Background: an optimization exercise with open tools, aiming at small area and a short achievable clock period. Do not read the settings as production practice.
Where RTL was checked, it was by simulation tests only, not by an equivalence proof against the original.
The series may have gaps, and a smaller design here may also do less where the tests do not look.
No functional check of the RTL was part of run 3.
Power is estimated from default activity; no workload was simulated.

**flow/design.v**
```verilog
typedef logic [32-1:0] addr_t;
typedef logic [32-1:0] instr_t;
typedef logic [32-1:0] imm_t;
typedef logic [32-1:0] word_t;
typedef logic [32-1:0] reg_data_t;
typedef logic [$clog2(32)-1:0] arf_id_t;
typedef logic [$clog2(16)-1:0] rob_id_t;
typedef logic [$clog2(4)-1:0] st_buf_id_t;
typedef logic [64-1:0] block_data_t;
typedef logic [$clog2((2**(32-$clog2(64 / 8))))-1:0] main_mem_block_addr_t;
typedef logic [$clog2(64 / 8)-1:0] main_mem_block_offset_t;
typedef logic [(32 - $clog2(64/8) - $clog2(64))-1:0] dcache_tag_t;
typedef logic [$clog2(64)-1:0] dcache_index_t;
typedef logic [$clog2(64/8)-1:0] dcache_offset_t;
typedef enum bit {ICACHE = 1'b0, DCACHE = 1'b1} cache_type_t;
typedef enum bit {READ = 1'b0, WRITE = 1'b1} req_type_t;
typedef enum bit [1:0] {BYTE = 2'b00, HALFWORD = 2'b01, WORD = 2'b10} req_width_t;
typedef struct packed {
    dcache_tag_t tag;
    dcache_index_t index;
    dcache_offset_t offset;
} dcache_addr_t;
typedef struct packed {
    logic valid;
    req_type_t req_type;
    logic [1:0] wmask;
} dcache_tag_array_req_t;
typedef logic [$clog2(64/8)-1:0] icache_offset_t;
typedef logic [$clog2(64)-1:0] icache_index_t;
typedef logic [(32 - $clog2(64/8) - $clog2(64))-1:0] icache_tag_t;
typedef struct packed {
    instr_t instr;
    addr_t pc;
    logic is_cond_br;
    logic br_dir_pred;
    addr_t br_target_pred;
} ififo_entry_t;
typedef struct packed {
    logic dst_valid;
    arf_id_t dst_arf_id;
    addr_t pc_npc;  
    logic br_mispred;
    logic reg_ready;
    logic is_executed;
    reg_data_t reg_data;
} rob_entry_t;
typedef struct packed {
    logic dst_valid;
    arf_id_t dst_arf_id;
    addr_t pc;
} rob_dispatch_data_t;
typedef struct packed {
    logic src1_valid;  
    rob_id_t src1_rob_id;
    logic src1_ready;  
    reg_data_t src1_data;
    logic src2_valid;
    rob_id_t src2_rob_id;
    logic src2_ready;
    reg_data_t src2_data;
    logic dst_valid;
    rob_id_t instr_rob_id;
    imm_t imm;
    addr_t pc;
    logic [2:0] funct3;  
    logic is_r_type;
    logic is_i_type;
    logic is_u_type;  
    logic is_b_type;
    logic is_j_type;  
    logic is_sub;  
    logic is_sra_srai;  
    logic is_lui;  
    logic is_jalr;  
    logic br_dir_pred;  
    addr_t br_target_pred;
} iiq_entry_t;
typedef struct packed {
    logic ld_st;  
    rob_id_t base_addr_rob_id;
    logic base_addr_ready;
    addr_t base_addr;
    imm_t imm;
    rob_id_t st_data_rob_id;
    logic st_data_ready;
    reg_data_t st_data;
    rob_id_t instr_rob_id;
    logic [1:0] width;  
    logic ld_sign;  
    logic [$clog2(4)-1:0] st_buf_id;  
} lsq_entry_t;
typedef struct packed {
    logic ld_st;  
    rob_id_t base_addr_rob_id;
    logic base_addr_ready;
    addr_t base_addr;
    imm_t imm;
    rob_id_t st_data_rob_id;
    logic st_data_ready;
    reg_data_t st_data;
    rob_id_t instr_rob_id;
    req_width_t width;
    logic ld_sign;  
} lsq_simple_entry_t;
typedef struct packed {
    logic entry_valid;
    reg_data_t src1_data;
    reg_data_t src2_data;
    rob_id_t instr_rob_id;  
    imm_t imm;
    addr_t pc;
    logic [2:0] funct3;  
    logic is_r_type;
    logic is_i_type;
    logic is_u_type;  
    logic is_b_type;
    logic is_j_type;  
    logic is_sub;  
    logic is_sra_srai;  
    logic is_lui;  
    logic is_jalr;  
    logic br_dir_pred;  
} iiq_issue_data_t;
typedef struct packed {
    addr_t eff_addr;
    logic [1:0] ld_width;
    logic is_dcache_initiated;  
    rob_id_t instr_rob_id;
    reg_data_t ld_data;  
} ld_buf_entry_t;
typedef struct packed {
    addr_t eff_addr;
    reg_data_t st_data;
    logic [2:0] st_width;
} st_buf_entry_t;
typedef struct packed {
    logic valid;
    logic rd_wr;  
    addr_t addr;
    logic [1:0] width;
    reg_data_t data;  
} lsu_dcache_req_t;
typedef struct packed {
    logic valid;
    reg_data_t data;
} dcache_lsu_resp_t;  
typedef struct packed {
    logic valid;
    addr_t addr;
} ifu_icache_req_t;
typedef struct packed {
    logic valid;
    instr_t instr;
} icache_ifu_resp_t;
typedef struct packed {
    logic valid;
    logic rd_wr;
    main_mem_block_addr_t addr;
    block_data_t data;
} dcache_main_mem_req_t;
typedef struct packed {
    logic valid;
    main_mem_block_addr_t addr;
    block_data_t data;
} icache_main_mem_req_t;
typedef struct packed {
    logic valid;
    logic i_d;  
    main_mem_block_addr_t addr;
    block_data_t data;
} main_mem_req_t;
typedef struct packed {
    logic valid;
    logic i_d;  
    block_data_t data;
} main_mem_resp_t;
typedef struct packed {
    logic valid;
    block_data_t data;
} main_mem_dcache_resp_t;
typedef struct packed {
    logic valid;
    block_data_t data;
} main_mem_icache_resp_t;
typedef enum {POSEDGE, NEGEDGE} edge_t;
typedef logic [6:0] opcode_t;
typedef logic [2:0] funct3_t;
typedef logic [6:0] funct7_t;
module INV_X1 (input wire A, output wire ZN);
    assign ZN = ~A;
endmodule
module AND2_X1 (input wire A1, input wire A2, output wire ZN);
    assign ZN = A1 & A2;
endmodule
module AND3_X1 (input wire A1, input wire A2, input wire A3, output wire ZN);
    assign ZN = A1 & A2 & A3;
endmodule
module AND4_X1 (input wire A1, input wire A2, input wire A3, input wire A4, output wire ZN);
    assign ZN = A1 & A2 & A3 & A4;
endmodule
module OR2_X1 (input wire A1, input wire A2, output wire ZN);
    assign ZN = A1 | A2;
endmodule
module OR3_X1 (input wire A1, input wire A2, input wire A3, output wire ZN);
    assign ZN = A1 | A2 | A3;
endmodule
module OR4_X1 (input wire A1, input wire A2, input wire A3, input wire A4, output wire ZN);
    assign ZN = A1 | A2 | A3 | A4;
endmodule
module XOR2_X1 (input wire A, input wire B, output wire Z);
    assign Z = A ^ B;
endmodule
module XNOR2_X1 (input wire A, input wire B, output wire ZN);
    assign ZN = ~(A ^ B);
endmodule
module FA_X1 (input wire A, input wire B, input wire CI, output wire S, output wire CO);
    assign S = A ^ B ^ CI;
    assign CO = (A & B) | (A & CI) | (B & CI);
endmodule
module ff1 #(
    parameter WIDTH = 8
) (
    input wire [WIDTH-1:0] a,
    output reg [WIDTH-1:0] y
);
    assign y[0] = a[0];
    for (genvar i = 1; i < WIDTH; i++) begin
        assign y[i] = ~|a[i-1:0] & a[i];
    end
endmodule
module unsigned_cmp #(
    parameter WIDTH
) (
    input wire [WIDTH-1:0] a,
    input wire [WIDTH-1:0] b,
    output wire eq,
    output wire lt,
    output wire ge
);
    assign eq = (a == b);
    assign lt = (a < b);
    assign ge = (a >= b);
endmodule
module reg_ #(
    parameter WIDTH = 1
) (
    input wire clk,
    input wire rst_aL,
    input wire we,
    input wire [WIDTH-1:0] din,
    output wire [WIDTH-1:0] dout,
    input wire flush,
    input wire init,
    input wire [WIDTH-1:0] init_state
);
    logic [WIDTH-1:0] reg_r;
    always_ff @(posedge clk or negedge rst_aL) begin
        if (!rst_aL) begin
            reg_r <= 0;
        end else if (flush) begin
            reg_r <= 0;
        end else if (we) begin
            reg_r <= din;
        end
    end
    assign dout = reg_r;
endmodule
module adder #(
    parameter WIDTH
) (
    input wire [WIDTH-1:0] a,
    input wire [WIDTH-1:0] b,
    output wire [WIDTH-1:0] sum
);
    wire [WIDTH-2:0] C;
    wire cout;  
    for (genvar i = 0; i < WIDTH; i = i + 1) begin : fa_gen
        if (i == 0) begin
            FA_X1 fa_first (.A(a[0]), .B(b[0]), .CI(1'b0), .S(sum[0]), .CO(C[0]));
        end else if (i < WIDTH-1) begin
            FA_X1 fa_middle (.A(a[i]), .B(b[i]), .CI(C[i-1]), .S(sum[i]), .CO(C[i]));
        end else begin
            FA_X1 fa_last (.A(a[WIDTH-1]), .B(b[WIDTH-1]), .CI(C[WIDTH-2]), .S(sum[WIDTH-1]), .CO(cout));
        end
    end
endmodule
module up_down_counter #(
    parameter WIDTH = 1
) (
    input wire clk,
    input wire rst_aL,
    input wire inc,
    input wire dec,
    output wire [WIDTH-1:0] count,
    input wire flush,
    input wire init,
    input wire [WIDTH-1:0] init_state
);
    wire [WIDTH-1:0] next_count;
    reg_ #(.WIDTH(WIDTH)) ctr (
        .flush(flush),
        .clk(clk),
        .rst_aL(rst_aL),
        .we(inc ^ dec),  
        .din(next_count),
        .dout(count),
        .init(init),
        .init_state(init_state)
    );
    wire [WIDTH-1:0] one = 'b1;
    wire [WIDTH-1:0] minus_one = {WIDTH{1'b1}};
    wire [WIDTH-1:0] b = inc ? one : minus_one;  
    adder #(.WIDTH(WIDTH)) inc_adder (
        .a(count),
        .b(b),
        .sum(next_count)
    );
endmodule
module onehot_mux #(
    parameter WIDTH,
    parameter N_INS
) (
    input wire clk,
    input wire [N_INS-1:0] [WIDTH-1:0] ins,
    input wire [N_INS-1:0] sel,
    output logic [WIDTH-1:0] out  
);
    always_comb begin
        out = {WIDTH{1'b0}};
        for (int i = N_INS-1; i >= 0; i--) begin
            if (sel[i]) begin
                out = ins[i];
            end
        end
    end
endmodule
module dec_ #(
    parameter IN_WIDTH = 1,
    localparam OUT_WIDTH = 2**IN_WIDTH
) (
    input wire [IN_WIDTH-1:0] in,
    output wire [OUT_WIDTH-1:0] out
);
    assign out = 1 << in;
endmodule
module and8 (
    input wire [7:0] a,
    output wire y
);
    wire and0;
    wire and1;
    AND4_X1 _and0(.A1(a[0]), .A2(a[1]), .A3(a[2]), .A4(a[3]), .ZN(and0));
    AND4_X1 _and1(.A1(a[4]), .A2(a[5]), .A3(a[6]), .A4(a[7]), .ZN(and1));
    AND2_X1 _and_y(.A1(and0), .A2(and1), .ZN(y));
endmodule
module and16 (
    input wire [15:0] a,
    output wire y
);
    wire and0;
    wire and1;
    and8 _and0(.a(a[7:0]), .y(and0));
    and8 _and1(.a(a[15:8]), .y(and1));
    AND2_X1 _and_y(.A1(and0), .A2(and1), .ZN(y));
endmodule
module and32 (
    input wire [31:0] a,
    output wire y
);
    wire and0;
    wire and1;
    and16 _and0(.a(a[15:0]), .y(and0));
    and16 _and1(.a(a[31:16]), .y(and1));
    AND2_X1 _and_y(.A1(and0), .A2(and1), .ZN(y));
endmodule
module and_ #(
    parameter N_INS
) (
    input wire [N_INS-1:0] a,
    output wire y
);
    case (N_INS)
        2: AND2_X1 and_gate (
            .A1(a[0]),
            .A2(a[1]),
            .ZN(y)
        );
        3: AND3_X1 and_gate (
            .A1(a[0]),
            .A2(a[1]),
            .A3(a[2]),
            .ZN(y)
        );
        4: AND4_X1 and_gate (
            .A1(a[0]),
            .A2(a[1]),
            .A3(a[2]),
            .A4(a[3]),
            .ZN(y)
        );
        5: and8 and_gate (
            .a({a, 3'b111}),
            .y(y)
        );
        6: and8 and_gate (
            .a({a, 2'b11}),
            .y(y)
        );
        7: and8 and_gate (
            .a({a, 1'b1}),
            .y(y)
        );
        8: and8 and_gate (
            .a(a),
            .y(y)
        );
        9: and16 and_gate (
            .a({a, 7'b1111111}),
            .y(y)
        );
        10: and16 and_gate (
            .a({a, 6'b111111}),
            .y(y)
        );
        11: and16 and_gate (
            .a({a, 5'b11111}),
            .y(y)
        );
        12: and16 and_gate (
            .a({a, 4'b1111}),
            .y(y)
        );
        13: and16 and_gate (
            .a({a, 3'b111}),
            .y(y)
        );
        14: and16 and_gate (
            .a({a, 2'b11}),
            .y(y)
        );
        15: and16 and_gate (
            .a({a, 1'b1}),
            .y(y)
        );
        16: and16 and_gate (
            .a(a),
            .y(y)
        );
        17: and32 and_gate (
            .a({a, 15'b111111111111111}),
            .y(y)
        );
        18: and32 and_gate (
            .a({a, 14'b11111111111111}),
            .y(y)
        );
        19: and32 and_gate (
            .a({a, 13'b1111111111111}),
            .y(y)
        );
        20: and32 and_gate (
            .a({a, 12'b111111111111}),
            .y(y)
        );
        21: and32 and_gate (
            .a({a, 11'b11111111111}),
            .y(y)
        );
        22: and32 and_gate (
            .a({a, 10'b1111111111}),
            .y(y)
        );
        23: and32 and_gate (
            .a({a, 9'b111111111}),
            .y(y)
        );
        24: and32 and_gate (
            .a({a, 8'b11111111}),
            .y(y)
        );
        25: and32 and_gate (
            .a({a, 7'b1111111}),
            .y(y)
        );
        26: and32 and_gate (
            .a({a, 6'b111111}),
            .y(y)
        );
        27: and32 and_gate (
            .a({a, 5'b11111}),
            .y(y)
        );
        28: and32 and_gate (
            .a({a, 4'b1111}),
            .y(y)
        );
        29: and32 and_gate (
            .a({a, 3'b111}),
            .y(y)
        );
        30: and32 and_gate (
            .a({a, 2'b11}),
            .y(y)
        );
        31: and32 and_gate (
            .a({a, 1'b1}),
            .y(y)
        );
        32: and32 and_gate (
            .a(a),
            .y(y)
        );
        default: begin
            assign y = 1'b0;
        end
    endcase
endmodule
module or8 (
    input wire [7:0] a,
    output wire y
);
    wire or0;
    wire or1;
    OR4_X1 _or0(.A1(a[0]), .A2(a[1]), .A3(a[2]), .A4(a[3]), .ZN(or0));
    OR4_X1 _or1(.A1(a[4]), .A2(a[5]), .A3(a[6]), .A4(a[7]), .ZN(or1));
    OR2_X1 _or_y(.A1(or0), .A2(or1), .ZN(y));
endmodule
module or16 (
    input wire [15:0] a,
    output wire y
);
    wire or0;
    wire or1;
    or8 _or0(.a(a[7:0]), .y(or0));
    or8 _or1(.a(a[15:8]), .y(or1));
    OR2_X1 _or_y(.A1(or0), .A2(or1), .ZN(y));
endmodule
module or32 (
    input wire [31:0] a,
    output wire y
);
    wire or0;
    wire or1;
    or16 _or0(.a(a[15:0]), .y(or0));
    or16 _or1(.a(a[31:16]), .y(or1));
    OR2_X1 _or_y(.A1(or0), .A2(or1), .ZN(y));
endmodule
module or_ #(
    parameter N_INS
) (
    input wire [N_INS-1:0] a,
    output wire y
);
    case (N_INS)
        2: OR2_X1 _or (
            .A1(a[0]),
            .A2(a[1]),
            .ZN(y)
        );
        3: OR3_X1 _or (
            .A1(a[0]),
            .A2(a[1]),
            .A3(a[2]),
            .ZN(y)
        );
        4: OR4_X1 _or (
            .A1(a[0]),
            .A2(a[1]),
            .A3(a[2]),
            .A4(a[3]),
            .ZN(y)
        );
        5: or8 _or (
            .a({a, 3'b000}),
            .y(y)
        );
        6: or8 _or (
            .a({a, 2'b00}),
            .y(y)
        );
        7: or8 _or (
            .a({a, 1'b0}),
            .y(y)
        );
        8: or8 _or (
            .a(a),
            .y(y)
        );
        9: or16 _or (
            .a({a, 7'b0000_000}),
            .y(y)
        );
        10: or16 _or (
            .a({a, 6'b0000_00}),
            .y(y)
        );
        11: or16 _or (
            .a({a, 5'b0000_0}),
            .y(y)
        );
        12: or16 _or (
            .a({a, 4'b0000}),
            .y(y)
        );
        13: or16 _or (
            .a({a, 3'b000}),
            .y(y)
        );
        14: or16 _or (
            .a({a, 2'b00}),
            .y(y)
        );
        15: or16 _or (
            .a({a, 1'b0}),
            .y(y)
        );
        16: or16 _or (
            .a(a),
            .y(y)
        );
        17: or32 _or (
            .a({a, 15'b0000_0000_0000_000}),
            .y(y)
        );
        18: or32 _or (
            .a({a, 14'b0000_0000_0000_00}),
            .y(y)
        );
        19: or32 _or (
            .a({a, 13'b0000_0000_0000_0}),
            .y(y)
        );
        20: or32 _or (
            .a({a, 12'b0000_0000_0000}),
            .y(y)
        );
        21: or32 _or (
            .a({a, 11'b0000_0000_000}),
            .y(y)
        );
        22: or32 _or (
            .a({a, 10'b0000_0000_00}),
            .y(y)
        );
        23: or32 _or (
            .a({a, 9'b0000_0000_0}),
            .y(y)
        );
        24: or32 _or (
            .a({a, 8'b0000_0000}),
            .y(y)
        );
        25: or32 _or (
            .a({a, 7'b0000_000}),
            .y(y)
        );
        26: or32 _or (
            .a({a, 6'b0000_00}),
            .y(y)
        );
        27: or32 _or (
            .a({a, 5'b0000_0}),
            .y(y)
        );
        28: or32 _or (
            .a({a, 4'b0000}),
            .y(y)
        );
        29: or32 _or (
            .a({a, 3'b000}),
            .y(y)
        );
        30: or32 _or (
            .a({a, 2'b00}),
            .y(y)
        );
        31: or32 _or (
            .a({a, 1'b0}),
            .y(y)
        );
        32: or32 _or (
            .a(a),
            .y(y)
        );
        default: begin
            assign y = 1'b0;
        end
    endcase
endmodule
module extend_first1 #(
    parameter WIDTH = 1
) (
    input wire [WIDTH-1:0] a,
    output wire [WIDTH-1:0] y
);
    assign y[0] = a[0];
    for (genvar i = 1; i < WIDTH; i++) begin
        or_ #(.N_INS(2)) or_gate (
            .a({a[i], y[i-1]}),
            .y(y[i])
        );
    end
endmodule
module shift_queue #(
    parameter N_ENTRIES = 8,
    parameter ENTRY_WIDTH = 190,
    localparam PTR_WIDTH = $clog2(N_ENTRIES),
    localparam CTR_WIDTH = PTR_WIDTH + 1
) (
    input wire clk,
    input wire rst_aL,
    output wire enq_ready,
    input wire enq_valid,
    input wire [ENTRY_WIDTH-1:0] enq_data,
    input wire deq_ready,
    input wire [N_ENTRIES-1:0] deq_sel_onehot,  
    output wire deq_valid,
    output wire [ENTRY_WIDTH-1:0] deq_data,
    input wire [N_ENTRIES-1:0] wr_en,
    input wire [N_ENTRIES-1:0] [ENTRY_WIDTH-1:0] wr_data,
    output wire [N_ENTRIES-1:0] [ENTRY_WIDTH-1:0] entry_douts,
    output wire [CTR_WIDTH-1:0] enq_ctr_dout,
    input wire flush,
    input wire init,
    input wire [N_ENTRIES-1:0] [ENTRY_WIDTH-1:0] init_entry_reg_state,
    input wire [CTR_WIDTH-1:0] init_enq_up_down_counter_state,
    output wire [N_ENTRIES-1:0] [ENTRY_WIDTH-1:0] current_entry_reg_state,
    output wire [CTR_WIDTH-1:0] current_enq_up_down_counter_state
);
    wire [CTR_WIDTH-1:0] enq_ctr;  
    wire [PTR_WIDTH-1:0] enq_ptr = enq_ctr[PTR_WIDTH-1:0];  
    wire queue_full = enq_ctr[PTR_WIDTH];  
    wire enq;
    and_ #(.N_INS(2)) enq_and (
        .a({enq_ready, enq_valid}),
        .y(enq)
    );
    wire deq;
    and_ #(.N_INS(2)) deq_and (
        .a({deq_ready, deq_valid}),
        .y(deq)
    );
    wire [N_ENTRIES-1:0] shift_we_pre;
    extend_first1 #(.WIDTH(N_ENTRIES)) shift_we_pre_extf1 (
        .a(deq_sel_onehot),
        .y(shift_we_pre)
    );
    wire [N_ENTRIES-1:0] shift_we;
    for (genvar i = 0; i < N_ENTRIES; i++) begin
        and_ #(.N_INS(2)) shift_we_and (
            .a({shift_we_pre[i], deq}),
            .y(shift_we[i])
        );
    end
    wire [N_ENTRIES:0] enq_we_ext_pre;
    wire [2**CTR_WIDTH-1:0] enq_ctr_decoder_out;
    dec_ #(.IN_WIDTH(CTR_WIDTH)) enq_ctr_decoder (
        .in(enq_ctr),
        .out(enq_ctr_decoder_out)
    );
    assign enq_we_ext_pre = enq_ctr_decoder_out[N_ENTRIES:0];  
    wire [N_ENTRIES:0] enq_we_ext;
    for (genvar i = 0; i <= N_ENTRIES; i++) begin
        and_ #(.N_INS(2)) enq_we_and (
            .a({enq_we_ext_pre[i], enq}),
            .y(enq_we_ext[i])
        );
    end
    wire [N_ENTRIES:0] wr_en_ext = {1'b0, wr_en};  
    wire [N_ENTRIES-1:0] shift_we_not;
    wire [N_ENTRIES:0] enq_we_ext_not;
    wire [N_ENTRIES:0] wr_en_ext_not;
    for (genvar i = 0; i < N_ENTRIES; i++) begin
        INV_X1 shift_we_inv (
            .A(shift_we[i]),
            .ZN(shift_we_not[i])
        );
        INV_X1 enq_we_ext_inv (
            .A(enq_we_ext[i]),
            .ZN(enq_we_ext_not[i])
        );
        INV_X1 wr_en_ext_inv (
            .A(wr_en_ext[i]),
            .ZN(wr_en_ext_not[i])
        );
    end
    INV_X1 enq_we_ext_last_inv (
        .A(enq_we_ext[N_ENTRIES]),
        .ZN(enq_we_ext_not[N_ENTRIES])
    );
    INV_X1 wr_en_ext_last_inv (
        .A(wr_en_ext[N_ENTRIES]),
        .ZN(wr_en_ext_not[N_ENTRIES])
    );
    wire [N_ENTRIES-1:0] sel_data_behind;  
    for (genvar i = 0; i < N_ENTRIES; i++) begin
        and_ #(.N_INS(3)) sel_data_behind_and (
            .a({shift_we[i], enq_we_ext_not[i+1], wr_en_ext_not[i+1]}),
            .y(sel_data_behind[i])
        );
    end
    wire [N_ENTRIES-1:0] sel_enq_data_pre_from_this;  
    wire [N_ENTRIES-1:0] sel_enq_data_pre_from_behind;  
    wire [N_ENTRIES-1:0] sel_enq_data;  
    for (genvar i = 0; i < N_ENTRIES; i++) begin
        and_ #(.N_INS(2)) sel_enq_data_pre_from_this_and (
            .a({enq_we_ext[i], shift_we_not[i]}),
            .y(sel_enq_data_pre_from_this[i])
        );
        and_ #(.N_INS(2)) sel_enq_data_pre_from_behind_and (
            .a({enq_we_ext[i+1], shift_we[i]}),
            .y(sel_enq_data_pre_from_behind[i])
        );
        or_ #(.N_INS(2)) sel_enq_data_or (
            .a({sel_enq_data_pre_from_this[i], sel_enq_data_pre_from_behind[i]}),
            .y(sel_enq_data[i])
        );
    end
    wire [N_ENTRIES-1:0] sel_wr_data;  
    for (genvar i = 0; i < N_ENTRIES; i++) begin
        and_ #(.N_INS(2)) sel_wr_data_and (
            .a({wr_en_ext[i], shift_we_not[i]}),
            .y(sel_wr_data[i])
        );
    end
    wire [N_ENTRIES-1:0] sel_wr_data_behind;  
    for (genvar i = 0; i < N_ENTRIES; i++) begin
        and_ #(.N_INS(2)) sel_wr_data_behind_and (
            .a({wr_en_ext[i+1], shift_we[i]}),
            .y(sel_wr_data_behind[i])
        );
    end
    wire [N_ENTRIES-1:0] [ENTRY_WIDTH-1:0] entry_din;
    for (genvar i = 0; i < N_ENTRIES-1; i++) begin
        onehot_mux #(.WIDTH(ENTRY_WIDTH), .N_INS(4)) entry_din_mux (
            .clk(clk),
            .ins({entry_douts[i+1], enq_data, wr_data[i], wr_data[i+1]}),
            .sel({sel_data_behind[i], sel_enq_data[i], sel_wr_data[i], sel_wr_data_behind[i]}),
            .out(entry_din[i])
        );
    end
    onehot_mux #(.WIDTH(ENTRY_WIDTH), .N_INS(4)) entry_din_last_mux (
        .clk(clk),
        .ins({{ENTRY_WIDTH{1'b0}}, enq_data, wr_data[N_ENTRIES-1], {ENTRY_WIDTH{1'b0}}}),
        .sel({sel_data_behind[N_ENTRIES-1], sel_enq_data[N_ENTRIES-1], sel_wr_data[N_ENTRIES-1], sel_wr_data_behind[N_ENTRIES-1]}),
        .out(entry_din[N_ENTRIES-1])
    );
    wire [N_ENTRIES-1:0] entry_we;
    for (genvar i = 0; i < N_ENTRIES; i++) begin
        or_ #(.N_INS(4)) entry_we_or (
            .a({sel_data_behind[i], sel_enq_data[i], sel_wr_data[i], sel_wr_data_behind[i]}),
            .y(entry_we[i])
        );
    end
    wire enq_ctr_inc;
    wire enq_ctr_dec;
    wire enq_not;
    wire deq_not;
    INV_X1 enq_inv (
        .A(enq),
        .ZN(enq_not)
    );
    INV_X1 deq_inv (
        .A(deq),
        .ZN(deq_not)
    );
    and_ #(.N_INS(2)) enq_ctr_inc_and (
        .a({enq, deq_not}),
        .y(enq_ctr_inc)
    );
    and_ #(.N_INS(2)) enq_ctr_dec_and (
        .a({enq_not, deq}),
        .y(enq_ctr_dec)
    );
    wire queue_not_full;
    INV_X1 inv (
        .A(queue_full),
        .ZN(queue_not_full)
    );
    or_ #(.N_INS(2)) enq_ready_or (
        .a({queue_not_full, deq}),
        .y(enq_ready)
    );
    or_ #(.N_INS(N_ENTRIES)) deq_valid_or (
        .a(deq_sel_onehot),
        .y(deq_valid)
    );
    onehot_mux #(.WIDTH(ENTRY_WIDTH), .N_INS(N_ENTRIES)) deq_data_mux (
        .clk(clk),
        .sel(deq_sel_onehot),
        .ins(entry_douts),
        .out(deq_data)
    );
    up_down_counter #(.WIDTH(CTR_WIDTH)) enq_up_down_counter (  
        .clk(clk),
        .rst_aL(rst_aL),
        .inc(enq_ctr_inc),
        .dec(enq_ctr_dec),
        .count(enq_ctr),
        .flush(flush),
        .init(init),
        .init_state(init_enq_up_down_counter_state)
    );
    assign enq_ctr_dout = enq_ctr;
    for (genvar i = 0; i < N_ENTRIES; i++) begin : queue
        reg_ #(.WIDTH(ENTRY_WIDTH)) entry_reg (  
            .flush(flush),
            .clk(clk),
            .rst_aL(rst_aL),
            .we(entry_we[i]),
            .din(entry_din[i]),
            .dout(entry_douts[i]),
            .init(init),
            .init_state(init_entry_reg_state[i])
        );
    end
    assign current_entry_reg_state = entry_douts;
    assign current_enq_up_down_counter_state = enq_ctr;
endmodule
module inv (
    input wire a,
    output wire y
);
    INV_X1 _inv (
        .A(a),
        .ZN(y)
    );
endmodule
module nor_ #(
    parameter N_INS
) (
    input wire [N_INS-1:0] a,
    output wire y
);
    wire or_y;
    or_ #(.N_INS(N_INS)) _or (
        .a(a),
        .y(or_y)
    );
    inv _inv (
        .a(or_y),
        .y(y)
    );
endmodule
module integer_issue (
    input wire clk,
    input wire init,
    input wire rst_aL,
    output wire dispatch_ready,
    input wire dispatch_valid,
    input wire iiq_entry_t dispatch_data,
    output wire issue_valid,
    output wire rob_id_t issue_rob_id,
    output wire iiq_issue_data_t issue_data,
    input wire alu_broadcast_valid,
    input wire rob_id_t alu_broadcast_rob_id,
    input wire reg_data_t alu_broadcast_reg_data,
    input wire ld_broadcast_valid,
    input wire rob_id_t ld_broadcast_rob_id,  
    input wire reg_data_t ld_broadcast_reg_data,
    input wire fetch_redirect_valid
);
    wire [8-1:0] [190-1:0] entries;
    wire [8-1:0] scheduled_entry_idx_onehot;
    wire iiq_entry_t scheduled_entry;
    wire [8-1:0] entries_wr_en;
    wire [8-1:0] [190-1:0] entries_wr_data;
    localparam int unsigned CTR_WIDTH = $clog2(8) + 1;
    wire [CTR_WIDTH-1:0] enq_ctr;
    shift_queue #(
        .N_ENTRIES(8),
        .ENTRY_WIDTH(190)
    ) iiq (
        .clk(clk),
        .init(init),
        .rst_aL(rst_aL),
        .enq_ready(dispatch_ready),
        .enq_valid(dispatch_valid),
        .enq_data(dispatch_data),
        .deq_ready(1'b1),  
        .deq_sel_onehot(scheduled_entry_idx_onehot),  
        .deq_valid(issue_valid),
        .deq_data(scheduled_entry),
        .wr_en(entries_wr_en),
        .wr_data(entries_wr_data),
        .entry_douts(entries),
        .enq_ctr_dout(enq_ctr),
        .flush(fetch_redirect_valid),
        .init_entry_reg_state('0),
        .init_enq_up_down_counter_state('0),
        .current_enq_up_down_counter_state(),
        .current_entry_reg_state()
    );
    wire [8-1:0] entries_valid;
    wire [8-1:0] entries_ready;
    for (genvar i = 0; i < 8; i++) begin
        wire iiq_entry_t entry_i = entries[i];
        unsigned_cmp #(
            .WIDTH(CTR_WIDTH)
        ) entries_valid_cmp (
            .a(i[CTR_WIDTH-1:0]),
            .b(enq_ctr),
            .eq(),
            .lt(entries_valid[i]),
            .ge()
        );
        wire entries_src1_valid_and_ready;
        and_ #(
            .N_INS(2)
        ) entries_src1_valid_and_ready_and (
            .a({entry_i.src1_valid, entry_i.src1_ready}),
            .y(entries_src1_valid_and_ready)
        );
        wire entries_src1_not_valid;
        inv entries_src1_not_valid_inv (
            .a(entry_i.src1_valid),
            .y(entries_src1_not_valid)
        );
        wire src1_ok;
        or_ #(
            .N_INS(2)
        ) src1_ok_or (
            .a({entries_src1_not_valid, entries_src1_valid_and_ready}),
            .y(src1_ok)
        );
        wire entries_src2_valid_and_ready;
        and_ #(
            .N_INS(2)
        ) entries_src2_valid_and_ready_and (
            .a({entry_i.src2_valid, entry_i.src2_ready}),
            .y(entries_src2_valid_and_ready)
        );
        wire entries_src2_not_valid;
        inv entries_src2_not_valid_inv (
            .a(entry_i.src2_valid),
            .y(entries_src2_not_valid)
        );
        wire src2_ok;
        or_ #(
            .N_INS(2)
        ) src2_ok_or (
            .a({entries_src2_not_valid, entries_src2_valid_and_ready}),
            .y(src2_ok)
        );
        and_ #(
            .N_INS(3)
        ) entries_ready_and (
            .a({entries_valid[i], src1_ok, src2_ok}),
            .y(entries_ready[i])
        );
    end
    ff1 #(
        .WIDTH(8)
    ) issue_scheduler (
        .a(entries_ready),
        .y(scheduled_entry_idx_onehot)
    );
    wire [8-1:0] entries_src1_iiq_wakeup;  
    wire [8-1:0] entries_src1_iiq_wakeup_ok;
    wire [8-1:0] entries_src2_iiq_wakeup;
    wire [8-1:0] entries_src2_iiq_wakeup_ok;
    wire [8-1:0] entries_src1_alu_capture;
    wire [8-1:0] entries_src1_alu_capture_ok;
    wire [8-1:0] entries_src2_alu_capture;
    wire [8-1:0] entries_src2_alu_capture_ok;
    wire [8-1:0] entries_src1_ld_capture;
    wire [8-1:0] entries_src1_ld_capture_ok;
    wire [8-1:0] entries_src2_ld_capture;
    wire [8-1:0] entries_src2_ld_capture_ok;
    for (genvar i = 0; i < 8; i++) begin
        wire iiq_entry_t entry_i = entries[i];
        unsigned_cmp #(
            .WIDTH($clog2(16))
        ) entries_src1_int_wakeup_cmp (
            .a(scheduled_entry.src1_rob_id),
            .b(entry_i.src1_rob_id),
            .eq(entries_src1_iiq_wakeup[i]),
            .ge(),
            .lt()
        );
        wire entries_src1_not_ready;
        inv entries_src1_not_ready_inv (
            .a(entry_i.src1_ready),
            .y(entries_src1_not_ready)
        );
        and_ #(
            .N_INS(5)
        ) entries_src1_iiq_wakeup_ok_and (
            .a({issue_valid, entries_valid[i], entry_i.src1_valid, entries_src1_not_ready, entries_src1_iiq_wakeup[i]}),
            .y(entries_src1_iiq_wakeup_ok[i])
        );
        unsigned_cmp #(
            .WIDTH($clog2(16))
        ) entries_src2_int_wakeup_cmp (
            .a(scheduled_entry.src2_rob_id),
            .b(entry_i.src2_rob_id),
            .eq(entries_src2_iiq_wakeup[i]),
            .ge(),
            .lt()
        );
        wire entries_src2_not_ready;
        inv entries_src2_not_ready_inv (
            .a(entry_i.src2_ready),
            .y(entries_src2_not_ready)
        );
        and_ #(
            .N_INS(5)
        ) entries_src2_iiq_wakeup_ok_and (
            .a({issue_valid, entries_valid[i], entry_i.src2_valid, entries_src2_not_ready, entries_src2_iiq_wakeup[i]}),
            .y(entries_src2_iiq_wakeup_ok[i])
        );
        unsigned_cmp #(
            .WIDTH($clog2(16))
        ) entries_src1_alu_capture_cmp (
            .a(alu_broadcast_rob_id),
            .b(entry_i.src1_rob_id),
            .eq(entries_src1_alu_capture[i]),
            .ge(),
            .lt()
        );
        and_ #(
            .N_INS(5)
        ) entries_src1_alu_capture_ok_and (
            .a({
                alu_broadcast_valid,
                entries_valid[i],
                entry_i.src1_valid,
                entry_i.src1_ready,
                entries_src1_alu_capture[i]
            }),
            .y(entries_src1_alu_capture_ok[i])
        );
        unsigned_cmp #(
            .WIDTH($clog2(16))
        ) entries_src2_alu_capture_cmp (
            .a(alu_broadcast_rob_id),
            .b(entry_i.src2_rob_id),
            .eq(entries_src2_alu_capture[i]),
            .ge(),
            .lt()
        );
        and_ #(
            .N_INS(5)
        ) entries_src2_alu_capture_ok_and (
            .a({
                alu_broadcast_valid,
                entries_valid[i],
                entry_i.src2_valid,
                entry_i.src2_ready,
                entries_src2_alu_capture[i]
            }),
            .y(entries_src2_alu_capture_ok[i])
        );
        unsigned_cmp #(
            .WIDTH($clog2(16))
        ) entries_src1_ld_capture_cmp (
            .a(ld_broadcast_rob_id),
            .b(entry_i.src1_rob_id),
            .eq(entries_src1_ld_capture[i]),
            .ge(),
            .lt()
        );
        and_ #(
            .N_INS(5)
        ) entries_src1_ld_capture_ok_and (
            .a({
                ld_broadcast_valid,
                entries_valid[i],
                entry_i.src1_valid,
                entries_src1_not_ready,
                entries_src1_ld_capture[i]
            }),
            .y(entries_src1_ld_capture_ok[i])
        );
        unsigned_cmp #(
            .WIDTH($clog2(16))
        ) entries_src2_ld_capture_cmp (
            .a(ld_broadcast_rob_id),
            .b(entry_i.src2_rob_id),
            .eq(entries_src2_ld_capture[i]),
            .ge(),
            .lt()
        );
        and_ #(
            .N_INS(5)
        ) entries_src2_ld_capture_ok_and (
            .a({
                ld_broadcast_valid,
                entries_valid[i],
                entry_i.src2_valid,
                entries_src2_not_ready,
                entries_src2_ld_capture[i]
            }),
            .y(entries_src2_ld_capture_ok[i])
        );
    end
    for (genvar i = 0; i < 8; i++) begin
        wire iiq_entry_t entry_i = entries[i];
        or_ #(
            .N_INS(6)
        ) entries_wr_en_or (
            .a({
                entries_src1_iiq_wakeup_ok[i],
                entries_src2_iiq_wakeup_ok[i],
                entries_src1_alu_capture_ok[i],
                entries_src2_alu_capture_ok[i],
                entries_src1_ld_capture_ok[i],
                entries_src2_ld_capture_ok[i]
            }),
            .y(entries_wr_en[i])
        );
    end
    for (genvar i = 0; i < 8; i++) begin
        wire iiq_entry_t entry_i = entries[i];
        wire entries_wr_src1_ready;
        or_ #(
            .N_INS(3)
        ) entries_wr_src1_ready_or (
            .a({entries_src1_iiq_wakeup_ok[i], entries_src1_ld_capture_ok[i], entry_i.src1_ready}),
            .y(entries_wr_src1_ready)
        );
        wire sel_src1_data;
        nor_ #(
            .N_INS(2)
        ) sel_src1_data_nor (
            .a({entries_src1_alu_capture_ok[i], entries_src1_ld_capture_ok[i]}),
            .y(sel_src1_data)
        );
        wire reg_data_t entries_wr_src1_data;
        onehot_mux #(
            .WIDTH(32),
            .N_INS(3)
        ) entries_wr_src1_data_mux (
            .clk(clk),
            .ins({alu_broadcast_reg_data,         ld_broadcast_reg_data,         entry_i.src1_data}),
            .sel({entries_src1_alu_capture_ok[i], entries_src1_ld_capture_ok[i], sel_src1_data}),
            .out(entries_wr_src1_data)
        );
        wire entries_wr_src2_ready;
        or_ #(
            .N_INS(3)
        ) entries_wr_src2_ready_or (
            .a({entries_src2_iiq_wakeup_ok[i], entries_src2_ld_capture_ok[i], entry_i.src2_ready}),
            .y(entries_wr_src2_ready)
        );
        wire sel_src2_data;
        nor_ #(
            .N_INS(2)
        ) sel_src2_data_nor (
            .a({entries_src2_alu_capture_ok[i], entries_src2_ld_capture_ok[i]}),
            .y(sel_src2_data)
        );
        wire reg_data_t entries_wr_src2_data;
        onehot_mux #(
            .WIDTH(32),
            .N_INS(3)
        ) entries_wr_src2_data_mux (
            .clk(clk),
            .ins({alu_broadcast_reg_data,         ld_broadcast_reg_data,         entry_i.src2_data}),
            .sel({entries_src2_alu_capture_ok[i], entries_src2_ld_capture_ok[i], sel_src2_data}),
            .out(entries_wr_src2_data)
        );
        assign entries_wr_data[i] = {
        entry_i.src1_valid,
        entry_i.src1_rob_id,
        entries_wr_src1_ready,
        entries_wr_src1_data,
        entry_i.src2_valid,
        entry_i.src2_rob_id,
        entries_wr_src2_ready,
        entries_wr_src2_data,
        entry_i.dst_valid,
        entry_i.instr_rob_id,
        entry_i.imm,
        entry_i.pc,
        entry_i.funct3,
        entry_i.is_r_type,
        entry_i.is_i_type,
        entry_i.is_u_type,
        entry_i.is_b_type,
        entry_i.is_j_type,
        entry_i.is_sub,
        entry_i.is_sra_srai,
        entry_i.is_lui,
        entry_i.is_jalr,
        entry_i.br_dir_pred,
        entry_i.br_target_pred
    };
    end
    wire src1_alu_broadcast_match;
    wire src1_ld_broadcast_match;
    wire src2_alu_broadcast_match;
    wire src2_ld_broadcast_match;
    unsigned_cmp #(
        .WIDTH($clog2(16))
    ) src1_alu_broadcast_cmp (
        .a(alu_broadcast_rob_id),
        .b(scheduled_entry.src1_rob_id),
        .eq(src1_alu_broadcast_match),
        .ge(),
        .lt()
    );
    unsigned_cmp #(
        .WIDTH($clog2(16))
    ) src1_ld_broadcast_cmp (
        .a(ld_broadcast_rob_id),
        .b(scheduled_entry.src1_rob_id),
        .eq(src1_ld_broadcast_match),
        .ge(),
        .lt()
    );
    unsigned_cmp #(
        .WIDTH($clog2(16))
    ) src2_alu_broadcast_cmp (
        .a(alu_broadcast_rob_id),
        .b(scheduled_entry.src2_rob_id),
        .eq(src2_alu_broadcast_match),
        .ge(),
        .lt()
    );
    unsigned_cmp #(
        .WIDTH($clog2(16))
    ) src2_ld_broadcast_cmp (
        .a(ld_broadcast_rob_id),
        .b(scheduled_entry.src2_rob_id),
        .eq(src2_ld_broadcast_match),
        .ge(),
        .lt()
    );
    wire src1_alu_broadcast_bypass;
    wire src1_ld_broadcast_bypass;
    wire src2_alu_broadcast_bypass;
    wire src2_ld_broadcast_bypass;
    and_ #(
        .N_INS(2)
    ) src1_alu_broadcast_bypass_and (
        .a({alu_broadcast_valid, src1_alu_broadcast_match}),
        .y(src1_alu_broadcast_bypass)
    );
    and_ #(
        .N_INS(2)
    ) src1_ld_broadcast_bypass_and (
        .a({ld_broadcast_valid, src1_ld_broadcast_match}),
        .y(src1_ld_broadcast_bypass)
    );
    and_ #(
        .N_INS(2)
    ) src2_alu_broadcast_bypass_and (
        .a({alu_broadcast_valid, src2_alu_broadcast_match}),
        .y(src2_alu_broadcast_bypass)
    );
    and_ #(
        .N_INS(2)
    ) src2_ld_broadcast_bypass_and (
        .a({ld_broadcast_valid, src2_ld_broadcast_match}),
        .y(src2_ld_broadcast_bypass)
    );
    wire sel_iiq_src1_data;
    wire sel_iiq_src2_data;
    nor_ #(
        .N_INS(2)
    ) sel_iiq_src1_data_nor (
        .a({src1_alu_broadcast_bypass, src1_ld_broadcast_bypass}),
        .y(sel_iiq_src1_data)
    );
    nor_ #(
        .N_INS(2)
    ) sel_iiq_src2_data_nor (
        .a({src2_alu_broadcast_bypass, src2_ld_broadcast_bypass}),
        .y(sel_iiq_src2_data)
    );
    wire reg_data_t integer_issue_buffer_din_src1_data;
    wire reg_data_t integer_issue_buffer_din_src2_data;
    onehot_mux #(
        .WIDTH(32),
        .N_INS(3)
    ) integer_issue_buffer_din_src1_data_mux (
        .clk(clk),
        .ins({alu_broadcast_reg_data,         ld_broadcast_reg_data,         scheduled_entry.src1_data}),
        .sel({src1_alu_broadcast_bypass,      src1_ld_broadcast_bypass,      sel_iiq_src1_data}),
        .out(integer_issue_buffer_din_src1_data)
    );
    onehot_mux #(
        .WIDTH(32),
        .N_INS(3)
    ) integer_issue_buffer_din_src2_data_mux (
        .clk(clk),
        .ins({alu_broadcast_reg_data,         ld_broadcast_reg_data,         scheduled_entry.src2_data}),
        .sel({src2_alu_broadcast_bypass,      src2_ld_broadcast_bypass,      sel_iiq_src2_data}),
        .out(integer_issue_buffer_din_src2_data)
    );
    wire iiq_issue_data_t integer_issue_buffer_din;
    assign integer_issue_buffer_din = {
        issue_valid,
        integer_issue_buffer_din_src1_data,
        integer_issue_buffer_din_src2_data,
        scheduled_entry.instr_rob_id,
        scheduled_entry.imm,
        scheduled_entry.pc,
        scheduled_entry.funct3,
        scheduled_entry.is_r_type,
        scheduled_entry.is_i_type,
        scheduled_entry.is_u_type,
        scheduled_entry.is_b_type,
        scheduled_entry.is_j_type,
        scheduled_entry.is_sub,
        scheduled_entry.is_sra_srai,
        scheduled_entry.is_lui,
        scheduled_entry.is_jalr,
        scheduled_entry.br_dir_pred
    };
    reg_ #(.WIDTH(146))
    integer_issue_buffer (
        .clk(clk),
        .init(init),
        .rst_aL(rst_aL),
        .we(1'b1),
        .din(integer_issue_buffer_din),
        .dout(issue_data),
        .flush(fetch_redirect_valid),
        .init_state('0)
    );
    assign issue_rob_id = scheduled_entry.instr_rob_id;
endmodule
module signed_cmp #(
    parameter WIDTH
) (
    input wire [WIDTH-1:0] a,
    input wire [WIDTH-1:0] b,
    output wire eq,
    output wire lt,
    output wire ge
);
    assign eq = ($signed(a) == $signed(b));
    assign lt = ($signed(a) < $signed(b));
    assign ge = ($signed(a) >= $signed(b));
endmodule
module bitwise_and #(
    parameter WIDTH = 1
) (
    input wire [WIDTH-1:0] a,
    input wire [WIDTH-1:0] b,
    output wire [WIDTH-1:0] y
);
    for (genvar i = 0; i < WIDTH; i++) begin
        and_ #(.N_INS(2)) and_i (
            .a({a[i], b[i]}),
            .y(y[i])
        );
    end
endmodule
module bitwise_or #(
    parameter WIDTH = 1
) (
    input wire [WIDTH-1:0] a,
    input wire [WIDTH-1:0] b,
    output wire [WIDTH-1:0] y
);
    for (genvar i = 0; i < WIDTH; i++) begin
        or_ #(.N_INS(2)) or_i (
            .a({a[i], b[i]}),
            .y(y[i])
        );
    end
endmodule
module xor_ #(
    parameter N_INS
) (
    input wire [N_INS-1:0] a,
    output wire y
);
    assign y = ^a;
endmodule
module bitwise_xor #(
    parameter WIDTH
) (
    input wire [WIDTH-1:0] a,
    input wire [WIDTH-1:0] b,
    output wire [WIDTH-1:0] y
);
    for (genvar i = 0; i < WIDTH; i++) begin
        xor_ #(.N_INS(2)) xor_i (
            .a({a[i], b[i]}),
            .y(y[i])
        );
    end
endmodule
module mux_ #(
    parameter WIDTH,
    parameter N_INS,
    localparam SEL_WIDTH = $clog2(N_INS)
) (
    input wire [N_INS-1:0][WIDTH-1:0] ins,
    input wire [SEL_WIDTH-1:0] sel,
    output wire [WIDTH-1:0] out
);
    wire [SEL_WIDTH-1:0] inv_sel;
    for (genvar i = 0; i < SEL_WIDTH; i = i + 1) begin
        INV_X1 inv(
            .A(sel[i]),
            .ZN(inv_sel[i])
        );
    end
    wire [N_INS-1:0][WIDTH-1:0] gated_ins;
    genvar i,j,k;
    generate
        for (i = 0; i < WIDTH; i = i + 1) begin
            wire [N_INS-1:0] gated_ins_i;
            for(j = 0; j < N_INS; j = j + 1) begin
                wire [(SEL_WIDTH+1)-1:0] and_in;
                assign and_in[0] = ins[j][i];
                for(k = 0; k < SEL_WIDTH; k = k + 1) begin
                    assign and_in[k+1] = (j & (1'b1 << k)) ? sel[k] : inv_sel[k];
                end
                and_ #(.N_INS(SEL_WIDTH+1)) and_gate(
                    .a(and_in),
                    .y(gated_ins[j][i])
                );
                assign gated_ins_i[j] = gated_ins[j][i];
            end
            or_ #(.N_INS(N_INS)) or_gate(.a(gated_ins_i), .y(out[i]));
        end
    endgenerate
endmodule
module bitwise_inv #(
    parameter WIDTH
) (
    input wire [WIDTH-1:0] a,
    output wire [WIDTH-1:0] y
);
    for (genvar i = 0; i < WIDTH; i = i + 1) begin
        inv _inv (
            .a(a[i]),
            .y(y[i])
        );
    end
endmodule
module integer_execute (
    input wire clk,
    input wire rst_aL,
    input wire iiq_issue_data_t iiq_issue_data,
    output wire rob_id_t instr_rob_id_out,  
    output wire execute_valid,  
    output wire alu_broadcast_valid,
    output wire reg_data_t dst,
    output wire npc_wb_valid,  
    output wire npc_mispred,  
    output wire addr_t npc  
);
    wire entry_valid = iiq_issue_data.entry_valid;
    wire reg_data_t src1 = iiq_issue_data.src1_data;
    wire reg_data_t src2 = iiq_issue_data.src2_data;
    wire rob_id_t instr_rob_id_in = iiq_issue_data.instr_rob_id;
    wire imm_t imm = iiq_issue_data.imm;
    wire addr_t pc = iiq_issue_data.pc;
    wire funct3_t funct3 = iiq_issue_data.funct3;  
    wire is_r_type = iiq_issue_data.is_r_type;
    wire is_i_type = iiq_issue_data.is_i_type;
    wire is_u_type = iiq_issue_data.is_u_type;  
    wire is_b_type = iiq_issue_data.is_b_type;
    wire is_j_type = iiq_issue_data.is_j_type;  
    wire is_sub = iiq_issue_data.is_sub;  
    wire is_sra_srai = iiq_issue_data.is_sra_srai;  
    wire is_lui = iiq_issue_data.is_lui;  
    wire is_jalr = iiq_issue_data.is_jalr;  
    wire br_dir_pred = iiq_issue_data.br_dir_pred;  
    wire word_t main_adder_op1 = (is_r_type || is_i_type) ?
                                    src1 :
                                    (is_lui) ?
                                        32'b0:
                                        pc;
    wire word_t inv_src2;
    bitwise_inv #(
        .WIDTH(32)
    ) src2_inv (
        .a(src2),
        .y(inv_src2)
    );
    wire word_t minus_src2;
    adder #(
        .WIDTH(32)
    ) minus_src2_adder (
        .a(inv_src2),
        .b(32'b1),
        .sum(minus_src2)
    );
    wire word_t main_adder_op2 = (!is_r_type) ?
                                    imm :
                                    is_sub ?
                                        minus_src2 :
                                        src2;
    wire word_t main_adder_sum;
    adder #(
        .WIDTH(32)
    ) main_adder (
        .a(main_adder_op1),
        .b(main_adder_op2),
        .sum(main_adder_sum)
    );
    wire addr_t pc_plus_4;
    adder #(
        .WIDTH(32)
    ) pc_plus_4_adder (
        .a(pc),
        .b(32'd4),
        .sum(pc_plus_4)
    );
    wire word_t cmp_op1 = src1;
    wire word_t cmp_op2;
    mux_ #(
        .WIDTH(32),
        .N_INS(2)
    ) cmp_op2_mux (
        .ins({imm, src2}),
        .sel(is_i_type),
        .out(cmp_op2)
    );
    wire unsigned_cmp_eq_w;
    wire unsigned_cmp_lt_w;
    wire unsigned_cmp_ge_w;
    wire word_t unsigned_cmp_eq;
    wire word_t unsigned_cmp_lt;
    wire word_t unsigned_cmp_ge;
    wire word_t signed_cmp_eq;
    wire word_t signed_cmp_lt;
    wire word_t signed_cmp_ge;
    unsigned_cmp #(
        .WIDTH(32)
    ) unsigned_cmp (
        .a(cmp_op1),
        .b(cmp_op2),
        .eq(unsigned_cmp_eq_w),
        .lt(unsigned_cmp_lt_w),
        .ge(unsigned_cmp_ge_w)
    );
    assign unsigned_cmp_eq = {31'b0, unsigned_cmp_eq_w};
    assign unsigned_cmp_lt = {31'b0, unsigned_cmp_lt_w};
    assign unsigned_cmp_ge = {31'b0, unsigned_cmp_ge_w};
    signed_cmp #(
        .WIDTH(32)
    ) signed_cmp (
        .a(cmp_op1),
        .b(cmp_op2),
        .eq(),
        .lt(),
        .ge()
    );
    assign signed_cmp_eq = {31'b0, unsigned_cmp_eq_w};
    assign signed_cmp_lt = {31'b0, unsigned_cmp_lt_w};
    assign signed_cmp_ge = {31'b0, unsigned_cmp_ge_w};
    wire word_t and_op1 = src1;
    wire word_t and_op2;
    mux_ #(
        .WIDTH(32),
        .N_INS(2)
    ) and_op2_mux (
        .ins({imm, src2}),
        .sel(is_i_type),
        .out(and_op2)
    );
    wire word_t and_out;
    bitwise_and #(
        .WIDTH(32)
    ) _bitwise_and (
        .a(and_op1),
        .b(and_op2),
        .y(and_out)
    );
    wire word_t or_op1 = src1;
    wire word_t or_op2;
    mux_ #(
        .WIDTH(32),
        .N_INS(2)
    ) or_op2_mux (
        .ins({imm, src2}),
        .sel(is_i_type),
        .out(or_op2)
    );
    wire word_t or_out;
    bitwise_or #(
        .WIDTH(32)
    ) _bitwise_or (
        .a(or_op1),
        .b(or_op2),
        .y(or_out)
    );
    wire word_t xor_op1 = src1;
    wire word_t xor_op2;
    mux_ #(
        .WIDTH(32),
        .N_INS(2)
    ) xor_op2_mux (
        .ins({imm, src2}),
        .sel(is_i_type),
        .out(xor_op2)
    );
    wire word_t xor_out;
    bitwise_xor #(
        .WIDTH(32)
    ) _bitwise_xor (
        .a(xor_op1),
        .b(xor_op2),
        .y(xor_out)
    );
    wire word_t sll_op1 = src1;
    wire [4:0] sll_op2;
    mux_ #(
        .WIDTH(5),
        .N_INS(2)
    ) sll_op2_mux (
        .ins({imm[4:0], src2[4:0]}),
        .sel(is_i_type),
        .out(sll_op2)
    );
    wire word_t sll_out = sll_op1 << sll_op2;
    wire word_t srl_op1 = src1;
    wire [4:0] srl_op2;
    mux_ #(
        .WIDTH(5),
        .N_INS(2)
    ) srl_op2_mux (
        .ins({imm[4:0], src2[4:0]}),
        .sel(is_i_type),
        .out(srl_op2)
    );
    wire word_t srl_out = srl_op1 >> srl_op2;
    wire word_t sra_op1 = src1;
    wire [4:0] sra_op2;
    mux_ #(
        .WIDTH(5),
        .N_INS(2)
    ) sra_op2_mux (
        .ins({imm[4:0], src2[4:0]}),
        .sel(is_i_type),
        .out(sra_op2)
    );
    wire word_t sra_out = sra_op1 >>> sra_op2;
    assign instr_rob_id_out = instr_rob_id_in;
    assign execute_valid = entry_valid;
    wire dst_valid;
    inv dst_valid_inv (
        .a(is_b_type),
        .y(dst_valid)
    );
    and_ #(
        .N_INS(2)
    ) alu_broadcast_valid_and (
        .a({entry_valid, dst_valid}),
        .y(alu_broadcast_valid)
    );
    wire funct3_nor;
    nor_ #(
        .N_INS(3)
    ) _funct3_nor (
        .a(funct3),
        .y(funct3_nor)
    );
    wire sel_main_adder_sum;
    or_ #(
        .N_INS(2)
    ) sel_main_adder_sum_or (
        .a({is_u_type, funct3_nor}),
        .y(sel_main_adder_sum)
    );
    wire not_funct3_2;
    wire not_funct3_1;
    wire not_funct3_0;
    inv not_funct3_2_inv (
        .a(funct3[2]),
        .y(not_funct3_2)
    );
    inv not_funct3_1_inv (
        .a(funct3[1]),
        .y(not_funct3_1)
    );
    inv not_funct3_0_inv (
        .a(funct3[0]),
        .y(not_funct3_0)
    );
    wire sel_sll_out;
    and_ #(
        .N_INS(3)
    ) sel_sll_out_and (
        .a({not_funct3_2, not_funct3_1, funct3[0]}),
        .y(sel_sll_out)
    );
    wire not_is_sra_srai;
    inv not_is_sra_srai_inv (
        .a(is_sra_srai),
        .y(not_is_sra_srai)
    );
    wire sel_srl_out;
    and_ #(
        .N_INS(4)
    ) sel_srl_out_and (
        .a({funct3[2], not_funct3_1, funct3[0], not_is_sra_srai}),
        .y(sel_srl_out)
    );
    wire sel_sra_out;
    and_ #(
        .N_INS(4)
    ) sel_sra_out_and (
        .a({funct3[2], not_funct3_1, funct3[0], is_sra_srai}),
        .y(sel_sra_out)
    );
    wire sel_unsigned_cmp_lt;
    and_ #(
        .N_INS(3)
    ) sel_unsigned_cmp_lt_and (
        .a({not_funct3_2, funct3[1], funct3[0]}),
        .y(sel_unsigned_cmp_lt)
    );
    wire sel_signed_cmp_lt;
    and_ #(
        .N_INS(3)
    ) sel_signed_cmp_lt_and (
        .a({not_funct3_2, funct3[1], not_funct3_0}),
        .y(sel_signed_cmp_lt)
    );
    wire sel_and_out;
    and_ #(
        .N_INS(3)
    ) sel_and_out_and (
        .a(funct3),
        .y(sel_and_out)
    );
    wire sel_or_out;
    and_ #(
        .N_INS(3)
    ) sel_or_out_and (
        .a({funct3[2], funct3[1], not_funct3_0}),
        .y(sel_or_out)
    );
    wire sel_xor_out;
    and_ #(
        .N_INS(3)
    ) sel_xor_out_and (
        .a({funct3[2], not_funct3_1, not_funct3_0}),
        .y(sel_xor_out)
    );
    wire sel_pc_plus_4;
    or_ #(
        .N_INS(2)
    ) sel_pc_plus_4_or (
        .a({is_j_type, is_jalr}),
        .y(sel_pc_plus_4)
    );
    onehot_mux #(
        .WIDTH(32),
        .N_INS(10)
    ) dst_mux (
        .clk(clk),
        .ins({
            main_adder_sum,
            sll_out,
            srl_out,
            sra_out,
            unsigned_cmp_lt,
            signed_cmp_lt,
            and_out,
            or_out,
            xor_out,
            pc_plus_4
        }),
        .sel({
            sel_main_adder_sum,
            sel_sll_out,
            sel_srl_out,
            sel_sra_out,
            sel_unsigned_cmp_lt,
            sel_signed_cmp_lt,
            sel_and_out,
            sel_or_out,
            sel_xor_out,
            sel_pc_plus_4
        }),
        .out(dst)
    );
    wire sel_beq_taken;
    nor_ #(
        .N_INS(3)
    ) sel_beq_taken_nor (
        .a(funct3),
        .y(sel_beq_taken)
    );
    wire sel_bne_taken;
    and_ #(
        .N_INS(3)
    ) sel_bne_taken_and (
        .a({not_funct3_2, not_funct3_1, funct3[0]}),
        .y(sel_bne_taken)
    );
    wire sel_blt_taken;
    and_ #(
        .N_INS(3)
    ) sel_blt_taken_and (
        .a({funct3[2], not_funct3_1, not_funct3_0}),
        .y(sel_blt_taken)
    );
    wire sel_bge_taken;
    and_ #(
        .N_INS(3)
    ) sel_bge_taken_and (
        .a({funct3[2], not_funct3_1, funct3[0]}),
        .y(sel_bge_taken)
    );
    wire sel_bltu_taken;
    and_ #(
        .N_INS(3)
    ) sel_bltu_taken_and (
        .a({funct3[2], funct3[1], not_funct3_0}),
        .y(sel_bltu_taken)
    );
    wire sel_bgeu_taken;
    and_ #(
        .N_INS(3)
    ) sel_bgeu_taken_and (
        .a(funct3),
        .y(sel_bgeu_taken)
    );
    wire unsigned_cmp_eq_or;
    wire unsigned_cmp_eq_nor;
    wire signed_cmp_lt_or;
    wire signed_cmp_ge_or;
    wire unsigned_cmp_lt_or;
    wire unsigned_cmp_ge_or;
    or_ #(
        .N_INS(32)
    ) _unsigned_cmp_eq_or (
        .a(unsigned_cmp_eq),
        .y(unsigned_cmp_eq_or)
    );
    nor_ #(
        .N_INS(32)
    ) _unsigned_cmp_eq_nor (
        .a(unsigned_cmp_eq),
        .y(unsigned_cmp_eq_nor)
    );
    or_ #(
        .N_INS(32)
    ) _signed_cmp_lt_or (
        .a(signed_cmp_lt),
        .y(signed_cmp_lt_or)
    );
    or_ #(
        .N_INS(32)
    ) _signed_cmp_ge_or (
        .a(signed_cmp_ge),
        .y(signed_cmp_ge_or)
    );
    or_ #(
        .N_INS(32)
    ) _unsigned_cmp_lt_or (
        .a(unsigned_cmp_lt),
        .y(unsigned_cmp_lt_or)
    );
    or_ #(
        .N_INS(32)
    ) _unsigned_cmp_ge_or (
        .a(unsigned_cmp_ge),
        .y(unsigned_cmp_ge_or)
    );
    wire br_taken;
    onehot_mux #(
        .WIDTH(1),
        .N_INS(6)
    ) br_taken_mux (
        .clk(clk),
        .ins({
            unsigned_cmp_eq_or,
            unsigned_cmp_eq_nor,
            signed_cmp_lt_or,
            signed_cmp_ge_or,
            unsigned_cmp_lt_or,
            unsigned_cmp_ge_or
        }),
        .sel({
            sel_beq_taken,
            sel_bne_taken,
            sel_blt_taken,
            sel_bge_taken,
            sel_bltu_taken,
            sel_bgeu_taken
        }),
        .out(br_taken)
    );
    or_ #(
        .N_INS(2)
    ) npc_wb_valid_or (
        .a({is_b_type, is_jalr}),
        .y(npc_wb_valid)
    );
    mux_ #(
        .WIDTH(1),
        .N_INS(2)
    ) npc_0_mux (
        .ins({1'b0, main_adder_sum[0]}),
        .sel(is_jalr),
        .out(npc[0])
    );
    assign npc[31:1] = main_adder_sum[31:1];
    wire br_dir_pred_xor_br_taken;
    xor_ #(
        .N_INS(2)
    ) _br_dir_pred_xor_br_taken (
        .a({br_dir_pred, br_taken}),
        .y(br_dir_pred_xor_br_taken)
    );
    or_ #(
        .N_INS(2)
    ) npc_mispred_or (
        .a({br_dir_pred_xor_br_taken, is_jalr}),
        .y(npc_mispred)
    );
endmodule
module int_backend (
    input  wire        clk,
    input  wire        rst_aL,
    input  wire        flush,
    output wire        dispatch_ready,
    input  wire        dispatch_valid,
    input  wire [190-1:0] dispatch_data,
    input  wire        ld_broadcast_valid,
    input  wire [$clog2(16)-1:0] ld_broadcast_rob_id,
    input  wire [32-1:0] ld_broadcast_reg_data,
    output wire        issue_valid,
    output wire [$clog2(16)-1:0] issue_rob_id,
    output wire        execute_valid,
    output wire        alu_broadcast_valid,
    output wire [$clog2(16)-1:0] alu_broadcast_rob_id,
    output wire [32-1:0] alu_broadcast_reg_data,
    output wire        alu_npc_wb_valid,
    output wire        alu_npc_mispred,
    output wire [32-1:0] alu_npc
);
    iiq_issue_data_t iiq_issue_data;
    rob_id_t         iiq_issue_rob_id;
    rob_id_t         alu_rob_id;
    reg_data_t       alu_dst;
    addr_t           npc;
    wire             alu_bc_valid;
    wire [190-1:0] dispatch_entry = {dispatch_data[189:114], 1'b0,
                                                  dispatch_data[112:32], 32'b0};
    integer_issue _integer_issue (
        .clk(clk),
        .init(1'b0),
        .rst_aL(rst_aL),
        .fetch_redirect_valid(flush),
        .dispatch_ready(dispatch_ready),
        .dispatch_valid(dispatch_valid),
        .dispatch_data(dispatch_entry),
        .issue_valid(issue_valid),
        .issue_rob_id(iiq_issue_rob_id),
        .issue_data(iiq_issue_data),
        .alu_broadcast_valid(alu_bc_valid),
        .alu_broadcast_rob_id(alu_rob_id),
        .alu_broadcast_reg_data(alu_dst),
        .ld_broadcast_valid(ld_broadcast_valid),
        .ld_broadcast_rob_id(ld_broadcast_rob_id),
        .ld_broadcast_reg_data(ld_broadcast_reg_data)
    );
    integer_execute _integer_execute (
        .clk(clk),
        .rst_aL(rst_aL),
        .iiq_issue_data(iiq_issue_data),
        .instr_rob_id_out(alu_rob_id),
        .execute_valid(execute_valid),
        .alu_broadcast_valid(alu_bc_valid),
        .dst(alu_dst),
        .npc_wb_valid(alu_npc_wb_valid),
        .npc_mispred(alu_npc_mispred),
        .npc(npc)
    );
    assign issue_rob_id           = iiq_issue_rob_id;
    assign alu_broadcast_valid    = alu_bc_valid;
    assign alu_broadcast_rob_id   = alu_rob_id;
    assign alu_broadcast_reg_data = alu_dst;
    assign alu_npc                = npc;
endmodule
```
**flow/run.sh**
```bash
#!/bin/bash
# synth_recipe.tcl (not shown) runs the flow's synth.tcl, then flattens the netlist and writes it again
# the make line also repeats each setting of config.mk as NAME=value (left out here)
make -C /OpenROAD-flow-scripts/flow DESIGN_CONFIG=/design/flow/config.mk WORK_HOME=/design/flow/orfs CLKGATE_MAP_FILE= SYNTH_SCRIPT=/design/flow/synth_recipe.tcl finish
```
**flow/config.mk**
```make
export PLATFORM = sky130hd
export DESIGN_NAME = int_backend
export DESIGN_NICKNAME = int_backend
export VERILOG_FILES = /design/flow/design.v
export SDC_FILE = /design/flow/constraint.sdc
export NUM_CORES = 4
export LEC_CHECK = 0
export CAP_MARGIN = 20
export CELL_PAD_IN_SITES_DETAIL_PLACEMENT = 2
export CELL_PAD_IN_SITES_GLOBAL_PLACEMENT = 4
export CORE_MARGIN = 2
export CORE_UTILIZATION = 20
export GPL_ROUTABILITY_DRIVEN = 1
export PLACE_DENSITY = 0.35
export SLEW_MARGIN = 20
```
**flow/constraint.sdc**
```tcl
create_clock -name core_clock -period 24.0 [get_ports {clk}]
set_input_delay 4.8000 -clock core_clock [delete_from_list [all_inputs] [get_ports {clk}]]
set_output_delay 4.8000 -clock core_clock [all_outputs]
set_load 0.01 [all_outputs]
```
==> results.yml, run 1 <==
outcome:
  status: "finished clean"
clock_tree:
  tritoncts.num_buffers: 210
  cts_buffer_depth: 4
  numClockSinks: 1397
  cts_resized: 0
  hold_buffers: 0
  clk_root_buffer_cell: "clkbuf_16"
  cts_htree_levels: 4
sta:
  rsz0062_at_grt: "false"
  slew_headroom_pct: 14.18
  max_slew.worst_pin.slew_ns: 1.276
  worst_hold_slack_ns: 0.4848
  finalSetupViolCount: 0
place:
  port_buffers: 274
detailed_routing:
  route.top_layer_used: "met5"
  post_drt_via_cell_ratio: 6.151
  wirelength_mm: 837.3
setup_path:
  crit_end: "alu_broadcast_reg_data[30]"
  cp.required_ns: 19.20
  cp-end-kind: "output port"
  worstRegToRegCells: 44
  start_kind: "flop"
  cp_arrival_ns: 18.34
die:
  core-area_mm2: 0.4777
  std_cell_rows: 254
  floorplan.initialDensity_pct: 20.05
synth:
  most_instantiated_cells_after_synthesis: "a21oi_1, nand2_1, dfrtp_1, clkbuf_1, o21ai_0"
  synth_xor_area_share_pct: 1.536
  yosys.area_share.adder_pct: 2.720
  synth-async-reset-ratio_pct: 100.0
  synth_simple_gate_area_share_pct: 10.74
  muxShareOfSynthArea_pct: 2.330
  synth_cell_type_count: 101
  synth_seq_cells: 1397
finish:
  most-common-layout-cells: "a21oi_1, nand2_1, dfrtp_1"
  final-instance-count-excl-fill: 17770
  filler_cell_count: 53980
  finalCoreUtilization_pct: 23.59
  combined_flip_flop_and_latch_cell_area_mm2: 0.03497
flow_run:
  maxCapViolCount: 0
global_routing:
  grt-busiest-layer: "met2"
  grt_util_met3_pct: 6.087
  grtUsageMet1_pct: 46.58
  antenna_found_initial: 129
min_path:
  hold-path-endpoint: "_integer_issue.iiq.queue[0].entry_reg.reg_r[175]$_DFFE_PN0P_"
  holdCritPathClass: "flop to flop"
pwr:
  vdd_drop_max_v: 0.0001658
[run 1: cell type report]
cell class                 instances  share of cell area [%]
multi-input combinational       8576                   48.96
sequential                      1397                   31.03
tap                             6400                   7.107
timing repair buffer             757                   6.048
clock buffer                     334                   5.683
inverter                         192                  0.6440
clock inverter                    37                  0.3587
antenna                           76                  0.1688
[run 1: report_power, final]
| group | switching (µW) | leakage (µW) | internal [µW] | total, µW |
|---|---|---|---|---|
| logic | 8990 | 0.0192 | 2520 | 11500 |
| clock network | 1390 | 0.00335 | 1860 | 3250 |
| registers | 401 | 0.0193 | 2660 | 3060 |
[run 1: critical path: cells and delay by family (launching register included)]
family | cells | cell delay (ns)
flops | 1 | 0.37
buf+inv | 5 | 1.15
compound gates | 4 | 1.40
fa+ha+maj | 31 | 14.24
simple gates | 2 | 0.26
[run 1: flip-flops by register name, indices dropped and copies added (netlist names)]
register,count
_integer_issue.iiq.enq_up_down_counter.ctr.reg_r,4
_integer_issue.iiq.queue.entry_reg.reg_r,1248
_integer_issue.integer_issue_buffer.reg_r,145
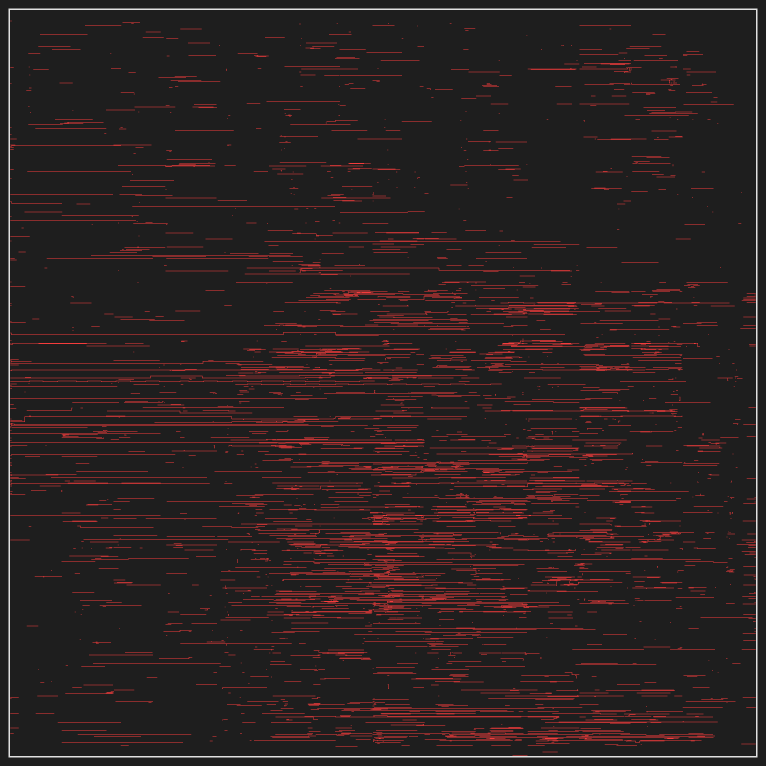
**Above:** run 1 (metal 3).
The wires run mostly horizontal. The layer carries 55.4 mm of wire. 1008 nets have wire on it. The layer holds 6.6% of the routed length.

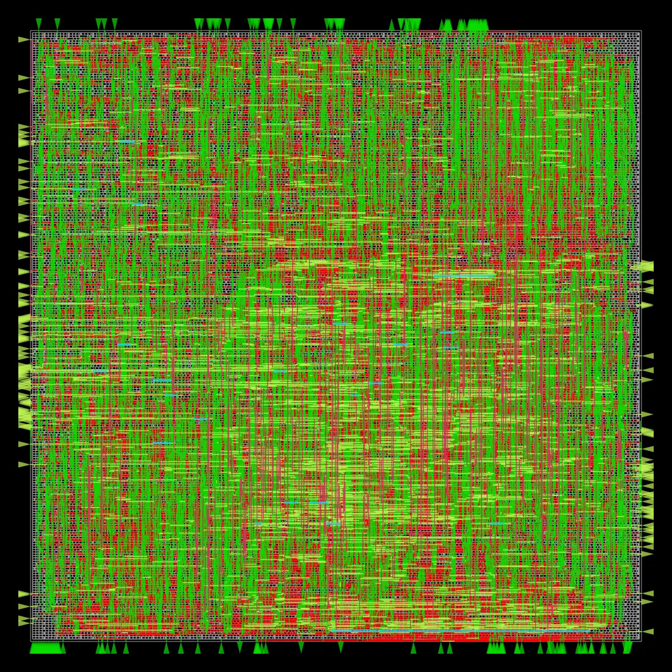
**Above:** run 1 (signal routing as the flow saved it).
Wirelength per Cell: 47.12 µm
Total GRT Usage: 33.49%
DR vias: 109300
routed wire length on met2: 366.4 mm
met1 WL: 382.0 mm

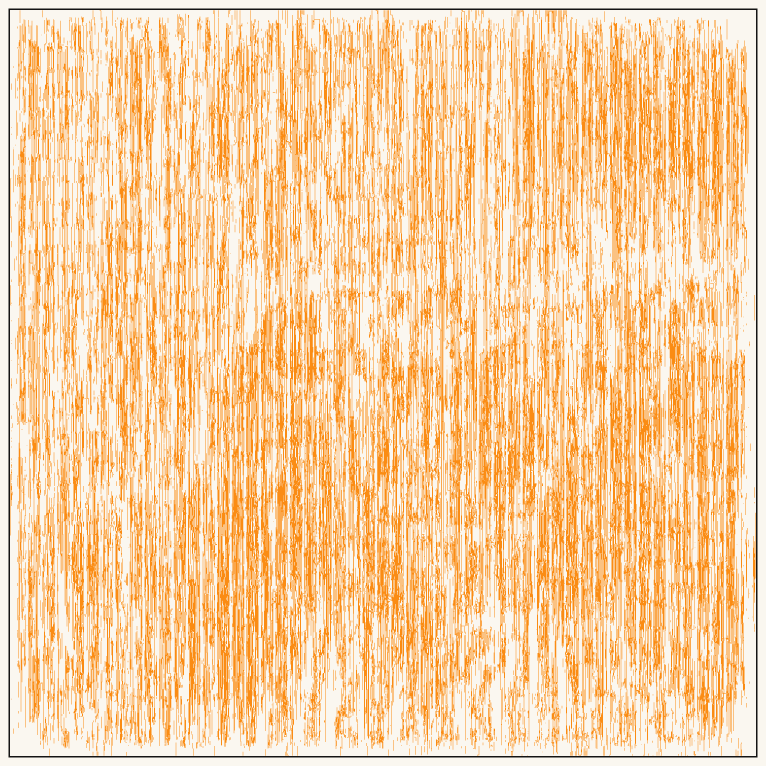
**Above:** run 1 (signal wires on met2).
The layer carries 366 mm of wire. The wires run mostly vertical. The layer holds 44% of the routed length.

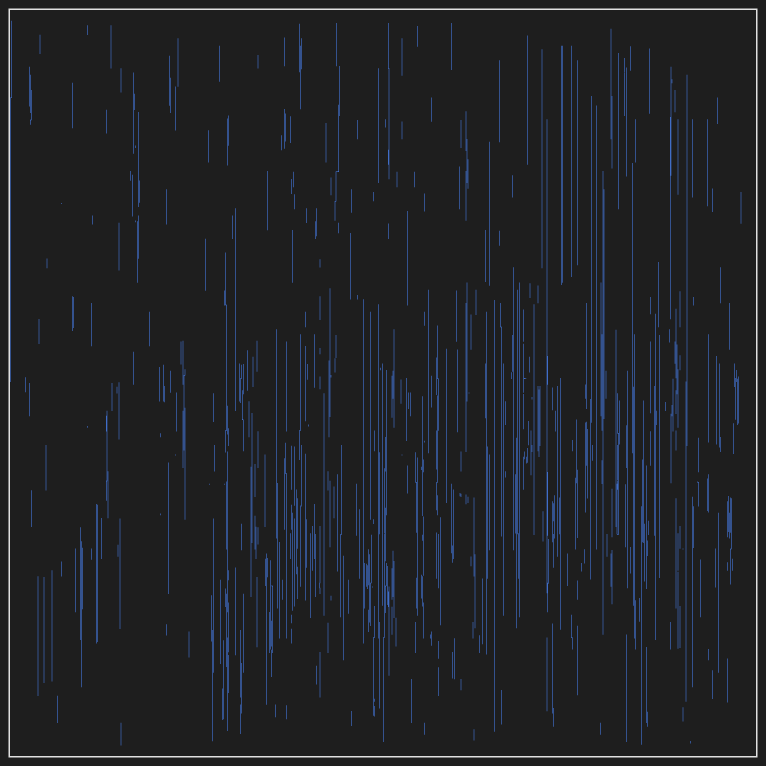
**Above:** run 1 (M4 wires).
The wires run mostly vertical. The layer holds 3.9% of the routed length. The layer carries 32.8 mm of wire. The longest straight run is 442 µm.

**Run 1: signal wires on met1**

The bar under the picture is 200 µm long.
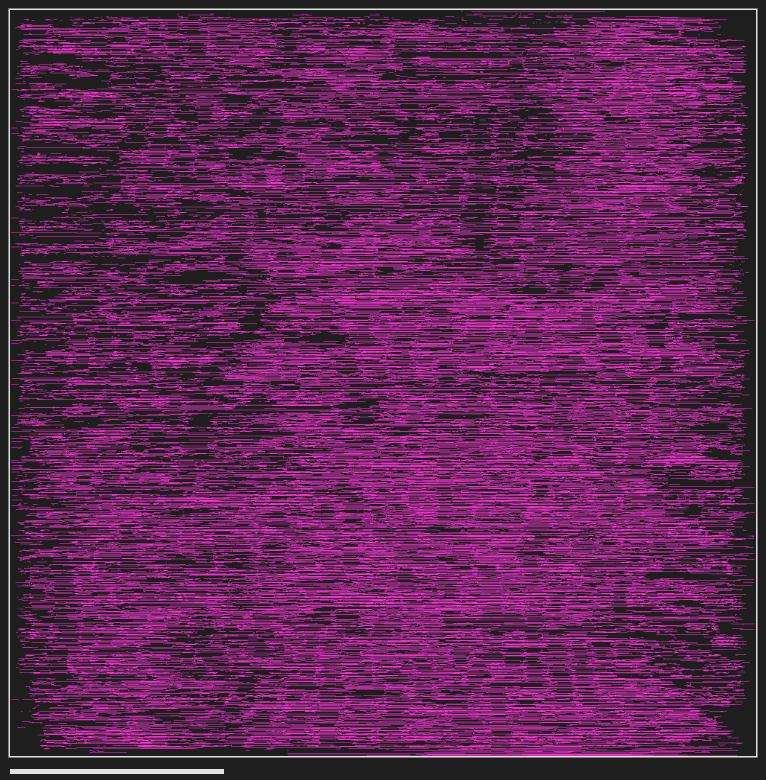

==> run 2: changes to the inputs <==
--- a/flow/design.v
+++ b/flow/design.v
@@ -2021,59 +2021,243 @@
     input  wire        dispatch_valid,
-    input  wire [190-1:0] dispatch_data,
+    input  wire [189:0] dispatch_data,
     input  wire        ld_broadcast_valid,
-    input  wire [$clog2(16)-1:0] ld_broadcast_rob_id,
-    input  wire [32-1:0] ld_broadcast_reg_data,
+    input  wire [3:0]  ld_broadcast_rob_id,
+    input  wire [31:0] ld_broadcast_reg_data,
     output wire        issue_valid,
-    output wire [$clog2(16)-1:0] issue_rob_id,
+    output wire [3:0]  issue_rob_id,
     output wire        execute_valid,
     output wire        alu_broadcast_valid,
-    output wire [$clog2(16)-1:0] alu_broadcast_rob_id,
-    output wire [32-1:0] alu_broadcast_reg_data,
+    output wire [3:0]  alu_broadcast_rob_id,
+    output wire [31:0] alu_broadcast_reg_data,
     output wire        alu_npc_wb_valid,
     output wire        alu_npc_mispred,
-    output wire [32-1:0] alu_npc
+    output wire [31:0] alu_npc
 );
-    iiq_issue_data_t iiq_issue_data;
-    rob_id_t         iiq_issue_rob_id;
-    rob_id_t         alu_rob_id;
-    reg_data_t       alu_dst;
-    addr_t           npc;
-    wire             alu_bc_valid;
-    wire [190-1:0] dispatch_entry = {dispatch_data[189:114], 1'b0,
-                                                  dispatch_data[112:32], 32'b0};
-    integer_issue _integer_issue (
-        .clk(clk),
-        .init(1'b0),
-        .rst_aL(rst_aL),
-        .fetch_redirect_valid(flush),
-        .dispatch_ready(dispatch_ready),
-        .dispatch_valid(dispatch_valid),
-        .dispatch_data(dispatch_entry),
-        .issue_valid(issue_valid),
-        .issue_rob_id(iiq_issue_rob_id),
-        .issue_data(iiq_issue_data),
-        .alu_broadcast_valid(alu_bc_valid),
-        .alu_broadcast_rob_id(alu_rob_id),
-        .alu_broadcast_reg_data(alu_dst),
-        .ld_broadcast_valid(ld_broadcast_valid),
-        .ld_broadcast_rob_id(ld_broadcast_rob_id),
-        .ld_broadcast_reg_data(ld_broadcast_reg_data)
-    );
-    integer_execute _integer_execute (
-        .clk(clk),
-        .rst_aL(rst_aL),
-        .iiq_issue_data(iiq_issue_data),
-        .instr_rob_id_out(alu_rob_id),
-        .execute_valid(execute_valid),
-        .alu_broadcast_valid(alu_bc_valid),
-        .dst(alu_dst),
-        .npc_wb_valid(alu_npc_wb_valid),
-        .npc_mispred(alu_npc_mispred),
-        .npc(npc)
-    );
-    assign issue_rob_id           = iiq_issue_rob_id;
-    assign alu_broadcast_valid    = alu_bc_valid;
-    assign alu_broadcast_rob_id   = alu_rob_id;
-    assign alu_broadcast_reg_data = alu_dst;
-    assign alu_npc                = npc;
+    localparam N = 8;
+    wire        d_s1v   = dispatch_data[189];
+    wire [3:0]  d_s1id  = dispatch_data[188:185];
+    wire        d_s1r   = dispatch_data[184];
+    wire [31:0] d_s1d   = dispatch_data[183:152];
+    wire        d_s2v   = dispatch_data[151];
+    wire [3:0]  d_s2id  = dispatch_data[150:147];
+    wire        d_s2r   = dispatch_data[146];
+    wire [31:0] d_s2d   = dispatch_data[145:114];
+    wire [3:0]  d_rob   = dispatch_data[112:109];
+    wire [31:0] d_imm   = dispatch_data[108:77];
+    wire [31:0] d_pc    = dispatch_data[76:45];
+    wire [2:0]  d_f3    = dispatch_data[44:42];
+    wire [7:0]  d_fl    = {dispatch_data[41],    
+                           dispatch_data[40],    
+                           dispatch_data[38],    
+                           dispatch_data[37],    
+                           dispatch_data[36],    
+                           dispatch_data[34],    
+                           dispatch_data[33],    
+                           dispatch_data[32]};   
+    reg [N-1:0]  valid;
+    reg [N-1:0]          s1v;
+    reg [N-1:0] [3:0]    s1id;
+    reg [N-1:0]          s1r;
+    reg [N-1:0] [31:0]   s1d;
+    reg [N-1:0]          s2v;
+    reg [N-1:0] [3:0]    s2id;
+    reg [N-1:0]          s2r;
+    reg [N-1:0] [31:0]   s2d;
+    reg [N-1:0] [3:0]    rob;
+    reg [N-1:0] [31:0]   imm;
+    reg [N-1:0] [31:0]   pc;
+    reg [N-1:0] [2:0]    f3;
+    reg [N-1:0] [7:0]    fl;
+    reg [N*N-1:0] older;
+    reg          ex_valid_q;
+    reg          bc_valid_q;
+    reg [3:0]    rob_q;
+    reg [31:0]   dst_q;
+    reg          wb_valid_q;
+    reg          mispred_q;
+    reg [31:0]   npc_q;
+    wire [N-1:0] rdy;
+    for (genvar s = 0; s < N; s++) begin : g_rdy
+        assign rdy[s] = valid[s] & (~s1v[s] | s1r[s]) & (~s2v[s] | s2r[s]);
+    end
+    wire [N-1:0] sel;
+    for (genvar s = 0; s < N; s++) begin : g_sel
+        wire [N-1:0] blk;
+        for (genvar o = 0; o < N; o++) begin : g_o
+            if (o < s)      assign blk[o] = rdy[o] & older[o*N+s];
+            else if (o > s) assign blk[o] = rdy[o] & ~older[s*N+o];
+            else            assign blk[o] = 1'b0;
+        end
+        assign sel[s] = rdy[s] & ~|blk;
+    end
+    assign issue_valid = |rdy;
+    reg        q_s1v, q_s2v;
+    reg [3:0]  q_s1id, q_s2id, q_rob;
+    reg [31:0] q_s1d, q_s2d, q_imm, q_pc;
+    reg [2:0]  q_f3;
+    reg [7:0]  q_fl;
+    always_comb begin
+        q_s1v = 1'b0; q_s1id = 4'b0; q_s1d = 32'b0;
+        q_s2v = 1'b0; q_s2id = 4'b0; q_s2d = 32'b0;
+        q_rob = 4'b0; q_imm = 32'b0; q_pc = 32'b0; q_f3 = 3'b0; q_fl = 8'b0;
+        for (int s = 0; s < N; s++) begin
+            q_s1id = q_s1id | ({4{sel[s]}}  & s1id[s]);
+            q_s1d  = q_s1d  | ({32{sel[s]}} & s1d[s]);
+            q_s2id = q_s2id | ({4{sel[s]}}  & s2id[s]);
+            q_s2d  = q_s2d  | ({32{sel[s]}} & s2d[s]);
+            q_rob  = q_rob  | ({4{sel[s]}}  & rob[s]);
+            q_imm  = q_imm  | ({32{sel[s]}} & imm[s]);
+            q_pc   = q_pc   | ({32{sel[s]}} & pc[s]);
+            q_f3   = q_f3   | ({3{sel[s]}}  & f3[s]);
+            q_fl   = q_fl   | ({8{sel[s]}}  & fl[s]);
+        end
+    end
+    assign issue_rob_id = q_rob;
+    wire full = &valid;
+    assign dispatch_ready = ~full | issue_valid;
+    wire enq = dispatch_valid & dispatch_ready;
+    wire [N-1:0] free = ~valid;
+    wire [N-1:0] free_first;
+    for (genvar s = 0; s < N; s++) begin : g_ff
+        if (s == 0) assign free_first[s] = free[0];
+        else        assign free_first[s] = free[s] & ~|free[s-1:0];
+    end
+    wire [N-1:0] tgt = full ? sel : free_first;
+    wire        alu_bc_v  = bc_valid_q;
+    wire [3:0]  alu_bc_id = rob_q;
+    wire [31:0] alu_bc_d  = dst_q;
+    always_ff @(posedge clk or negedge rst_aL) begin
+        if (!rst_aL) begin
+            valid <= '0;
+        end else if (flush) begin
+            valid <= '0;
+        end else begin
+            valid <= (valid & ~sel) | (tgt & {N{enq}});
+        end
+    end
+    for (genvar s = 0; s < N; s++) begin : g_slot
+        wire wake1 = issue_valid & s1v[s] & ~s1r[s] & (q_s1id == s1id[s]);
+        wire wake2 = issue_valid & s2v[s] & ~s2r[s] & (q_s2id == s2id[s]);
+        wire ld1   = ld_broadcast_valid & s1v[s] & ~s1r[s] & (ld_broadcast_rob_id == s1id[s]);
+        wire ld2   = ld_broadcast_valid & s2v[s] & ~s2r[s] & (ld_broadcast_rob_id == s2id[s]);
+        wire alu1  = alu_bc_v & s1v[s] & s1r[s] & (alu_bc_id == s1id[s]);
+        wire alu2  = alu_bc_v & s2v[s] & s2r[s] & (alu_bc_id == s2id[s]);
+        always_ff @(posedge clk) begin
+            if (tgt[s]) begin
+                s1v[s]  <= d_s1v;
+                s1id[s] <= d_s1id;
+                s1r[s]  <= d_s1r;
+                s1d[s]  <= d_s1d;
+                s2v[s]  <= d_s2v;
+                s2id[s] <= d_s2id;
+                s2r[s]  <= d_s2r;
+                s2d[s]  <= d_s2d;
+                rob[s]  <= d_rob;
+                imm[s]  <= d_imm;
+                pc[s]   <= d_pc;
+                f3[s]   <= d_f3;
+                fl[s]   <= d_fl;
+            end else begin
+                if (wake1 | ld1) s1r[s] <= 1'b1;
+                if (wake2 | ld2) s2r[s] <= 1'b1;
+                if (ld1)       s1d[s] <= ld_broadcast_reg_data;
+                else if (alu1) s1d[s] <= alu_bc_d;
+                if (ld2)       s2d[s] <= ld_broadcast_reg_data;
+                else if (alu2) s2d[s] <= alu_bc_d;
+            end
+        end
+        for (genvar o = s + 1; o < N; o++) begin : g_age
+            always_ff @(posedge clk) begin
+                if (tgt[s])      older[s*N+o] <= 1'b0;
+                else if (tgt[o]) older[s*N+o] <= 1'b1;
+            end
+        end
+    end
+    wire b1_ld  = ld_broadcast_valid & (ld_broadcast_rob_id == q_s1id);
+    wire b1_alu = alu_bc_v & (alu_bc_id == q_s1id);
+    wire b2_ld  = ld_broadcast_valid & (ld_broadcast_rob_id == q_s2id);
+    wire b2_alu = alu_bc_v & (alu_bc_id == q_s2id);
+    wire [31:0] src1 = b1_ld ? ld_broadcast_reg_data : b1_alu ? alu_bc_d : q_s1d;
+    wire [31:0] src2 = b2_ld ? ld_broadcast_reg_data : b2_alu ? alu_bc_d : q_s2d;
+    wire is_r    = q_fl[7];
+    wire is_i    = q_fl[6];
+    wire is_b    = q_fl[5];
+    wire is_j    = q_fl[4];
+    wire is_sub  = q_fl[3];
+    wire is_lui  = q_fl[2];
+    wire is_jalr = q_fl[1];
+    wire bdp     = q_fl[0];
+    wire [31:0] op1  = (is_r | is_i) ? src1 : is_lui ? 32'b0 : q_pc;
+    wire        cin  = is_r & is_sub;
+    wire [31:0] op2  = ~is_r ? q_imm : is_sub ? ~src2 : src2;
+    wire [32:0] sum_x = {op1, 1'b1} + {op2, cin};
+    wire [31:0] sum  = sum_x[32:1];
+    wire [31:0] pc4  = q_pc + 32'd4;
+    wire [31:0] opb  = is_i ? q_imm : src2;
+    wire        eq   = (src1 == opb);
+    wire        lt   = (src1 < opb);
+    wire [31:0] sll  = src1 << opb[4:0];
+    wire [31:0] srl  = src1 >> opb[4:0];
+    reg [31:0] res;
+    always_comb begin
+        case (q_f3)
+            3'd0: res = sum;
+            3'd1: res = sll;
+            3'd2: res = {31'b0, lt};
+            3'd3: res = {31'b0, lt};
+            3'd4: res = src1 ^ opb;
+            3'd5: res = srl;
+            3'd6: res = src1 | opb;
+            default: res = src1 & opb;
+        endcase
+    end
+    wire [31:0] dst = (is_j | is_jalr) ? pc4 : res;
+    reg br_taken;
+    always_comb begin
+        case (q_f3)
+            3'd0: br_taken = eq;
+            3'd1: br_taken = ~eq;
+            3'd4: br_taken = lt;
+            3'd5: br_taken = ~lt;
+            3'd6: br_taken = lt;
+            3'd7: br_taken = ~lt;
+            default: br_taken = 1'b0;
+        endcase
+    end
+    wire mispred = (bdp ^ br_taken) | is_jalr;
+    wire [31:0] npc = {sum[31:1], sum[0] & ~is_jalr};
+    always_ff @(posedge clk or negedge rst_aL) begin
+        if (!rst_aL) begin
+            ex_valid_q <= 1'b0;
+            bc_valid_q <= 1'b0;
+            rob_q      <= 4'b0;
+            dst_q      <= 32'b0;
+            wb_valid_q <= 1'b0;
+            mispred_q  <= 1'b1;
+            npc_q      <= 32'b0;
+        end else if (flush) begin
+            ex_valid_q <= 1'b0;
+            bc_valid_q <= 1'b0;
+            rob_q      <= 4'b0;
+            dst_q      <= 32'b0;
+            wb_valid_q <= 1'b0;
+            mispred_q  <= 1'b1;
+            npc_q      <= 32'b0;
+        end else begin
+            ex_valid_q <= issue_valid;
+            bc_valid_q <= issue_valid & ~is_b;
+            rob_q      <= q_rob;
+            dst_q      <= dst;
+            wb_valid_q <= is_b | is_jalr;
+            mispred_q  <= mispred;
+            npc_q      <= npc;
+        end
+    end
+    assign execute_valid          = ex_valid_q;
+    assign alu_broadcast_valid    = bc_valid_q;
+    assign alu_broadcast_rob_id   = rob_q;
+    assign alu_broadcast_reg_data = dst_q;
+    assign alu_npc_wb_valid       = wb_valid_q;
+    assign alu_npc_mispred        = mispred_q;
+    assign alu_npc                = npc_q;
 endmodule
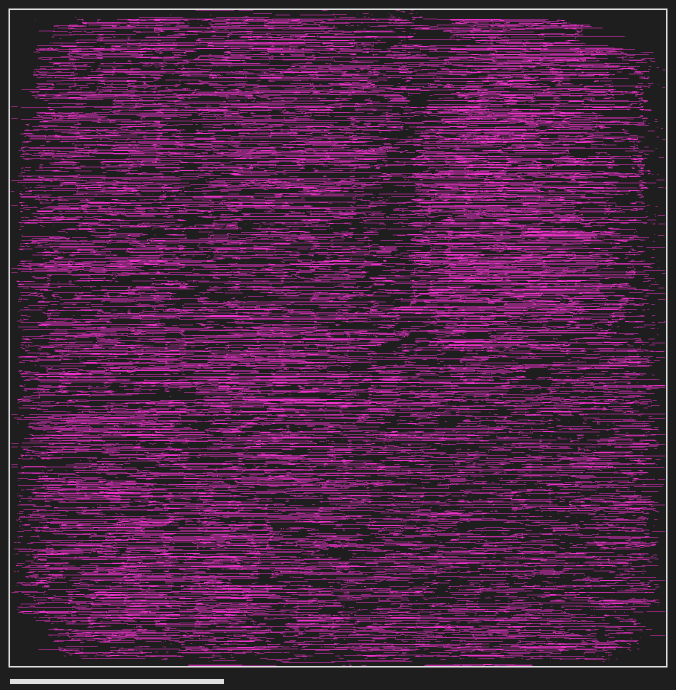
**Above:** run 2 (signal wires on met1).
The bar under the picture is 200 µm long.
The layer carries 214 mm of wire. The wires run mostly horizontal.

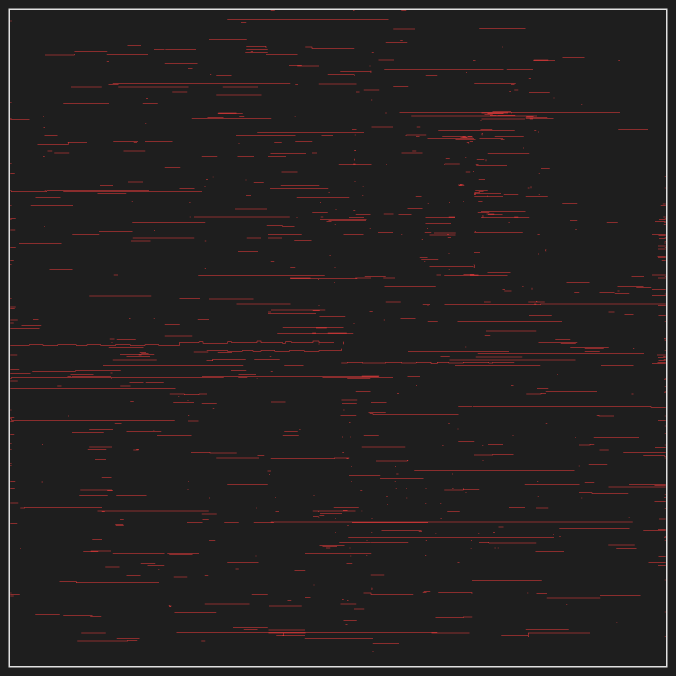
**Above:** run 2 (metal 3).
The wires run mostly horizontal. The layer holds 3.1% of the routed length. 427 nets have wire on it.

==> results.yml, run 2 <==
outcome:
  status: "finished clean"
pwr:
  seqPwrFrac_pct: 37.7
  power.share.combinational_pct: 24.4
  power.share.clock_pct: 37.9
  power_switching_uw: 2523
  cell_internal_pwr_uw: 4792
  power.switching_fraction_pct: 34.49
synth:
  yosys.area_share.adder_pct: 2.193
  muxShareOfSynthArea_pct: 8.484
  synth_xor_area_share_pct: 3.353
  synth_cell_type_count: 120
  synth_seq_cells: 1348
  most_instantiated_cells_after_synthesis: "edfxtp_1, o21ai_0, nand2_1, mux2i_1, a22oi_1"
finish:
  n_all_buffers: 590
  finalCoreUtilization_pct: 24.04
  most-common-layout-cells: "edfxtp_1, o21ai_0, nand2_1"
  combined_flip_flop_and_latch_cell_area_mm2: 0.03980
  antenna_cells: 36
  num-clock-buffers: 245
  filler_cell_count: 40800
  sh_seq_area_pct: 44.55
clock_tree:
  cts_resized: 0
  numClockSinks: 1348
  cts_htree_levels: 4
  clk_root_buffer_cell: "clkbuf_16"
  tritoncts.num_buffers: 189
  hold_buffers: 0
setup_path:
  start_kind: "primary input"
  worstPathBufferInverterCount: 7
  cp_arrival_ns: 13.67
  cp-end-kind: "flop"
sta:
  rsz0062_at_grt: "false"
  finalSetupViolCount: 0
  max_slew.worst_pin.slew_ns: 1.295
min_path:
  holdCritPathClass: "flop to flop"
place:
  port_buffers: 273
detailed_routing:
  drt-wirelength-per-cell_um: 38.71
die:
  nWellTaps: 4972
  core-area_mm2: 0.3716
global_routing:
  antenna_found_initial: 105
flow_run:
  maxCapViolCount: 0
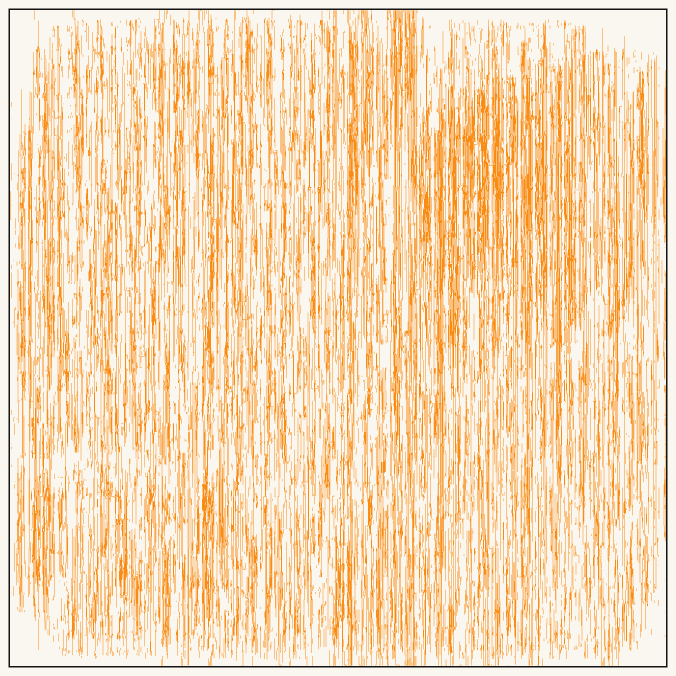
**Above:** run 2 (signal wires on met2).
The layer carries 226 mm of wire. The layer holds 49% of the routed length. The longest straight run is 427 µm. The wires run mostly vertical.

## run 2: per-layer routing
layer / up-vias / global-route usage, % / routed length [µm]
met5: - / 0 / 68
met4: 10 / 5.090 / 10580
met3: 417 / 2.102 / 14440
met2: 1145 / 41.46 / 226000
met1: 32150 / 32.58 / 214100
li1: 25780 / - / -
## run 2: path summary, 6_finish.rpt
path | slack [ns] | depth (start not counted) | to | from
worst max-delay path | 11.03 | 28 | dst_q[24]$_DFF_PN0_ | ld_broadcast_rob_id[2]
worst min-delay path | 0.50 | 2 | older[15]$_SDFFE_PP0P_ | older[15]$_SDFFE_PP0P_
worst max register to register | 12.53 | 35 | dst_q[24]$_DFF_PN0_ | s2r[1]$_SDFFCE_PN1P_
worst min register to register | 0.50 | 2 | older[15]$_SDFFE_PP0P_ | older[15]$_SDFFE_PP0P_
max in group asynchronous | 18.43 | 3 | dst_q[2]$_DFF_PN0_ | rst_aL
min in group asynchronous | 3.83 | 1 | rob_q[2]$_DFF_PN0_ | rst_aL
## run 2: power by group through the flow
stage	Sequential (µW)	Combinational, µW	Clock (µW)
final	2760	1780	2770
after global routing	2760	1900	2950
after CTS	2760	1810	2880
after detailed placement	2810	1800	0
after global placement	2800	1790	0
after floorplan	2790	852	0
**Run 2: M4 wires**

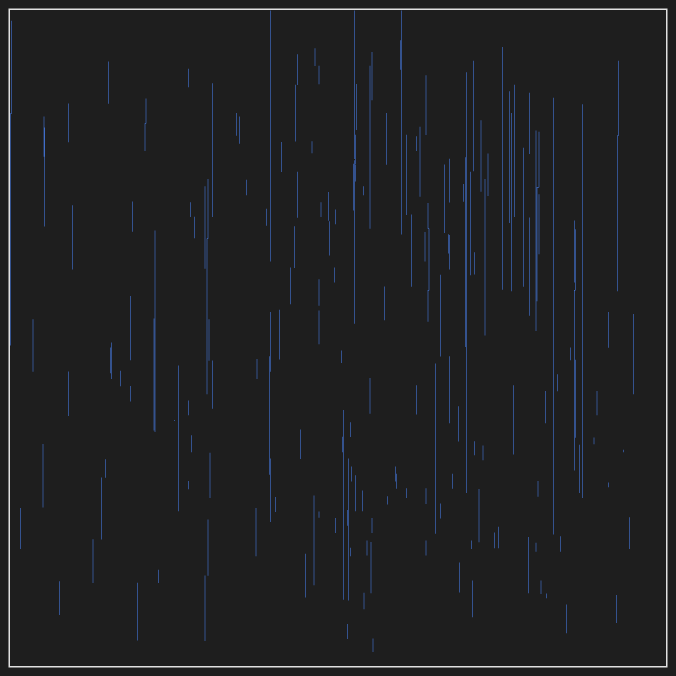

==> run 3: changes to the inputs <==
--- a/flow/design.v
+++ b/flow/design.v
@@ -2071,24 +2071,8 @@
     reg [N*N-1:0] older;
-    reg          ex_valid_q;
-    reg          bc_valid_q;
+    reg          ex_valid_q, bc_valid_q, wb_valid_q;
     reg [3:0]    rob_q;
-    reg [31:0]   dst_q;
-    reg          wb_valid_q;
-    reg          mispred_q;
-    reg [31:0]   npc_q;
-    wire [N-1:0] rdy;
-    for (genvar s = 0; s < N; s++) begin : g_rdy
-        assign rdy[s] = valid[s] & (~s1v[s] | s1r[s]) & (~s2v[s] | s2r[s]);
-    end
-    wire [N-1:0] sel;
-    for (genvar s = 0; s < N; s++) begin : g_sel
-        wire [N-1:0] blk;
-        for (genvar o = 0; o < N; o++) begin : g_o
-            if (o < s)      assign blk[o] = rdy[o] & older[o*N+s];
-            else if (o > s) assign blk[o] = rdy[o] & ~older[s*N+o];
-            else            assign blk[o] = 1'b0;
-        end
-        assign sel[s] = rdy[s] & ~|blk;
-    end
-    assign issue_valid = |rdy;
+    wire [31:0]  dst;
+    reg  [N-1:0] sel;           
+    reg          issue_valid_q;
+    assign issue_valid = issue_valid_q;
     reg        q_s1v, q_s2v;
@@ -2127,12 +2111,6 @@
     wire [3:0]  alu_bc_id = rob_q;
-    wire [31:0] alu_bc_d  = dst_q;
-    always_ff @(posedge clk or negedge rst_aL) begin
-        if (!rst_aL) begin
-            valid <= '0;
-        end else if (flush) begin
-            valid <= '0;
-        end else begin
-            valid <= (valid & ~sel) | (tgt & {N{enq}});
-        end
-    end
+    wire [31:0] alu_bc_d  = dst;
+    wire [N-1:0] valid_d = flush ? {N{1'b0}} : ((valid & ~sel) | (tgt & {N{enq}}));
+    wire [N-1:0] s1v_d, s1r_d, s2v_d, s2r_d;
+    wire [N*N-1:0] older_d;
     for (genvar s = 0; s < N; s++) begin : g_slot
@@ -2144,11 +2122,15 @@
         wire alu2  = alu_bc_v & s2v[s] & s2r[s] & (alu_bc_id == s2id[s]);
+        assign s1v_d[s] = tgt[s] ? d_s1v : s1v[s];
+        assign s2v_d[s] = tgt[s] ? d_s2v : s2v[s];
+        assign s1r_d[s] = tgt[s] ? d_s1r : (s1r[s] | wake1 | ld1);
+        assign s2r_d[s] = tgt[s] ? d_s2r : (s2r[s] | wake2 | ld2);
         always_ff @(posedge clk) begin
+            s1v[s] <= s1v_d[s];
+            s2v[s] <= s2v_d[s];
+            s1r[s] <= s1r_d[s];
+            s2r[s] <= s2r_d[s];
             if (tgt[s]) begin
-                s1v[s]  <= d_s1v;
                 s1id[s] <= d_s1id;
-                s1r[s]  <= d_s1r;
                 s1d[s]  <= d_s1d;
-                s2v[s]  <= d_s2v;
                 s2id[s] <= d_s2id;
-                s2r[s]  <= d_s2r;
                 s2d[s]  <= d_s2d;
@@ -2160,4 +2142,2 @@
             end else begin
-                if (wake1 | ld1) s1r[s] <= 1'b1;
-                if (wake2 | ld2) s2r[s] <= 1'b1;
                 if (ld1)       s1d[s] <= ld_broadcast_reg_data;
@@ -2169,6 +2149,29 @@
         for (genvar o = s + 1; o < N; o++) begin : g_age
-            always_ff @(posedge clk) begin
-                if (tgt[s])      older[s*N+o] <= 1'b0;
-                else if (tgt[o]) older[s*N+o] <= 1'b1;
-            end
+            assign older_d[s*N+o] = tgt[s] ? 1'b0 : tgt[o] ? 1'b1 : older[s*N+o];
+            always_ff @(posedge clk) older[s*N+o] <= older_d[s*N+o];
+        end
+    end
+    wire [N-1:0] rdy_d;
+    for (genvar s = 0; s < N; s++) begin : g_rdy
+        assign rdy_d[s] = valid_d[s] & (~s1v_d[s] | s1r_d[s]) & (~s2v_d[s] | s2r_d[s]);
+    end
+    wire [N-1:0] sel_d;
+    for (genvar s = 0; s < N; s++) begin : g_sel
+        wire [N-1:0] blk;
+        for (genvar o = 0; o < N; o++) begin : g_o
+            if (o < s)      assign blk[o] = rdy_d[o] & older_d[o*N+s];
+            else if (o > s) assign blk[o] = rdy_d[o] & ~older_d[s*N+o];
+            else            assign blk[o] = 1'b0;
+        end
+        assign sel_d[s] = rdy_d[s] & ~|blk;
+    end
+    always_ff @(posedge clk or negedge rst_aL) begin
+        if (!rst_aL) begin
+            valid         <= '0;
+            sel           <= '0;
+            issue_valid_q <= 1'b0;
+        end else begin
+            valid         <= valid_d;
+            sel           <= sel_d;
+            issue_valid_q <= |rdy_d;
         end
@@ -2194,2 +2197,3 @@
     wire [31:0] sum  = sum_x[32:1];
+    wire        pc4sel = is_j | is_jalr;
     wire [31:0] pc4  = q_pc + 32'd4;
@@ -2200,16 +2204,16 @@
     wire [31:0] srl  = src1 >> opb[4:0];
-    reg [31:0] res;
+    reg [31:0] m_d;
     always_comb begin
-        case (q_f3)
-            3'd0: res = sum;
-            3'd1: res = sll;
-            3'd2: res = {31'b0, lt};
-            3'd3: res = {31'b0, lt};
-            3'd4: res = src1 ^ opb;
-            3'd5: res = srl;
-            3'd6: res = src1 | opb;
-            default: res = src1 & opb;
+        if (pc4sel) m_d = pc4;
+        else case (q_f3)
+            3'd1:    m_d = sll;
+            3'd2:    m_d = {31'b0, lt};
+            3'd3:    m_d = {31'b0, lt};
+            3'd4:    m_d = src1 ^ opb;
+            3'd5:    m_d = srl;
+            3'd6:    m_d = src1 | opb;
+            default: m_d = src1 & opb;    
         endcase
     end
-    wire [31:0] dst = (is_j | is_jalr) ? pc4 : res;
+    wire use_sum = ~pc4sel & (q_f3 == 3'd0);
     reg br_taken;
@@ -2227,3 +2231,4 @@
     wire mispred = (bdp ^ br_taken) | is_jalr;
-    wire [31:0] npc = {sum[31:1], sum[0] & ~is_jalr};
+    reg [31:0] sum_q, m_q;
+    reg        use_sum_q, jalr_q, mispred_q;
     always_ff @(posedge clk or negedge rst_aL) begin
@@ -2232,7 +2237,9 @@
             bc_valid_q <= 1'b0;
-            rob_q      <= 4'b0;
-            dst_q      <= 32'b0;
             wb_valid_q <= 1'b0;
+            rob_q      <= 4'b0;
+            sum_q      <= 32'b0;
+            m_q        <= 32'b0;
+            use_sum_q  <= 1'b1;
+            jalr_q     <= 1'b0;
             mispred_q  <= 1'b1;
-            npc_q      <= 32'b0;
         end else if (flush) begin
@@ -2240,7 +2247,9 @@
             bc_valid_q <= 1'b0;
-            rob_q      <= 4'b0;
-            dst_q      <= 32'b0;
             wb_valid_q <= 1'b0;
+            rob_q      <= 4'b0;
+            sum_q      <= 32'b0;
+            m_q        <= 32'b0;
+            use_sum_q  <= 1'b1;
+            jalr_q     <= 1'b0;
             mispred_q  <= 1'b1;
-            npc_q      <= 32'b0;
         end else begin
@@ -2248,9 +2257,12 @@
             bc_valid_q <= issue_valid & ~is_b;
-            rob_q      <= q_rob;
-            dst_q      <= dst;
             wb_valid_q <= is_b | is_jalr;
+            rob_q      <= q_rob;
+            sum_q      <= sum;
+            m_q        <= m_d;
+            use_sum_q  <= use_sum;
+            jalr_q     <= is_jalr;
             mispred_q  <= mispred;
-            npc_q      <= npc;
         end
     end
+    assign dst = use_sum_q ? sum_q : m_q;
     assign execute_valid          = ex_valid_q;
@@ -2258,6 +2270,6 @@
     assign alu_broadcast_rob_id   = rob_q;
-    assign alu_broadcast_reg_data = dst_q;
+    assign alu_broadcast_reg_data = dst;
     assign alu_npc_wb_valid       = wb_valid_q;
     assign alu_npc_mispred        = mispred_q;
-    assign alu_npc                = npc_q;
+    assign alu_npc                = {sum_q[31:1], sum_q[0] & ~jalr_q};
 endmodule
==> flow/flow/run.sh (new file) <==
#!/bin/bash
# The standard layout (standard.sh: standard synthesis and ORFS), with
# two changes to how the layout is made:
#  - timing repair aims past the clock (setup over-fix margin), so the tools
#    size and buffer the design for speed instead of stopping at 24 ns;
#  - the port buffers are plain buffer cells instead of delay cells.
# The SDC (clock period, I/O delays, loads) is the standard flow's, unchanged.
# Each tool's full log is under orfs/logs/; make's output is in make_standard.log.
set -euo pipefail
export SETUP_SLACK_MARGIN=17
export BUFFER_PORTS_ARGS="-buffer_cell sky130_fd_sc_hd__buf_2"
bash standard.sh > make_standard.log 2>&1
==> flow/standard.sh (new file) <==
#!/bin/bash
# synth_recipe.tcl (not shown) runs the flow's synth.tcl, then flattens the netlist and writes it again
# the make line also repeats each setting of config.mk as NAME=value (left out here)
make -C /OpenROAD-flow-scripts/flow DESIGN_CONFIG=/design/flow/config.mk WORK_HOME=/design/flow/orfs CLKGATE_MAP_FILE= SYNTH_SCRIPT=/design/flow/synth_recipe.tcl "${@:-finish}"
--- a/flow/config.mk
+++ b/flow/config.mk
@@ -8,8 +8,11 @@
 export CAP_MARGIN = 20
-export CELL_PAD_IN_SITES_DETAIL_PLACEMENT = 2
-export CELL_PAD_IN_SITES_GLOBAL_PLACEMENT = 4
+export CELL_PAD_IN_SITES_DETAIL_PLACEMENT = 1
+export CELL_PAD_IN_SITES_GLOBAL_PLACEMENT = 2
 export CORE_MARGIN = 2
-export CORE_UTILIZATION = 20
+export CORE_UTILIZATION = 40
+export CTS_BUF_LIST = sky130_fd_sc_hd__clkbuf_8
+export CTS_CLUSTER_SIZE = 24
 export GPL_ROUTABILITY_DRIVEN = 1
-export PLACE_DENSITY = 0.35
+export GPL_TIMING_DRIVEN = 1
+export PLACE_DENSITY = 0.55
 export SLEW_MARGIN = 20
removed: flow/run.sh
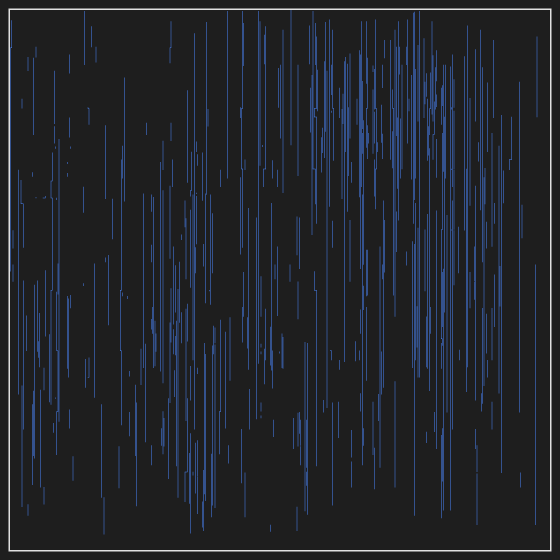
**Above:** run 3 (M4 wires).
The wires run mostly vertical. The longest straight run is 354 µm. 271 nets have wire on it. The layer carries 23.9 mm of wire. The layer holds 6.3% of the routed length.

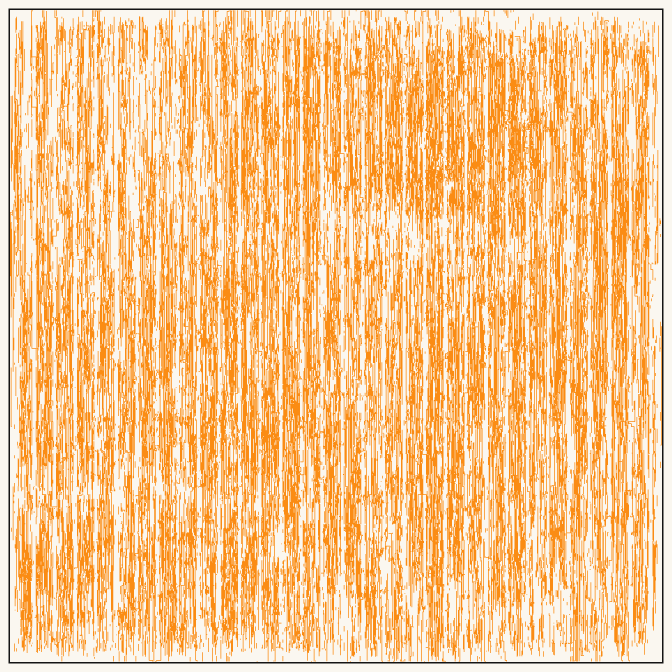
**Above:** run 3 (signal wires on met2).
The layer holds 45% of the routed length. 6554 nets have wire on it. The layer carries 172 mm of wire. The wires run mostly vertical. The longest straight run is 322 µm.

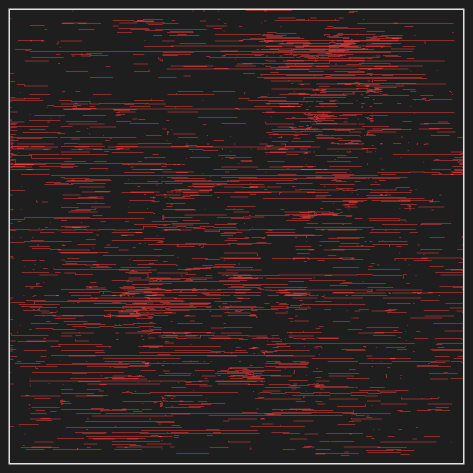
**Above:** run 3 (metal 3).
The longest straight run is 363 µm. 839 nets have wire on it. The wires run mostly horizontal. The layer carries 33.6 mm of wire. The layer holds 8.8% of the routed length.

==> results.yml, run 3 <==
outcome:
  status: "finished clean"
min_path:
  worstHoldStart: "older[37]$_DFF_P_"
  holdCritPathClass: "flop to flop"
finish:
  non_clock_inverter_count: 163
  fraction_of_area_in_multi_input_gates_pct: 36.68
  most-common-layout-cells: "edfxtp_1, nand2_1, o21ai_0"
  buffer_area_share_pct: 8.727
  antenna_cells: 33
  n_all_buffers: 830
  sh_seq_area_pct: 44.94
  combined_flip_flop_and_latch_cell_area_mm2: 0.03979
  finalCoreUtilization_pct: 48.98
setup_path:
  cp_arrival_ns: 9.30
  timing.critical_path.from: "ld_broadcast_rob_id[2]"
  start_kind: "primary input"
  worstPathBufferInverterCount: 6
  cpLargestDelayFamily: "simple AND/OR/NAND/NOR gates"
  timing.rr.start: "sel[3]$_DFF_PN0_"
  critical_path_depth: 20
  cp.required_ns: 24.94
  worst_reg2reg_path_endpoint: "mispred_q$_DFF_PN1_"
die:
  floorplan.initialDensity_pct: 40.22
  core-area_mm2: 0.1807
detailed_routing:
  wirelength_mm: 381.5
  via_count: 64790
  drt-wirelength-per-cell_um: 37.75
clock_tree:
  tritoncts.num_buffers: 239
  numClockSinks: 1359
pwr:
  power_sequential_uw: 2820
  clock_net_power_uw: 2140
  pg_comb_uw: 2390
  power_switching_uw: 2670
synth:
  synth_cell_type_count: 93
  synth_simple_gate_area_share_pct: 11.44
  synth_seq_cells: 1359
global_routing:
  grt.total_usage_pct: 38.74
  antenna_found_initial: 72
sta:
  finalSetupViolCount: 0
  max_slew.worst_pin.slew_ns: 1.344
place:
  port_buffers: 273
-- run 3: cell types whose count changed in the layout (fill, tap and decap cells not counted), moves of 83 or more --
cell / delta
nor2_1: +116
buf_2: +228
mux2i_1: -512
o21ai_0: +354
clkdlybuf4s50_1: -264
inv_1: +97
buf_6: +95
clkbuf_8: +243
nand3_1: -83
clkbuf_16: -188
nand2_1: +361
-- run 3: cell families after synthesis --
family	count (synthesis)
DFF	1359
adders and majority gates	130
muxes	251
xor gates and xnor gates	290
AOI/OAI and AO/OA	2301
buffers and inverters	867
and+or+nand+nor	1930
-- run 3: stage by stage --
stage	setup slack [ns]	hold slack (ns)
after floorplan	15.37	0.4554
after global placement	12.92	0.4811
after detailed placement	12.86	0.4928
after CTS	15.76	0.5088
after global routing	15.62	0.5509
final	15.64	0.5057
-- run 3: metal layers --
layer	share of wire, %	track usage (%)	up-vias
li1	-	-	27150
met1	40	50.82	33350
met2	45	60.93	3374
met3	8.8	7.508	872
met4	6.3	20.15	42
met5	0.088	0	-
-- run 3: what timing repair did --
item / CTS / global route
setup endpoints to repair: 157 / 187
gates cloned: 26 / 13
buffers inserted: 255 / 110
resized for setup: 515 / 243
pin swaps: 99 / 97
**Run 3: signal wires on met1**

The bar under the picture is 100 µm long.
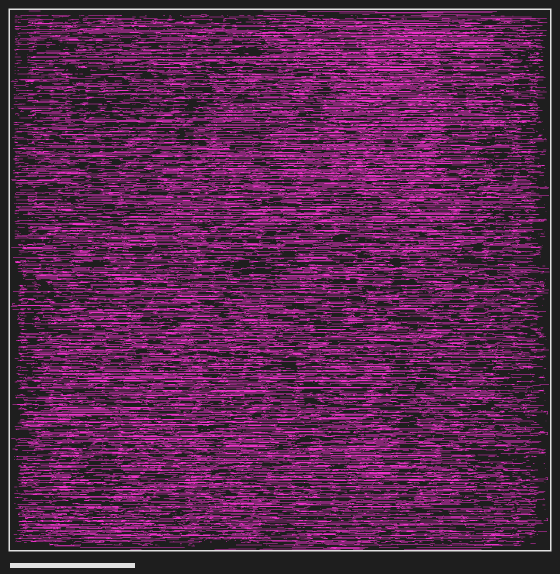

==> run 4: changes to the inputs <==
--- a/flow/design.v
+++ b/flow/design.v
@@ -2167,2 +2167,11 @@
     end
+    wire         bc_valid_d = ~flush & issue_valid & ~q_fl[5];
+    wire [N-1:0] eqa1, eqa2;
+    for (genvar s = 0; s < N; s++) begin : g_eqa
+        wire [3:0] id1_d = tgt[s] ? d_s1id : s1id[s];
+        wire [3:0] id2_d = tgt[s] ? d_s2id : s2id[s];
+        assign eqa1[s] = (id1_d == q_rob);
+        assign eqa2[s] = (id2_d == q_rob);
+    end
+    reg b1_alu_q, b2_alu_q;
     always_ff @(posedge clk or negedge rst_aL) begin
@@ -2172,2 +2181,4 @@
             issue_valid_q <= 1'b0;
+            b1_alu_q      <= 1'b0;
+            b2_alu_q      <= 1'b0;
         end else begin
@@ -2176,2 +2187,4 @@
             issue_valid_q <= |rdy_d;
+            b1_alu_q      <= bc_valid_d & |(sel_d & eqa1);
+            b2_alu_q      <= bc_valid_d & |(sel_d & eqa2);
         end
@@ -2179,5 +2192,5 @@
     wire b1_ld  = ld_broadcast_valid & (ld_broadcast_rob_id == q_s1id);
-    wire b1_alu = alu_bc_v & (alu_bc_id == q_s1id);
+    wire b1_alu = b1_alu_q;
     wire b2_ld  = ld_broadcast_valid & (ld_broadcast_rob_id == q_s2id);
-    wire b2_alu = alu_bc_v & (alu_bc_id == q_s2id);
+    wire b2_alu = b2_alu_q;
     wire [31:0] src1 = b1_ld ? ld_broadcast_reg_data : b1_alu ? alu_bc_d : q_s1d;
@@ -2195,4 +2208,7 @@
     wire [31:0] op2  = ~is_r ? q_imm : is_sub ? ~src2 : src2;
-    wire [32:0] sum_x = {op1, 1'b1} + {op2, cin};
-    wire [31:0] sum  = sum_x[32:1];
+    wire [17:0] lo_x  = {1'b0, op1[15:0], 1'b1} + {1'b0, op2[15:0], cin};
+    wire [16:0] lo    = lo_x[17:1];
+    wire [15:0] hi0   = op1[31:16] + op2[31:16];
+    wire [16:0] hi1_x = {op1[31:16], 1'b1} + {op2[31:16], 1'b1};
+    wire [15:0] hi1   = hi1_x[16:1];
     wire        pc4sel = is_j | is_jalr;
@@ -2200,4 +2216,6 @@
     wire [31:0] opb  = is_i ? q_imm : src2;
-    wire        eq   = (src1 == opb);
-    wire        lt   = (src1 < opb);
+    wire        eq_hi = (src1[31:16] == opb[31:16]);
+    wire        eq_lo = (src1[15:0]  == opb[15:0]);
+    wire        lt_hi = (src1[31:16] <  opb[31:16]);
+    wire        lt_lo = (src1[15:0]  <  opb[15:0]);
     wire [31:0] sll  = src1 << opb[4:0];
@@ -2209,4 +2227,2 @@
             3'd1:    m_d = sll;
-            3'd2:    m_d = {31'b0, lt};
-            3'd3:    m_d = {31'b0, lt};
             3'd4:    m_d = src1 ^ opb;
@@ -2214,3 +2230,4 @@
             3'd6:    m_d = src1 | opb;
-            default: m_d = src1 & opb;    
+            3'd7:    m_d = src1 & opb;
+            default: m_d = 32'b0;         
         endcase
@@ -2218,17 +2235,14 @@
     wire use_sum = ~pc4sel & (q_f3 == 3'd0);
-    reg br_taken;
-    always_comb begin
-        case (q_f3)
-            3'd0: br_taken = eq;
-            3'd1: br_taken = ~eq;
-            3'd4: br_taken = lt;
-            3'd5: br_taken = ~lt;
-            3'd6: br_taken = lt;
-            3'd7: br_taken = ~lt;
-            default: br_taken = 1'b0;
-        endcase
-    end
-    wire mispred = (bdp ^ br_taken) | is_jalr;
-    reg [31:0] sum_q, m_q;
-    reg        use_sum_q, jalr_q, mispred_q;
+    wire use_lt  = ~pc4sel & (q_f3[2:1] == 2'b01);
+    wire f3_none = (q_f3[2:1] == 2'b01);
+    wire mp_one  = is_jalr | (f3_none & bdp);
+    wire mp_zero = ~is_jalr & f3_none & ~bdp;
+    wire mp_inv  = bdp ^ ((q_f3 == 3'd1) | (q_f3 == 3'd5) | (q_f3 == 3'd7));
+    wire mp_eq   = ~q_f3[2];
+    reg [15:0] lo_q, hi0_q, hi1_q;
+    reg        c16_q;
+    reg [31:0] m_q;
+    reg        use_sum_q, use_lt_q, jalr_q;
+    reg        eq_hi_q, eq_lo_q, lt_hi_q, lt_lo_q;
+    reg        mp_one_q, mp_zero_q, mp_inv_q, mp_eq_q;
     always_ff @(posedge clk or negedge rst_aL) begin
@@ -2239,7 +2253,18 @@
             rob_q      <= 4'b0;
-            sum_q      <= 32'b0;
+            lo_q       <= 16'd0;
+            c16_q      <= 1'b0;
+            hi0_q      <= 16'd0;
+            hi1_q      <= 16'd1;
             m_q        <= 32'b0;
             use_sum_q  <= 1'b1;
+            use_lt_q   <= 1'b0;
             jalr_q     <= 1'b0;
-            mispred_q  <= 1'b1;
+            eq_hi_q    <= 1'b1;
+            eq_lo_q    <= 1'b1;
+            lt_hi_q    <= 1'b0;
+            lt_lo_q    <= 1'b0;
+            mp_one_q   <= 1'b0;
+            mp_zero_q  <= 1'b0;
+            mp_inv_q   <= 1'b0;
+            mp_eq_q    <= 1'b1;
         end else if (flush) begin
@@ -2249,7 +2274,18 @@
             rob_q      <= 4'b0;
-            sum_q      <= 32'b0;
+            lo_q       <= 16'd0;
+            c16_q      <= 1'b0;
+            hi0_q      <= 16'd0;
+            hi1_q      <= 16'd1;
             m_q        <= 32'b0;
             use_sum_q  <= 1'b1;
+            use_lt_q   <= 1'b0;
             jalr_q     <= 1'b0;
-            mispred_q  <= 1'b1;
+            eq_hi_q    <= 1'b1;
+            eq_lo_q    <= 1'b1;
+            lt_hi_q    <= 1'b0;
+            lt_lo_q    <= 1'b0;
+            mp_one_q   <= 1'b0;
+            mp_zero_q  <= 1'b0;
+            mp_inv_q   <= 1'b0;
+            mp_eq_q    <= 1'b1;
         end else begin
@@ -2259,10 +2295,24 @@
             rob_q      <= q_rob;
-            sum_q      <= sum;
+            lo_q       <= lo[15:0];
+            c16_q      <= lo[16];
+            hi0_q      <= hi0;
+            hi1_q      <= hi1;
             m_q        <= m_d;
             use_sum_q  <= use_sum;
+            use_lt_q   <= use_lt;
             jalr_q     <= is_jalr;
-            mispred_q  <= mispred;
+            eq_hi_q    <= eq_hi;
+            eq_lo_q    <= eq_lo;
+            lt_hi_q    <= lt_hi;
+            lt_lo_q    <= lt_lo;
+            mp_one_q   <= mp_one;
+            mp_zero_q  <= mp_zero;
+            mp_inv_q   <= mp_inv;
+            mp_eq_q    <= mp_eq;
         end
     end
-    assign dst = use_sum_q ? sum_q : m_q;
+    wire [31:0] sum = {c16_q ? hi1_q : hi0_q, lo_q};
+    wire eq = eq_hi_q & eq_lo_q;
+    wire lt = lt_hi_q | (eq_hi_q & lt_lo_q);
+    assign dst = use_sum_q ? sum : {m_q[31:1], m_q[0] | (use_lt_q & lt)};
     assign execute_valid          = ex_valid_q;
@@ -2272,4 +2322,4 @@
     assign alu_npc_wb_valid       = wb_valid_q;
-    assign alu_npc_mispred        = mispred_q;
-    assign alu_npc                = {sum_q[31:1], sum_q[0] & ~jalr_q};
+    assign alu_npc_mispred        = mp_one_q | (~mp_zero_q & (mp_inv_q ^ (mp_eq_q ? eq : lt)));
+    assign alu_npc                = {sum[31:1], sum[0] & ~jalr_q};
 endmodule
--- a/flow/flow/run.sh
+++ b/flow/flow/run.sh
@@ -1,4 +1,7 @@
 #!/bin/bash
-# The standard layout (standard.sh: standard synthesis and ORFS), with
-# two changes to how the layout is made:
+# The standard layout (standard.sh: the standard flow's synthesis script and ORFS),
+# with three changes to how the layout is made:
+#  - synthesis leaves adders to Yosys's parallel-prefix mapping and abc
+#    instead of extracting full/half-adder cells (ADDER_MAP_FILE empty);
+#    registers, their names and cell types are unchanged;
 #  - timing repair aims past the clock (setup over-fix margin), so the tools
@@ -9,2 +12,3 @@
 set -euo pipefail
+export ADDER_MAP_FILE=
 export SETUP_SLACK_MARGIN=17
--- a/flow/config.mk
+++ b/flow/config.mk
@@ -12,4 +12,5 @@
 export CORE_UTILIZATION = 40
-export CTS_BUF_LIST = sky130_fd_sc_hd__clkbuf_8
-export CTS_CLUSTER_SIZE = 24
+export CTS_BUF_LIST = sky130_fd_sc_hd__clkbuf_16
+export CTS_CLUSTER_DIAMETER = 50
+export CTS_CLUSTER_SIZE = 16
 export GPL_ROUTABILITY_DRIVEN = 1
@@ -18 +19,2 @@
 export SLEW_MARGIN = 20
+export TNS_END_PERCENT = 3
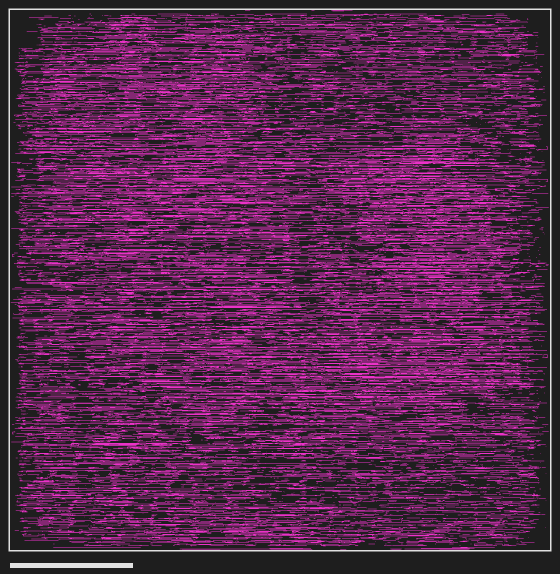
**Above:** run 4 (signal wires on met1).
The bar under the picture is 100 µm long.
The layer carries 149 mm of wire. 6987 nets have wire on it. The wires run mostly horizontal.

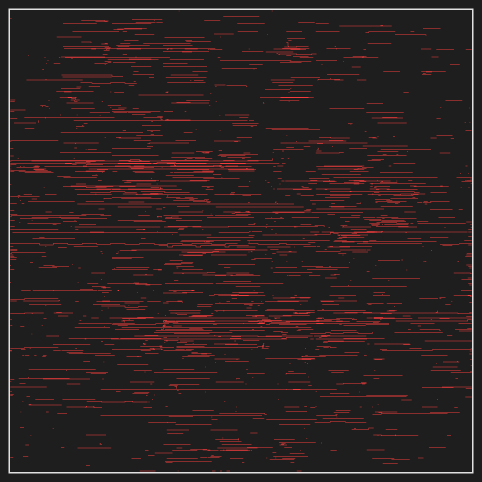
**Above:** run 4 (metal 3).
The wires run mostly horizontal. The layer carries 23.9 mm of wire.

==> results.yml, run 4 <==
setup_path:
  cpLargestDelayFamily: "compound AO/OA/AOI/OAI gates"
  cp.required_ns: 24.66
  cp-end-kind: "flop"
  timing.critical_path.from: "ld_broadcast_rob_id[2]"
  cp_arrival_ns: 8.42
  worstPathBufferInverterCount: 6
  worst_path_max_delay_cell: "or3_4"
  timing.rr.start: "sel[2]$_DFF_PN0_"
  start_kind: "primary input"
pwr:
  clock_net_power_uw: 2690
  dominant_power_group: "registers"
  power.share.combinational_pct: 23.7
  cell_internal_pwr_uw: 4848
  power.switching_fraction_pct: 33.18
  pg_comb_uw: 1720
  power.share.clock_pct: 37.0
  vdd_drop_max_v: 0.00005845
  power_sequential_uw: 2850
  power_switching_uw: 2407
  seqPwrFrac_pct: 39.2
sta:
  final.min_clock_period_ns: 7.754
  rsz0062_at_grt: "true"
  max_slew.worst_pin.slew_ns: 1.127
  slew_headroom_pct: 24.54
  worst_hold_slack_ns: 0.5116
  finalSetupViolCount: 0
  setup_slack_ns: 16.25
clock_tree:
  numClockSinks: 1386
  cts_resized: 198
  clk_root_buffer_cell: "clkbuf_16"
  hold_buffers: 0
  cts_htree_levels: 4
die:
  std_cell_rows: 159
  core-area_mm2: 0.1874
  floorplan.initialDensity_pct: 40.18
synth:
  synth_cell_type_count: 116
  synth_xor_area_share_pct: 4.469
  synth-async-reset-ratio_pct: 8.514
  yosys.area_share.adder_pct: 0.4270
  most_instantiated_cells_after_synthesis: "edfxtp_1, nand2_1, o21ai_0, a22oi_1, nor2_1"
  muxShareOfSynthArea_pct: 6.867
outcome:
  status: "finished clean"
finish:
  combined_flip_flop_and_latch_cell_area_mm2: 0.03983
  most-common-layout-cells: "edfxtp_1, nand2_1, o21ai_0"
  filler_cell_count: 20180
  finalCoreUtilization_pct: 45.85
  final-instance-count-excl-fill: 9907
detailed_routing:
  drt-wirelength-per-cell_um: 35.25
  wirelength_mm: 349.2
  via_count: 62140
  post_drt_via_cell_ratio: 6.272
global_routing:
  grt.total_usage_pct: 35.72
  grt_pass1_wl_mm: 488.4
  antenna_found_initial: 74
min_path:
  holdCritPathClass: "flop to flop"
  worstHoldStart: "older[1]$_DFF_P_"
place:
  preCtsSetupSlack_ns: 14.27
  port_buffers: 273
flow_run:
  maxCapViolCount: 0
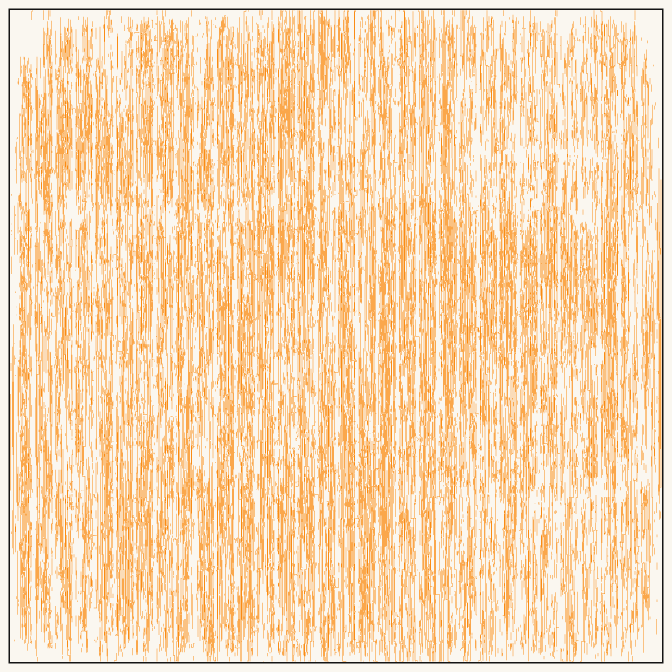
**Above:** run 4 (signal wires on met2).
The layer carries 162 mm of wire. The longest straight run is 207 µm.

run 4: per-layer routing:
| metal | vias up | routed length (µm) | GRT usage, % |
|---|---|---|---|
| met5 | - | 208 | 0 |
| met4 | 30 | 14230 | 14.11 |
| met3 | 624 | 23940 | 5.446 |
| met2 | 2451 | 161600 | 57.31 |
| met1 | 32240 | 149200 | 48.52 |
| li1 | 26800 | - | - |
run 4: path summary, 6_finish.rpt:
| path | end | slack (ns) | cells after the start |
|---|---|---|---|
| setup reg to reg | lo_q[13]$_DFF_PN0_ | 17.93 | 16 |
| max in group asynchronous | sel[0]$_DFF_PN0_ | 18.59 | 2 |
| hold reg to reg | older[1]$_DFF_P_ | 0.51 | 2 |
| hold / removal | older[1]$_DFF_P_ | 0.51 | 2 |
| setup / recovery | m_q[25]$_DFF_PN0_ | 16.25 | 17 |
| min in group asynchronous | hi0_q[1]$_DFF_PN0_ | 4.02 | 1 |
run 4: layout make-up:
type / count / share of cell area [%]
flip-flops and latches: 1386 / 46.35
multi-input cells: 5066 / 38.05
clock buffers: 171 / 4.980
repair buffers: 530 / 4.670
well taps: 2495 / 3.633
clock inverters: 144 / 1.781
inverters: 92 / 0.4659
diodes: 23 / 0.06698
**Run 4: M4 wires**

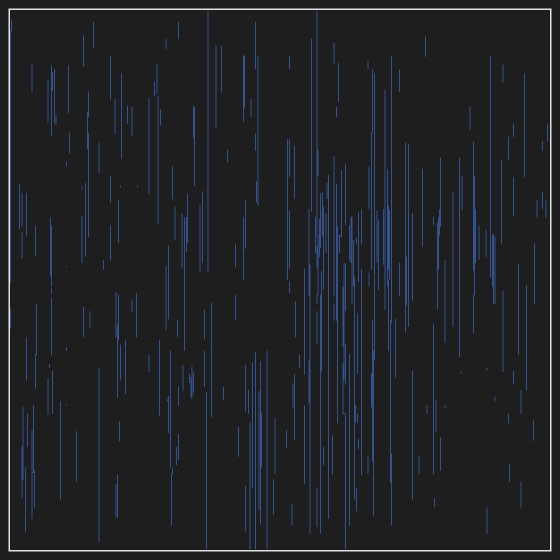

==> run 5: changes to the inputs <==
--- a/flow/config.mk
+++ b/flow/config.mk
@@ -12,5 +12,4 @@
 export CORE_UTILIZATION = 40
-export CTS_BUF_LIST = sky130_fd_sc_hd__clkbuf_16
-export CTS_CLUSTER_DIAMETER = 50
-export CTS_CLUSTER_SIZE = 16
+export CTS_BUF_LIST = sky130_fd_sc_hd__clkbuf_8
+export CTS_CLUSTER_SIZE = 24
 export GPL_ROUTABILITY_DRIVEN = 1
@@ -19,2 +18,2 @@
 export SLEW_MARGIN = 20
-export TNS_END_PERCENT = 3
+export TNS_END_PERCENT = 10
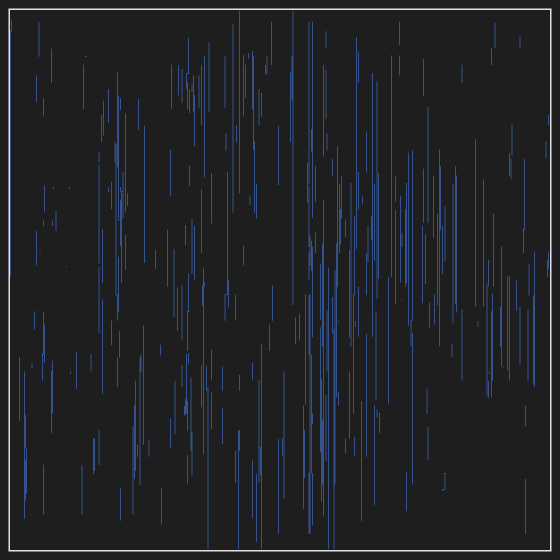
**Above:** run 5 (M4 wires).
The layer carries 15300 µm of wire. The layer holds 4.2% of the routed length. The longest straight run is 256 µm.

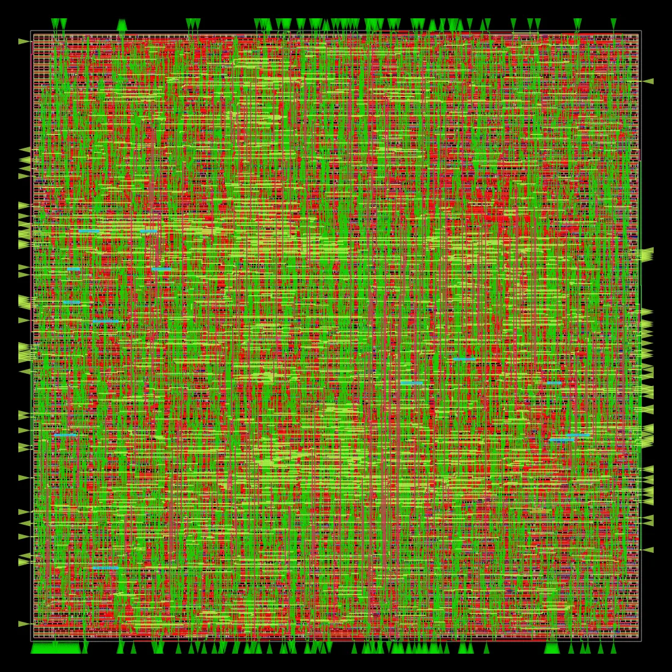
**Above:** run 5 (signal routing as the flow saved it).
Top Metal Used: met5
Wirelength per Cell: 35.86 µm
met3 wire length: 30.61 mm
Total GRT Usage: 37.04%

==> results.yml, run 5 <==
outcome:
  status: "finished clean"
detailed_routing:
  routed-wl-met2_mm: 167.3
  wirelength_mm: 364.9
  drt-met1-wl_mm: 151.5
  post_drt_via_cell_ratio: 6.323
  via_count: 64330
clock_tree:
  cts_setup_buffers: 143
  cts_buffer_depth: 3
  clk_root_buffer_cell: "clkbuf_8"
  tritoncts: "done"
  cts_htree_levels: 4
  tritoncts.num_buffers: 240
  hold_buffers: 0
  numClockSinks: 1386
  cts_resized: 397
flow_run:
  maxCapViolCount: 0
sta:
  final.min_clock_period_ns: 7.705
  slew_headroom_pct: 21.96
  setup_slack_ns: 16.29
  rsz0062_at_grt: "true"
  finalSetupViolCount: 0
  max_slew.worst_pin.slew_ns: 1.171
synth:
  synth-async-reset-ratio_pct: 8.514
  synth_cell_type_count: 116
  syn_area_per_cell_um2: 10.28
  most_instantiated_cells_after_synthesis: "edfxtp_1, nand2_1, o21ai_0, a22oi_1, nor2_1"
  synth_seq_cells: 1386
min_path:
  hold-path-endpoint: "older[6]$_DFF_P_"
  holdCritPathClass: "flop to flop"
  worstHoldStart: "older[6]$_DFF_P_"
  hold_path_depth: 2
global_routing:
  antenna_found_initial: 78
  grt_pass1_wl_mm: 505.0
  grt-busiest-layer: "met2"
  groute.layer.met2.usage_pct: 58.43
  grt_util_met3_pct: 6.894
  grtUsageMet1_pct: 49.90
setup_path:
  cp_arrival_ns: 8.58
  start_kind: "primary input"
  worstRegToRegCells: 20
  worst_reg2reg_path_endpoint: "m_q[12]$_DFF_PN0_"
  timing.reg2reg.setup_slack_ns: 17.95
  timing.critical_path.from: "ld_broadcast_rob_id[2]"
  worst-setup-path-type: "primary input to flop"
  cp.required_ns: 24.87
  cp-end-kind: "flop"
  crit_end: "m_q[12]$_DFF_PN0_"
pwr:
  vdd_drop_max_v: 0.00004870
die:
  std_cell_rows: 159
  core-area_mm2: 0.1874
  die-width_um: 437.9
  floorplan.initialDensity_pct: 40.18
finish:
  most-common-layout-cells: "edfxtp_1, nand2_1, o21ai_0"
  finalCoreUtilization_pct: 46.50
  final-instance-count-excl-fill: 10180
place:
  preCtsSetupSlack_ns: 14.04
  port_buffers: 273
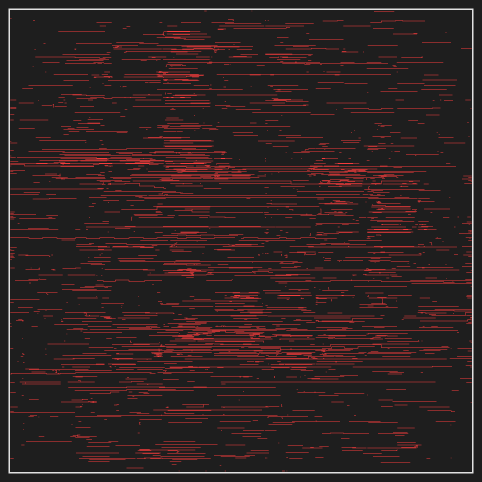
**Above:** run 5 (metal 3).
The longest straight run is 248 µm. The wires run mostly horizontal. 792 nets have wire on it. The layer holds 8.4% of the routed length. The layer carries 30.6 mm of wire.

-- run 5: worst max-delay path: stages --
cell and delay [ns]:
buf_12 0.10, buf_12 0.12, or3_4 0.40, buf_6 0.13, a211o_4 0.45, buf_4 0.21, or3_1 0.41, nand2_2 0.20
mux2i_1 0.15, mux2i_1 0.37, mux2i_1 0.23, mux2i_1 0.31, o32ai_1 0.13, a21oi_1 0.37, o21ai_0 0.16
-- run 5: kinds of logic after synthesis --
kind of cell	count (synthesis)	share of synthesized area [%]
adder cells (fa/ha/maj)	30	0.4270
flip-flops	1386	52.84
multiplexers	503	6.867
AND/OR/NAND/NOR	2132	12.68
buffers and inverters	877	5.440
AO/OA/AOI/OAI	2020	17.28
XOR/XNOR	377	4.469
-- run 5: cell type report --
class / instances / area, µm²
fillers: 20430 / 100300
flip-flops and latches: 1386 / 39830
multi-input cells: 5066 / 33140
repair buffers: 666 / 6072
clock buffers: 256 / 3523
well taps: 2495 / 3122
clock inverters: 187 / 958.4
inverters: 92 / 416.7
diodes: 27 / 67.56
-- run 5: power breakdown --
group	total [µW]	leakage, µW	internal (µW)	switching [µW]
clock	2080	0.00271	1030	1060
combinational	1910	0.0182	664	1250
sequential	2840	0.0132	2770	74.2
**Run 5: signal wires on met2**

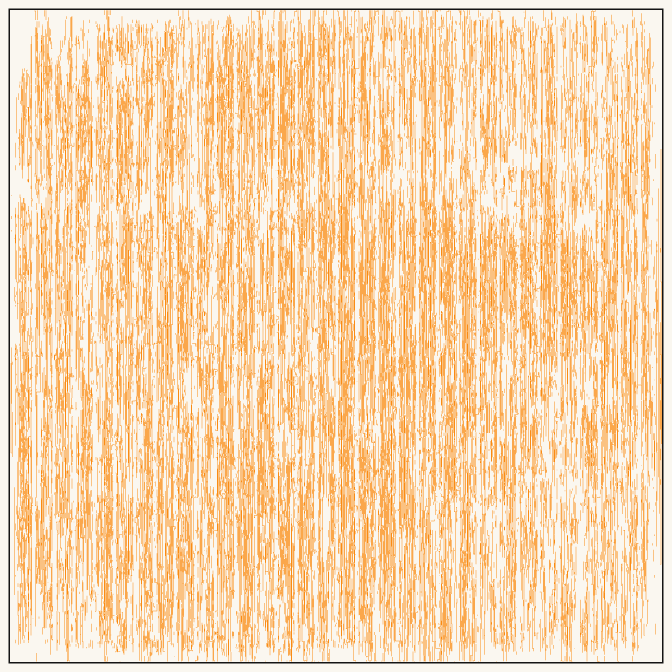

==> run 6: changes to the inputs <==
--- a/flow/design.v
+++ b/flow/design.v
@@ -2220,4 +2220,4 @@
     wire        lt_lo = (src1[15:0]  <  opb[15:0]);
-    wire [31:0] sll  = src1 << opb[4:0];
-    wire [31:0] srl  = src1 >> opb[4:0];
+    wire [31:0] sll  = src1 << {opb[4:1], 1'b0};
+    wire [31:0] srl  = src1 >> {opb[4:1], 1'b0};
     reg [31:0] m_d;
@@ -2236,2 +2236,7 @@
     wire use_lt  = ~pc4sel & (q_f3[2:1] == 2'b01);
+    wire pk_hi1  = use_sum & lo[16];                          
+    wire pk_hi0  = use_sum & ~lo[16];                         
+    wire pk_l1   = ~pc4sel & (q_f3 == 3'd1) & opb[0];         
+    wire pk_r1   = ~pc4sel & (q_f3 == 3'd5) & opb[0];         
+    wire pk_m    = ~use_sum & ~pk_l1 & ~pk_r1;                
     wire f3_none = (q_f3[2:1] == 2'b01);
@@ -2245,2 +2250,3 @@
     reg        use_sum_q, use_lt_q, jalr_q;
+    reg        pk_hi1_q, pk_hi0_q, pk_l1_q, pk_r1_q, pk_m_q;
     reg        eq_hi_q, eq_lo_q, lt_hi_q, lt_lo_q;
@@ -2260,2 +2266,7 @@
             use_lt_q   <= 1'b0;
+            pk_hi1_q   <= 1'b0;
+            pk_hi0_q   <= 1'b1;
+            pk_l1_q    <= 1'b0;
+            pk_r1_q    <= 1'b0;
+            pk_m_q     <= 1'b0;
             jalr_q     <= 1'b0;
@@ -2281,2 +2292,7 @@
             use_lt_q   <= 1'b0;
+            pk_hi1_q   <= 1'b0;
+            pk_hi0_q   <= 1'b1;
+            pk_l1_q    <= 1'b0;
+            pk_r1_q    <= 1'b0;
+            pk_m_q     <= 1'b0;
             jalr_q     <= 1'b0;
@@ -2302,2 +2318,7 @@
             use_lt_q   <= use_lt;
+            pk_hi1_q   <= pk_hi1;
+            pk_hi0_q   <= pk_hi0;
+            pk_l1_q    <= pk_l1;
+            pk_r1_q    <= pk_r1;
+            pk_m_q     <= pk_m;
             jalr_q     <= is_jalr;
@@ -2316,3 +2337,9 @@
     wire lt = lt_hi_q | (eq_hi_q & lt_lo_q);
-    assign dst = use_sum_q ? sum : {m_q[31:1], m_q[0] | (use_lt_q & lt)};
+    wire [15:0] hi_pick = ({16{pk_hi1_q}} & hi1_q) | ({16{pk_hi0_q}} & hi0_q);
+    wire [31:0] sum_pick = {hi_pick, {16{use_sum_q}} & lo_q};
+    assign dst = sum_pick
+               | ({32{pk_l1_q}} & {m_q[30:0], 1'b0})
+               | ({32{pk_r1_q}} & {1'b0, m_q[31:1]})
+               | ({32{pk_m_q}}  & m_q)
+               | {31'b0, use_lt_q & lt};
     assign execute_valid          = ex_valid_q;
--- a/flow/flow/run.sh
+++ b/flow/flow/run.sh
@@ -2,3 +2,3 @@
 # The standard layout (standard.sh: the standard flow's synthesis script and ORFS),
-# with three changes to how the layout is made:
+# with these changes to how the layout is made:
 #  - synthesis leaves adders to Yosys's parallel-prefix mapping and abc
@@ -8,3 +8,4 @@
 #    size and buffer the design for speed instead of stopping at 24 ns;
-#  - the port buffers are plain buffer cells instead of delay cells.
+#  - the port buffers are plain buffer cells instead of delay cells;
+#  - clock tree: larger sink clusters on clkbuf_8, no dummy loads.
 # The SDC (clock period, I/O delays, loads) is the standard flow's, unchanged.
@@ -15,2 +16,3 @@
 export BUFFER_PORTS_ARGS="-buffer_cell sky130_fd_sc_hd__buf_2"
+export CTS_ARGS="-sink_clustering_enable -repair_clock_nets -sink_clustering_size 18 -sink_clustering_max_diameter 70 -buf_list sky130_fd_sc_hd__clkbuf_8 -dont_use_dummy_load"
 bash standard.sh > make_standard.log 2>&1
--- a/flow/config.mk
+++ b/flow/config.mk
@@ -12,5 +12,3 @@
 export CORE_UTILIZATION = 40
-export CTS_BUF_LIST = sky130_fd_sc_hd__clkbuf_8
-export CTS_CLUSTER_SIZE = 24
-export GPL_ROUTABILITY_DRIVEN = 1
+export GPL_ROUTABILITY_DRIVEN = 0
 export GPL_TIMING_DRIVEN = 1
@@ -18,2 +16,2 @@
 export SLEW_MARGIN = 20
-export TNS_END_PERCENT = 10
+export TNS_END_PERCENT = 0
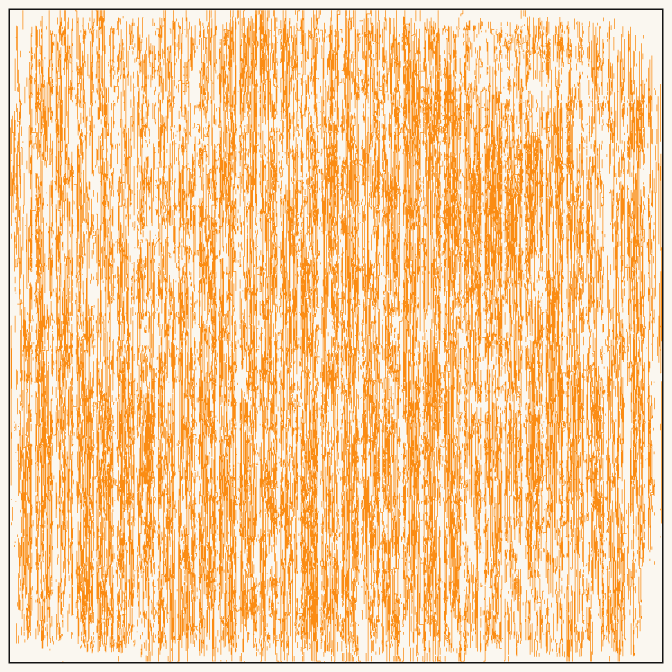
**Above:** run 6 (signal wires on met2).
The layer carries 158 mm of wire. The wires run mostly vertical. The layer holds 46% of the routed length. The longest straight run is 192 µm. 6233 nets have wire on it.

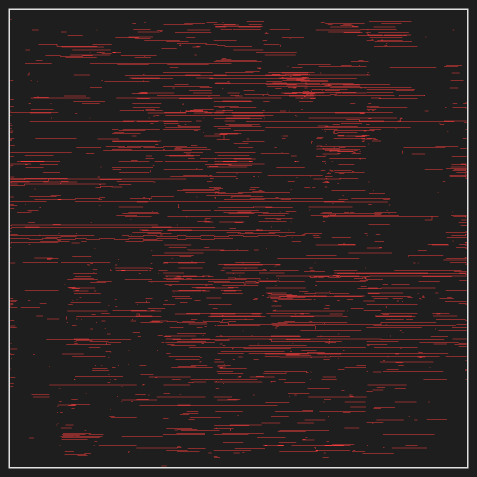
**Above:** run 6 (metal 3).
634 nets have wire on it. The layer carries 24.7 mm of wire. The longest straight run is 255 µm. The layer holds 7.2% of the routed length. The wires run mostly horizontal.

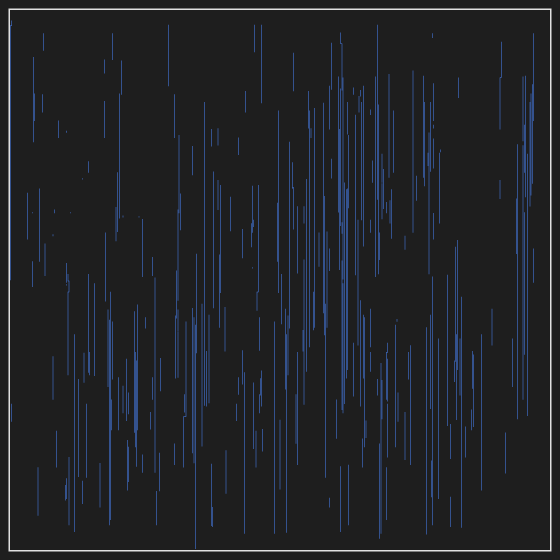
**Above:** run 6 (M4 wires).
184 nets have wire on it. The wires run mostly vertical. The longest straight run is 243 µm. The layer holds 4.6% of the routed length.

==> results.yml, run 6 <==
global_routing:
  groute.layer.met2.usage_pct: 57.22
  grt_pass1_wl_mm: 476.2
  grtUsageMet1_pct: 47.93
  antenna_found_initial: 46
  grt_util_met3_pct: 5.487
finish:
  antenna_cells: 25
  sequential_cell_total: 1391
  buffer_area_share_pct: 4.848
  sh_seq_area_pct: 49.74
  finalCoreUtilization_pct: 43.88
  clock_cell_area_share_pct: 2.039
  comb.multi_input.count: 5226
  multiInputGateArea_mm2: 0.03134
  combined_flip_flop_and_latch_cell_area_mm2: 0.03996
  non_clock_inverter_count: 86
  filler_cell_count: 20270
  most-common-layout-cells: "edfxtp_1, nand2_1, o21ai_0"
clock_tree:
  cts_htree_levels: 3
  cts_buffer_depth: 3
  cts_resized: 115
  hold_buffers: 0
  cts_setup_buffers: 31
  clk_root_buffer_cell: "clkbuf_8"
setup_path:
  cp_cell_sequence: "buf_12 > a222oi_1 > o21a_1 > buf_12 > inv_4 > buf_6"
  path_common_cell: "buf_12"
  cp-end-kind: "output port"
  worstPathBufferInverterCount: 4
  timing.critical_path.slowest_cell_delay_ns: 0.76
  worst-setup-path-type: "flop to output port"
sta:
  final.min_clock_period_ns: 7.686
  finalSetupViolCount: 0
  max_slew.worst_pin.slew_ns: 1.223
  worst_hold_slack_ns: 0.5091
synth:
  synth_top_family_by_area: "compound AO/OA/AOI/OAI gates"
  syn_area_per_cell_um2: 9.807
  synth_cell_type_count: 88
  synth_simple_gate_area_share_pct: 13.65
  muxShareOfSynthArea_pct: 2.690
  most_instantiated_cells_after_synthesis: "edfxtp_1, nand2_1, o21ai_0, nor2_1, a22oi_1"
  synth_xor_area_share_pct: 4.692
outcome:
  status: "finished clean"
pwr:
  pg_comb_uw: 1580
  vdd_drop_max_v: 0.00004867
  power_sequential_uw: 2850
  power_switching_uw: 1988
  seqPwrFrac_pct: 50.2
  power.share.combinational_pct: 27.8
detailed_routing:
  route.top_layer_used: "met5"
  via_count: 61980
  met3_wirelength_mm: 24.71
  post_drt_via_cell_ratio: 6.302
  drt-wirelength-per-cell_um: 34.73
  routed-wl-met2_mm: 157.8
die:
  core-area_mm2: 0.1831
  floorplan.initialDensity_pct: 40.27
place:
  port_buffers: 273
min_path:
  holdCritPathClass: "flop to flop"
==> run 6: cell types whose count changed after synthesis, sizes merged, moves of 33 or more <==
cell / delta
nand2: +53
buf: -89
clkbuf: +119
mux2i: -280
nor2: +151
nand3: -46
o22ai: +42
a21oi: +178
o21ai: +66
mux2: -33
==> run 6: worst paths after layout <==
path / slack (ns) / from / cells after the start / endpoint
max: 16.31 / pk_r1_q$_DFF_PN0_ / 6 / alu_broadcast_reg_data[0]
min reg2reg: 0.51 / older[5]$_DFF_P_ / 2 / older[5]$_DFF_P_
max in group asynchronous: 18.59 / rst_aL / 2 / b1_alu_q$_DFF_PN0_
min in group asynchronous: 3.86 / rst_aL / 1 / lo_q[4]$_DFF_PN0_
min: 0.51 / older[5]$_DFF_P_ / 2 / older[5]$_DFF_P_
max reg2reg: 17.23 / sel[0]$_DFF_PN0_ / 16 / m_q[31]$_DFF_PN0_
==> run 6: per-stage QoR <==
stage               instances  setup slack (ns)
finish                   9836             16.31
global route             9826             16.32
CTS                      9784             16.29
detailed placement       9633             13.73
global placement         9633             13.75
floorplan                7518             16.14
**Run 6: signal routing as the flow saved it**

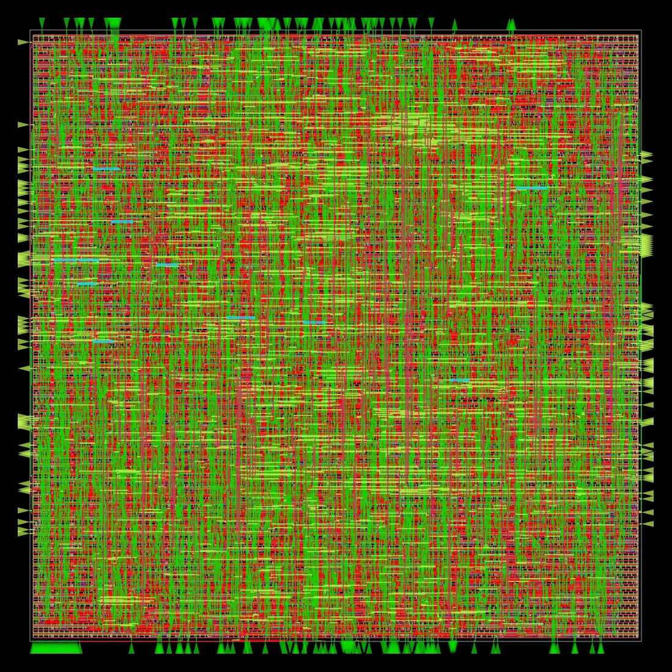

==> run 7: changes to the inputs <==
--- a/flow/flow/run.sh
+++ b/flow/flow/run.sh
@@ -15,3 +15,3 @@
 export SETUP_SLACK_MARGIN=17
-export BUFFER_PORTS_ARGS="-buffer_cell sky130_fd_sc_hd__buf_2"
+export BUFFER_PORTS_ARGS="-buffer_cell sky130_fd_sc_hd__buf_1"
 export CTS_ARGS="-sink_clustering_enable -repair_clock_nets -sink_clustering_size 18 -sink_clustering_max_diameter 70 -buf_list sky130_fd_sc_hd__clkbuf_8 -dont_use_dummy_load"
--- a/flow/config.mk
+++ b/flow/config.mk
@@ -7,3 +7,3 @@
 export LEC_CHECK = 0
-export CAP_MARGIN = 20
+export CAP_MARGIN = 10
 export CELL_PAD_IN_SITES_DETAIL_PLACEMENT = 1
@@ -15,3 +15,3 @@
 export PLACE_DENSITY = 0.55
-export SLEW_MARGIN = 20
+export SLEW_MARGIN = 10
 export TNS_END_PERCENT = 0
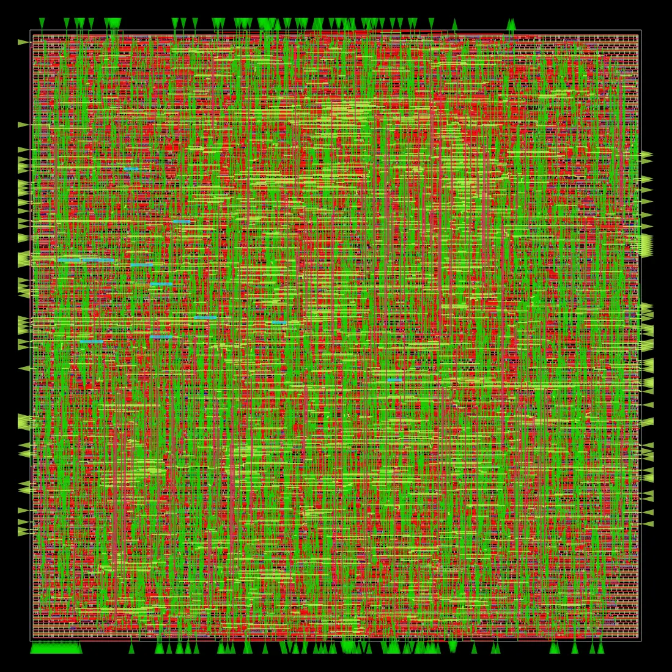
**Above:** run 7 (signal routing as the flow saved it).
met3 wire length: 25.14 mm
wirelength, routed: 344.4 mm
DR vias: 62980
Wirelength per Cell: 34.84 µm

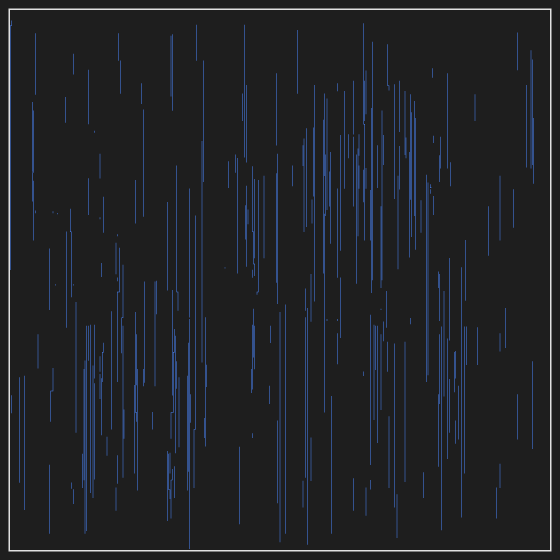
**Above:** run 7 (M4 wires).
The wires run mostly vertical. 170 nets have wire on it. The layer carries 14300 µm of wire. The longest straight run is 201 µm.

==> results.yml, run 7 <==
outcome:
  status: "finished clean"
setup_path:
  start_kind: "primary input"
  crit_end: "m_q[7]$_DFF_PN0_"
  worst-setup-path-type: "primary input to flop"
  cp_arrival_ns: 8.37
  timing.rr.start: "sel[6]$_DFF_PN0_"
  cp-end-kind: "flop"
  worstRegToRegCells: 16
  cp.required_ns: 24.73
  timing.critical_path.from: "ld_broadcast_rob_id[0]"
  timing.reg2reg.setup_slack_ns: 16.83
pwr:
  pg_comb_uw: 1580
  power.share.clock_pct: 22.8
  clock_net_power_uw: 1310
  vdd_drop_max_v: 0.00005702
  power_sequential_uw: 2860
  power_switching_uw: 2006
  seqPwrFrac_pct: 49.6
  power.switching_fraction_pct: 34.87
  power.share.combinational_pct: 27.5
  cell_internal_pwr_uw: 3747
sta:
  final.min_clock_period_ns: 7.645
  setup_slack_ns: 16.35
  rsz0062_at_grt: "true"
  finalSetupViolCount: 0
  slew_headroom_pct: 12.09
detailed_routing:
  routed-wl-met2_mm: 157.1
  post_drt_via_cell_ratio: 6.370
  route.top_layer_used: "met5"
flow_run:
  maxCapViolCount: 0
clock_tree:
  clk_root_buffer_cell: "clkbuf_8"
  cts_htree_levels: 4
  tritoncts.num_buffers: 130
  cts_buffer_depth: 3
  tritoncts: "done"
  numClockSinks: 1391
die:
  core-area_mm2: 0.1831
  std_cell_rows: 157
global_routing:
  groute.layer.met2.usage_pct: 56.56
  grt.total_usage_pct: 35.99
  grt-busiest-layer: "met2"
  antenna_found_initial: 39
  grt_pass1_wl_mm: 479.7
  grtUsageMet1_pct: 49.68
  grt_util_met3_pct: 5.628
min_path:
  hold-path-endpoint: "s2v[1]$_DFF_P_"
  holdCritPathClass: "flop to flop"
  worstHoldStart: "s2v[1]$_DFF_P_"
place:
  dp.cells: 9655
  preCtsSetupSlack_ns: 13.93
  port_buffers: 273
finish:
  filler_cell_count: 20250
  final-instance-count-excl-fill: 9887
  most-common-layout-cells: "edfxtp_1, nand2_1, o21ai_0"
synth:
  synth_seq_cells: 1391
  syn_area_per_cell_um2: 9.807
  synth_cell_type_count: 88
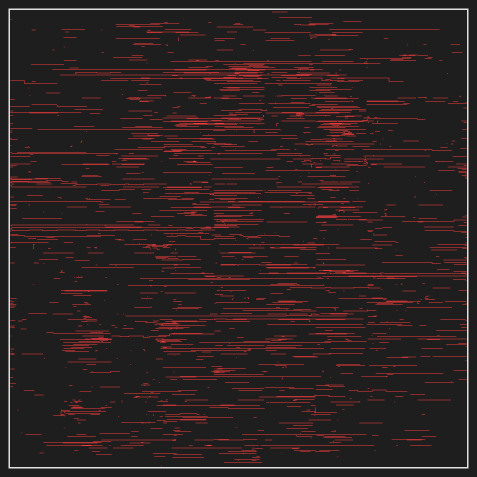
**Above:** run 7 (metal 3).
The wires run mostly horizontal. The layer carries 25.1 mm of wire. 671 nets have wire on it. The longest straight run is 271 µm. The layer holds 7.3% of the routed length.

-- run 7: logic make-up after synthesis --
| logic type | share of synthesized area (%) |
|---|---|
| and+or+nand+nor | 13.65 |
| xor gates and xnor gates | 4.692 |
| AOI/OAI and AO/OA | 19.27 |
| buffers and inverters | 5.116 |
| muxes | 2.690 |
| adders and majority gates | 0.4344 |
| DFF | 54.14 |
-- run 7: timing repair --
action	in CTS	in global routing
pin swaps	10	5
buffers inserted	57	21
resized for setup	163	70
hold buffers	0	0
setup endpoints to repair	293	311
gates cloned	4	2
-- run 7: cell type report --
class                           count  area (µm²)  share of cell area (%)
Antenna cell                       17       42.54                 0.05286
Clock buffer                      130        1789                   2.223
Multi-Input combinational cell   5227       31270                   38.86
Sequential cell                  1391       39960                   49.65
Tap cell                         2464        3083                   3.831
Timing Repair Buffer              572        3949                   4.907
Inverter                           86       377.9                  0.4695
-- run 7: critical path, stage by stage --
cell      delay (ns)
buf_1           0.13
buf_12          0.17
inv_2           0.04
or3_1           0.34
and3_4          0.20
buf_12          0.15
a21oi_1         0.69
nor2_1          0.24
o21ai_0         0.41
mux2i_1         0.18
nor2_1          0.12
a31oi_1         0.06
a221oi_1        0.63
o22ai_1         0.19
**Run 7: signal wires on met1**

The bar under the picture is 100 µm long.
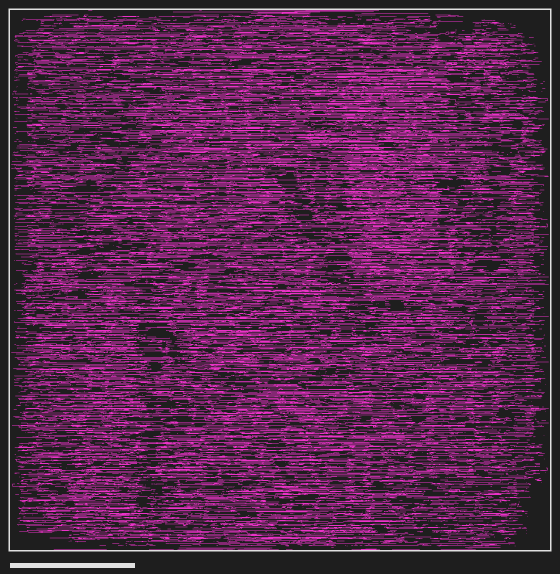

==> run 8: changes to the inputs <==
--- a/flow/flow/run.sh
+++ b/flow/flow/run.sh
@@ -15,4 +15,4 @@
 export SETUP_SLACK_MARGIN=17
-export BUFFER_PORTS_ARGS="-buffer_cell sky130_fd_sc_hd__buf_1"
-export CTS_ARGS="-sink_clustering_enable -repair_clock_nets -sink_clustering_size 18 -sink_clustering_max_diameter 70 -buf_list sky130_fd_sc_hd__clkbuf_8 -dont_use_dummy_load"
+export BUFFER_PORTS_ARGS="-buffer_cell sky130_fd_sc_hd__buf_2"
+export CTS_ARGS="-sink_clustering_enable -repair_clock_nets -sink_clustering_size 14 -sink_clustering_max_diameter 60 -buf_list sky130_fd_sc_hd__clkbuf_8 -dont_use_dummy_load"
 bash standard.sh > make_standard.log 2>&1
--- a/flow/config.mk
+++ b/flow/config.mk
@@ -7,3 +7,3 @@
 export LEC_CHECK = 0
-export CAP_MARGIN = 10
+export CAP_MARGIN = 20
 export CELL_PAD_IN_SITES_DETAIL_PLACEMENT = 1
@@ -12,6 +12,6 @@
 export CORE_UTILIZATION = 40
-export GPL_ROUTABILITY_DRIVEN = 0
+export GPL_ROUTABILITY_DRIVEN = 1
 export GPL_TIMING_DRIVEN = 1
 export PLACE_DENSITY = 0.55
-export SLEW_MARGIN = 10
-export TNS_END_PERCENT = 0
+export SLEW_MARGIN = 20
+export TNS_END_PERCENT = 3
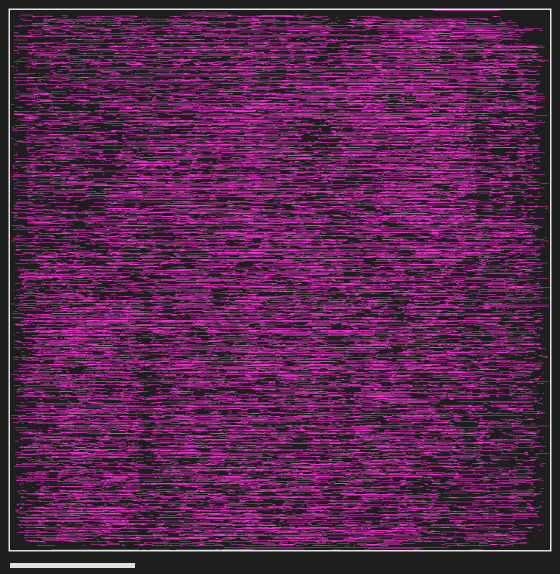
**Above:** run 8 (signal wires on met1).
The bar under the picture is 100 µm long.
The wires run mostly horizontal. 7285 nets have wire on it. The layer carries 152 mm of wire.

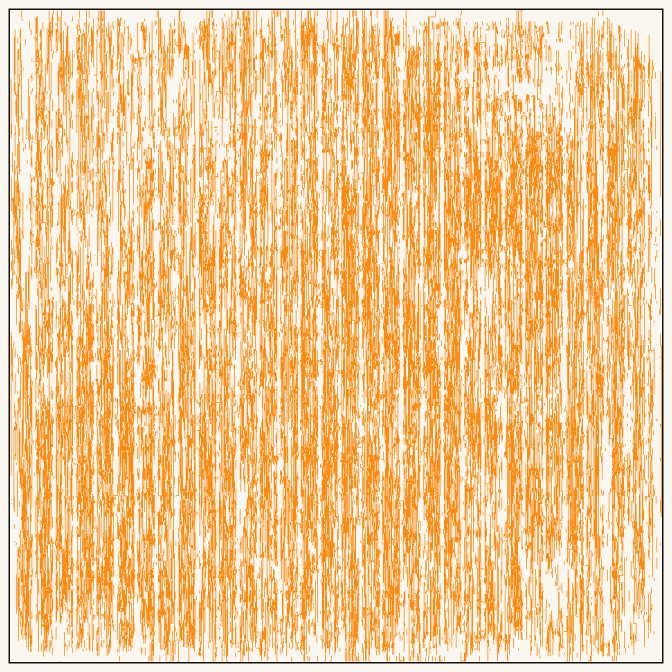
**Above:** run 8 (signal wires on met2).
The layer holds 46% of the routed length. The longest straight run is 193 µm. The wires run mostly vertical.

==> results.yml, run 8 <==
synth:
  synth_seq_cells: 1391
  most_instantiated_cells_after_synthesis: "edfxtp_1, nand2_1, o21ai_0, nor2_1, a22oi_1"
  synth_cell_type_count: 88
  synth-async-reset-ratio_pct: 8.843
clock_tree:
  clk_root_buffer_cell: "clkbuf_8"
  cts_htree_levels: 4
  cts_buffer_depth: 3
  tritoncts: "done"
  tritoncts.num_buffers: 148
sta:
  max_slew.worst_pin.slew_ns: 1.178
finish:
  finalCoreUtilization_pct: 45.45
  comb.multi_input.count: 5228
  n_all_buffers: 674
  sh_seq_area_pct: 48.02
  non_clock_inverter_count: 86
  most-common-layout-cells: "edfxtp_1, nand2_1, o21ai_0"
  fraction_of_area_in_multi_input_gates_pct: 38.38
  sequential_cell_total: 1391
  num-clock-buffers: 148
  buffer_area_share_pct: 6.925
  top_area_cell_class: "flip-flops and latches"
detailed_routing:
  via_count: 64480
  post_drt_via_cell_ratio: 6.443
  drt-wirelength-per-cell_um: 36.57
  wirelength_mm: 366.0
  route.top_layer_used: "met5"
  drt-met1-wl_mm: 151.9
global_routing:
  grt_pass1_wl_mm: 489.9
  grt-busiest-layer: "met2"
  grtUsageMet1_pct: 50.37
setup_path:
  timing.critical_path.from: "ld_broadcast_rob_id[3]"
  worstPathBufferInverterCount: 5
  cpLargestDelayFamily: "buffers and inverters"
  worst-setup-path-type: "primary input to flop"
  worst_path_max_delay_cell: "a221oi_1"
  start_kind: "primary input"
  worstRegToRegCells: 17
  cp_arrival_ns: 8.26
pwr:
  power_sequential_uw: 2850
  power.share.combinational_pct: 28.6
  clock_net_power_uw: 1410
place:
  preCtsSetupSlack_ns: 14.03
  port_buffers: 273
die:
  nWellTaps: 2464
min_path:
  holdCritPathClass: "flop to flop"
outcome:
  status: "finished clean"
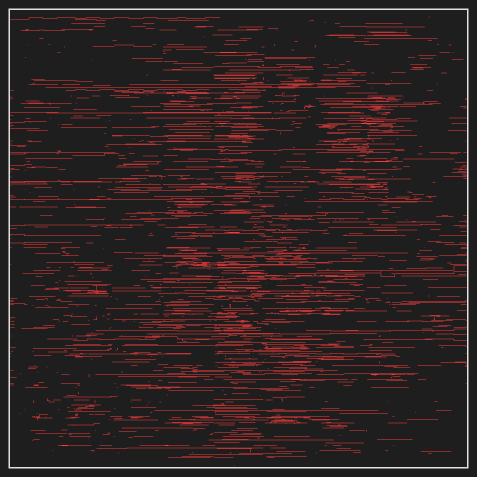
**Above:** run 8 (metal 3).
The wires run mostly horizontal. 773 nets have wire on it. The longest straight run is 275 µm. The layer carries 31.6 mm of wire.

run 8: cell types whose count changed in the layout (fill, tap and decap cells not counted), moves of 11 or more:
| cell | before | now |
|---|---|---|
| buf_1 | 269 | 0 |
| buf_2 | 0 | 265 |
| buf_4 | 240 | 282 |
| buf_6 | 12 | 43 |
| buf_12 | 33 | 53 |
| clkbuf_8 | 131 | 150 |
| nor3_1 | 73 | 62 |
run 8: worst min path at each step:
stage,cells after the start,startpoint,slack (ns),end
after CTS,2,s1v[4]$_DFF_P_,0.50,s1v[4]$_DFF_P_
final,2,s1v[4]$_DFF_P_,0.50,s1v[4]$_DFF_P_
after floorplan,2,s1v[4]$_DFF_P_,0.44,s1v[4]$_DFF_P_
after detailed placement,2,s1v[4]$_DFF_P_,0.48,s1v[4]$_DFF_P_
after global placement,1,s1r[4]$_DFF_P_,0.48,s1r[4]$_DFF_P_
after global routing,1,s1r[4]$_DFF_P_,0.54,s1r[4]$_DFF_P_
run 8: what timing repair did:
item	CTS	global route
setup buffers	114	67
pin swaps	53	33
endpoints found under the setup margin	278	221
resized for setup	324	113
cloned	13	17
endpoints found under the hold margin	0	0
**Run 8: M4 wires**

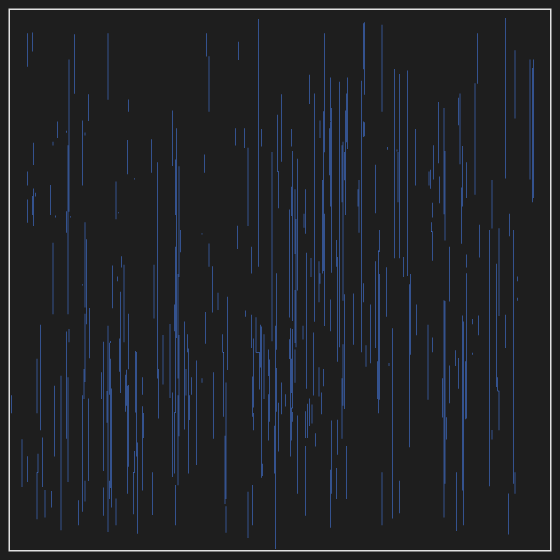

==> run 9: changes to the inputs <==
--- a/flow/design.v
+++ b/flow/design.v
@@ -2126,2 +2126,16 @@
         assign s2r_d[s] = tgt[s] ? d_s2r : (s2r[s] | wake2 | ld2);
+        wire p1_t = tgt[s];
+        wire p1_l = ~tgt[s] & ld1;
+        wire p1_a = ~tgt[s] & ~ld1 & alu1;
+        wire p1_h = ~tgt[s] & ~ld1 & ~alu1;
+        wire p2_t = tgt[s];
+        wire p2_l = ~tgt[s] & ld2;
+        wire p2_a = ~tgt[s] & ~ld2 & alu2;
+        wire p2_h = ~tgt[s] & ~ld2 & ~alu2;
+        always_ff @(posedge clk) begin
+            s1d[s] <= ({32{p1_t}} & d_s1d) | ({32{p1_l}} & ld_broadcast_reg_data)
+                    | ({32{p1_a}} & alu_bc_d) | ({32{p1_h}} & s1d[s]);
+            s2d[s] <= ({32{p2_t}} & d_s2d) | ({32{p2_l}} & ld_broadcast_reg_data)
+                    | ({32{p2_a}} & alu_bc_d) | ({32{p2_h}} & s2d[s]);
+        end
         always_ff @(posedge clk) begin
@@ -2133,5 +2147,3 @@
                 s1id[s] <= d_s1id;
-                s1d[s]  <= d_s1d;
                 s2id[s] <= d_s2id;
-                s2d[s]  <= d_s2d;
                 rob[s]  <= d_rob;
@@ -2141,7 +2153,2 @@
                 fl[s]   <= d_fl;
-            end else begin
-                if (ld1)       s1d[s] <= ld_broadcast_reg_data;
-                else if (alu1) s1d[s] <= alu_bc_d;
-                if (ld2)       s2d[s] <= ld_broadcast_reg_data;
-                else if (alu2) s2d[s] <= alu_bc_d;
             end
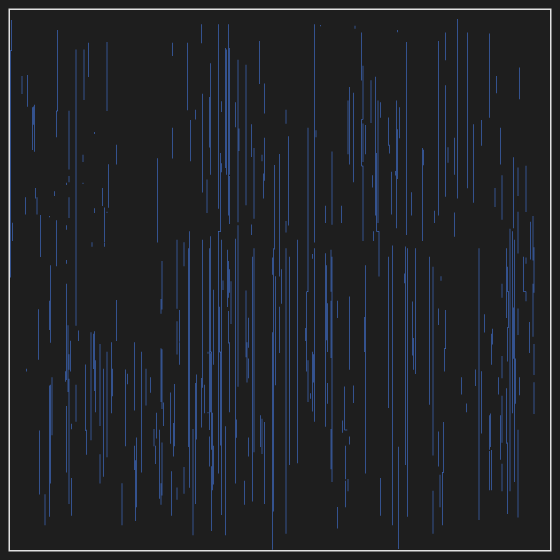
**Above:** run 9 (M4 wires).
The layer carries 17100 µm of wire. 223 nets have wire on it. The layer holds 4.7% of the routed length.

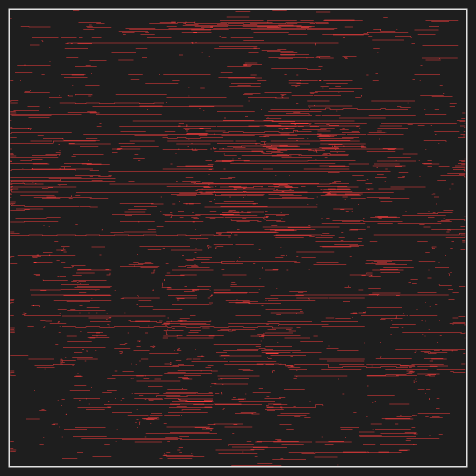
**Above:** run 9 (metal 3).
The longest straight run is 301 µm. The layer carries 25.1 mm of wire. The wires run mostly horizontal.

==> results.yml, run 9 <==
outcome:
  status: "finished clean"
pwr:
  seqPwrFrac_pct: 47.6
  pg_comb_uw: 1720
  clock_net_power_uw: 1420
  power.share.combinational_pct: 28.7
  cell_internal_pwr_uw: 3837
  power.share.clock_pct: 23.7
die:
  std_cell_rows: 157
  die-width_um: 432.7
  core-area_mm2: 0.1829
  floorplan.initialDensity_pct: 40.20
setup_path:
  cpLargestDelayFamily: "compound AO/OA/AOI/OAI gates"
  critical_path_depth: 15
  timing.critical_path.slowest_cell_delay_ns: 0.69
  worstPathBufferInverterCount: 3
  worst-setup-path-type: "primary input to flop"
  timing.reg2reg.setup_slack_ns: 17.92
  worst_path_max_delay_cell: "a21oi_2"
  cp.required_ns: 24.82
  worst_reg2reg_path_endpoint: "m_q[17]$_DFF_PN0_"
  crit_end: "hi1_q[9]$_DFF_PN0_"
  start_kind: "primary input"
finish:
  most-common-layout-cells: "nor2_1, a21oi_1, nand2_1"
  finalCoreUtilization_pct: 44.26
min_path:
  hold-path-endpoint: "s1v[4]$_DFF_P_"
  holdCritPathClass: "flop to flop"
  worstHoldStart: "s1v[4]$_DFF_P_"
synth:
  muxShareOfSynthArea_pct: 2.030
  synth_compound_gate_area_share_pct: 24.77
  synth_simple_gate_area_share_pct: 14.73
  synth-async-reset-ratio_pct: 8.843
  synth_seq_cells: 1391
  syn_area_per_cell_um2: 8.879
  synth_cell_type_count: 119
  synth_xor_area_share_pct: 4.719
detailed_routing:
  post_drt_via_cell_ratio: 6.434
  via_count: 68260
sta:
  final.min_clock_period_ns: 7.599
  slew_headroom_pct: 21.12
  finalSetupViolCount: 0
  rsz0062_at_grt: "true"
clock_tree:
  hold_buffers: 0
  clk_root_buffer_cell: "clkbuf_8"
global_routing:
  grt.total_usage_pct: 37.47
  antenna_found_initial: 78
place:
  preCtsSetupSlack_ns: 13.84
  dp.cells: 10290
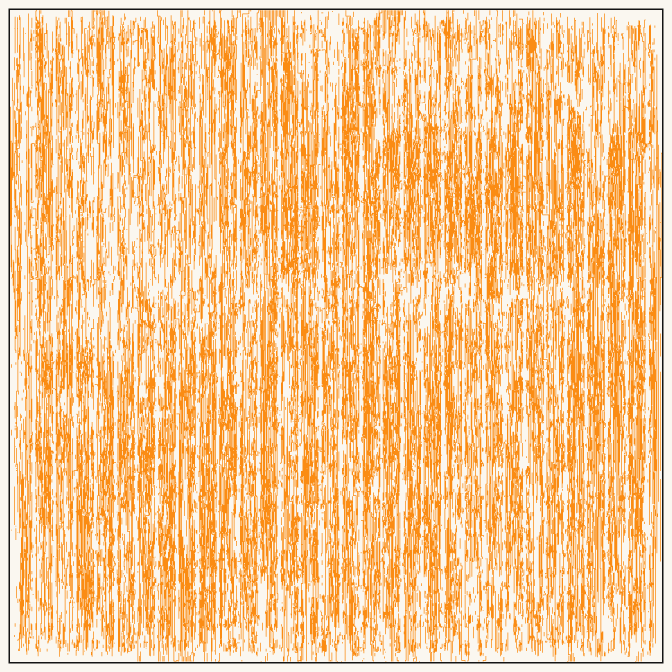
**Above:** run 9 (signal wires on met2).
The wires run mostly vertical. The layer carries 169 mm of wire. 6877 nets have wire on it. The layer holds 46% of the routed length.

run 9: logic make-up after synthesis:
group,Yosys count
compound gates,2822
xor+xnor,388
fa+ha+maj,30
buf+inv,1019
flops,1391
mux,142
simple gates,2489
run 9: layout make-up:
cell class	count	area, µm²	share of cell area, %
multi-input cells	5871	35700	44.10
flip-flops and latches	1391	34840	43.04
repair buffers	593	4722	5.834
well taps	2464	3083	3.809
clock buffers	151	2078	2.567
inverters	95	417.9	0.5163
diodes	43	107.6	0.1329
run 9: repair_timing:
action / in CTS / in global routing
resized for setup: 202 / 91
setup endpoints to repair: 155 / 138
cloned: 9 / 6
buffers inserted: 51 / 55
pin swaps: 30 / 30
endpoints found under the hold margin: 0 / 0
run 9: tightest hold or removal path, delay by kind of cell (launching register included):
| family | cells | cell delay [ns] |
|---|---|---|
| flip-flops | 1 | 0.34 |
| AND/OR/NAND/NOR | 2 | 0.12 |
run 9: layer usage:
layer,part of all wire [%],GRT usage (%),up-vias
li1,-,-,29650
met1,42,48.79,35140
met2,46,60.26,2719
met3,6.9,6.379,723
met4,4.7,18.11,34
met5,0.061,0,-
**Run 9: signal routing as the flow saved it**

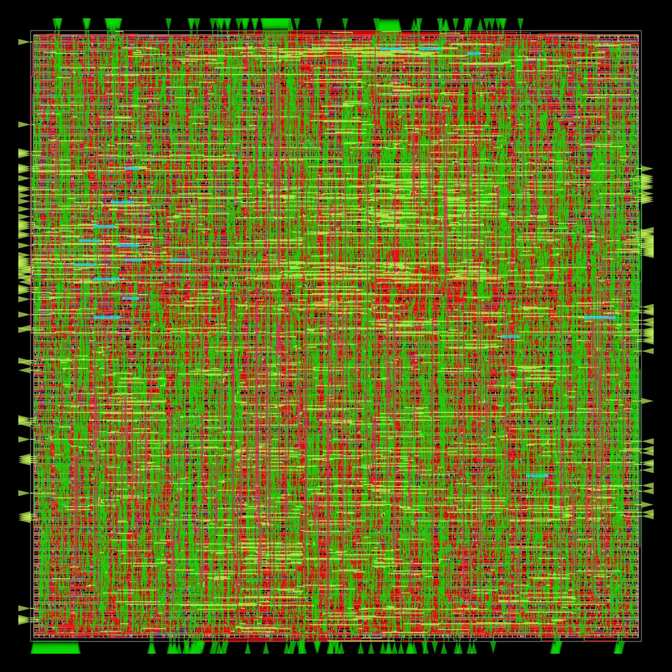

==> run 10: changes to the inputs <==
--- a/flow/flow/run.sh
+++ b/flow/flow/run.sh
@@ -16,3 +16,3 @@
 export BUFFER_PORTS_ARGS="-buffer_cell sky130_fd_sc_hd__buf_2"
-export CTS_ARGS="-sink_clustering_enable -repair_clock_nets -sink_clustering_size 14 -sink_clustering_max_diameter 60 -buf_list sky130_fd_sc_hd__clkbuf_8 -dont_use_dummy_load"
+export CTS_ARGS="-sink_clustering_enable -repair_clock_nets -sink_clustering_size 18 -sink_clustering_max_diameter 70 -buf_list sky130_fd_sc_hd__clkbuf_8 -dont_use_dummy_load"
 bash standard.sh > make_standard.log 2>&1
--- a/flow/config.mk
+++ b/flow/config.mk
@@ -12,3 +12,3 @@
 export CORE_UTILIZATION = 40
-export GPL_ROUTABILITY_DRIVEN = 1
+export GPL_ROUTABILITY_DRIVEN = 0
 export GPL_TIMING_DRIVEN = 1
@@ -16,2 +16,2 @@
 export SLEW_MARGIN = 20
-export TNS_END_PERCENT = 3
+export TNS_END_PERCENT = 2
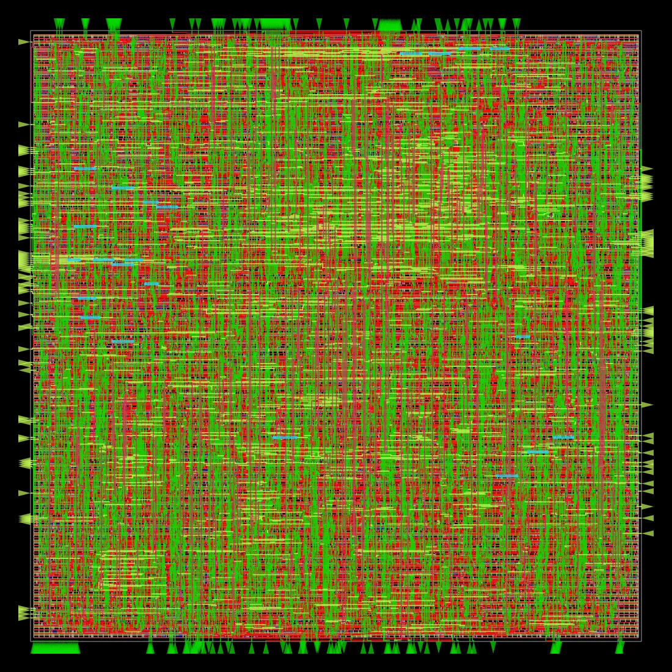
**Above:** run 10 (signal routing as the flow saved it).
routed wire length on met2: 164.6 mm
Wirelength per Cell: 33.85 µm

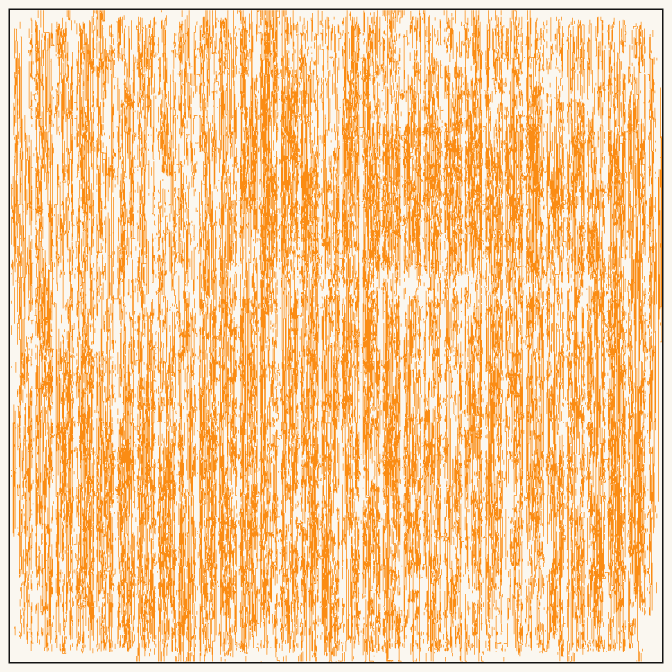
**Above:** run 10 (signal wires on met2).
6919 nets have wire on it. The wires run mostly vertical.

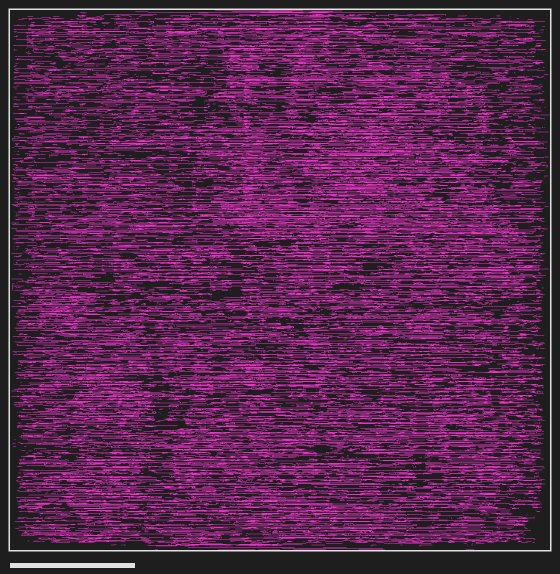
**Above:** run 10 (signal wires on met1).
The bar under the picture is 100 µm long.
The layer carries 151 mm of wire. The longest straight run is 252 µm. 7787 nets have wire on it.

==> results.yml, run 10 <==
setup_path:
  worst_reg2reg_path_endpoint: "m_q[31]$_DFF_PN0_"
  crit_end: "alu_broadcast_reg_data[26]"
  worst_path_max_delay_cell: "dfrtp_4"
  start_kind: "flop"
  cp-end-kind: "output port"
  worstRegToRegCells: 18
  cp.required_ns: 19.20
  timing.reg2reg.setup_slack_ns: 17.67
  worst-setup-path-type: "flop to output port"
  cpLargestDelayFamily: "buffers and inverters"
  worstPathBufferInverterCount: 4
  path_common_cell: "buf_12"
  cp_arrival_ns: 2.86
  cp_cell_sequence: "buf_12 > a222oi_1 > and3_1 > buf_12 > clkinvlp_4 > buf_6"
  timing.rr.start: "sel[1]$_DFF_PN0_"
  timing.critical_path.from: "pk_m_q$_DFF_PN0_"
clock_tree:
  clk_root_buffer_cell: "clkbuf_8"
  cts_htree_levels: 4
  cts_buffer_depth: 3
global_routing:
  grt_pass1_wl_mm: 500.4
  grt.total_usage_pct: 36.98
pwr:
  pg_comb_uw: 1750
  power.switching_fraction_pct: 36.11
  power.share.clock_pct: 22.4
  cell_internal_pwr_uw: 3786
  clock_net_power_uw: 1330
  power_switching_uw: 2140
  vdd_drop_max_v: 0.00005281
die:
  core-area_mm2: 0.1829
  std_cell_rows: 157
detailed_routing:
  via_count: 67750
  post_drt_via_cell_ratio: 6.408
  wirelength_mm: 357.9
synth:
  muxShareOfSynthArea_pct: 2.030
  syn_area_per_cell_um2: 8.879
  synth_simple_gate_area_share_pct: 14.73
  synth_top_family_by_area: "compound AO/OA/AOI/OAI gates"
  synth_cell_type_count: 119
  synth_seq_cells: 1391
  yosys.area_share.adder_pct: 0.4271
  most_instantiated_cells_after_synthesis: "nor2_1, a21oi_1, nand2_1, a22oi_1, dfxtp_1"
  synth-async-reset-ratio_pct: 8.843
  synth_xor_area_share_pct: 4.719
finish:
  most-common-layout-cells: "nor2_1, a21oi_1, nand2_1"
  final-instance-count-excl-fill: 10570
sta:
  finalSetupViolCount: 0
  slew_headroom_pct: 20.58
  max_slew.worst_pin.slew_ns: 1.191
  final.min_clock_period_ns: 7.658
  setup_slack_ns: 16.34
min_path:
  hold-path-endpoint: "s1v[4]$_DFF_P_"
  holdCritPathClass: "flop to flop"
  worstHoldStart: "s1v[4]$_DFF_P_"
  hold_path_depth: 2
place:
  dp.cells: 10280
  preCtsSetupSlack_ns: 13.89
  port_buffers: 273
flow_run:
  maxCapViolCount: 0
outcome:
  status: "finished clean"
[run 10: metrics by stage]
stage / util, % / power [µW] / hold WS (ns)
after floorplan: - / 3867 / 0.4440
after global placement: 41.56 / 4409 / 0.4818
after detailed placement: 41.56 / 4452 / 0.4865
after CTS: 43.32 / 5827 / 0.4967
after global routing: 43.96 / 6150 / 0.5208
final: 43.97 / 5926 / 0.4996
[run 10: layer usage]
| layer | vias up | GRT usage, % | routed length, µm |
|---|---|---|---|
| li1 | 29560 | - | - |
| met1 | 34830 | 48.75 | 150900 |
| met2 | 2597 | 58.86 | 164600 |
| met3 | 715 | 5.737 | 23560 |
| met4 | 44 | 18.59 | 18580 |
| met5 | - | 0 | 271 |
[run 10: layout make-up]
class / instances / area (µm²) / share of cell area, %
well taps: 2464 / 3083 / 3.834
inverters: 95 / 414.1 / 0.5150
repair buffers: 584 / 4700 / 5.844
clock buffers: 131 / 1803 / 2.242
multi-input cells: 5871 / 35480 / 44.12
flip-flops and latches: 1391 / 34840 / 43.33
diodes: 37 / 92.59 / 0.1151
[run 10: timing repair]
action	in CTS	in global routing
buffers inserted	59	52
gates resized for setup	149	119
endpoints found under the setup margin	154	140
hold buffers	0	0
pin swaps	22	16
gates cloned	5	6
**Run 10: M4 wires**

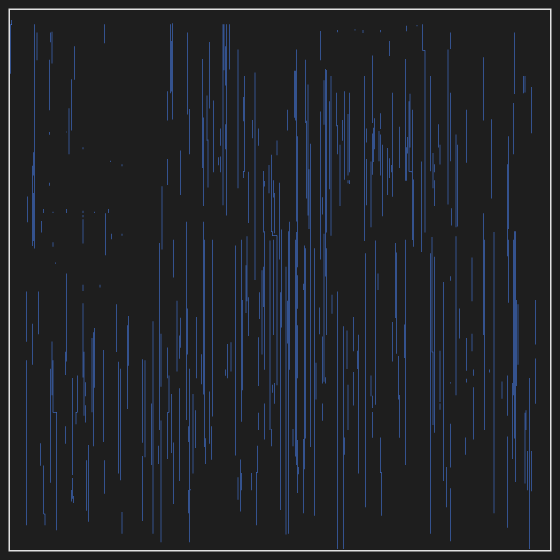

==> run 11: changes to the inputs <==
--- a/flow/config.mk
+++ b/flow/config.mk
@@ -16,2 +16,2 @@
 export SLEW_MARGIN = 20
-export TNS_END_PERCENT = 2
+export TNS_END_PERCENT = 0
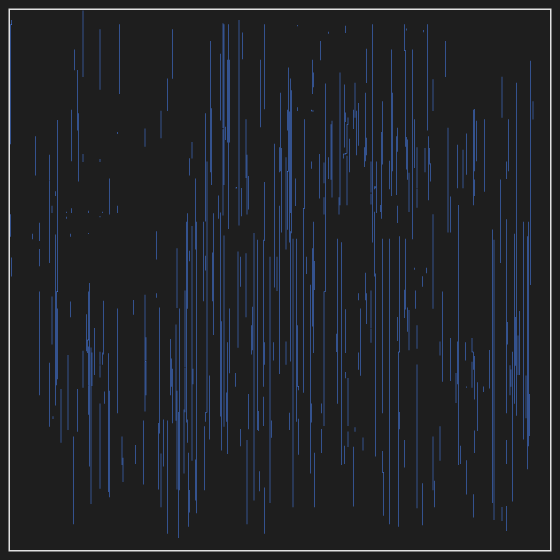
**Above:** run 11 (M4 wires).
The wires run mostly vertical. The layer carries 18400 µm of wire. The longest straight run is 267 µm.

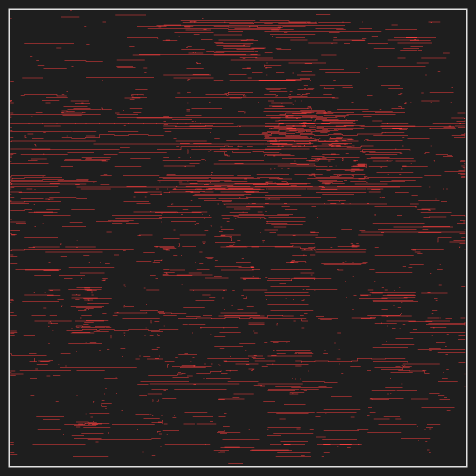
**Above:** run 11 (metal 3).
The longest straight run is 307 µm. 721 nets have wire on it.

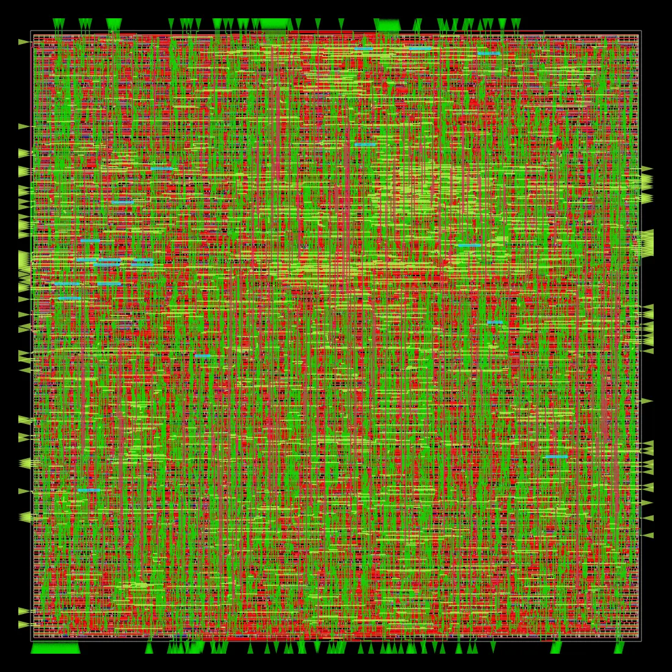
**Above:** run 11 (signal routing as the flow saved it).
DR vias: 68150
Wirelength per Cell: 33.93 µm
routed wire length on met2: 163.6 mm
wirelength, routed: 358.1 mm
met3 wire length: 23.58 mm

==> results.yml, run 11 <==
min_path:
  holdCritPathClass: "flop to flop"
  worstHoldStart: "s1v[4]$_DFF_P_"
finish:
  final-instance-count-excl-fill: 10560
  most-common-layout-cells: "nor2_1, a21oi_1, nand2_1"
setup_path:
  timing.critical_path.slowest_cell_delay_ns: 0.66
  worst-setup-path-type: "flop to output port"
  worst_path_max_delay_cell: "a222oi_1"
  start_kind: "flop"
  cp-end-kind: "output port"
  path_common_cell: "buf_12"
pwr:
  seqPwrFrac_pct: 48.2
  pg_comb_uw: 1710
  power_switching_uw: 2126
  power.switching_fraction_pct: 36.04
  dominant_power_group: "registers"
  cell_internal_pwr_uw: 3773
flow_run:
  maxCapViolCount: 0
synth:
  synth_cell_type_count: 119
  synth_seq_cells: 1391
clock_tree:
  tritoncts.num_buffers: 135
  clk_root_buffer_cell: "clkbuf_8"
  cts_htree_levels: 4
  cts_setup_buffers: 34
  numClockSinks: 1391
  tritoncts: "done"
die:
  std_cell_rows: 157
  floorplan.initialDensity_pct: 40.20
  core-area_mm2: 0.1829
sta:
  rsz0062_at_grt: "true"
  final.min_clock_period_ns: 7.686
  setup_slack_ns: 16.31
outcome:
  status: "finished clean"
detailed_routing:
  post_drt_via_cell_ratio: 6.457
global_routing:
  grt-busiest-layer: "met2"
  groute.layer.met2.usage_pct: 59.06
place:
  dp.cells: 10280
[run 11: cell count changes in the layout (fill, tap and decap cells not counted), sizes merged]
| cell | delta |
|---|---|
| diode | +11 |
| clkinv | +1 |
| clkbuf | +6 |
| buf | -35 |
| clkinvlp | -1 |
[run 11: area by class of cell]
class	instances	area, µm²	share of cell area, %
flip-flops and latches	1391	34840	43.47
multi-input cells	5871	35490	44.27
repair buffers	551	4342	5.417
diodes	48	120.1	0.1499
well taps	2464	3083	3.846
clock buffers	135	1858	2.318
inverters	95	420.4	0.5245
[run 11: logic make-up after synthesis]
family,Yosys count,share of synthesized area (%)
buf+inv,1019,5.992
mux,142,2.030
flops,1391,47.32
simple gates,2489,14.73
compound gates,2822,24.77
xor+xnor,388,4.719
fa+ha+maj,30,0.4271
[run 11: worst paths after layout]
path | to | cells past startpoint
max in group asynchronous | sel[2]$_DFF_PN0_ | 2
worst min register to register | s1v[4]$_DFF_P_ | 2
min in group asynchronous | m_q[4]$_DFF_PN0_ | 1
worst min-delay path | s1v[4]$_DFF_P_ | 2
worst max-delay path | alu_broadcast_reg_data[0] | 6
worst max register to register | m_q[31]$_DFF_PN0_ | 16
**Run 11: signal wires on met2**

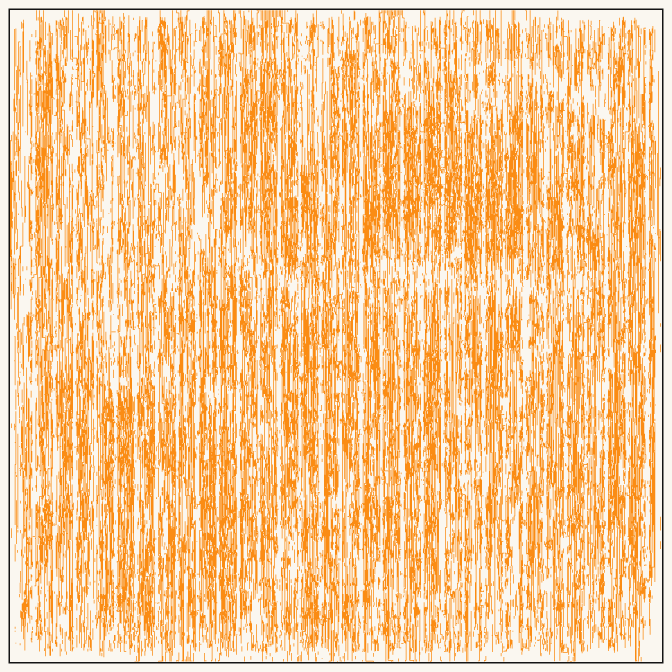

==> run 12: changes to the inputs <==
--- a/flow/config.mk
+++ b/flow/config.mk
@@ -16,2 +16,2 @@
 export SLEW_MARGIN = 20
-export TNS_END_PERCENT = 0
+export TNS_END_PERCENT = 1
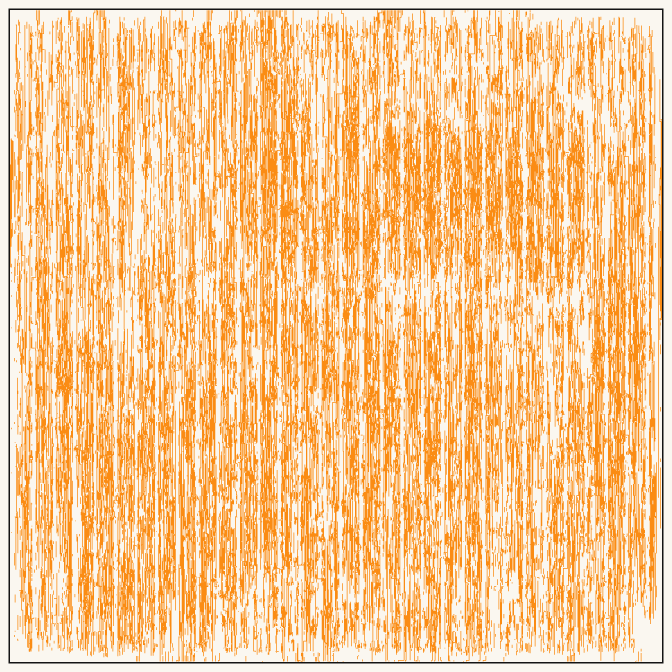
**Above:** run 12 (signal wires on met2).
The wires run mostly vertical. 6876 nets have wire on it. The layer carries 165 mm of wire.

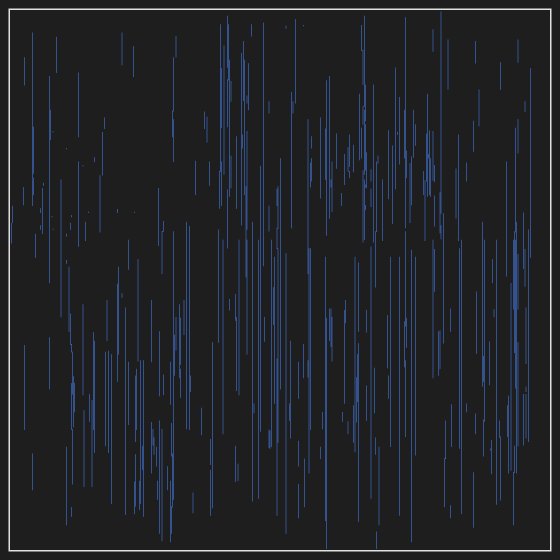
**Above:** run 12 (M4 wires).
The layer carries 18200 µm of wire. The longest straight run is 234 µm.

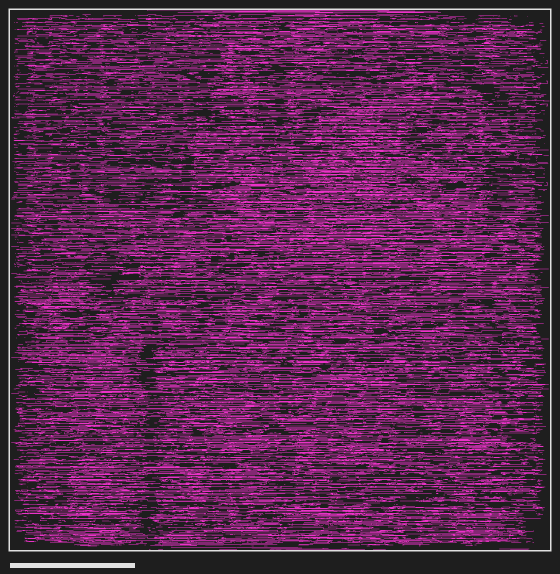
**Above:** run 12 (signal wires on met1).
The bar under the picture is 100 µm long.
The layer holds 42% of the routed length. The longest straight run is 197 µm. 7753 nets have wire on it. The wires run mostly horizontal. The layer carries 153 mm of wire.

==> results.yml, run 12 <==
outcome:
  status: "finished clean"
finish:
  multiInputGateArea_mm2: 0.03552
  sequential_cell_total: 1391
  clock_cell_area_share_pct: 2.250
  comb.multi_input.count: 5871
  most-common-layout-cells: "nor2_1, a21oi_1, nand2_1"
  sh_seq_area_pct: 43.47
  filler_cell_count: 20800
  non_clock_inverter_count: 95
  combined_flip_flop_and_latch_cell_area_mm2: 0.03484
  n_all_buffers: 552
  fraction_of_area_in_multi_input_gates_pct: 44.32
clock_tree:
  numClockSinks: 1391
  tritoncts: "done"
  cts_htree_levels: 4
  cts_setup_buffers: 34
  cts_buffer_depth: 3
synth:
  synth_cell_type_count: 119
  yosys.area_share.adder_pct: 0.4271
  syn_area_per_cell_um2: 8.879
  muxShareOfSynthArea_pct: 2.030
setup_path:
  worstRegToRegCells: 16
  cp.required_ns: 24.76
  cp-end-kind: "flop"
  worst_path_max_delay_cell: "nor4b_4"
  worstPathBufferInverterCount: 4
  start_kind: "primary input"
  worst-setup-path-type: "primary input to flop"
  critical_path_depth: 16
  cpLargestDelayFamily: "compound AO/OA/AOI/OAI gates"
global_routing:
  grt_util_met3_pct: 5.799
  antenna_found_initial: 85
  grt_pass1_wl_mm: 500.4
  grtUsageMet1_pct: 49.18
pwr:
  power.share.combinational_pct: 29.0
  seqPwrFrac_pct: 48.4
  clock_net_power_uw: 1320
  vdd_drop_max_v: 0.00006189
  power.switching_fraction_pct: 36.02
  dominant_power_group: "registers"
  power.total_uw: 5868
detailed_routing:
  via_count: 68010
  post_drt_via_cell_ratio: 6.452
  drt-wirelength-per-cell_um: 34.28
die:
  nWellTaps: 2464
  floorplan.initialDensity_pct: 40.20
  core-area_mm2: 0.1829
sta:
  max_slew.worst_pin.slew_ns: 1.210
  final.min_clock_period_ns: 7.591
  rsz0062_at_grt: "true"
min_path:
  holdCritPathClass: "flop to flop"
run 12: cell counts after synthesis:
No cell type changed its count.
run 12: per-layer routing:
metal,up-vias,part of all wire (%)
li1,29480,-
met1,34970,42
met2,2812,46
met3,712,6.8
met4,40,5.0
met5,-,0.074
run 12: stage by stage:
step	worst slack (ns)	std cells
4_1_cts	16.37	10460
6_report	16.41	10540
3_3_place_gp	13.99	10300
2_1_floorplan	15.97	8281
3_5_place_dp	13.94	10300
5_1_grt	16.39	10540
run 12: path summary, 6_finish.rpt:
path | startpoint | end | slack, ns
worst max-delay path | ld_broadcast_rob_id[1] | pk_hi1_q$_DFF_PN0_ | 16.41
worst min-delay path | s1v[4]$_DFF_P_ | s1v[4]$_DFF_P_ | 0.51
worst max register to register | sel[4]$_DFF_PN0_ | m_q[31]$_DFF_PN0_ | 17.60
worst min register to register | s1v[4]$_DFF_P_ | s1v[4]$_DFF_P_ | 0.51
max in group asynchronous | rst_aL | sel[1]$_DFF_PN0_ | 18.56
min in group asynchronous | rst_aL | m_q[6]$_DFF_PN0_ | 3.93
**Run 12: metal 3**

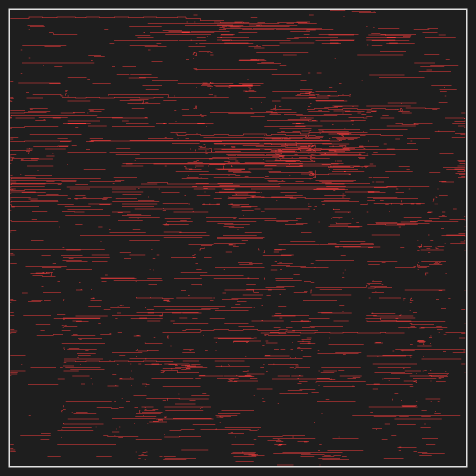

==> run 13: changes to the inputs <==
--- a/flow/flow/run.sh
+++ b/flow/flow/run.sh
@@ -14,3 +14,3 @@
 export ADDER_MAP_FILE=
-export SETUP_SLACK_MARGIN=17
+export SETUP_SLACK_MARGIN=18
 export BUFFER_PORTS_ARGS="-buffer_cell sky130_fd_sc_hd__buf_2"
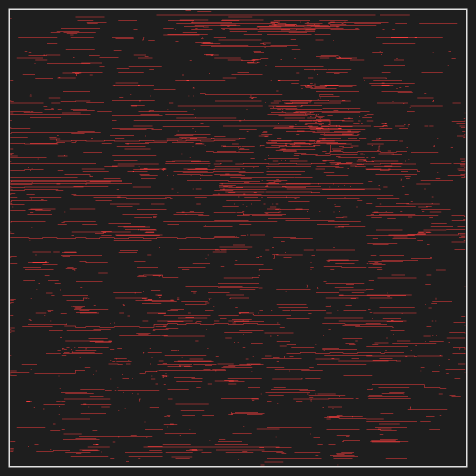
**Above:** run 13 (metal 3).
The layer holds 6.4% of the routed length. The longest straight run is 303 µm. The wires run mostly horizontal. The layer carries 23.1 mm of wire. 748 nets have wire on it.

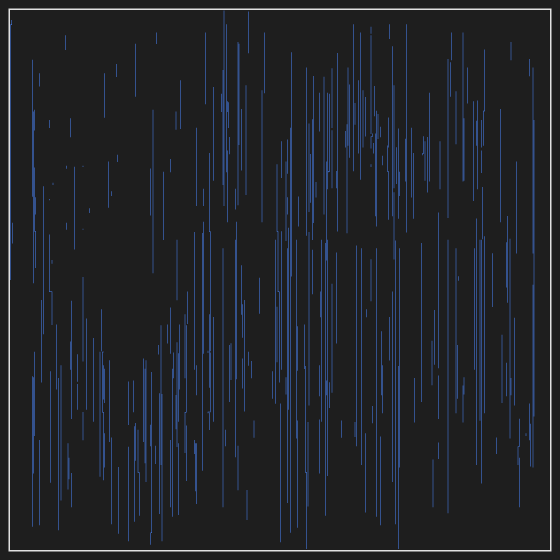
**Above:** run 13 (M4 wires).
The layer carries 19500 µm of wire. The layer holds 5.4% of the routed length. 236 nets have wire on it. The longest straight run is 324 µm. The wires run mostly vertical.

==> results.yml, run 13 <==
pwr:
  dominant_power_group: "registers"
  power.share.clock_pct: 22.7
  pg_comb_uw: 1730
  power.share.combinational_pct: 29.2
sta:
  worst_hold_slack_ns: 0.5015
  rsz0062_at_grt: "true"
  max_slew.worst_pin.slew_ns: 1.199
setup_path:
  worst_reg2reg_path_endpoint: "m_q[31]$_DFF_PN0_"
  start_kind: "flop"
  timing.rr.start: "sel[4]$_DFF_PN0_"
  cp-end-kind: "output port"
  timing.reg2reg.setup_slack_ns: 17.13
  cp.required_ns: 19.20
detailed_routing:
  met3_wirelength_mm: 23.15
  routed-wl-met2_mm: 165.0
  wirelength_mm: 361.7
  drt-wirelength-per-cell_um: 34.15
place:
  dp.cells: 10290
clock_tree:
  clk_root_buffer_cell: "clkbuf_8"
  tritoncts: "done"
  cts_buffer_depth: 3
  hold_buffers: 0
  cts_htree_levels: 4
synth:
  most_instantiated_cells_after_synthesis: "nor2_1, a21oi_1, nand2_1, a22oi_1, dfxtp_1"
  synth-async-reset-ratio_pct: 8.843
  synth_cell_type_count: 119
finish:
  most-common-layout-cells: "nor2_1, a21oi_1, nand2_1"
  finalCoreUtilization_pct: 44.00
global_routing:
  grt_pass1_wl_mm: 508.7
  grt-busiest-layer: "met2"
  grt.total_usage_pct: 37.69
  grt_util_met3_pct: 5.171
min_path:
  worstHoldStart: "s1v[1]$_DFF_P_"
  holdCritPathClass: "flop to flop"
  hold_path_depth: 2
die:
  core-area_mm2: 0.1829
outcome:
  status: "finished clean"
flow_run:
  maxCapViolCount: 0
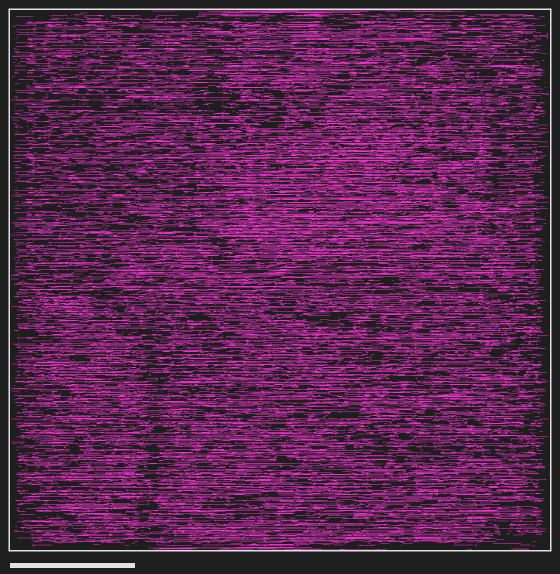
**Above:** run 13 (signal wires on met1).
The bar under the picture is 100 µm long.
7809 nets have wire on it. The layer carries 154 mm of wire. The longest straight run is 147 µm. The layer holds 43% of the routed length. The wires run mostly horizontal.

[run 13: changes by cell type in the layout (fill, tap and decap cells not counted), moves of 7 or more]
cell       delta
diode_2      +12
a31oi_2       -7
buf_16        +9
buf_4        +33
a31oi_1       +7
clkbuf_16     -8
[run 13: cell families (layout without fill, tap and decap cells)]
group / after synthesis / after routing / synth area share (%)
xor gates and xnor gates: 388 / 388 / 4.719
and+or+nand+nor: 2489 / 2489 / 14.73
buffers and inverters: 1019 / 814 / 5.992
DFF: 1391 / 1391 / 47.32
muxes: 142 / 142 / 2.030
AOI/OAI and AO/OA: 2822 / 2822 / 24.77
other: 0 / 49 / 0
adders and majority gates: 30 / 30 / 0.4271
[run 13: critical path, stage by stage (launching register included)]
cell      delay [ns]
dfrtp_4         0.49
buf_12          0.14
a222oi_1        0.72
a21boi_2        0.33
buf_12          0.16
inv_4           0.03
buf_6           0.11
[run 13: cell type report]
type	count	share of cell area, %
Timing Repair Buffer	586	5.923
Sequential cell	1391	43.30
Clock buffer	133	2.275
Inverter	95	0.5255
Antenna cell	49	0.1524
Tap cell	2464	3.831
Multi-Input combinational cell	5871	44.00
**Run 13: signal routing as the flow saved it**

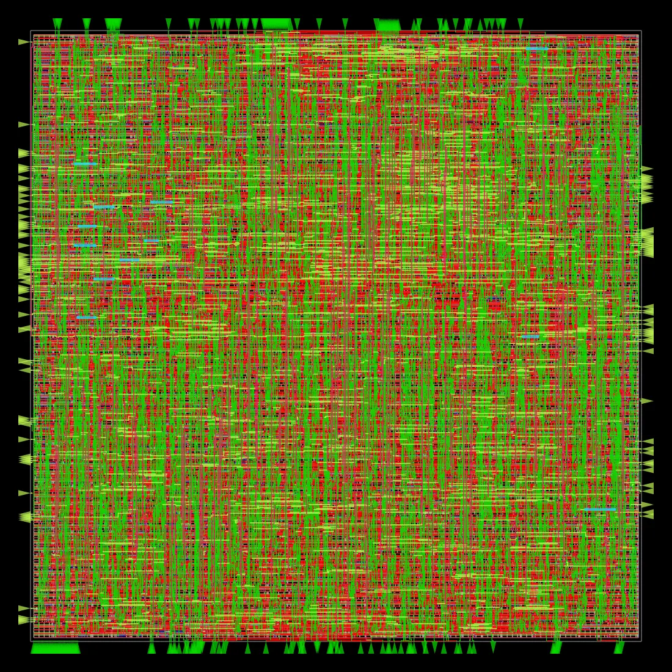

==> run 14: changes to the inputs <==
--- a/flow/design.v
+++ b/flow/design.v
@@ -2174,11 +2174,2 @@
     end
-    wire         bc_valid_d = ~flush & issue_valid & ~q_fl[5];
-    wire [N-1:0] eqa1, eqa2;
-    for (genvar s = 0; s < N; s++) begin : g_eqa
-        wire [3:0] id1_d = tgt[s] ? d_s1id : s1id[s];
-        wire [3:0] id2_d = tgt[s] ? d_s2id : s2id[s];
-        assign eqa1[s] = (id1_d == q_rob);
-        assign eqa2[s] = (id2_d == q_rob);
-    end
-    reg b1_alu_q, b2_alu_q;
     always_ff @(posedge clk or negedge rst_aL) begin
@@ -2188,4 +2179,2 @@
             issue_valid_q <= 1'b0;
-            b1_alu_q      <= 1'b0;
-            b2_alu_q      <= 1'b0;
         end else begin
@@ -2194,4 +2183,2 @@
             issue_valid_q <= |rdy_d;
-            b1_alu_q      <= bc_valid_d & |(sel_d & eqa1);
-            b2_alu_q      <= bc_valid_d & |(sel_d & eqa2);
         end
@@ -2199,5 +2186,5 @@
     wire b1_ld  = ld_broadcast_valid & (ld_broadcast_rob_id == q_s1id);
-    wire b1_alu = b1_alu_q;
+    wire b1_alu = alu_bc_v & (alu_bc_id == q_s1id);
     wire b2_ld  = ld_broadcast_valid & (ld_broadcast_rob_id == q_s2id);
-    wire b2_alu = b2_alu_q;
+    wire b2_alu = alu_bc_v & (alu_bc_id == q_s2id);
     wire [31:0] src1 = b1_ld ? ld_broadcast_reg_data : b1_alu ? alu_bc_d : q_s1d;
--- a/flow/flow/run.sh
+++ b/flow/flow/run.sh
@@ -14,3 +14,3 @@
 export ADDER_MAP_FILE=
-export SETUP_SLACK_MARGIN=18
+export SETUP_SLACK_MARGIN=17
 export BUFFER_PORTS_ARGS="-buffer_cell sky130_fd_sc_hd__buf_2"
--- a/flow/config.mk
+++ b/flow/config.mk
@@ -16,2 +16,2 @@
 export SLEW_MARGIN = 20
-export TNS_END_PERCENT = 1
+export TNS_END_PERCENT = 0
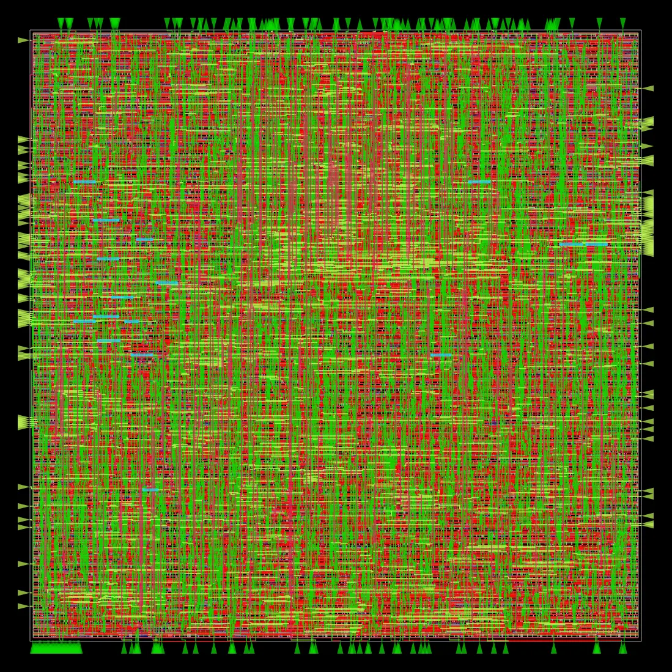
**Above:** run 14 (signal routing as the flow saved it).
met3 wire length: 25.45 mm
Wirelength per Cell: 35.13 µm
Total GRT Usage: 37.76%

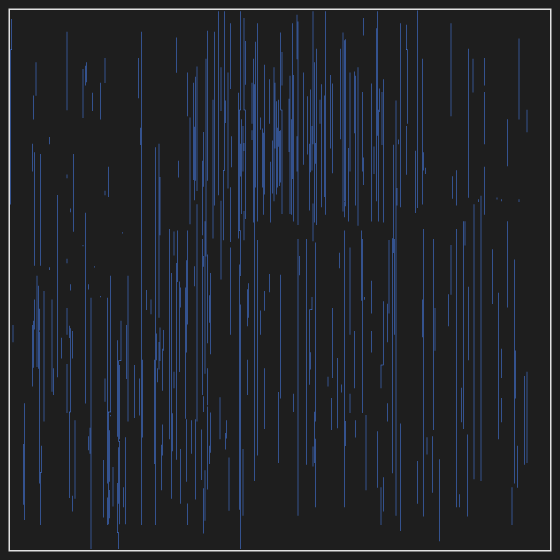
**Above:** run 14 (M4 wires).
The wires run mostly vertical. The layer carries 21.9 mm of wire.

==> results.yml, run 14 <==
setup_path:
  worst_reg2reg_path_endpoint: "pk_hi1_q$_DFF_PN0_"
  timing.rr.start: "sel[0]$_DFF_PN0_"
  timing.reg2reg.setup_slack_ns: 17.18
  start_kind: "primary input"
  cp_arrival_ns: 8.40
  critical_path_depth: 17
  timing.critical_path.slowest_cell_delay_ns: 0.56
  worst_path_max_delay_cell: "a221oi_2"
  worstPathBufferInverterCount: 8
  cp_cell_sequence: "buf_8 > xor2_2 > nor4_4 > buf_12 > and2_4 > buf_12 > buf_16 > o31ai_4 > buf_4 > buf_4 > buf_4 > inv_1 > a211oi_1 > a21oi_1 > mux2i_1 > a221oi_2 > o22ai_1"
  timing.critical_path.from: "ld_broadcast_rob_id[1]"
  worstRegToRegCells: 16
finish:
  sequential_cell_total: 1389
  comb.multi_input.count: 5660
  n_all_buffers: 600
  antenna_cells: 36
  combined_flip_flop_and_latch_cell_area_mm2: 0.03543
  most-common-layout-cells: "nor2_1, a21oi_1, nand2_1"
  sh_seq_area_pct: 44.04
  num-clock-buffers: 134
  top_area_cell_class: "flip-flops and latches"
  finalCoreUtilization_pct: 44.09
pwr:
  power.total_uw: 6293
  power.share.combinational_pct: 31.4
  pg_comb_uw: 1970
  vdd_drop_max_v: 0.00005255
  seqPwrFrac_pct: 47.4
  cell_internal_pwr_uw: 3985
  dominant_power_group: "registers"
sta:
  slew_headroom_pct: 17.01
  rsz0062_at_grt: "true"
  max_slew.worst_pin.slew_ns: 1.244
  final.min_clock_period_ns: 7.620
global_routing:
  grtUsageMet1_pct: 50.09
  antenna_found_initial: 69
  grt-busiest-layer: "met2"
synth:
  synth_cell_type_count: 112
  yosys.area_share.adder_pct: 0.4031
  synth_simple_gate_area_share_pct: 13.61
  muxShareOfSynthArea_pct: 5.235
  synth_xor_area_share_pct: 3.760
  synth_seq_cells: 1389
  synth_top_family_by_area: "compound AO/OA/AOI/OAI gates"
detailed_routing:
  drt-met1-wl_mm: 152.5
  routed-wl-met2_mm: 162.4
clock_tree:
  cts_htree_levels: 4
  cts_buffer_depth: 3
  clk_root_buffer_cell: "clkbuf_8"
  numClockSinks: 1389
place:
  dp.cells: 9990
outcome:
  status: "finished clean"
flow_run:
  maxCapViolCount: 0
die:
  nWellTaps: 2385
  floorplan.initialDensity_pct: 40.14
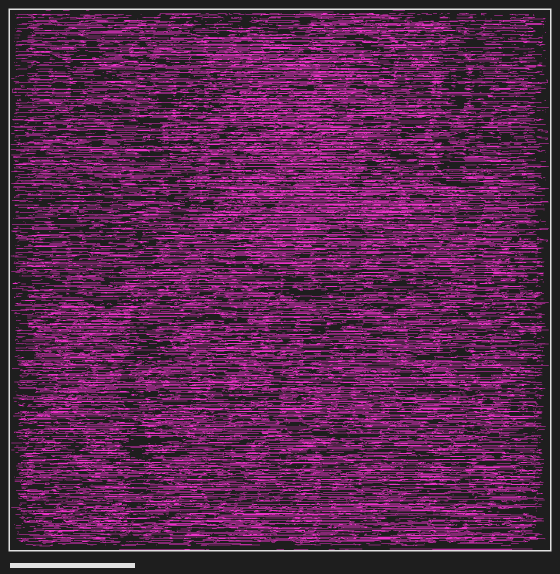
**Above:** run 14 (signal wires on met1).
The bar under the picture is 100 µm long.
The wires run mostly horizontal. The longest straight run is 195 µm. 7626 nets have wire on it. The layer holds 42% of the routed length.

run 14: changes by cell type after synthesis, moves of 70 or more:
| cell | before | now |
|---|---|---|
| xor2_1 | 228 | 155 |
| a211oi_1 | 458 | 184 |
| mux2i_1 | 104 | 334 |
| a21oi_1 | 1021 | 831 |
| nor2_1 | 1200 | 958 |
| clkbuf_1 | 586 | 516 |
| o21ai_0 | 307 | 583 |
run 14: worst min path at each step:
stage	slack, ns	cells past startpoint	from	endpoint
3_5_place_dp	0.48	2	older[55]$_DFF_P_	older[55]$_DFF_P_
4_1_cts	0.50	2	older[55]$_DFF_P_	older[55]$_DFF_P_
6_report	0.51	2	older[55]$_DFF_P_	older[55]$_DFF_P_
3_3_place_gp	0.49	2	older[19]$_DFF_P_	older[19]$_DFF_P_
2_1_floorplan	0.46	2	older[55]$_DFF_P_	older[55]$_DFF_P_
5_1_grt	0.52	2	older[55]$_DFF_P_	older[55]$_DFF_P_
run 14: repair_timing:
| item | in CTS | in global routing |
|---|---|---|
| gates resized for setup | 177 | 89 |
| cloned | 8 | 4 |
| hold endpoints to repair | 0 | 0 |
| setup endpoints to repair | 153 | 142 |
| pin swaps | 44 | 32 |
| buffers inserted | 85 | 58 |
==> run 15: changes to the inputs <==
--- a/flow/config.mk
+++ b/flow/config.mk
@@ -16,2 +16,2 @@
 export SLEW_MARGIN = 20
-export TNS_END_PERCENT = 0
+export TNS_END_PERCENT = 1
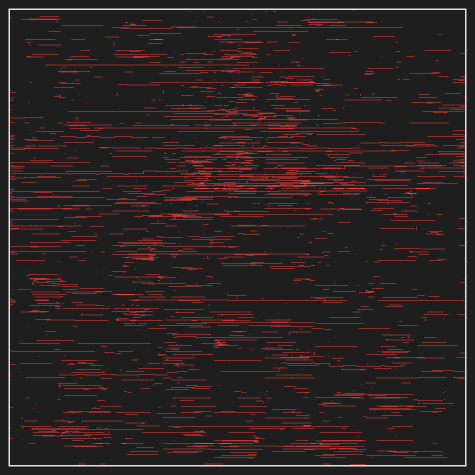
**Above:** run 15 (metal 3).
758 nets have wire on it. The longest straight run is 248 µm. The layer carries 25.4 mm of wire. The layer holds 7.0% of the routed length.

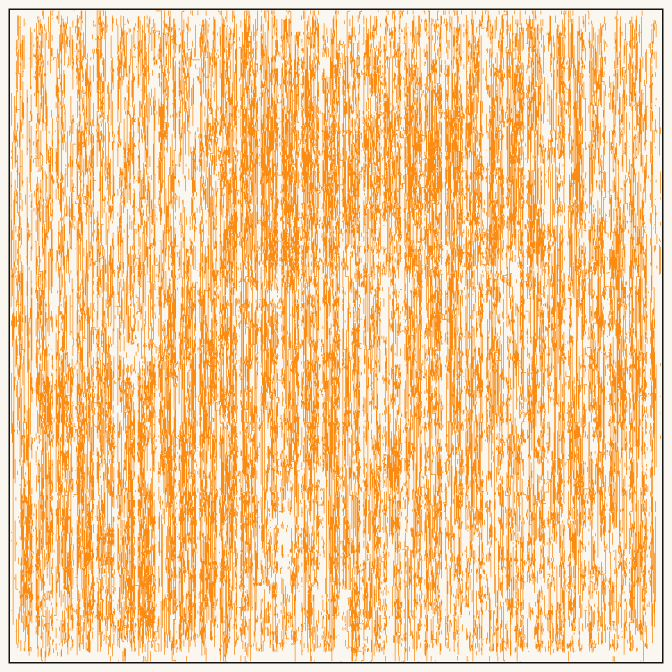
**Above:** run 15 (signal wires on met2).
The layer carries 162 mm of wire. 6811 nets have wire on it. The wires run mostly vertical.

==> results.yml, run 15 <==
min_path:
  holdCritPathClass: "flop to flop"
  hold_path_depth: 2
setup_path:
  timing.rr.start: "sel[0]$_DFF_PN0_"
  worstRegToRegCells: 16
  path_common_cell: "buf_4"
  cp.required_ns: 24.78
  worstPathBufferInverterCount: 8
  cp-end-kind: "flop"
clock_tree:
  clk_root_buffer_cell: "clkbuf_8"
  numClockSinks: 1389
  cts_htree_levels: 4
  tritoncts.num_buffers: 134
  hold_buffers: 0
pwr:
  cell_internal_pwr_uw: 3985
  power_sequential_uw: 2980
  clock_net_power_uw: 1340
  power.share.combinational_pct: 31.4
  power.switching_fraction_pct: 36.68
  vdd_drop_max_v: 0.00005255
  pg_comb_uw: 1970
die:
  core-area_mm2: 0.1825
  die-width_um: 431.9
  floorplan.initialDensity_pct: 40.14
sta:
  setup_slack_ns: 16.38
  rsz0062_at_grt: "true"
  finalSetupViolCount: 0
  worst_hold_slack_ns: 0.5052
  max_slew.worst_pin.slew_ns: 1.244
synth:
  synth_compound_gate_area_share_pct: 23.04
  syn_area_per_cell_um2: 9.164
  synth_top_family_by_area: "compound AO/OA/AOI/OAI gates"
  synth_seq_cells: 1389
  synth_cell_type_count: 112
  synth_xor_area_share_pct: 3.760
  synth-async-reset-ratio_pct: 8.711
  synth_simple_gate_area_share_pct: 13.61
finish:
  n_all_buffers: 600
  filler_cell_count: 20570
  finalCoreUtilization_pct: 44.09
  top_area_cell_class: "flip-flops and latches"
  multiInputGateArea_mm2: 0.03489
  sh_seq_area_pct: 44.04
global_routing:
  antenna_found_initial: 69
  grt.total_usage_pct: 37.76
detailed_routing:
  drt-met1-wl_mm: 152.5
  drt-wirelength-per-cell_um: 35.13
  wirelength_mm: 362.4
outcome:
  status: "finished clean"
-- run 15: cell counts in the layout (fill, tap and decap cells not counted) --
Identical to the previous run, type by type.
-- run 15: worst max-delay path by stage --
stage | from | endpoint | slack [ns] | depth (start not counted)
after global placement | ld_broadcast_rob_id[1] | m_q[16]$_DFF_PN0_ | 14.14 | 14
after floorplan | ld_broadcast_rob_id[0] | lo_q[15]$_DFF_PN0_ | 16.13 | 13
after global routing | ld_broadcast_rob_id[3] | pk_hi1_q$_DFF_PN0_ | 16.39 | 15
after CTS | ld_broadcast_rob_id[2] | lo_q[15]$_DFF_PN0_ | 16.44 | 16
after detailed placement | ld_broadcast_rob_id[1] | m_q[16]$_DFF_PN0_ | 14.10 | 14
final | ld_broadcast_rob_id[1] | m_q[8]$_DFF_PN0_ | 16.38 | 17
-- run 15: timing repair --
| action | in CTS | in global routing |
|---|---|---|
| pin swaps | 44 | 32 |
| gates cloned | 8 | 4 |
| gates resized for setup | 177 | 89 |
| endpoints found under the setup margin | 153 | 142 |
| setup buffers | 85 | 58 |

[static timing again, ports no longer ideal]
The results above use ideal ports. As a check the final layouts listed here were re-extracted and re-timed, cells and wires unchanged.
Step 1 assumes that a clkbuf_16 drives the clock port and a buf_2 every other input.
Step 2, shift: input delay + t, output delay - t, t = (earliest + latest rising clock arrival at the registers) / 2. This alone moves slack from input paths to output paths.
Slacks: ideal ports / drivers / drivers and shift; pairs: ideal ports / drivers.
| run | shift t [ns] | setup slack, ns | clock arrival spread, ns | worst register clock-pin slew, ns | cell pins on the clock port's net |
|---|---|---|---|---|---|
| run 1 | 1.040 | 0.865 / 0.746 / 1.786 | 0.102 / 0.101 | 0.07 / 0.07 | 1 |
| run 2 | 0.990 | 11.034 / 11.115 / 10.126 | 0.065 / 0.065 | 0.07 / 0.07 | 1 |
| run 3 | 1.105 | 15.641 / 15.675 / 14.570 | 0.099 / 0.098 | 0.08 / 0.08 | 1 |
| run 4 | 0.933 | 16.246 / 16.286 / 15.353 | 0.040 / 0.040 | 0.07 / 0.07 | 1 |
| run 5 | 1.105 | 16.295 / 16.332 / 15.227 | 0.073 / 0.073 | 0.07 / 0.07 | 1 |
| run 6 | 0.994 | 16.314 / 16.229 / 15.419 | 0.124 / 0.125 | 0.11 / 0.11 | 1 |
| run 7 | 1.009 | 16.355 / 16.354 / 15.399 | 0.132 / 0.132 | 0.12 / 0.12 | 1 |
| run 8 | 1.002 | 16.449 / 16.416 / 15.413 | 0.131 / 0.131 | 0.10 / 0.10 | 1 |
| run 9 | 1.018 | 16.401 / 16.332 / 15.314 | 0.113 / 0.112 | 0.10 / 0.10 | 1 |
| run 10 | 1.011 | 16.342 / 16.244 / 15.410 | 0.123 / 0.123 | 0.12 / 0.12 | 1 |
| run 11 | 1.051 | 16.314 / 16.222 / 15.308 | 0.116 / 0.115 | 0.12 / 0.12 | 1 |
| run 12 | 0.997 | 16.409 / 16.338 / 15.467 | 0.118 / 0.118 | 0.11 / 0.11 | 1 |
| run 13 | 1.008 | 16.321 / 16.231 / 15.310 | 0.116 / 0.116 | 0.12 / 0.12 | 1 |
| run 14 | 1.016 | 16.380 / 16.389 / 15.409 | 0.121 / 0.120 | 0.11 / 0.11 | 1 |
| run 15 | 1.016 | 16.380 / 16.389 / 15.409 | 0.121 / 0.120 | 0.11 / 0.11 | 1 |
After both steps every run listed still meets setup and hold. The setup slack of run 9, which loses most, moves by -0.069 ns with the drivers and by -1.087 ns with both steps.
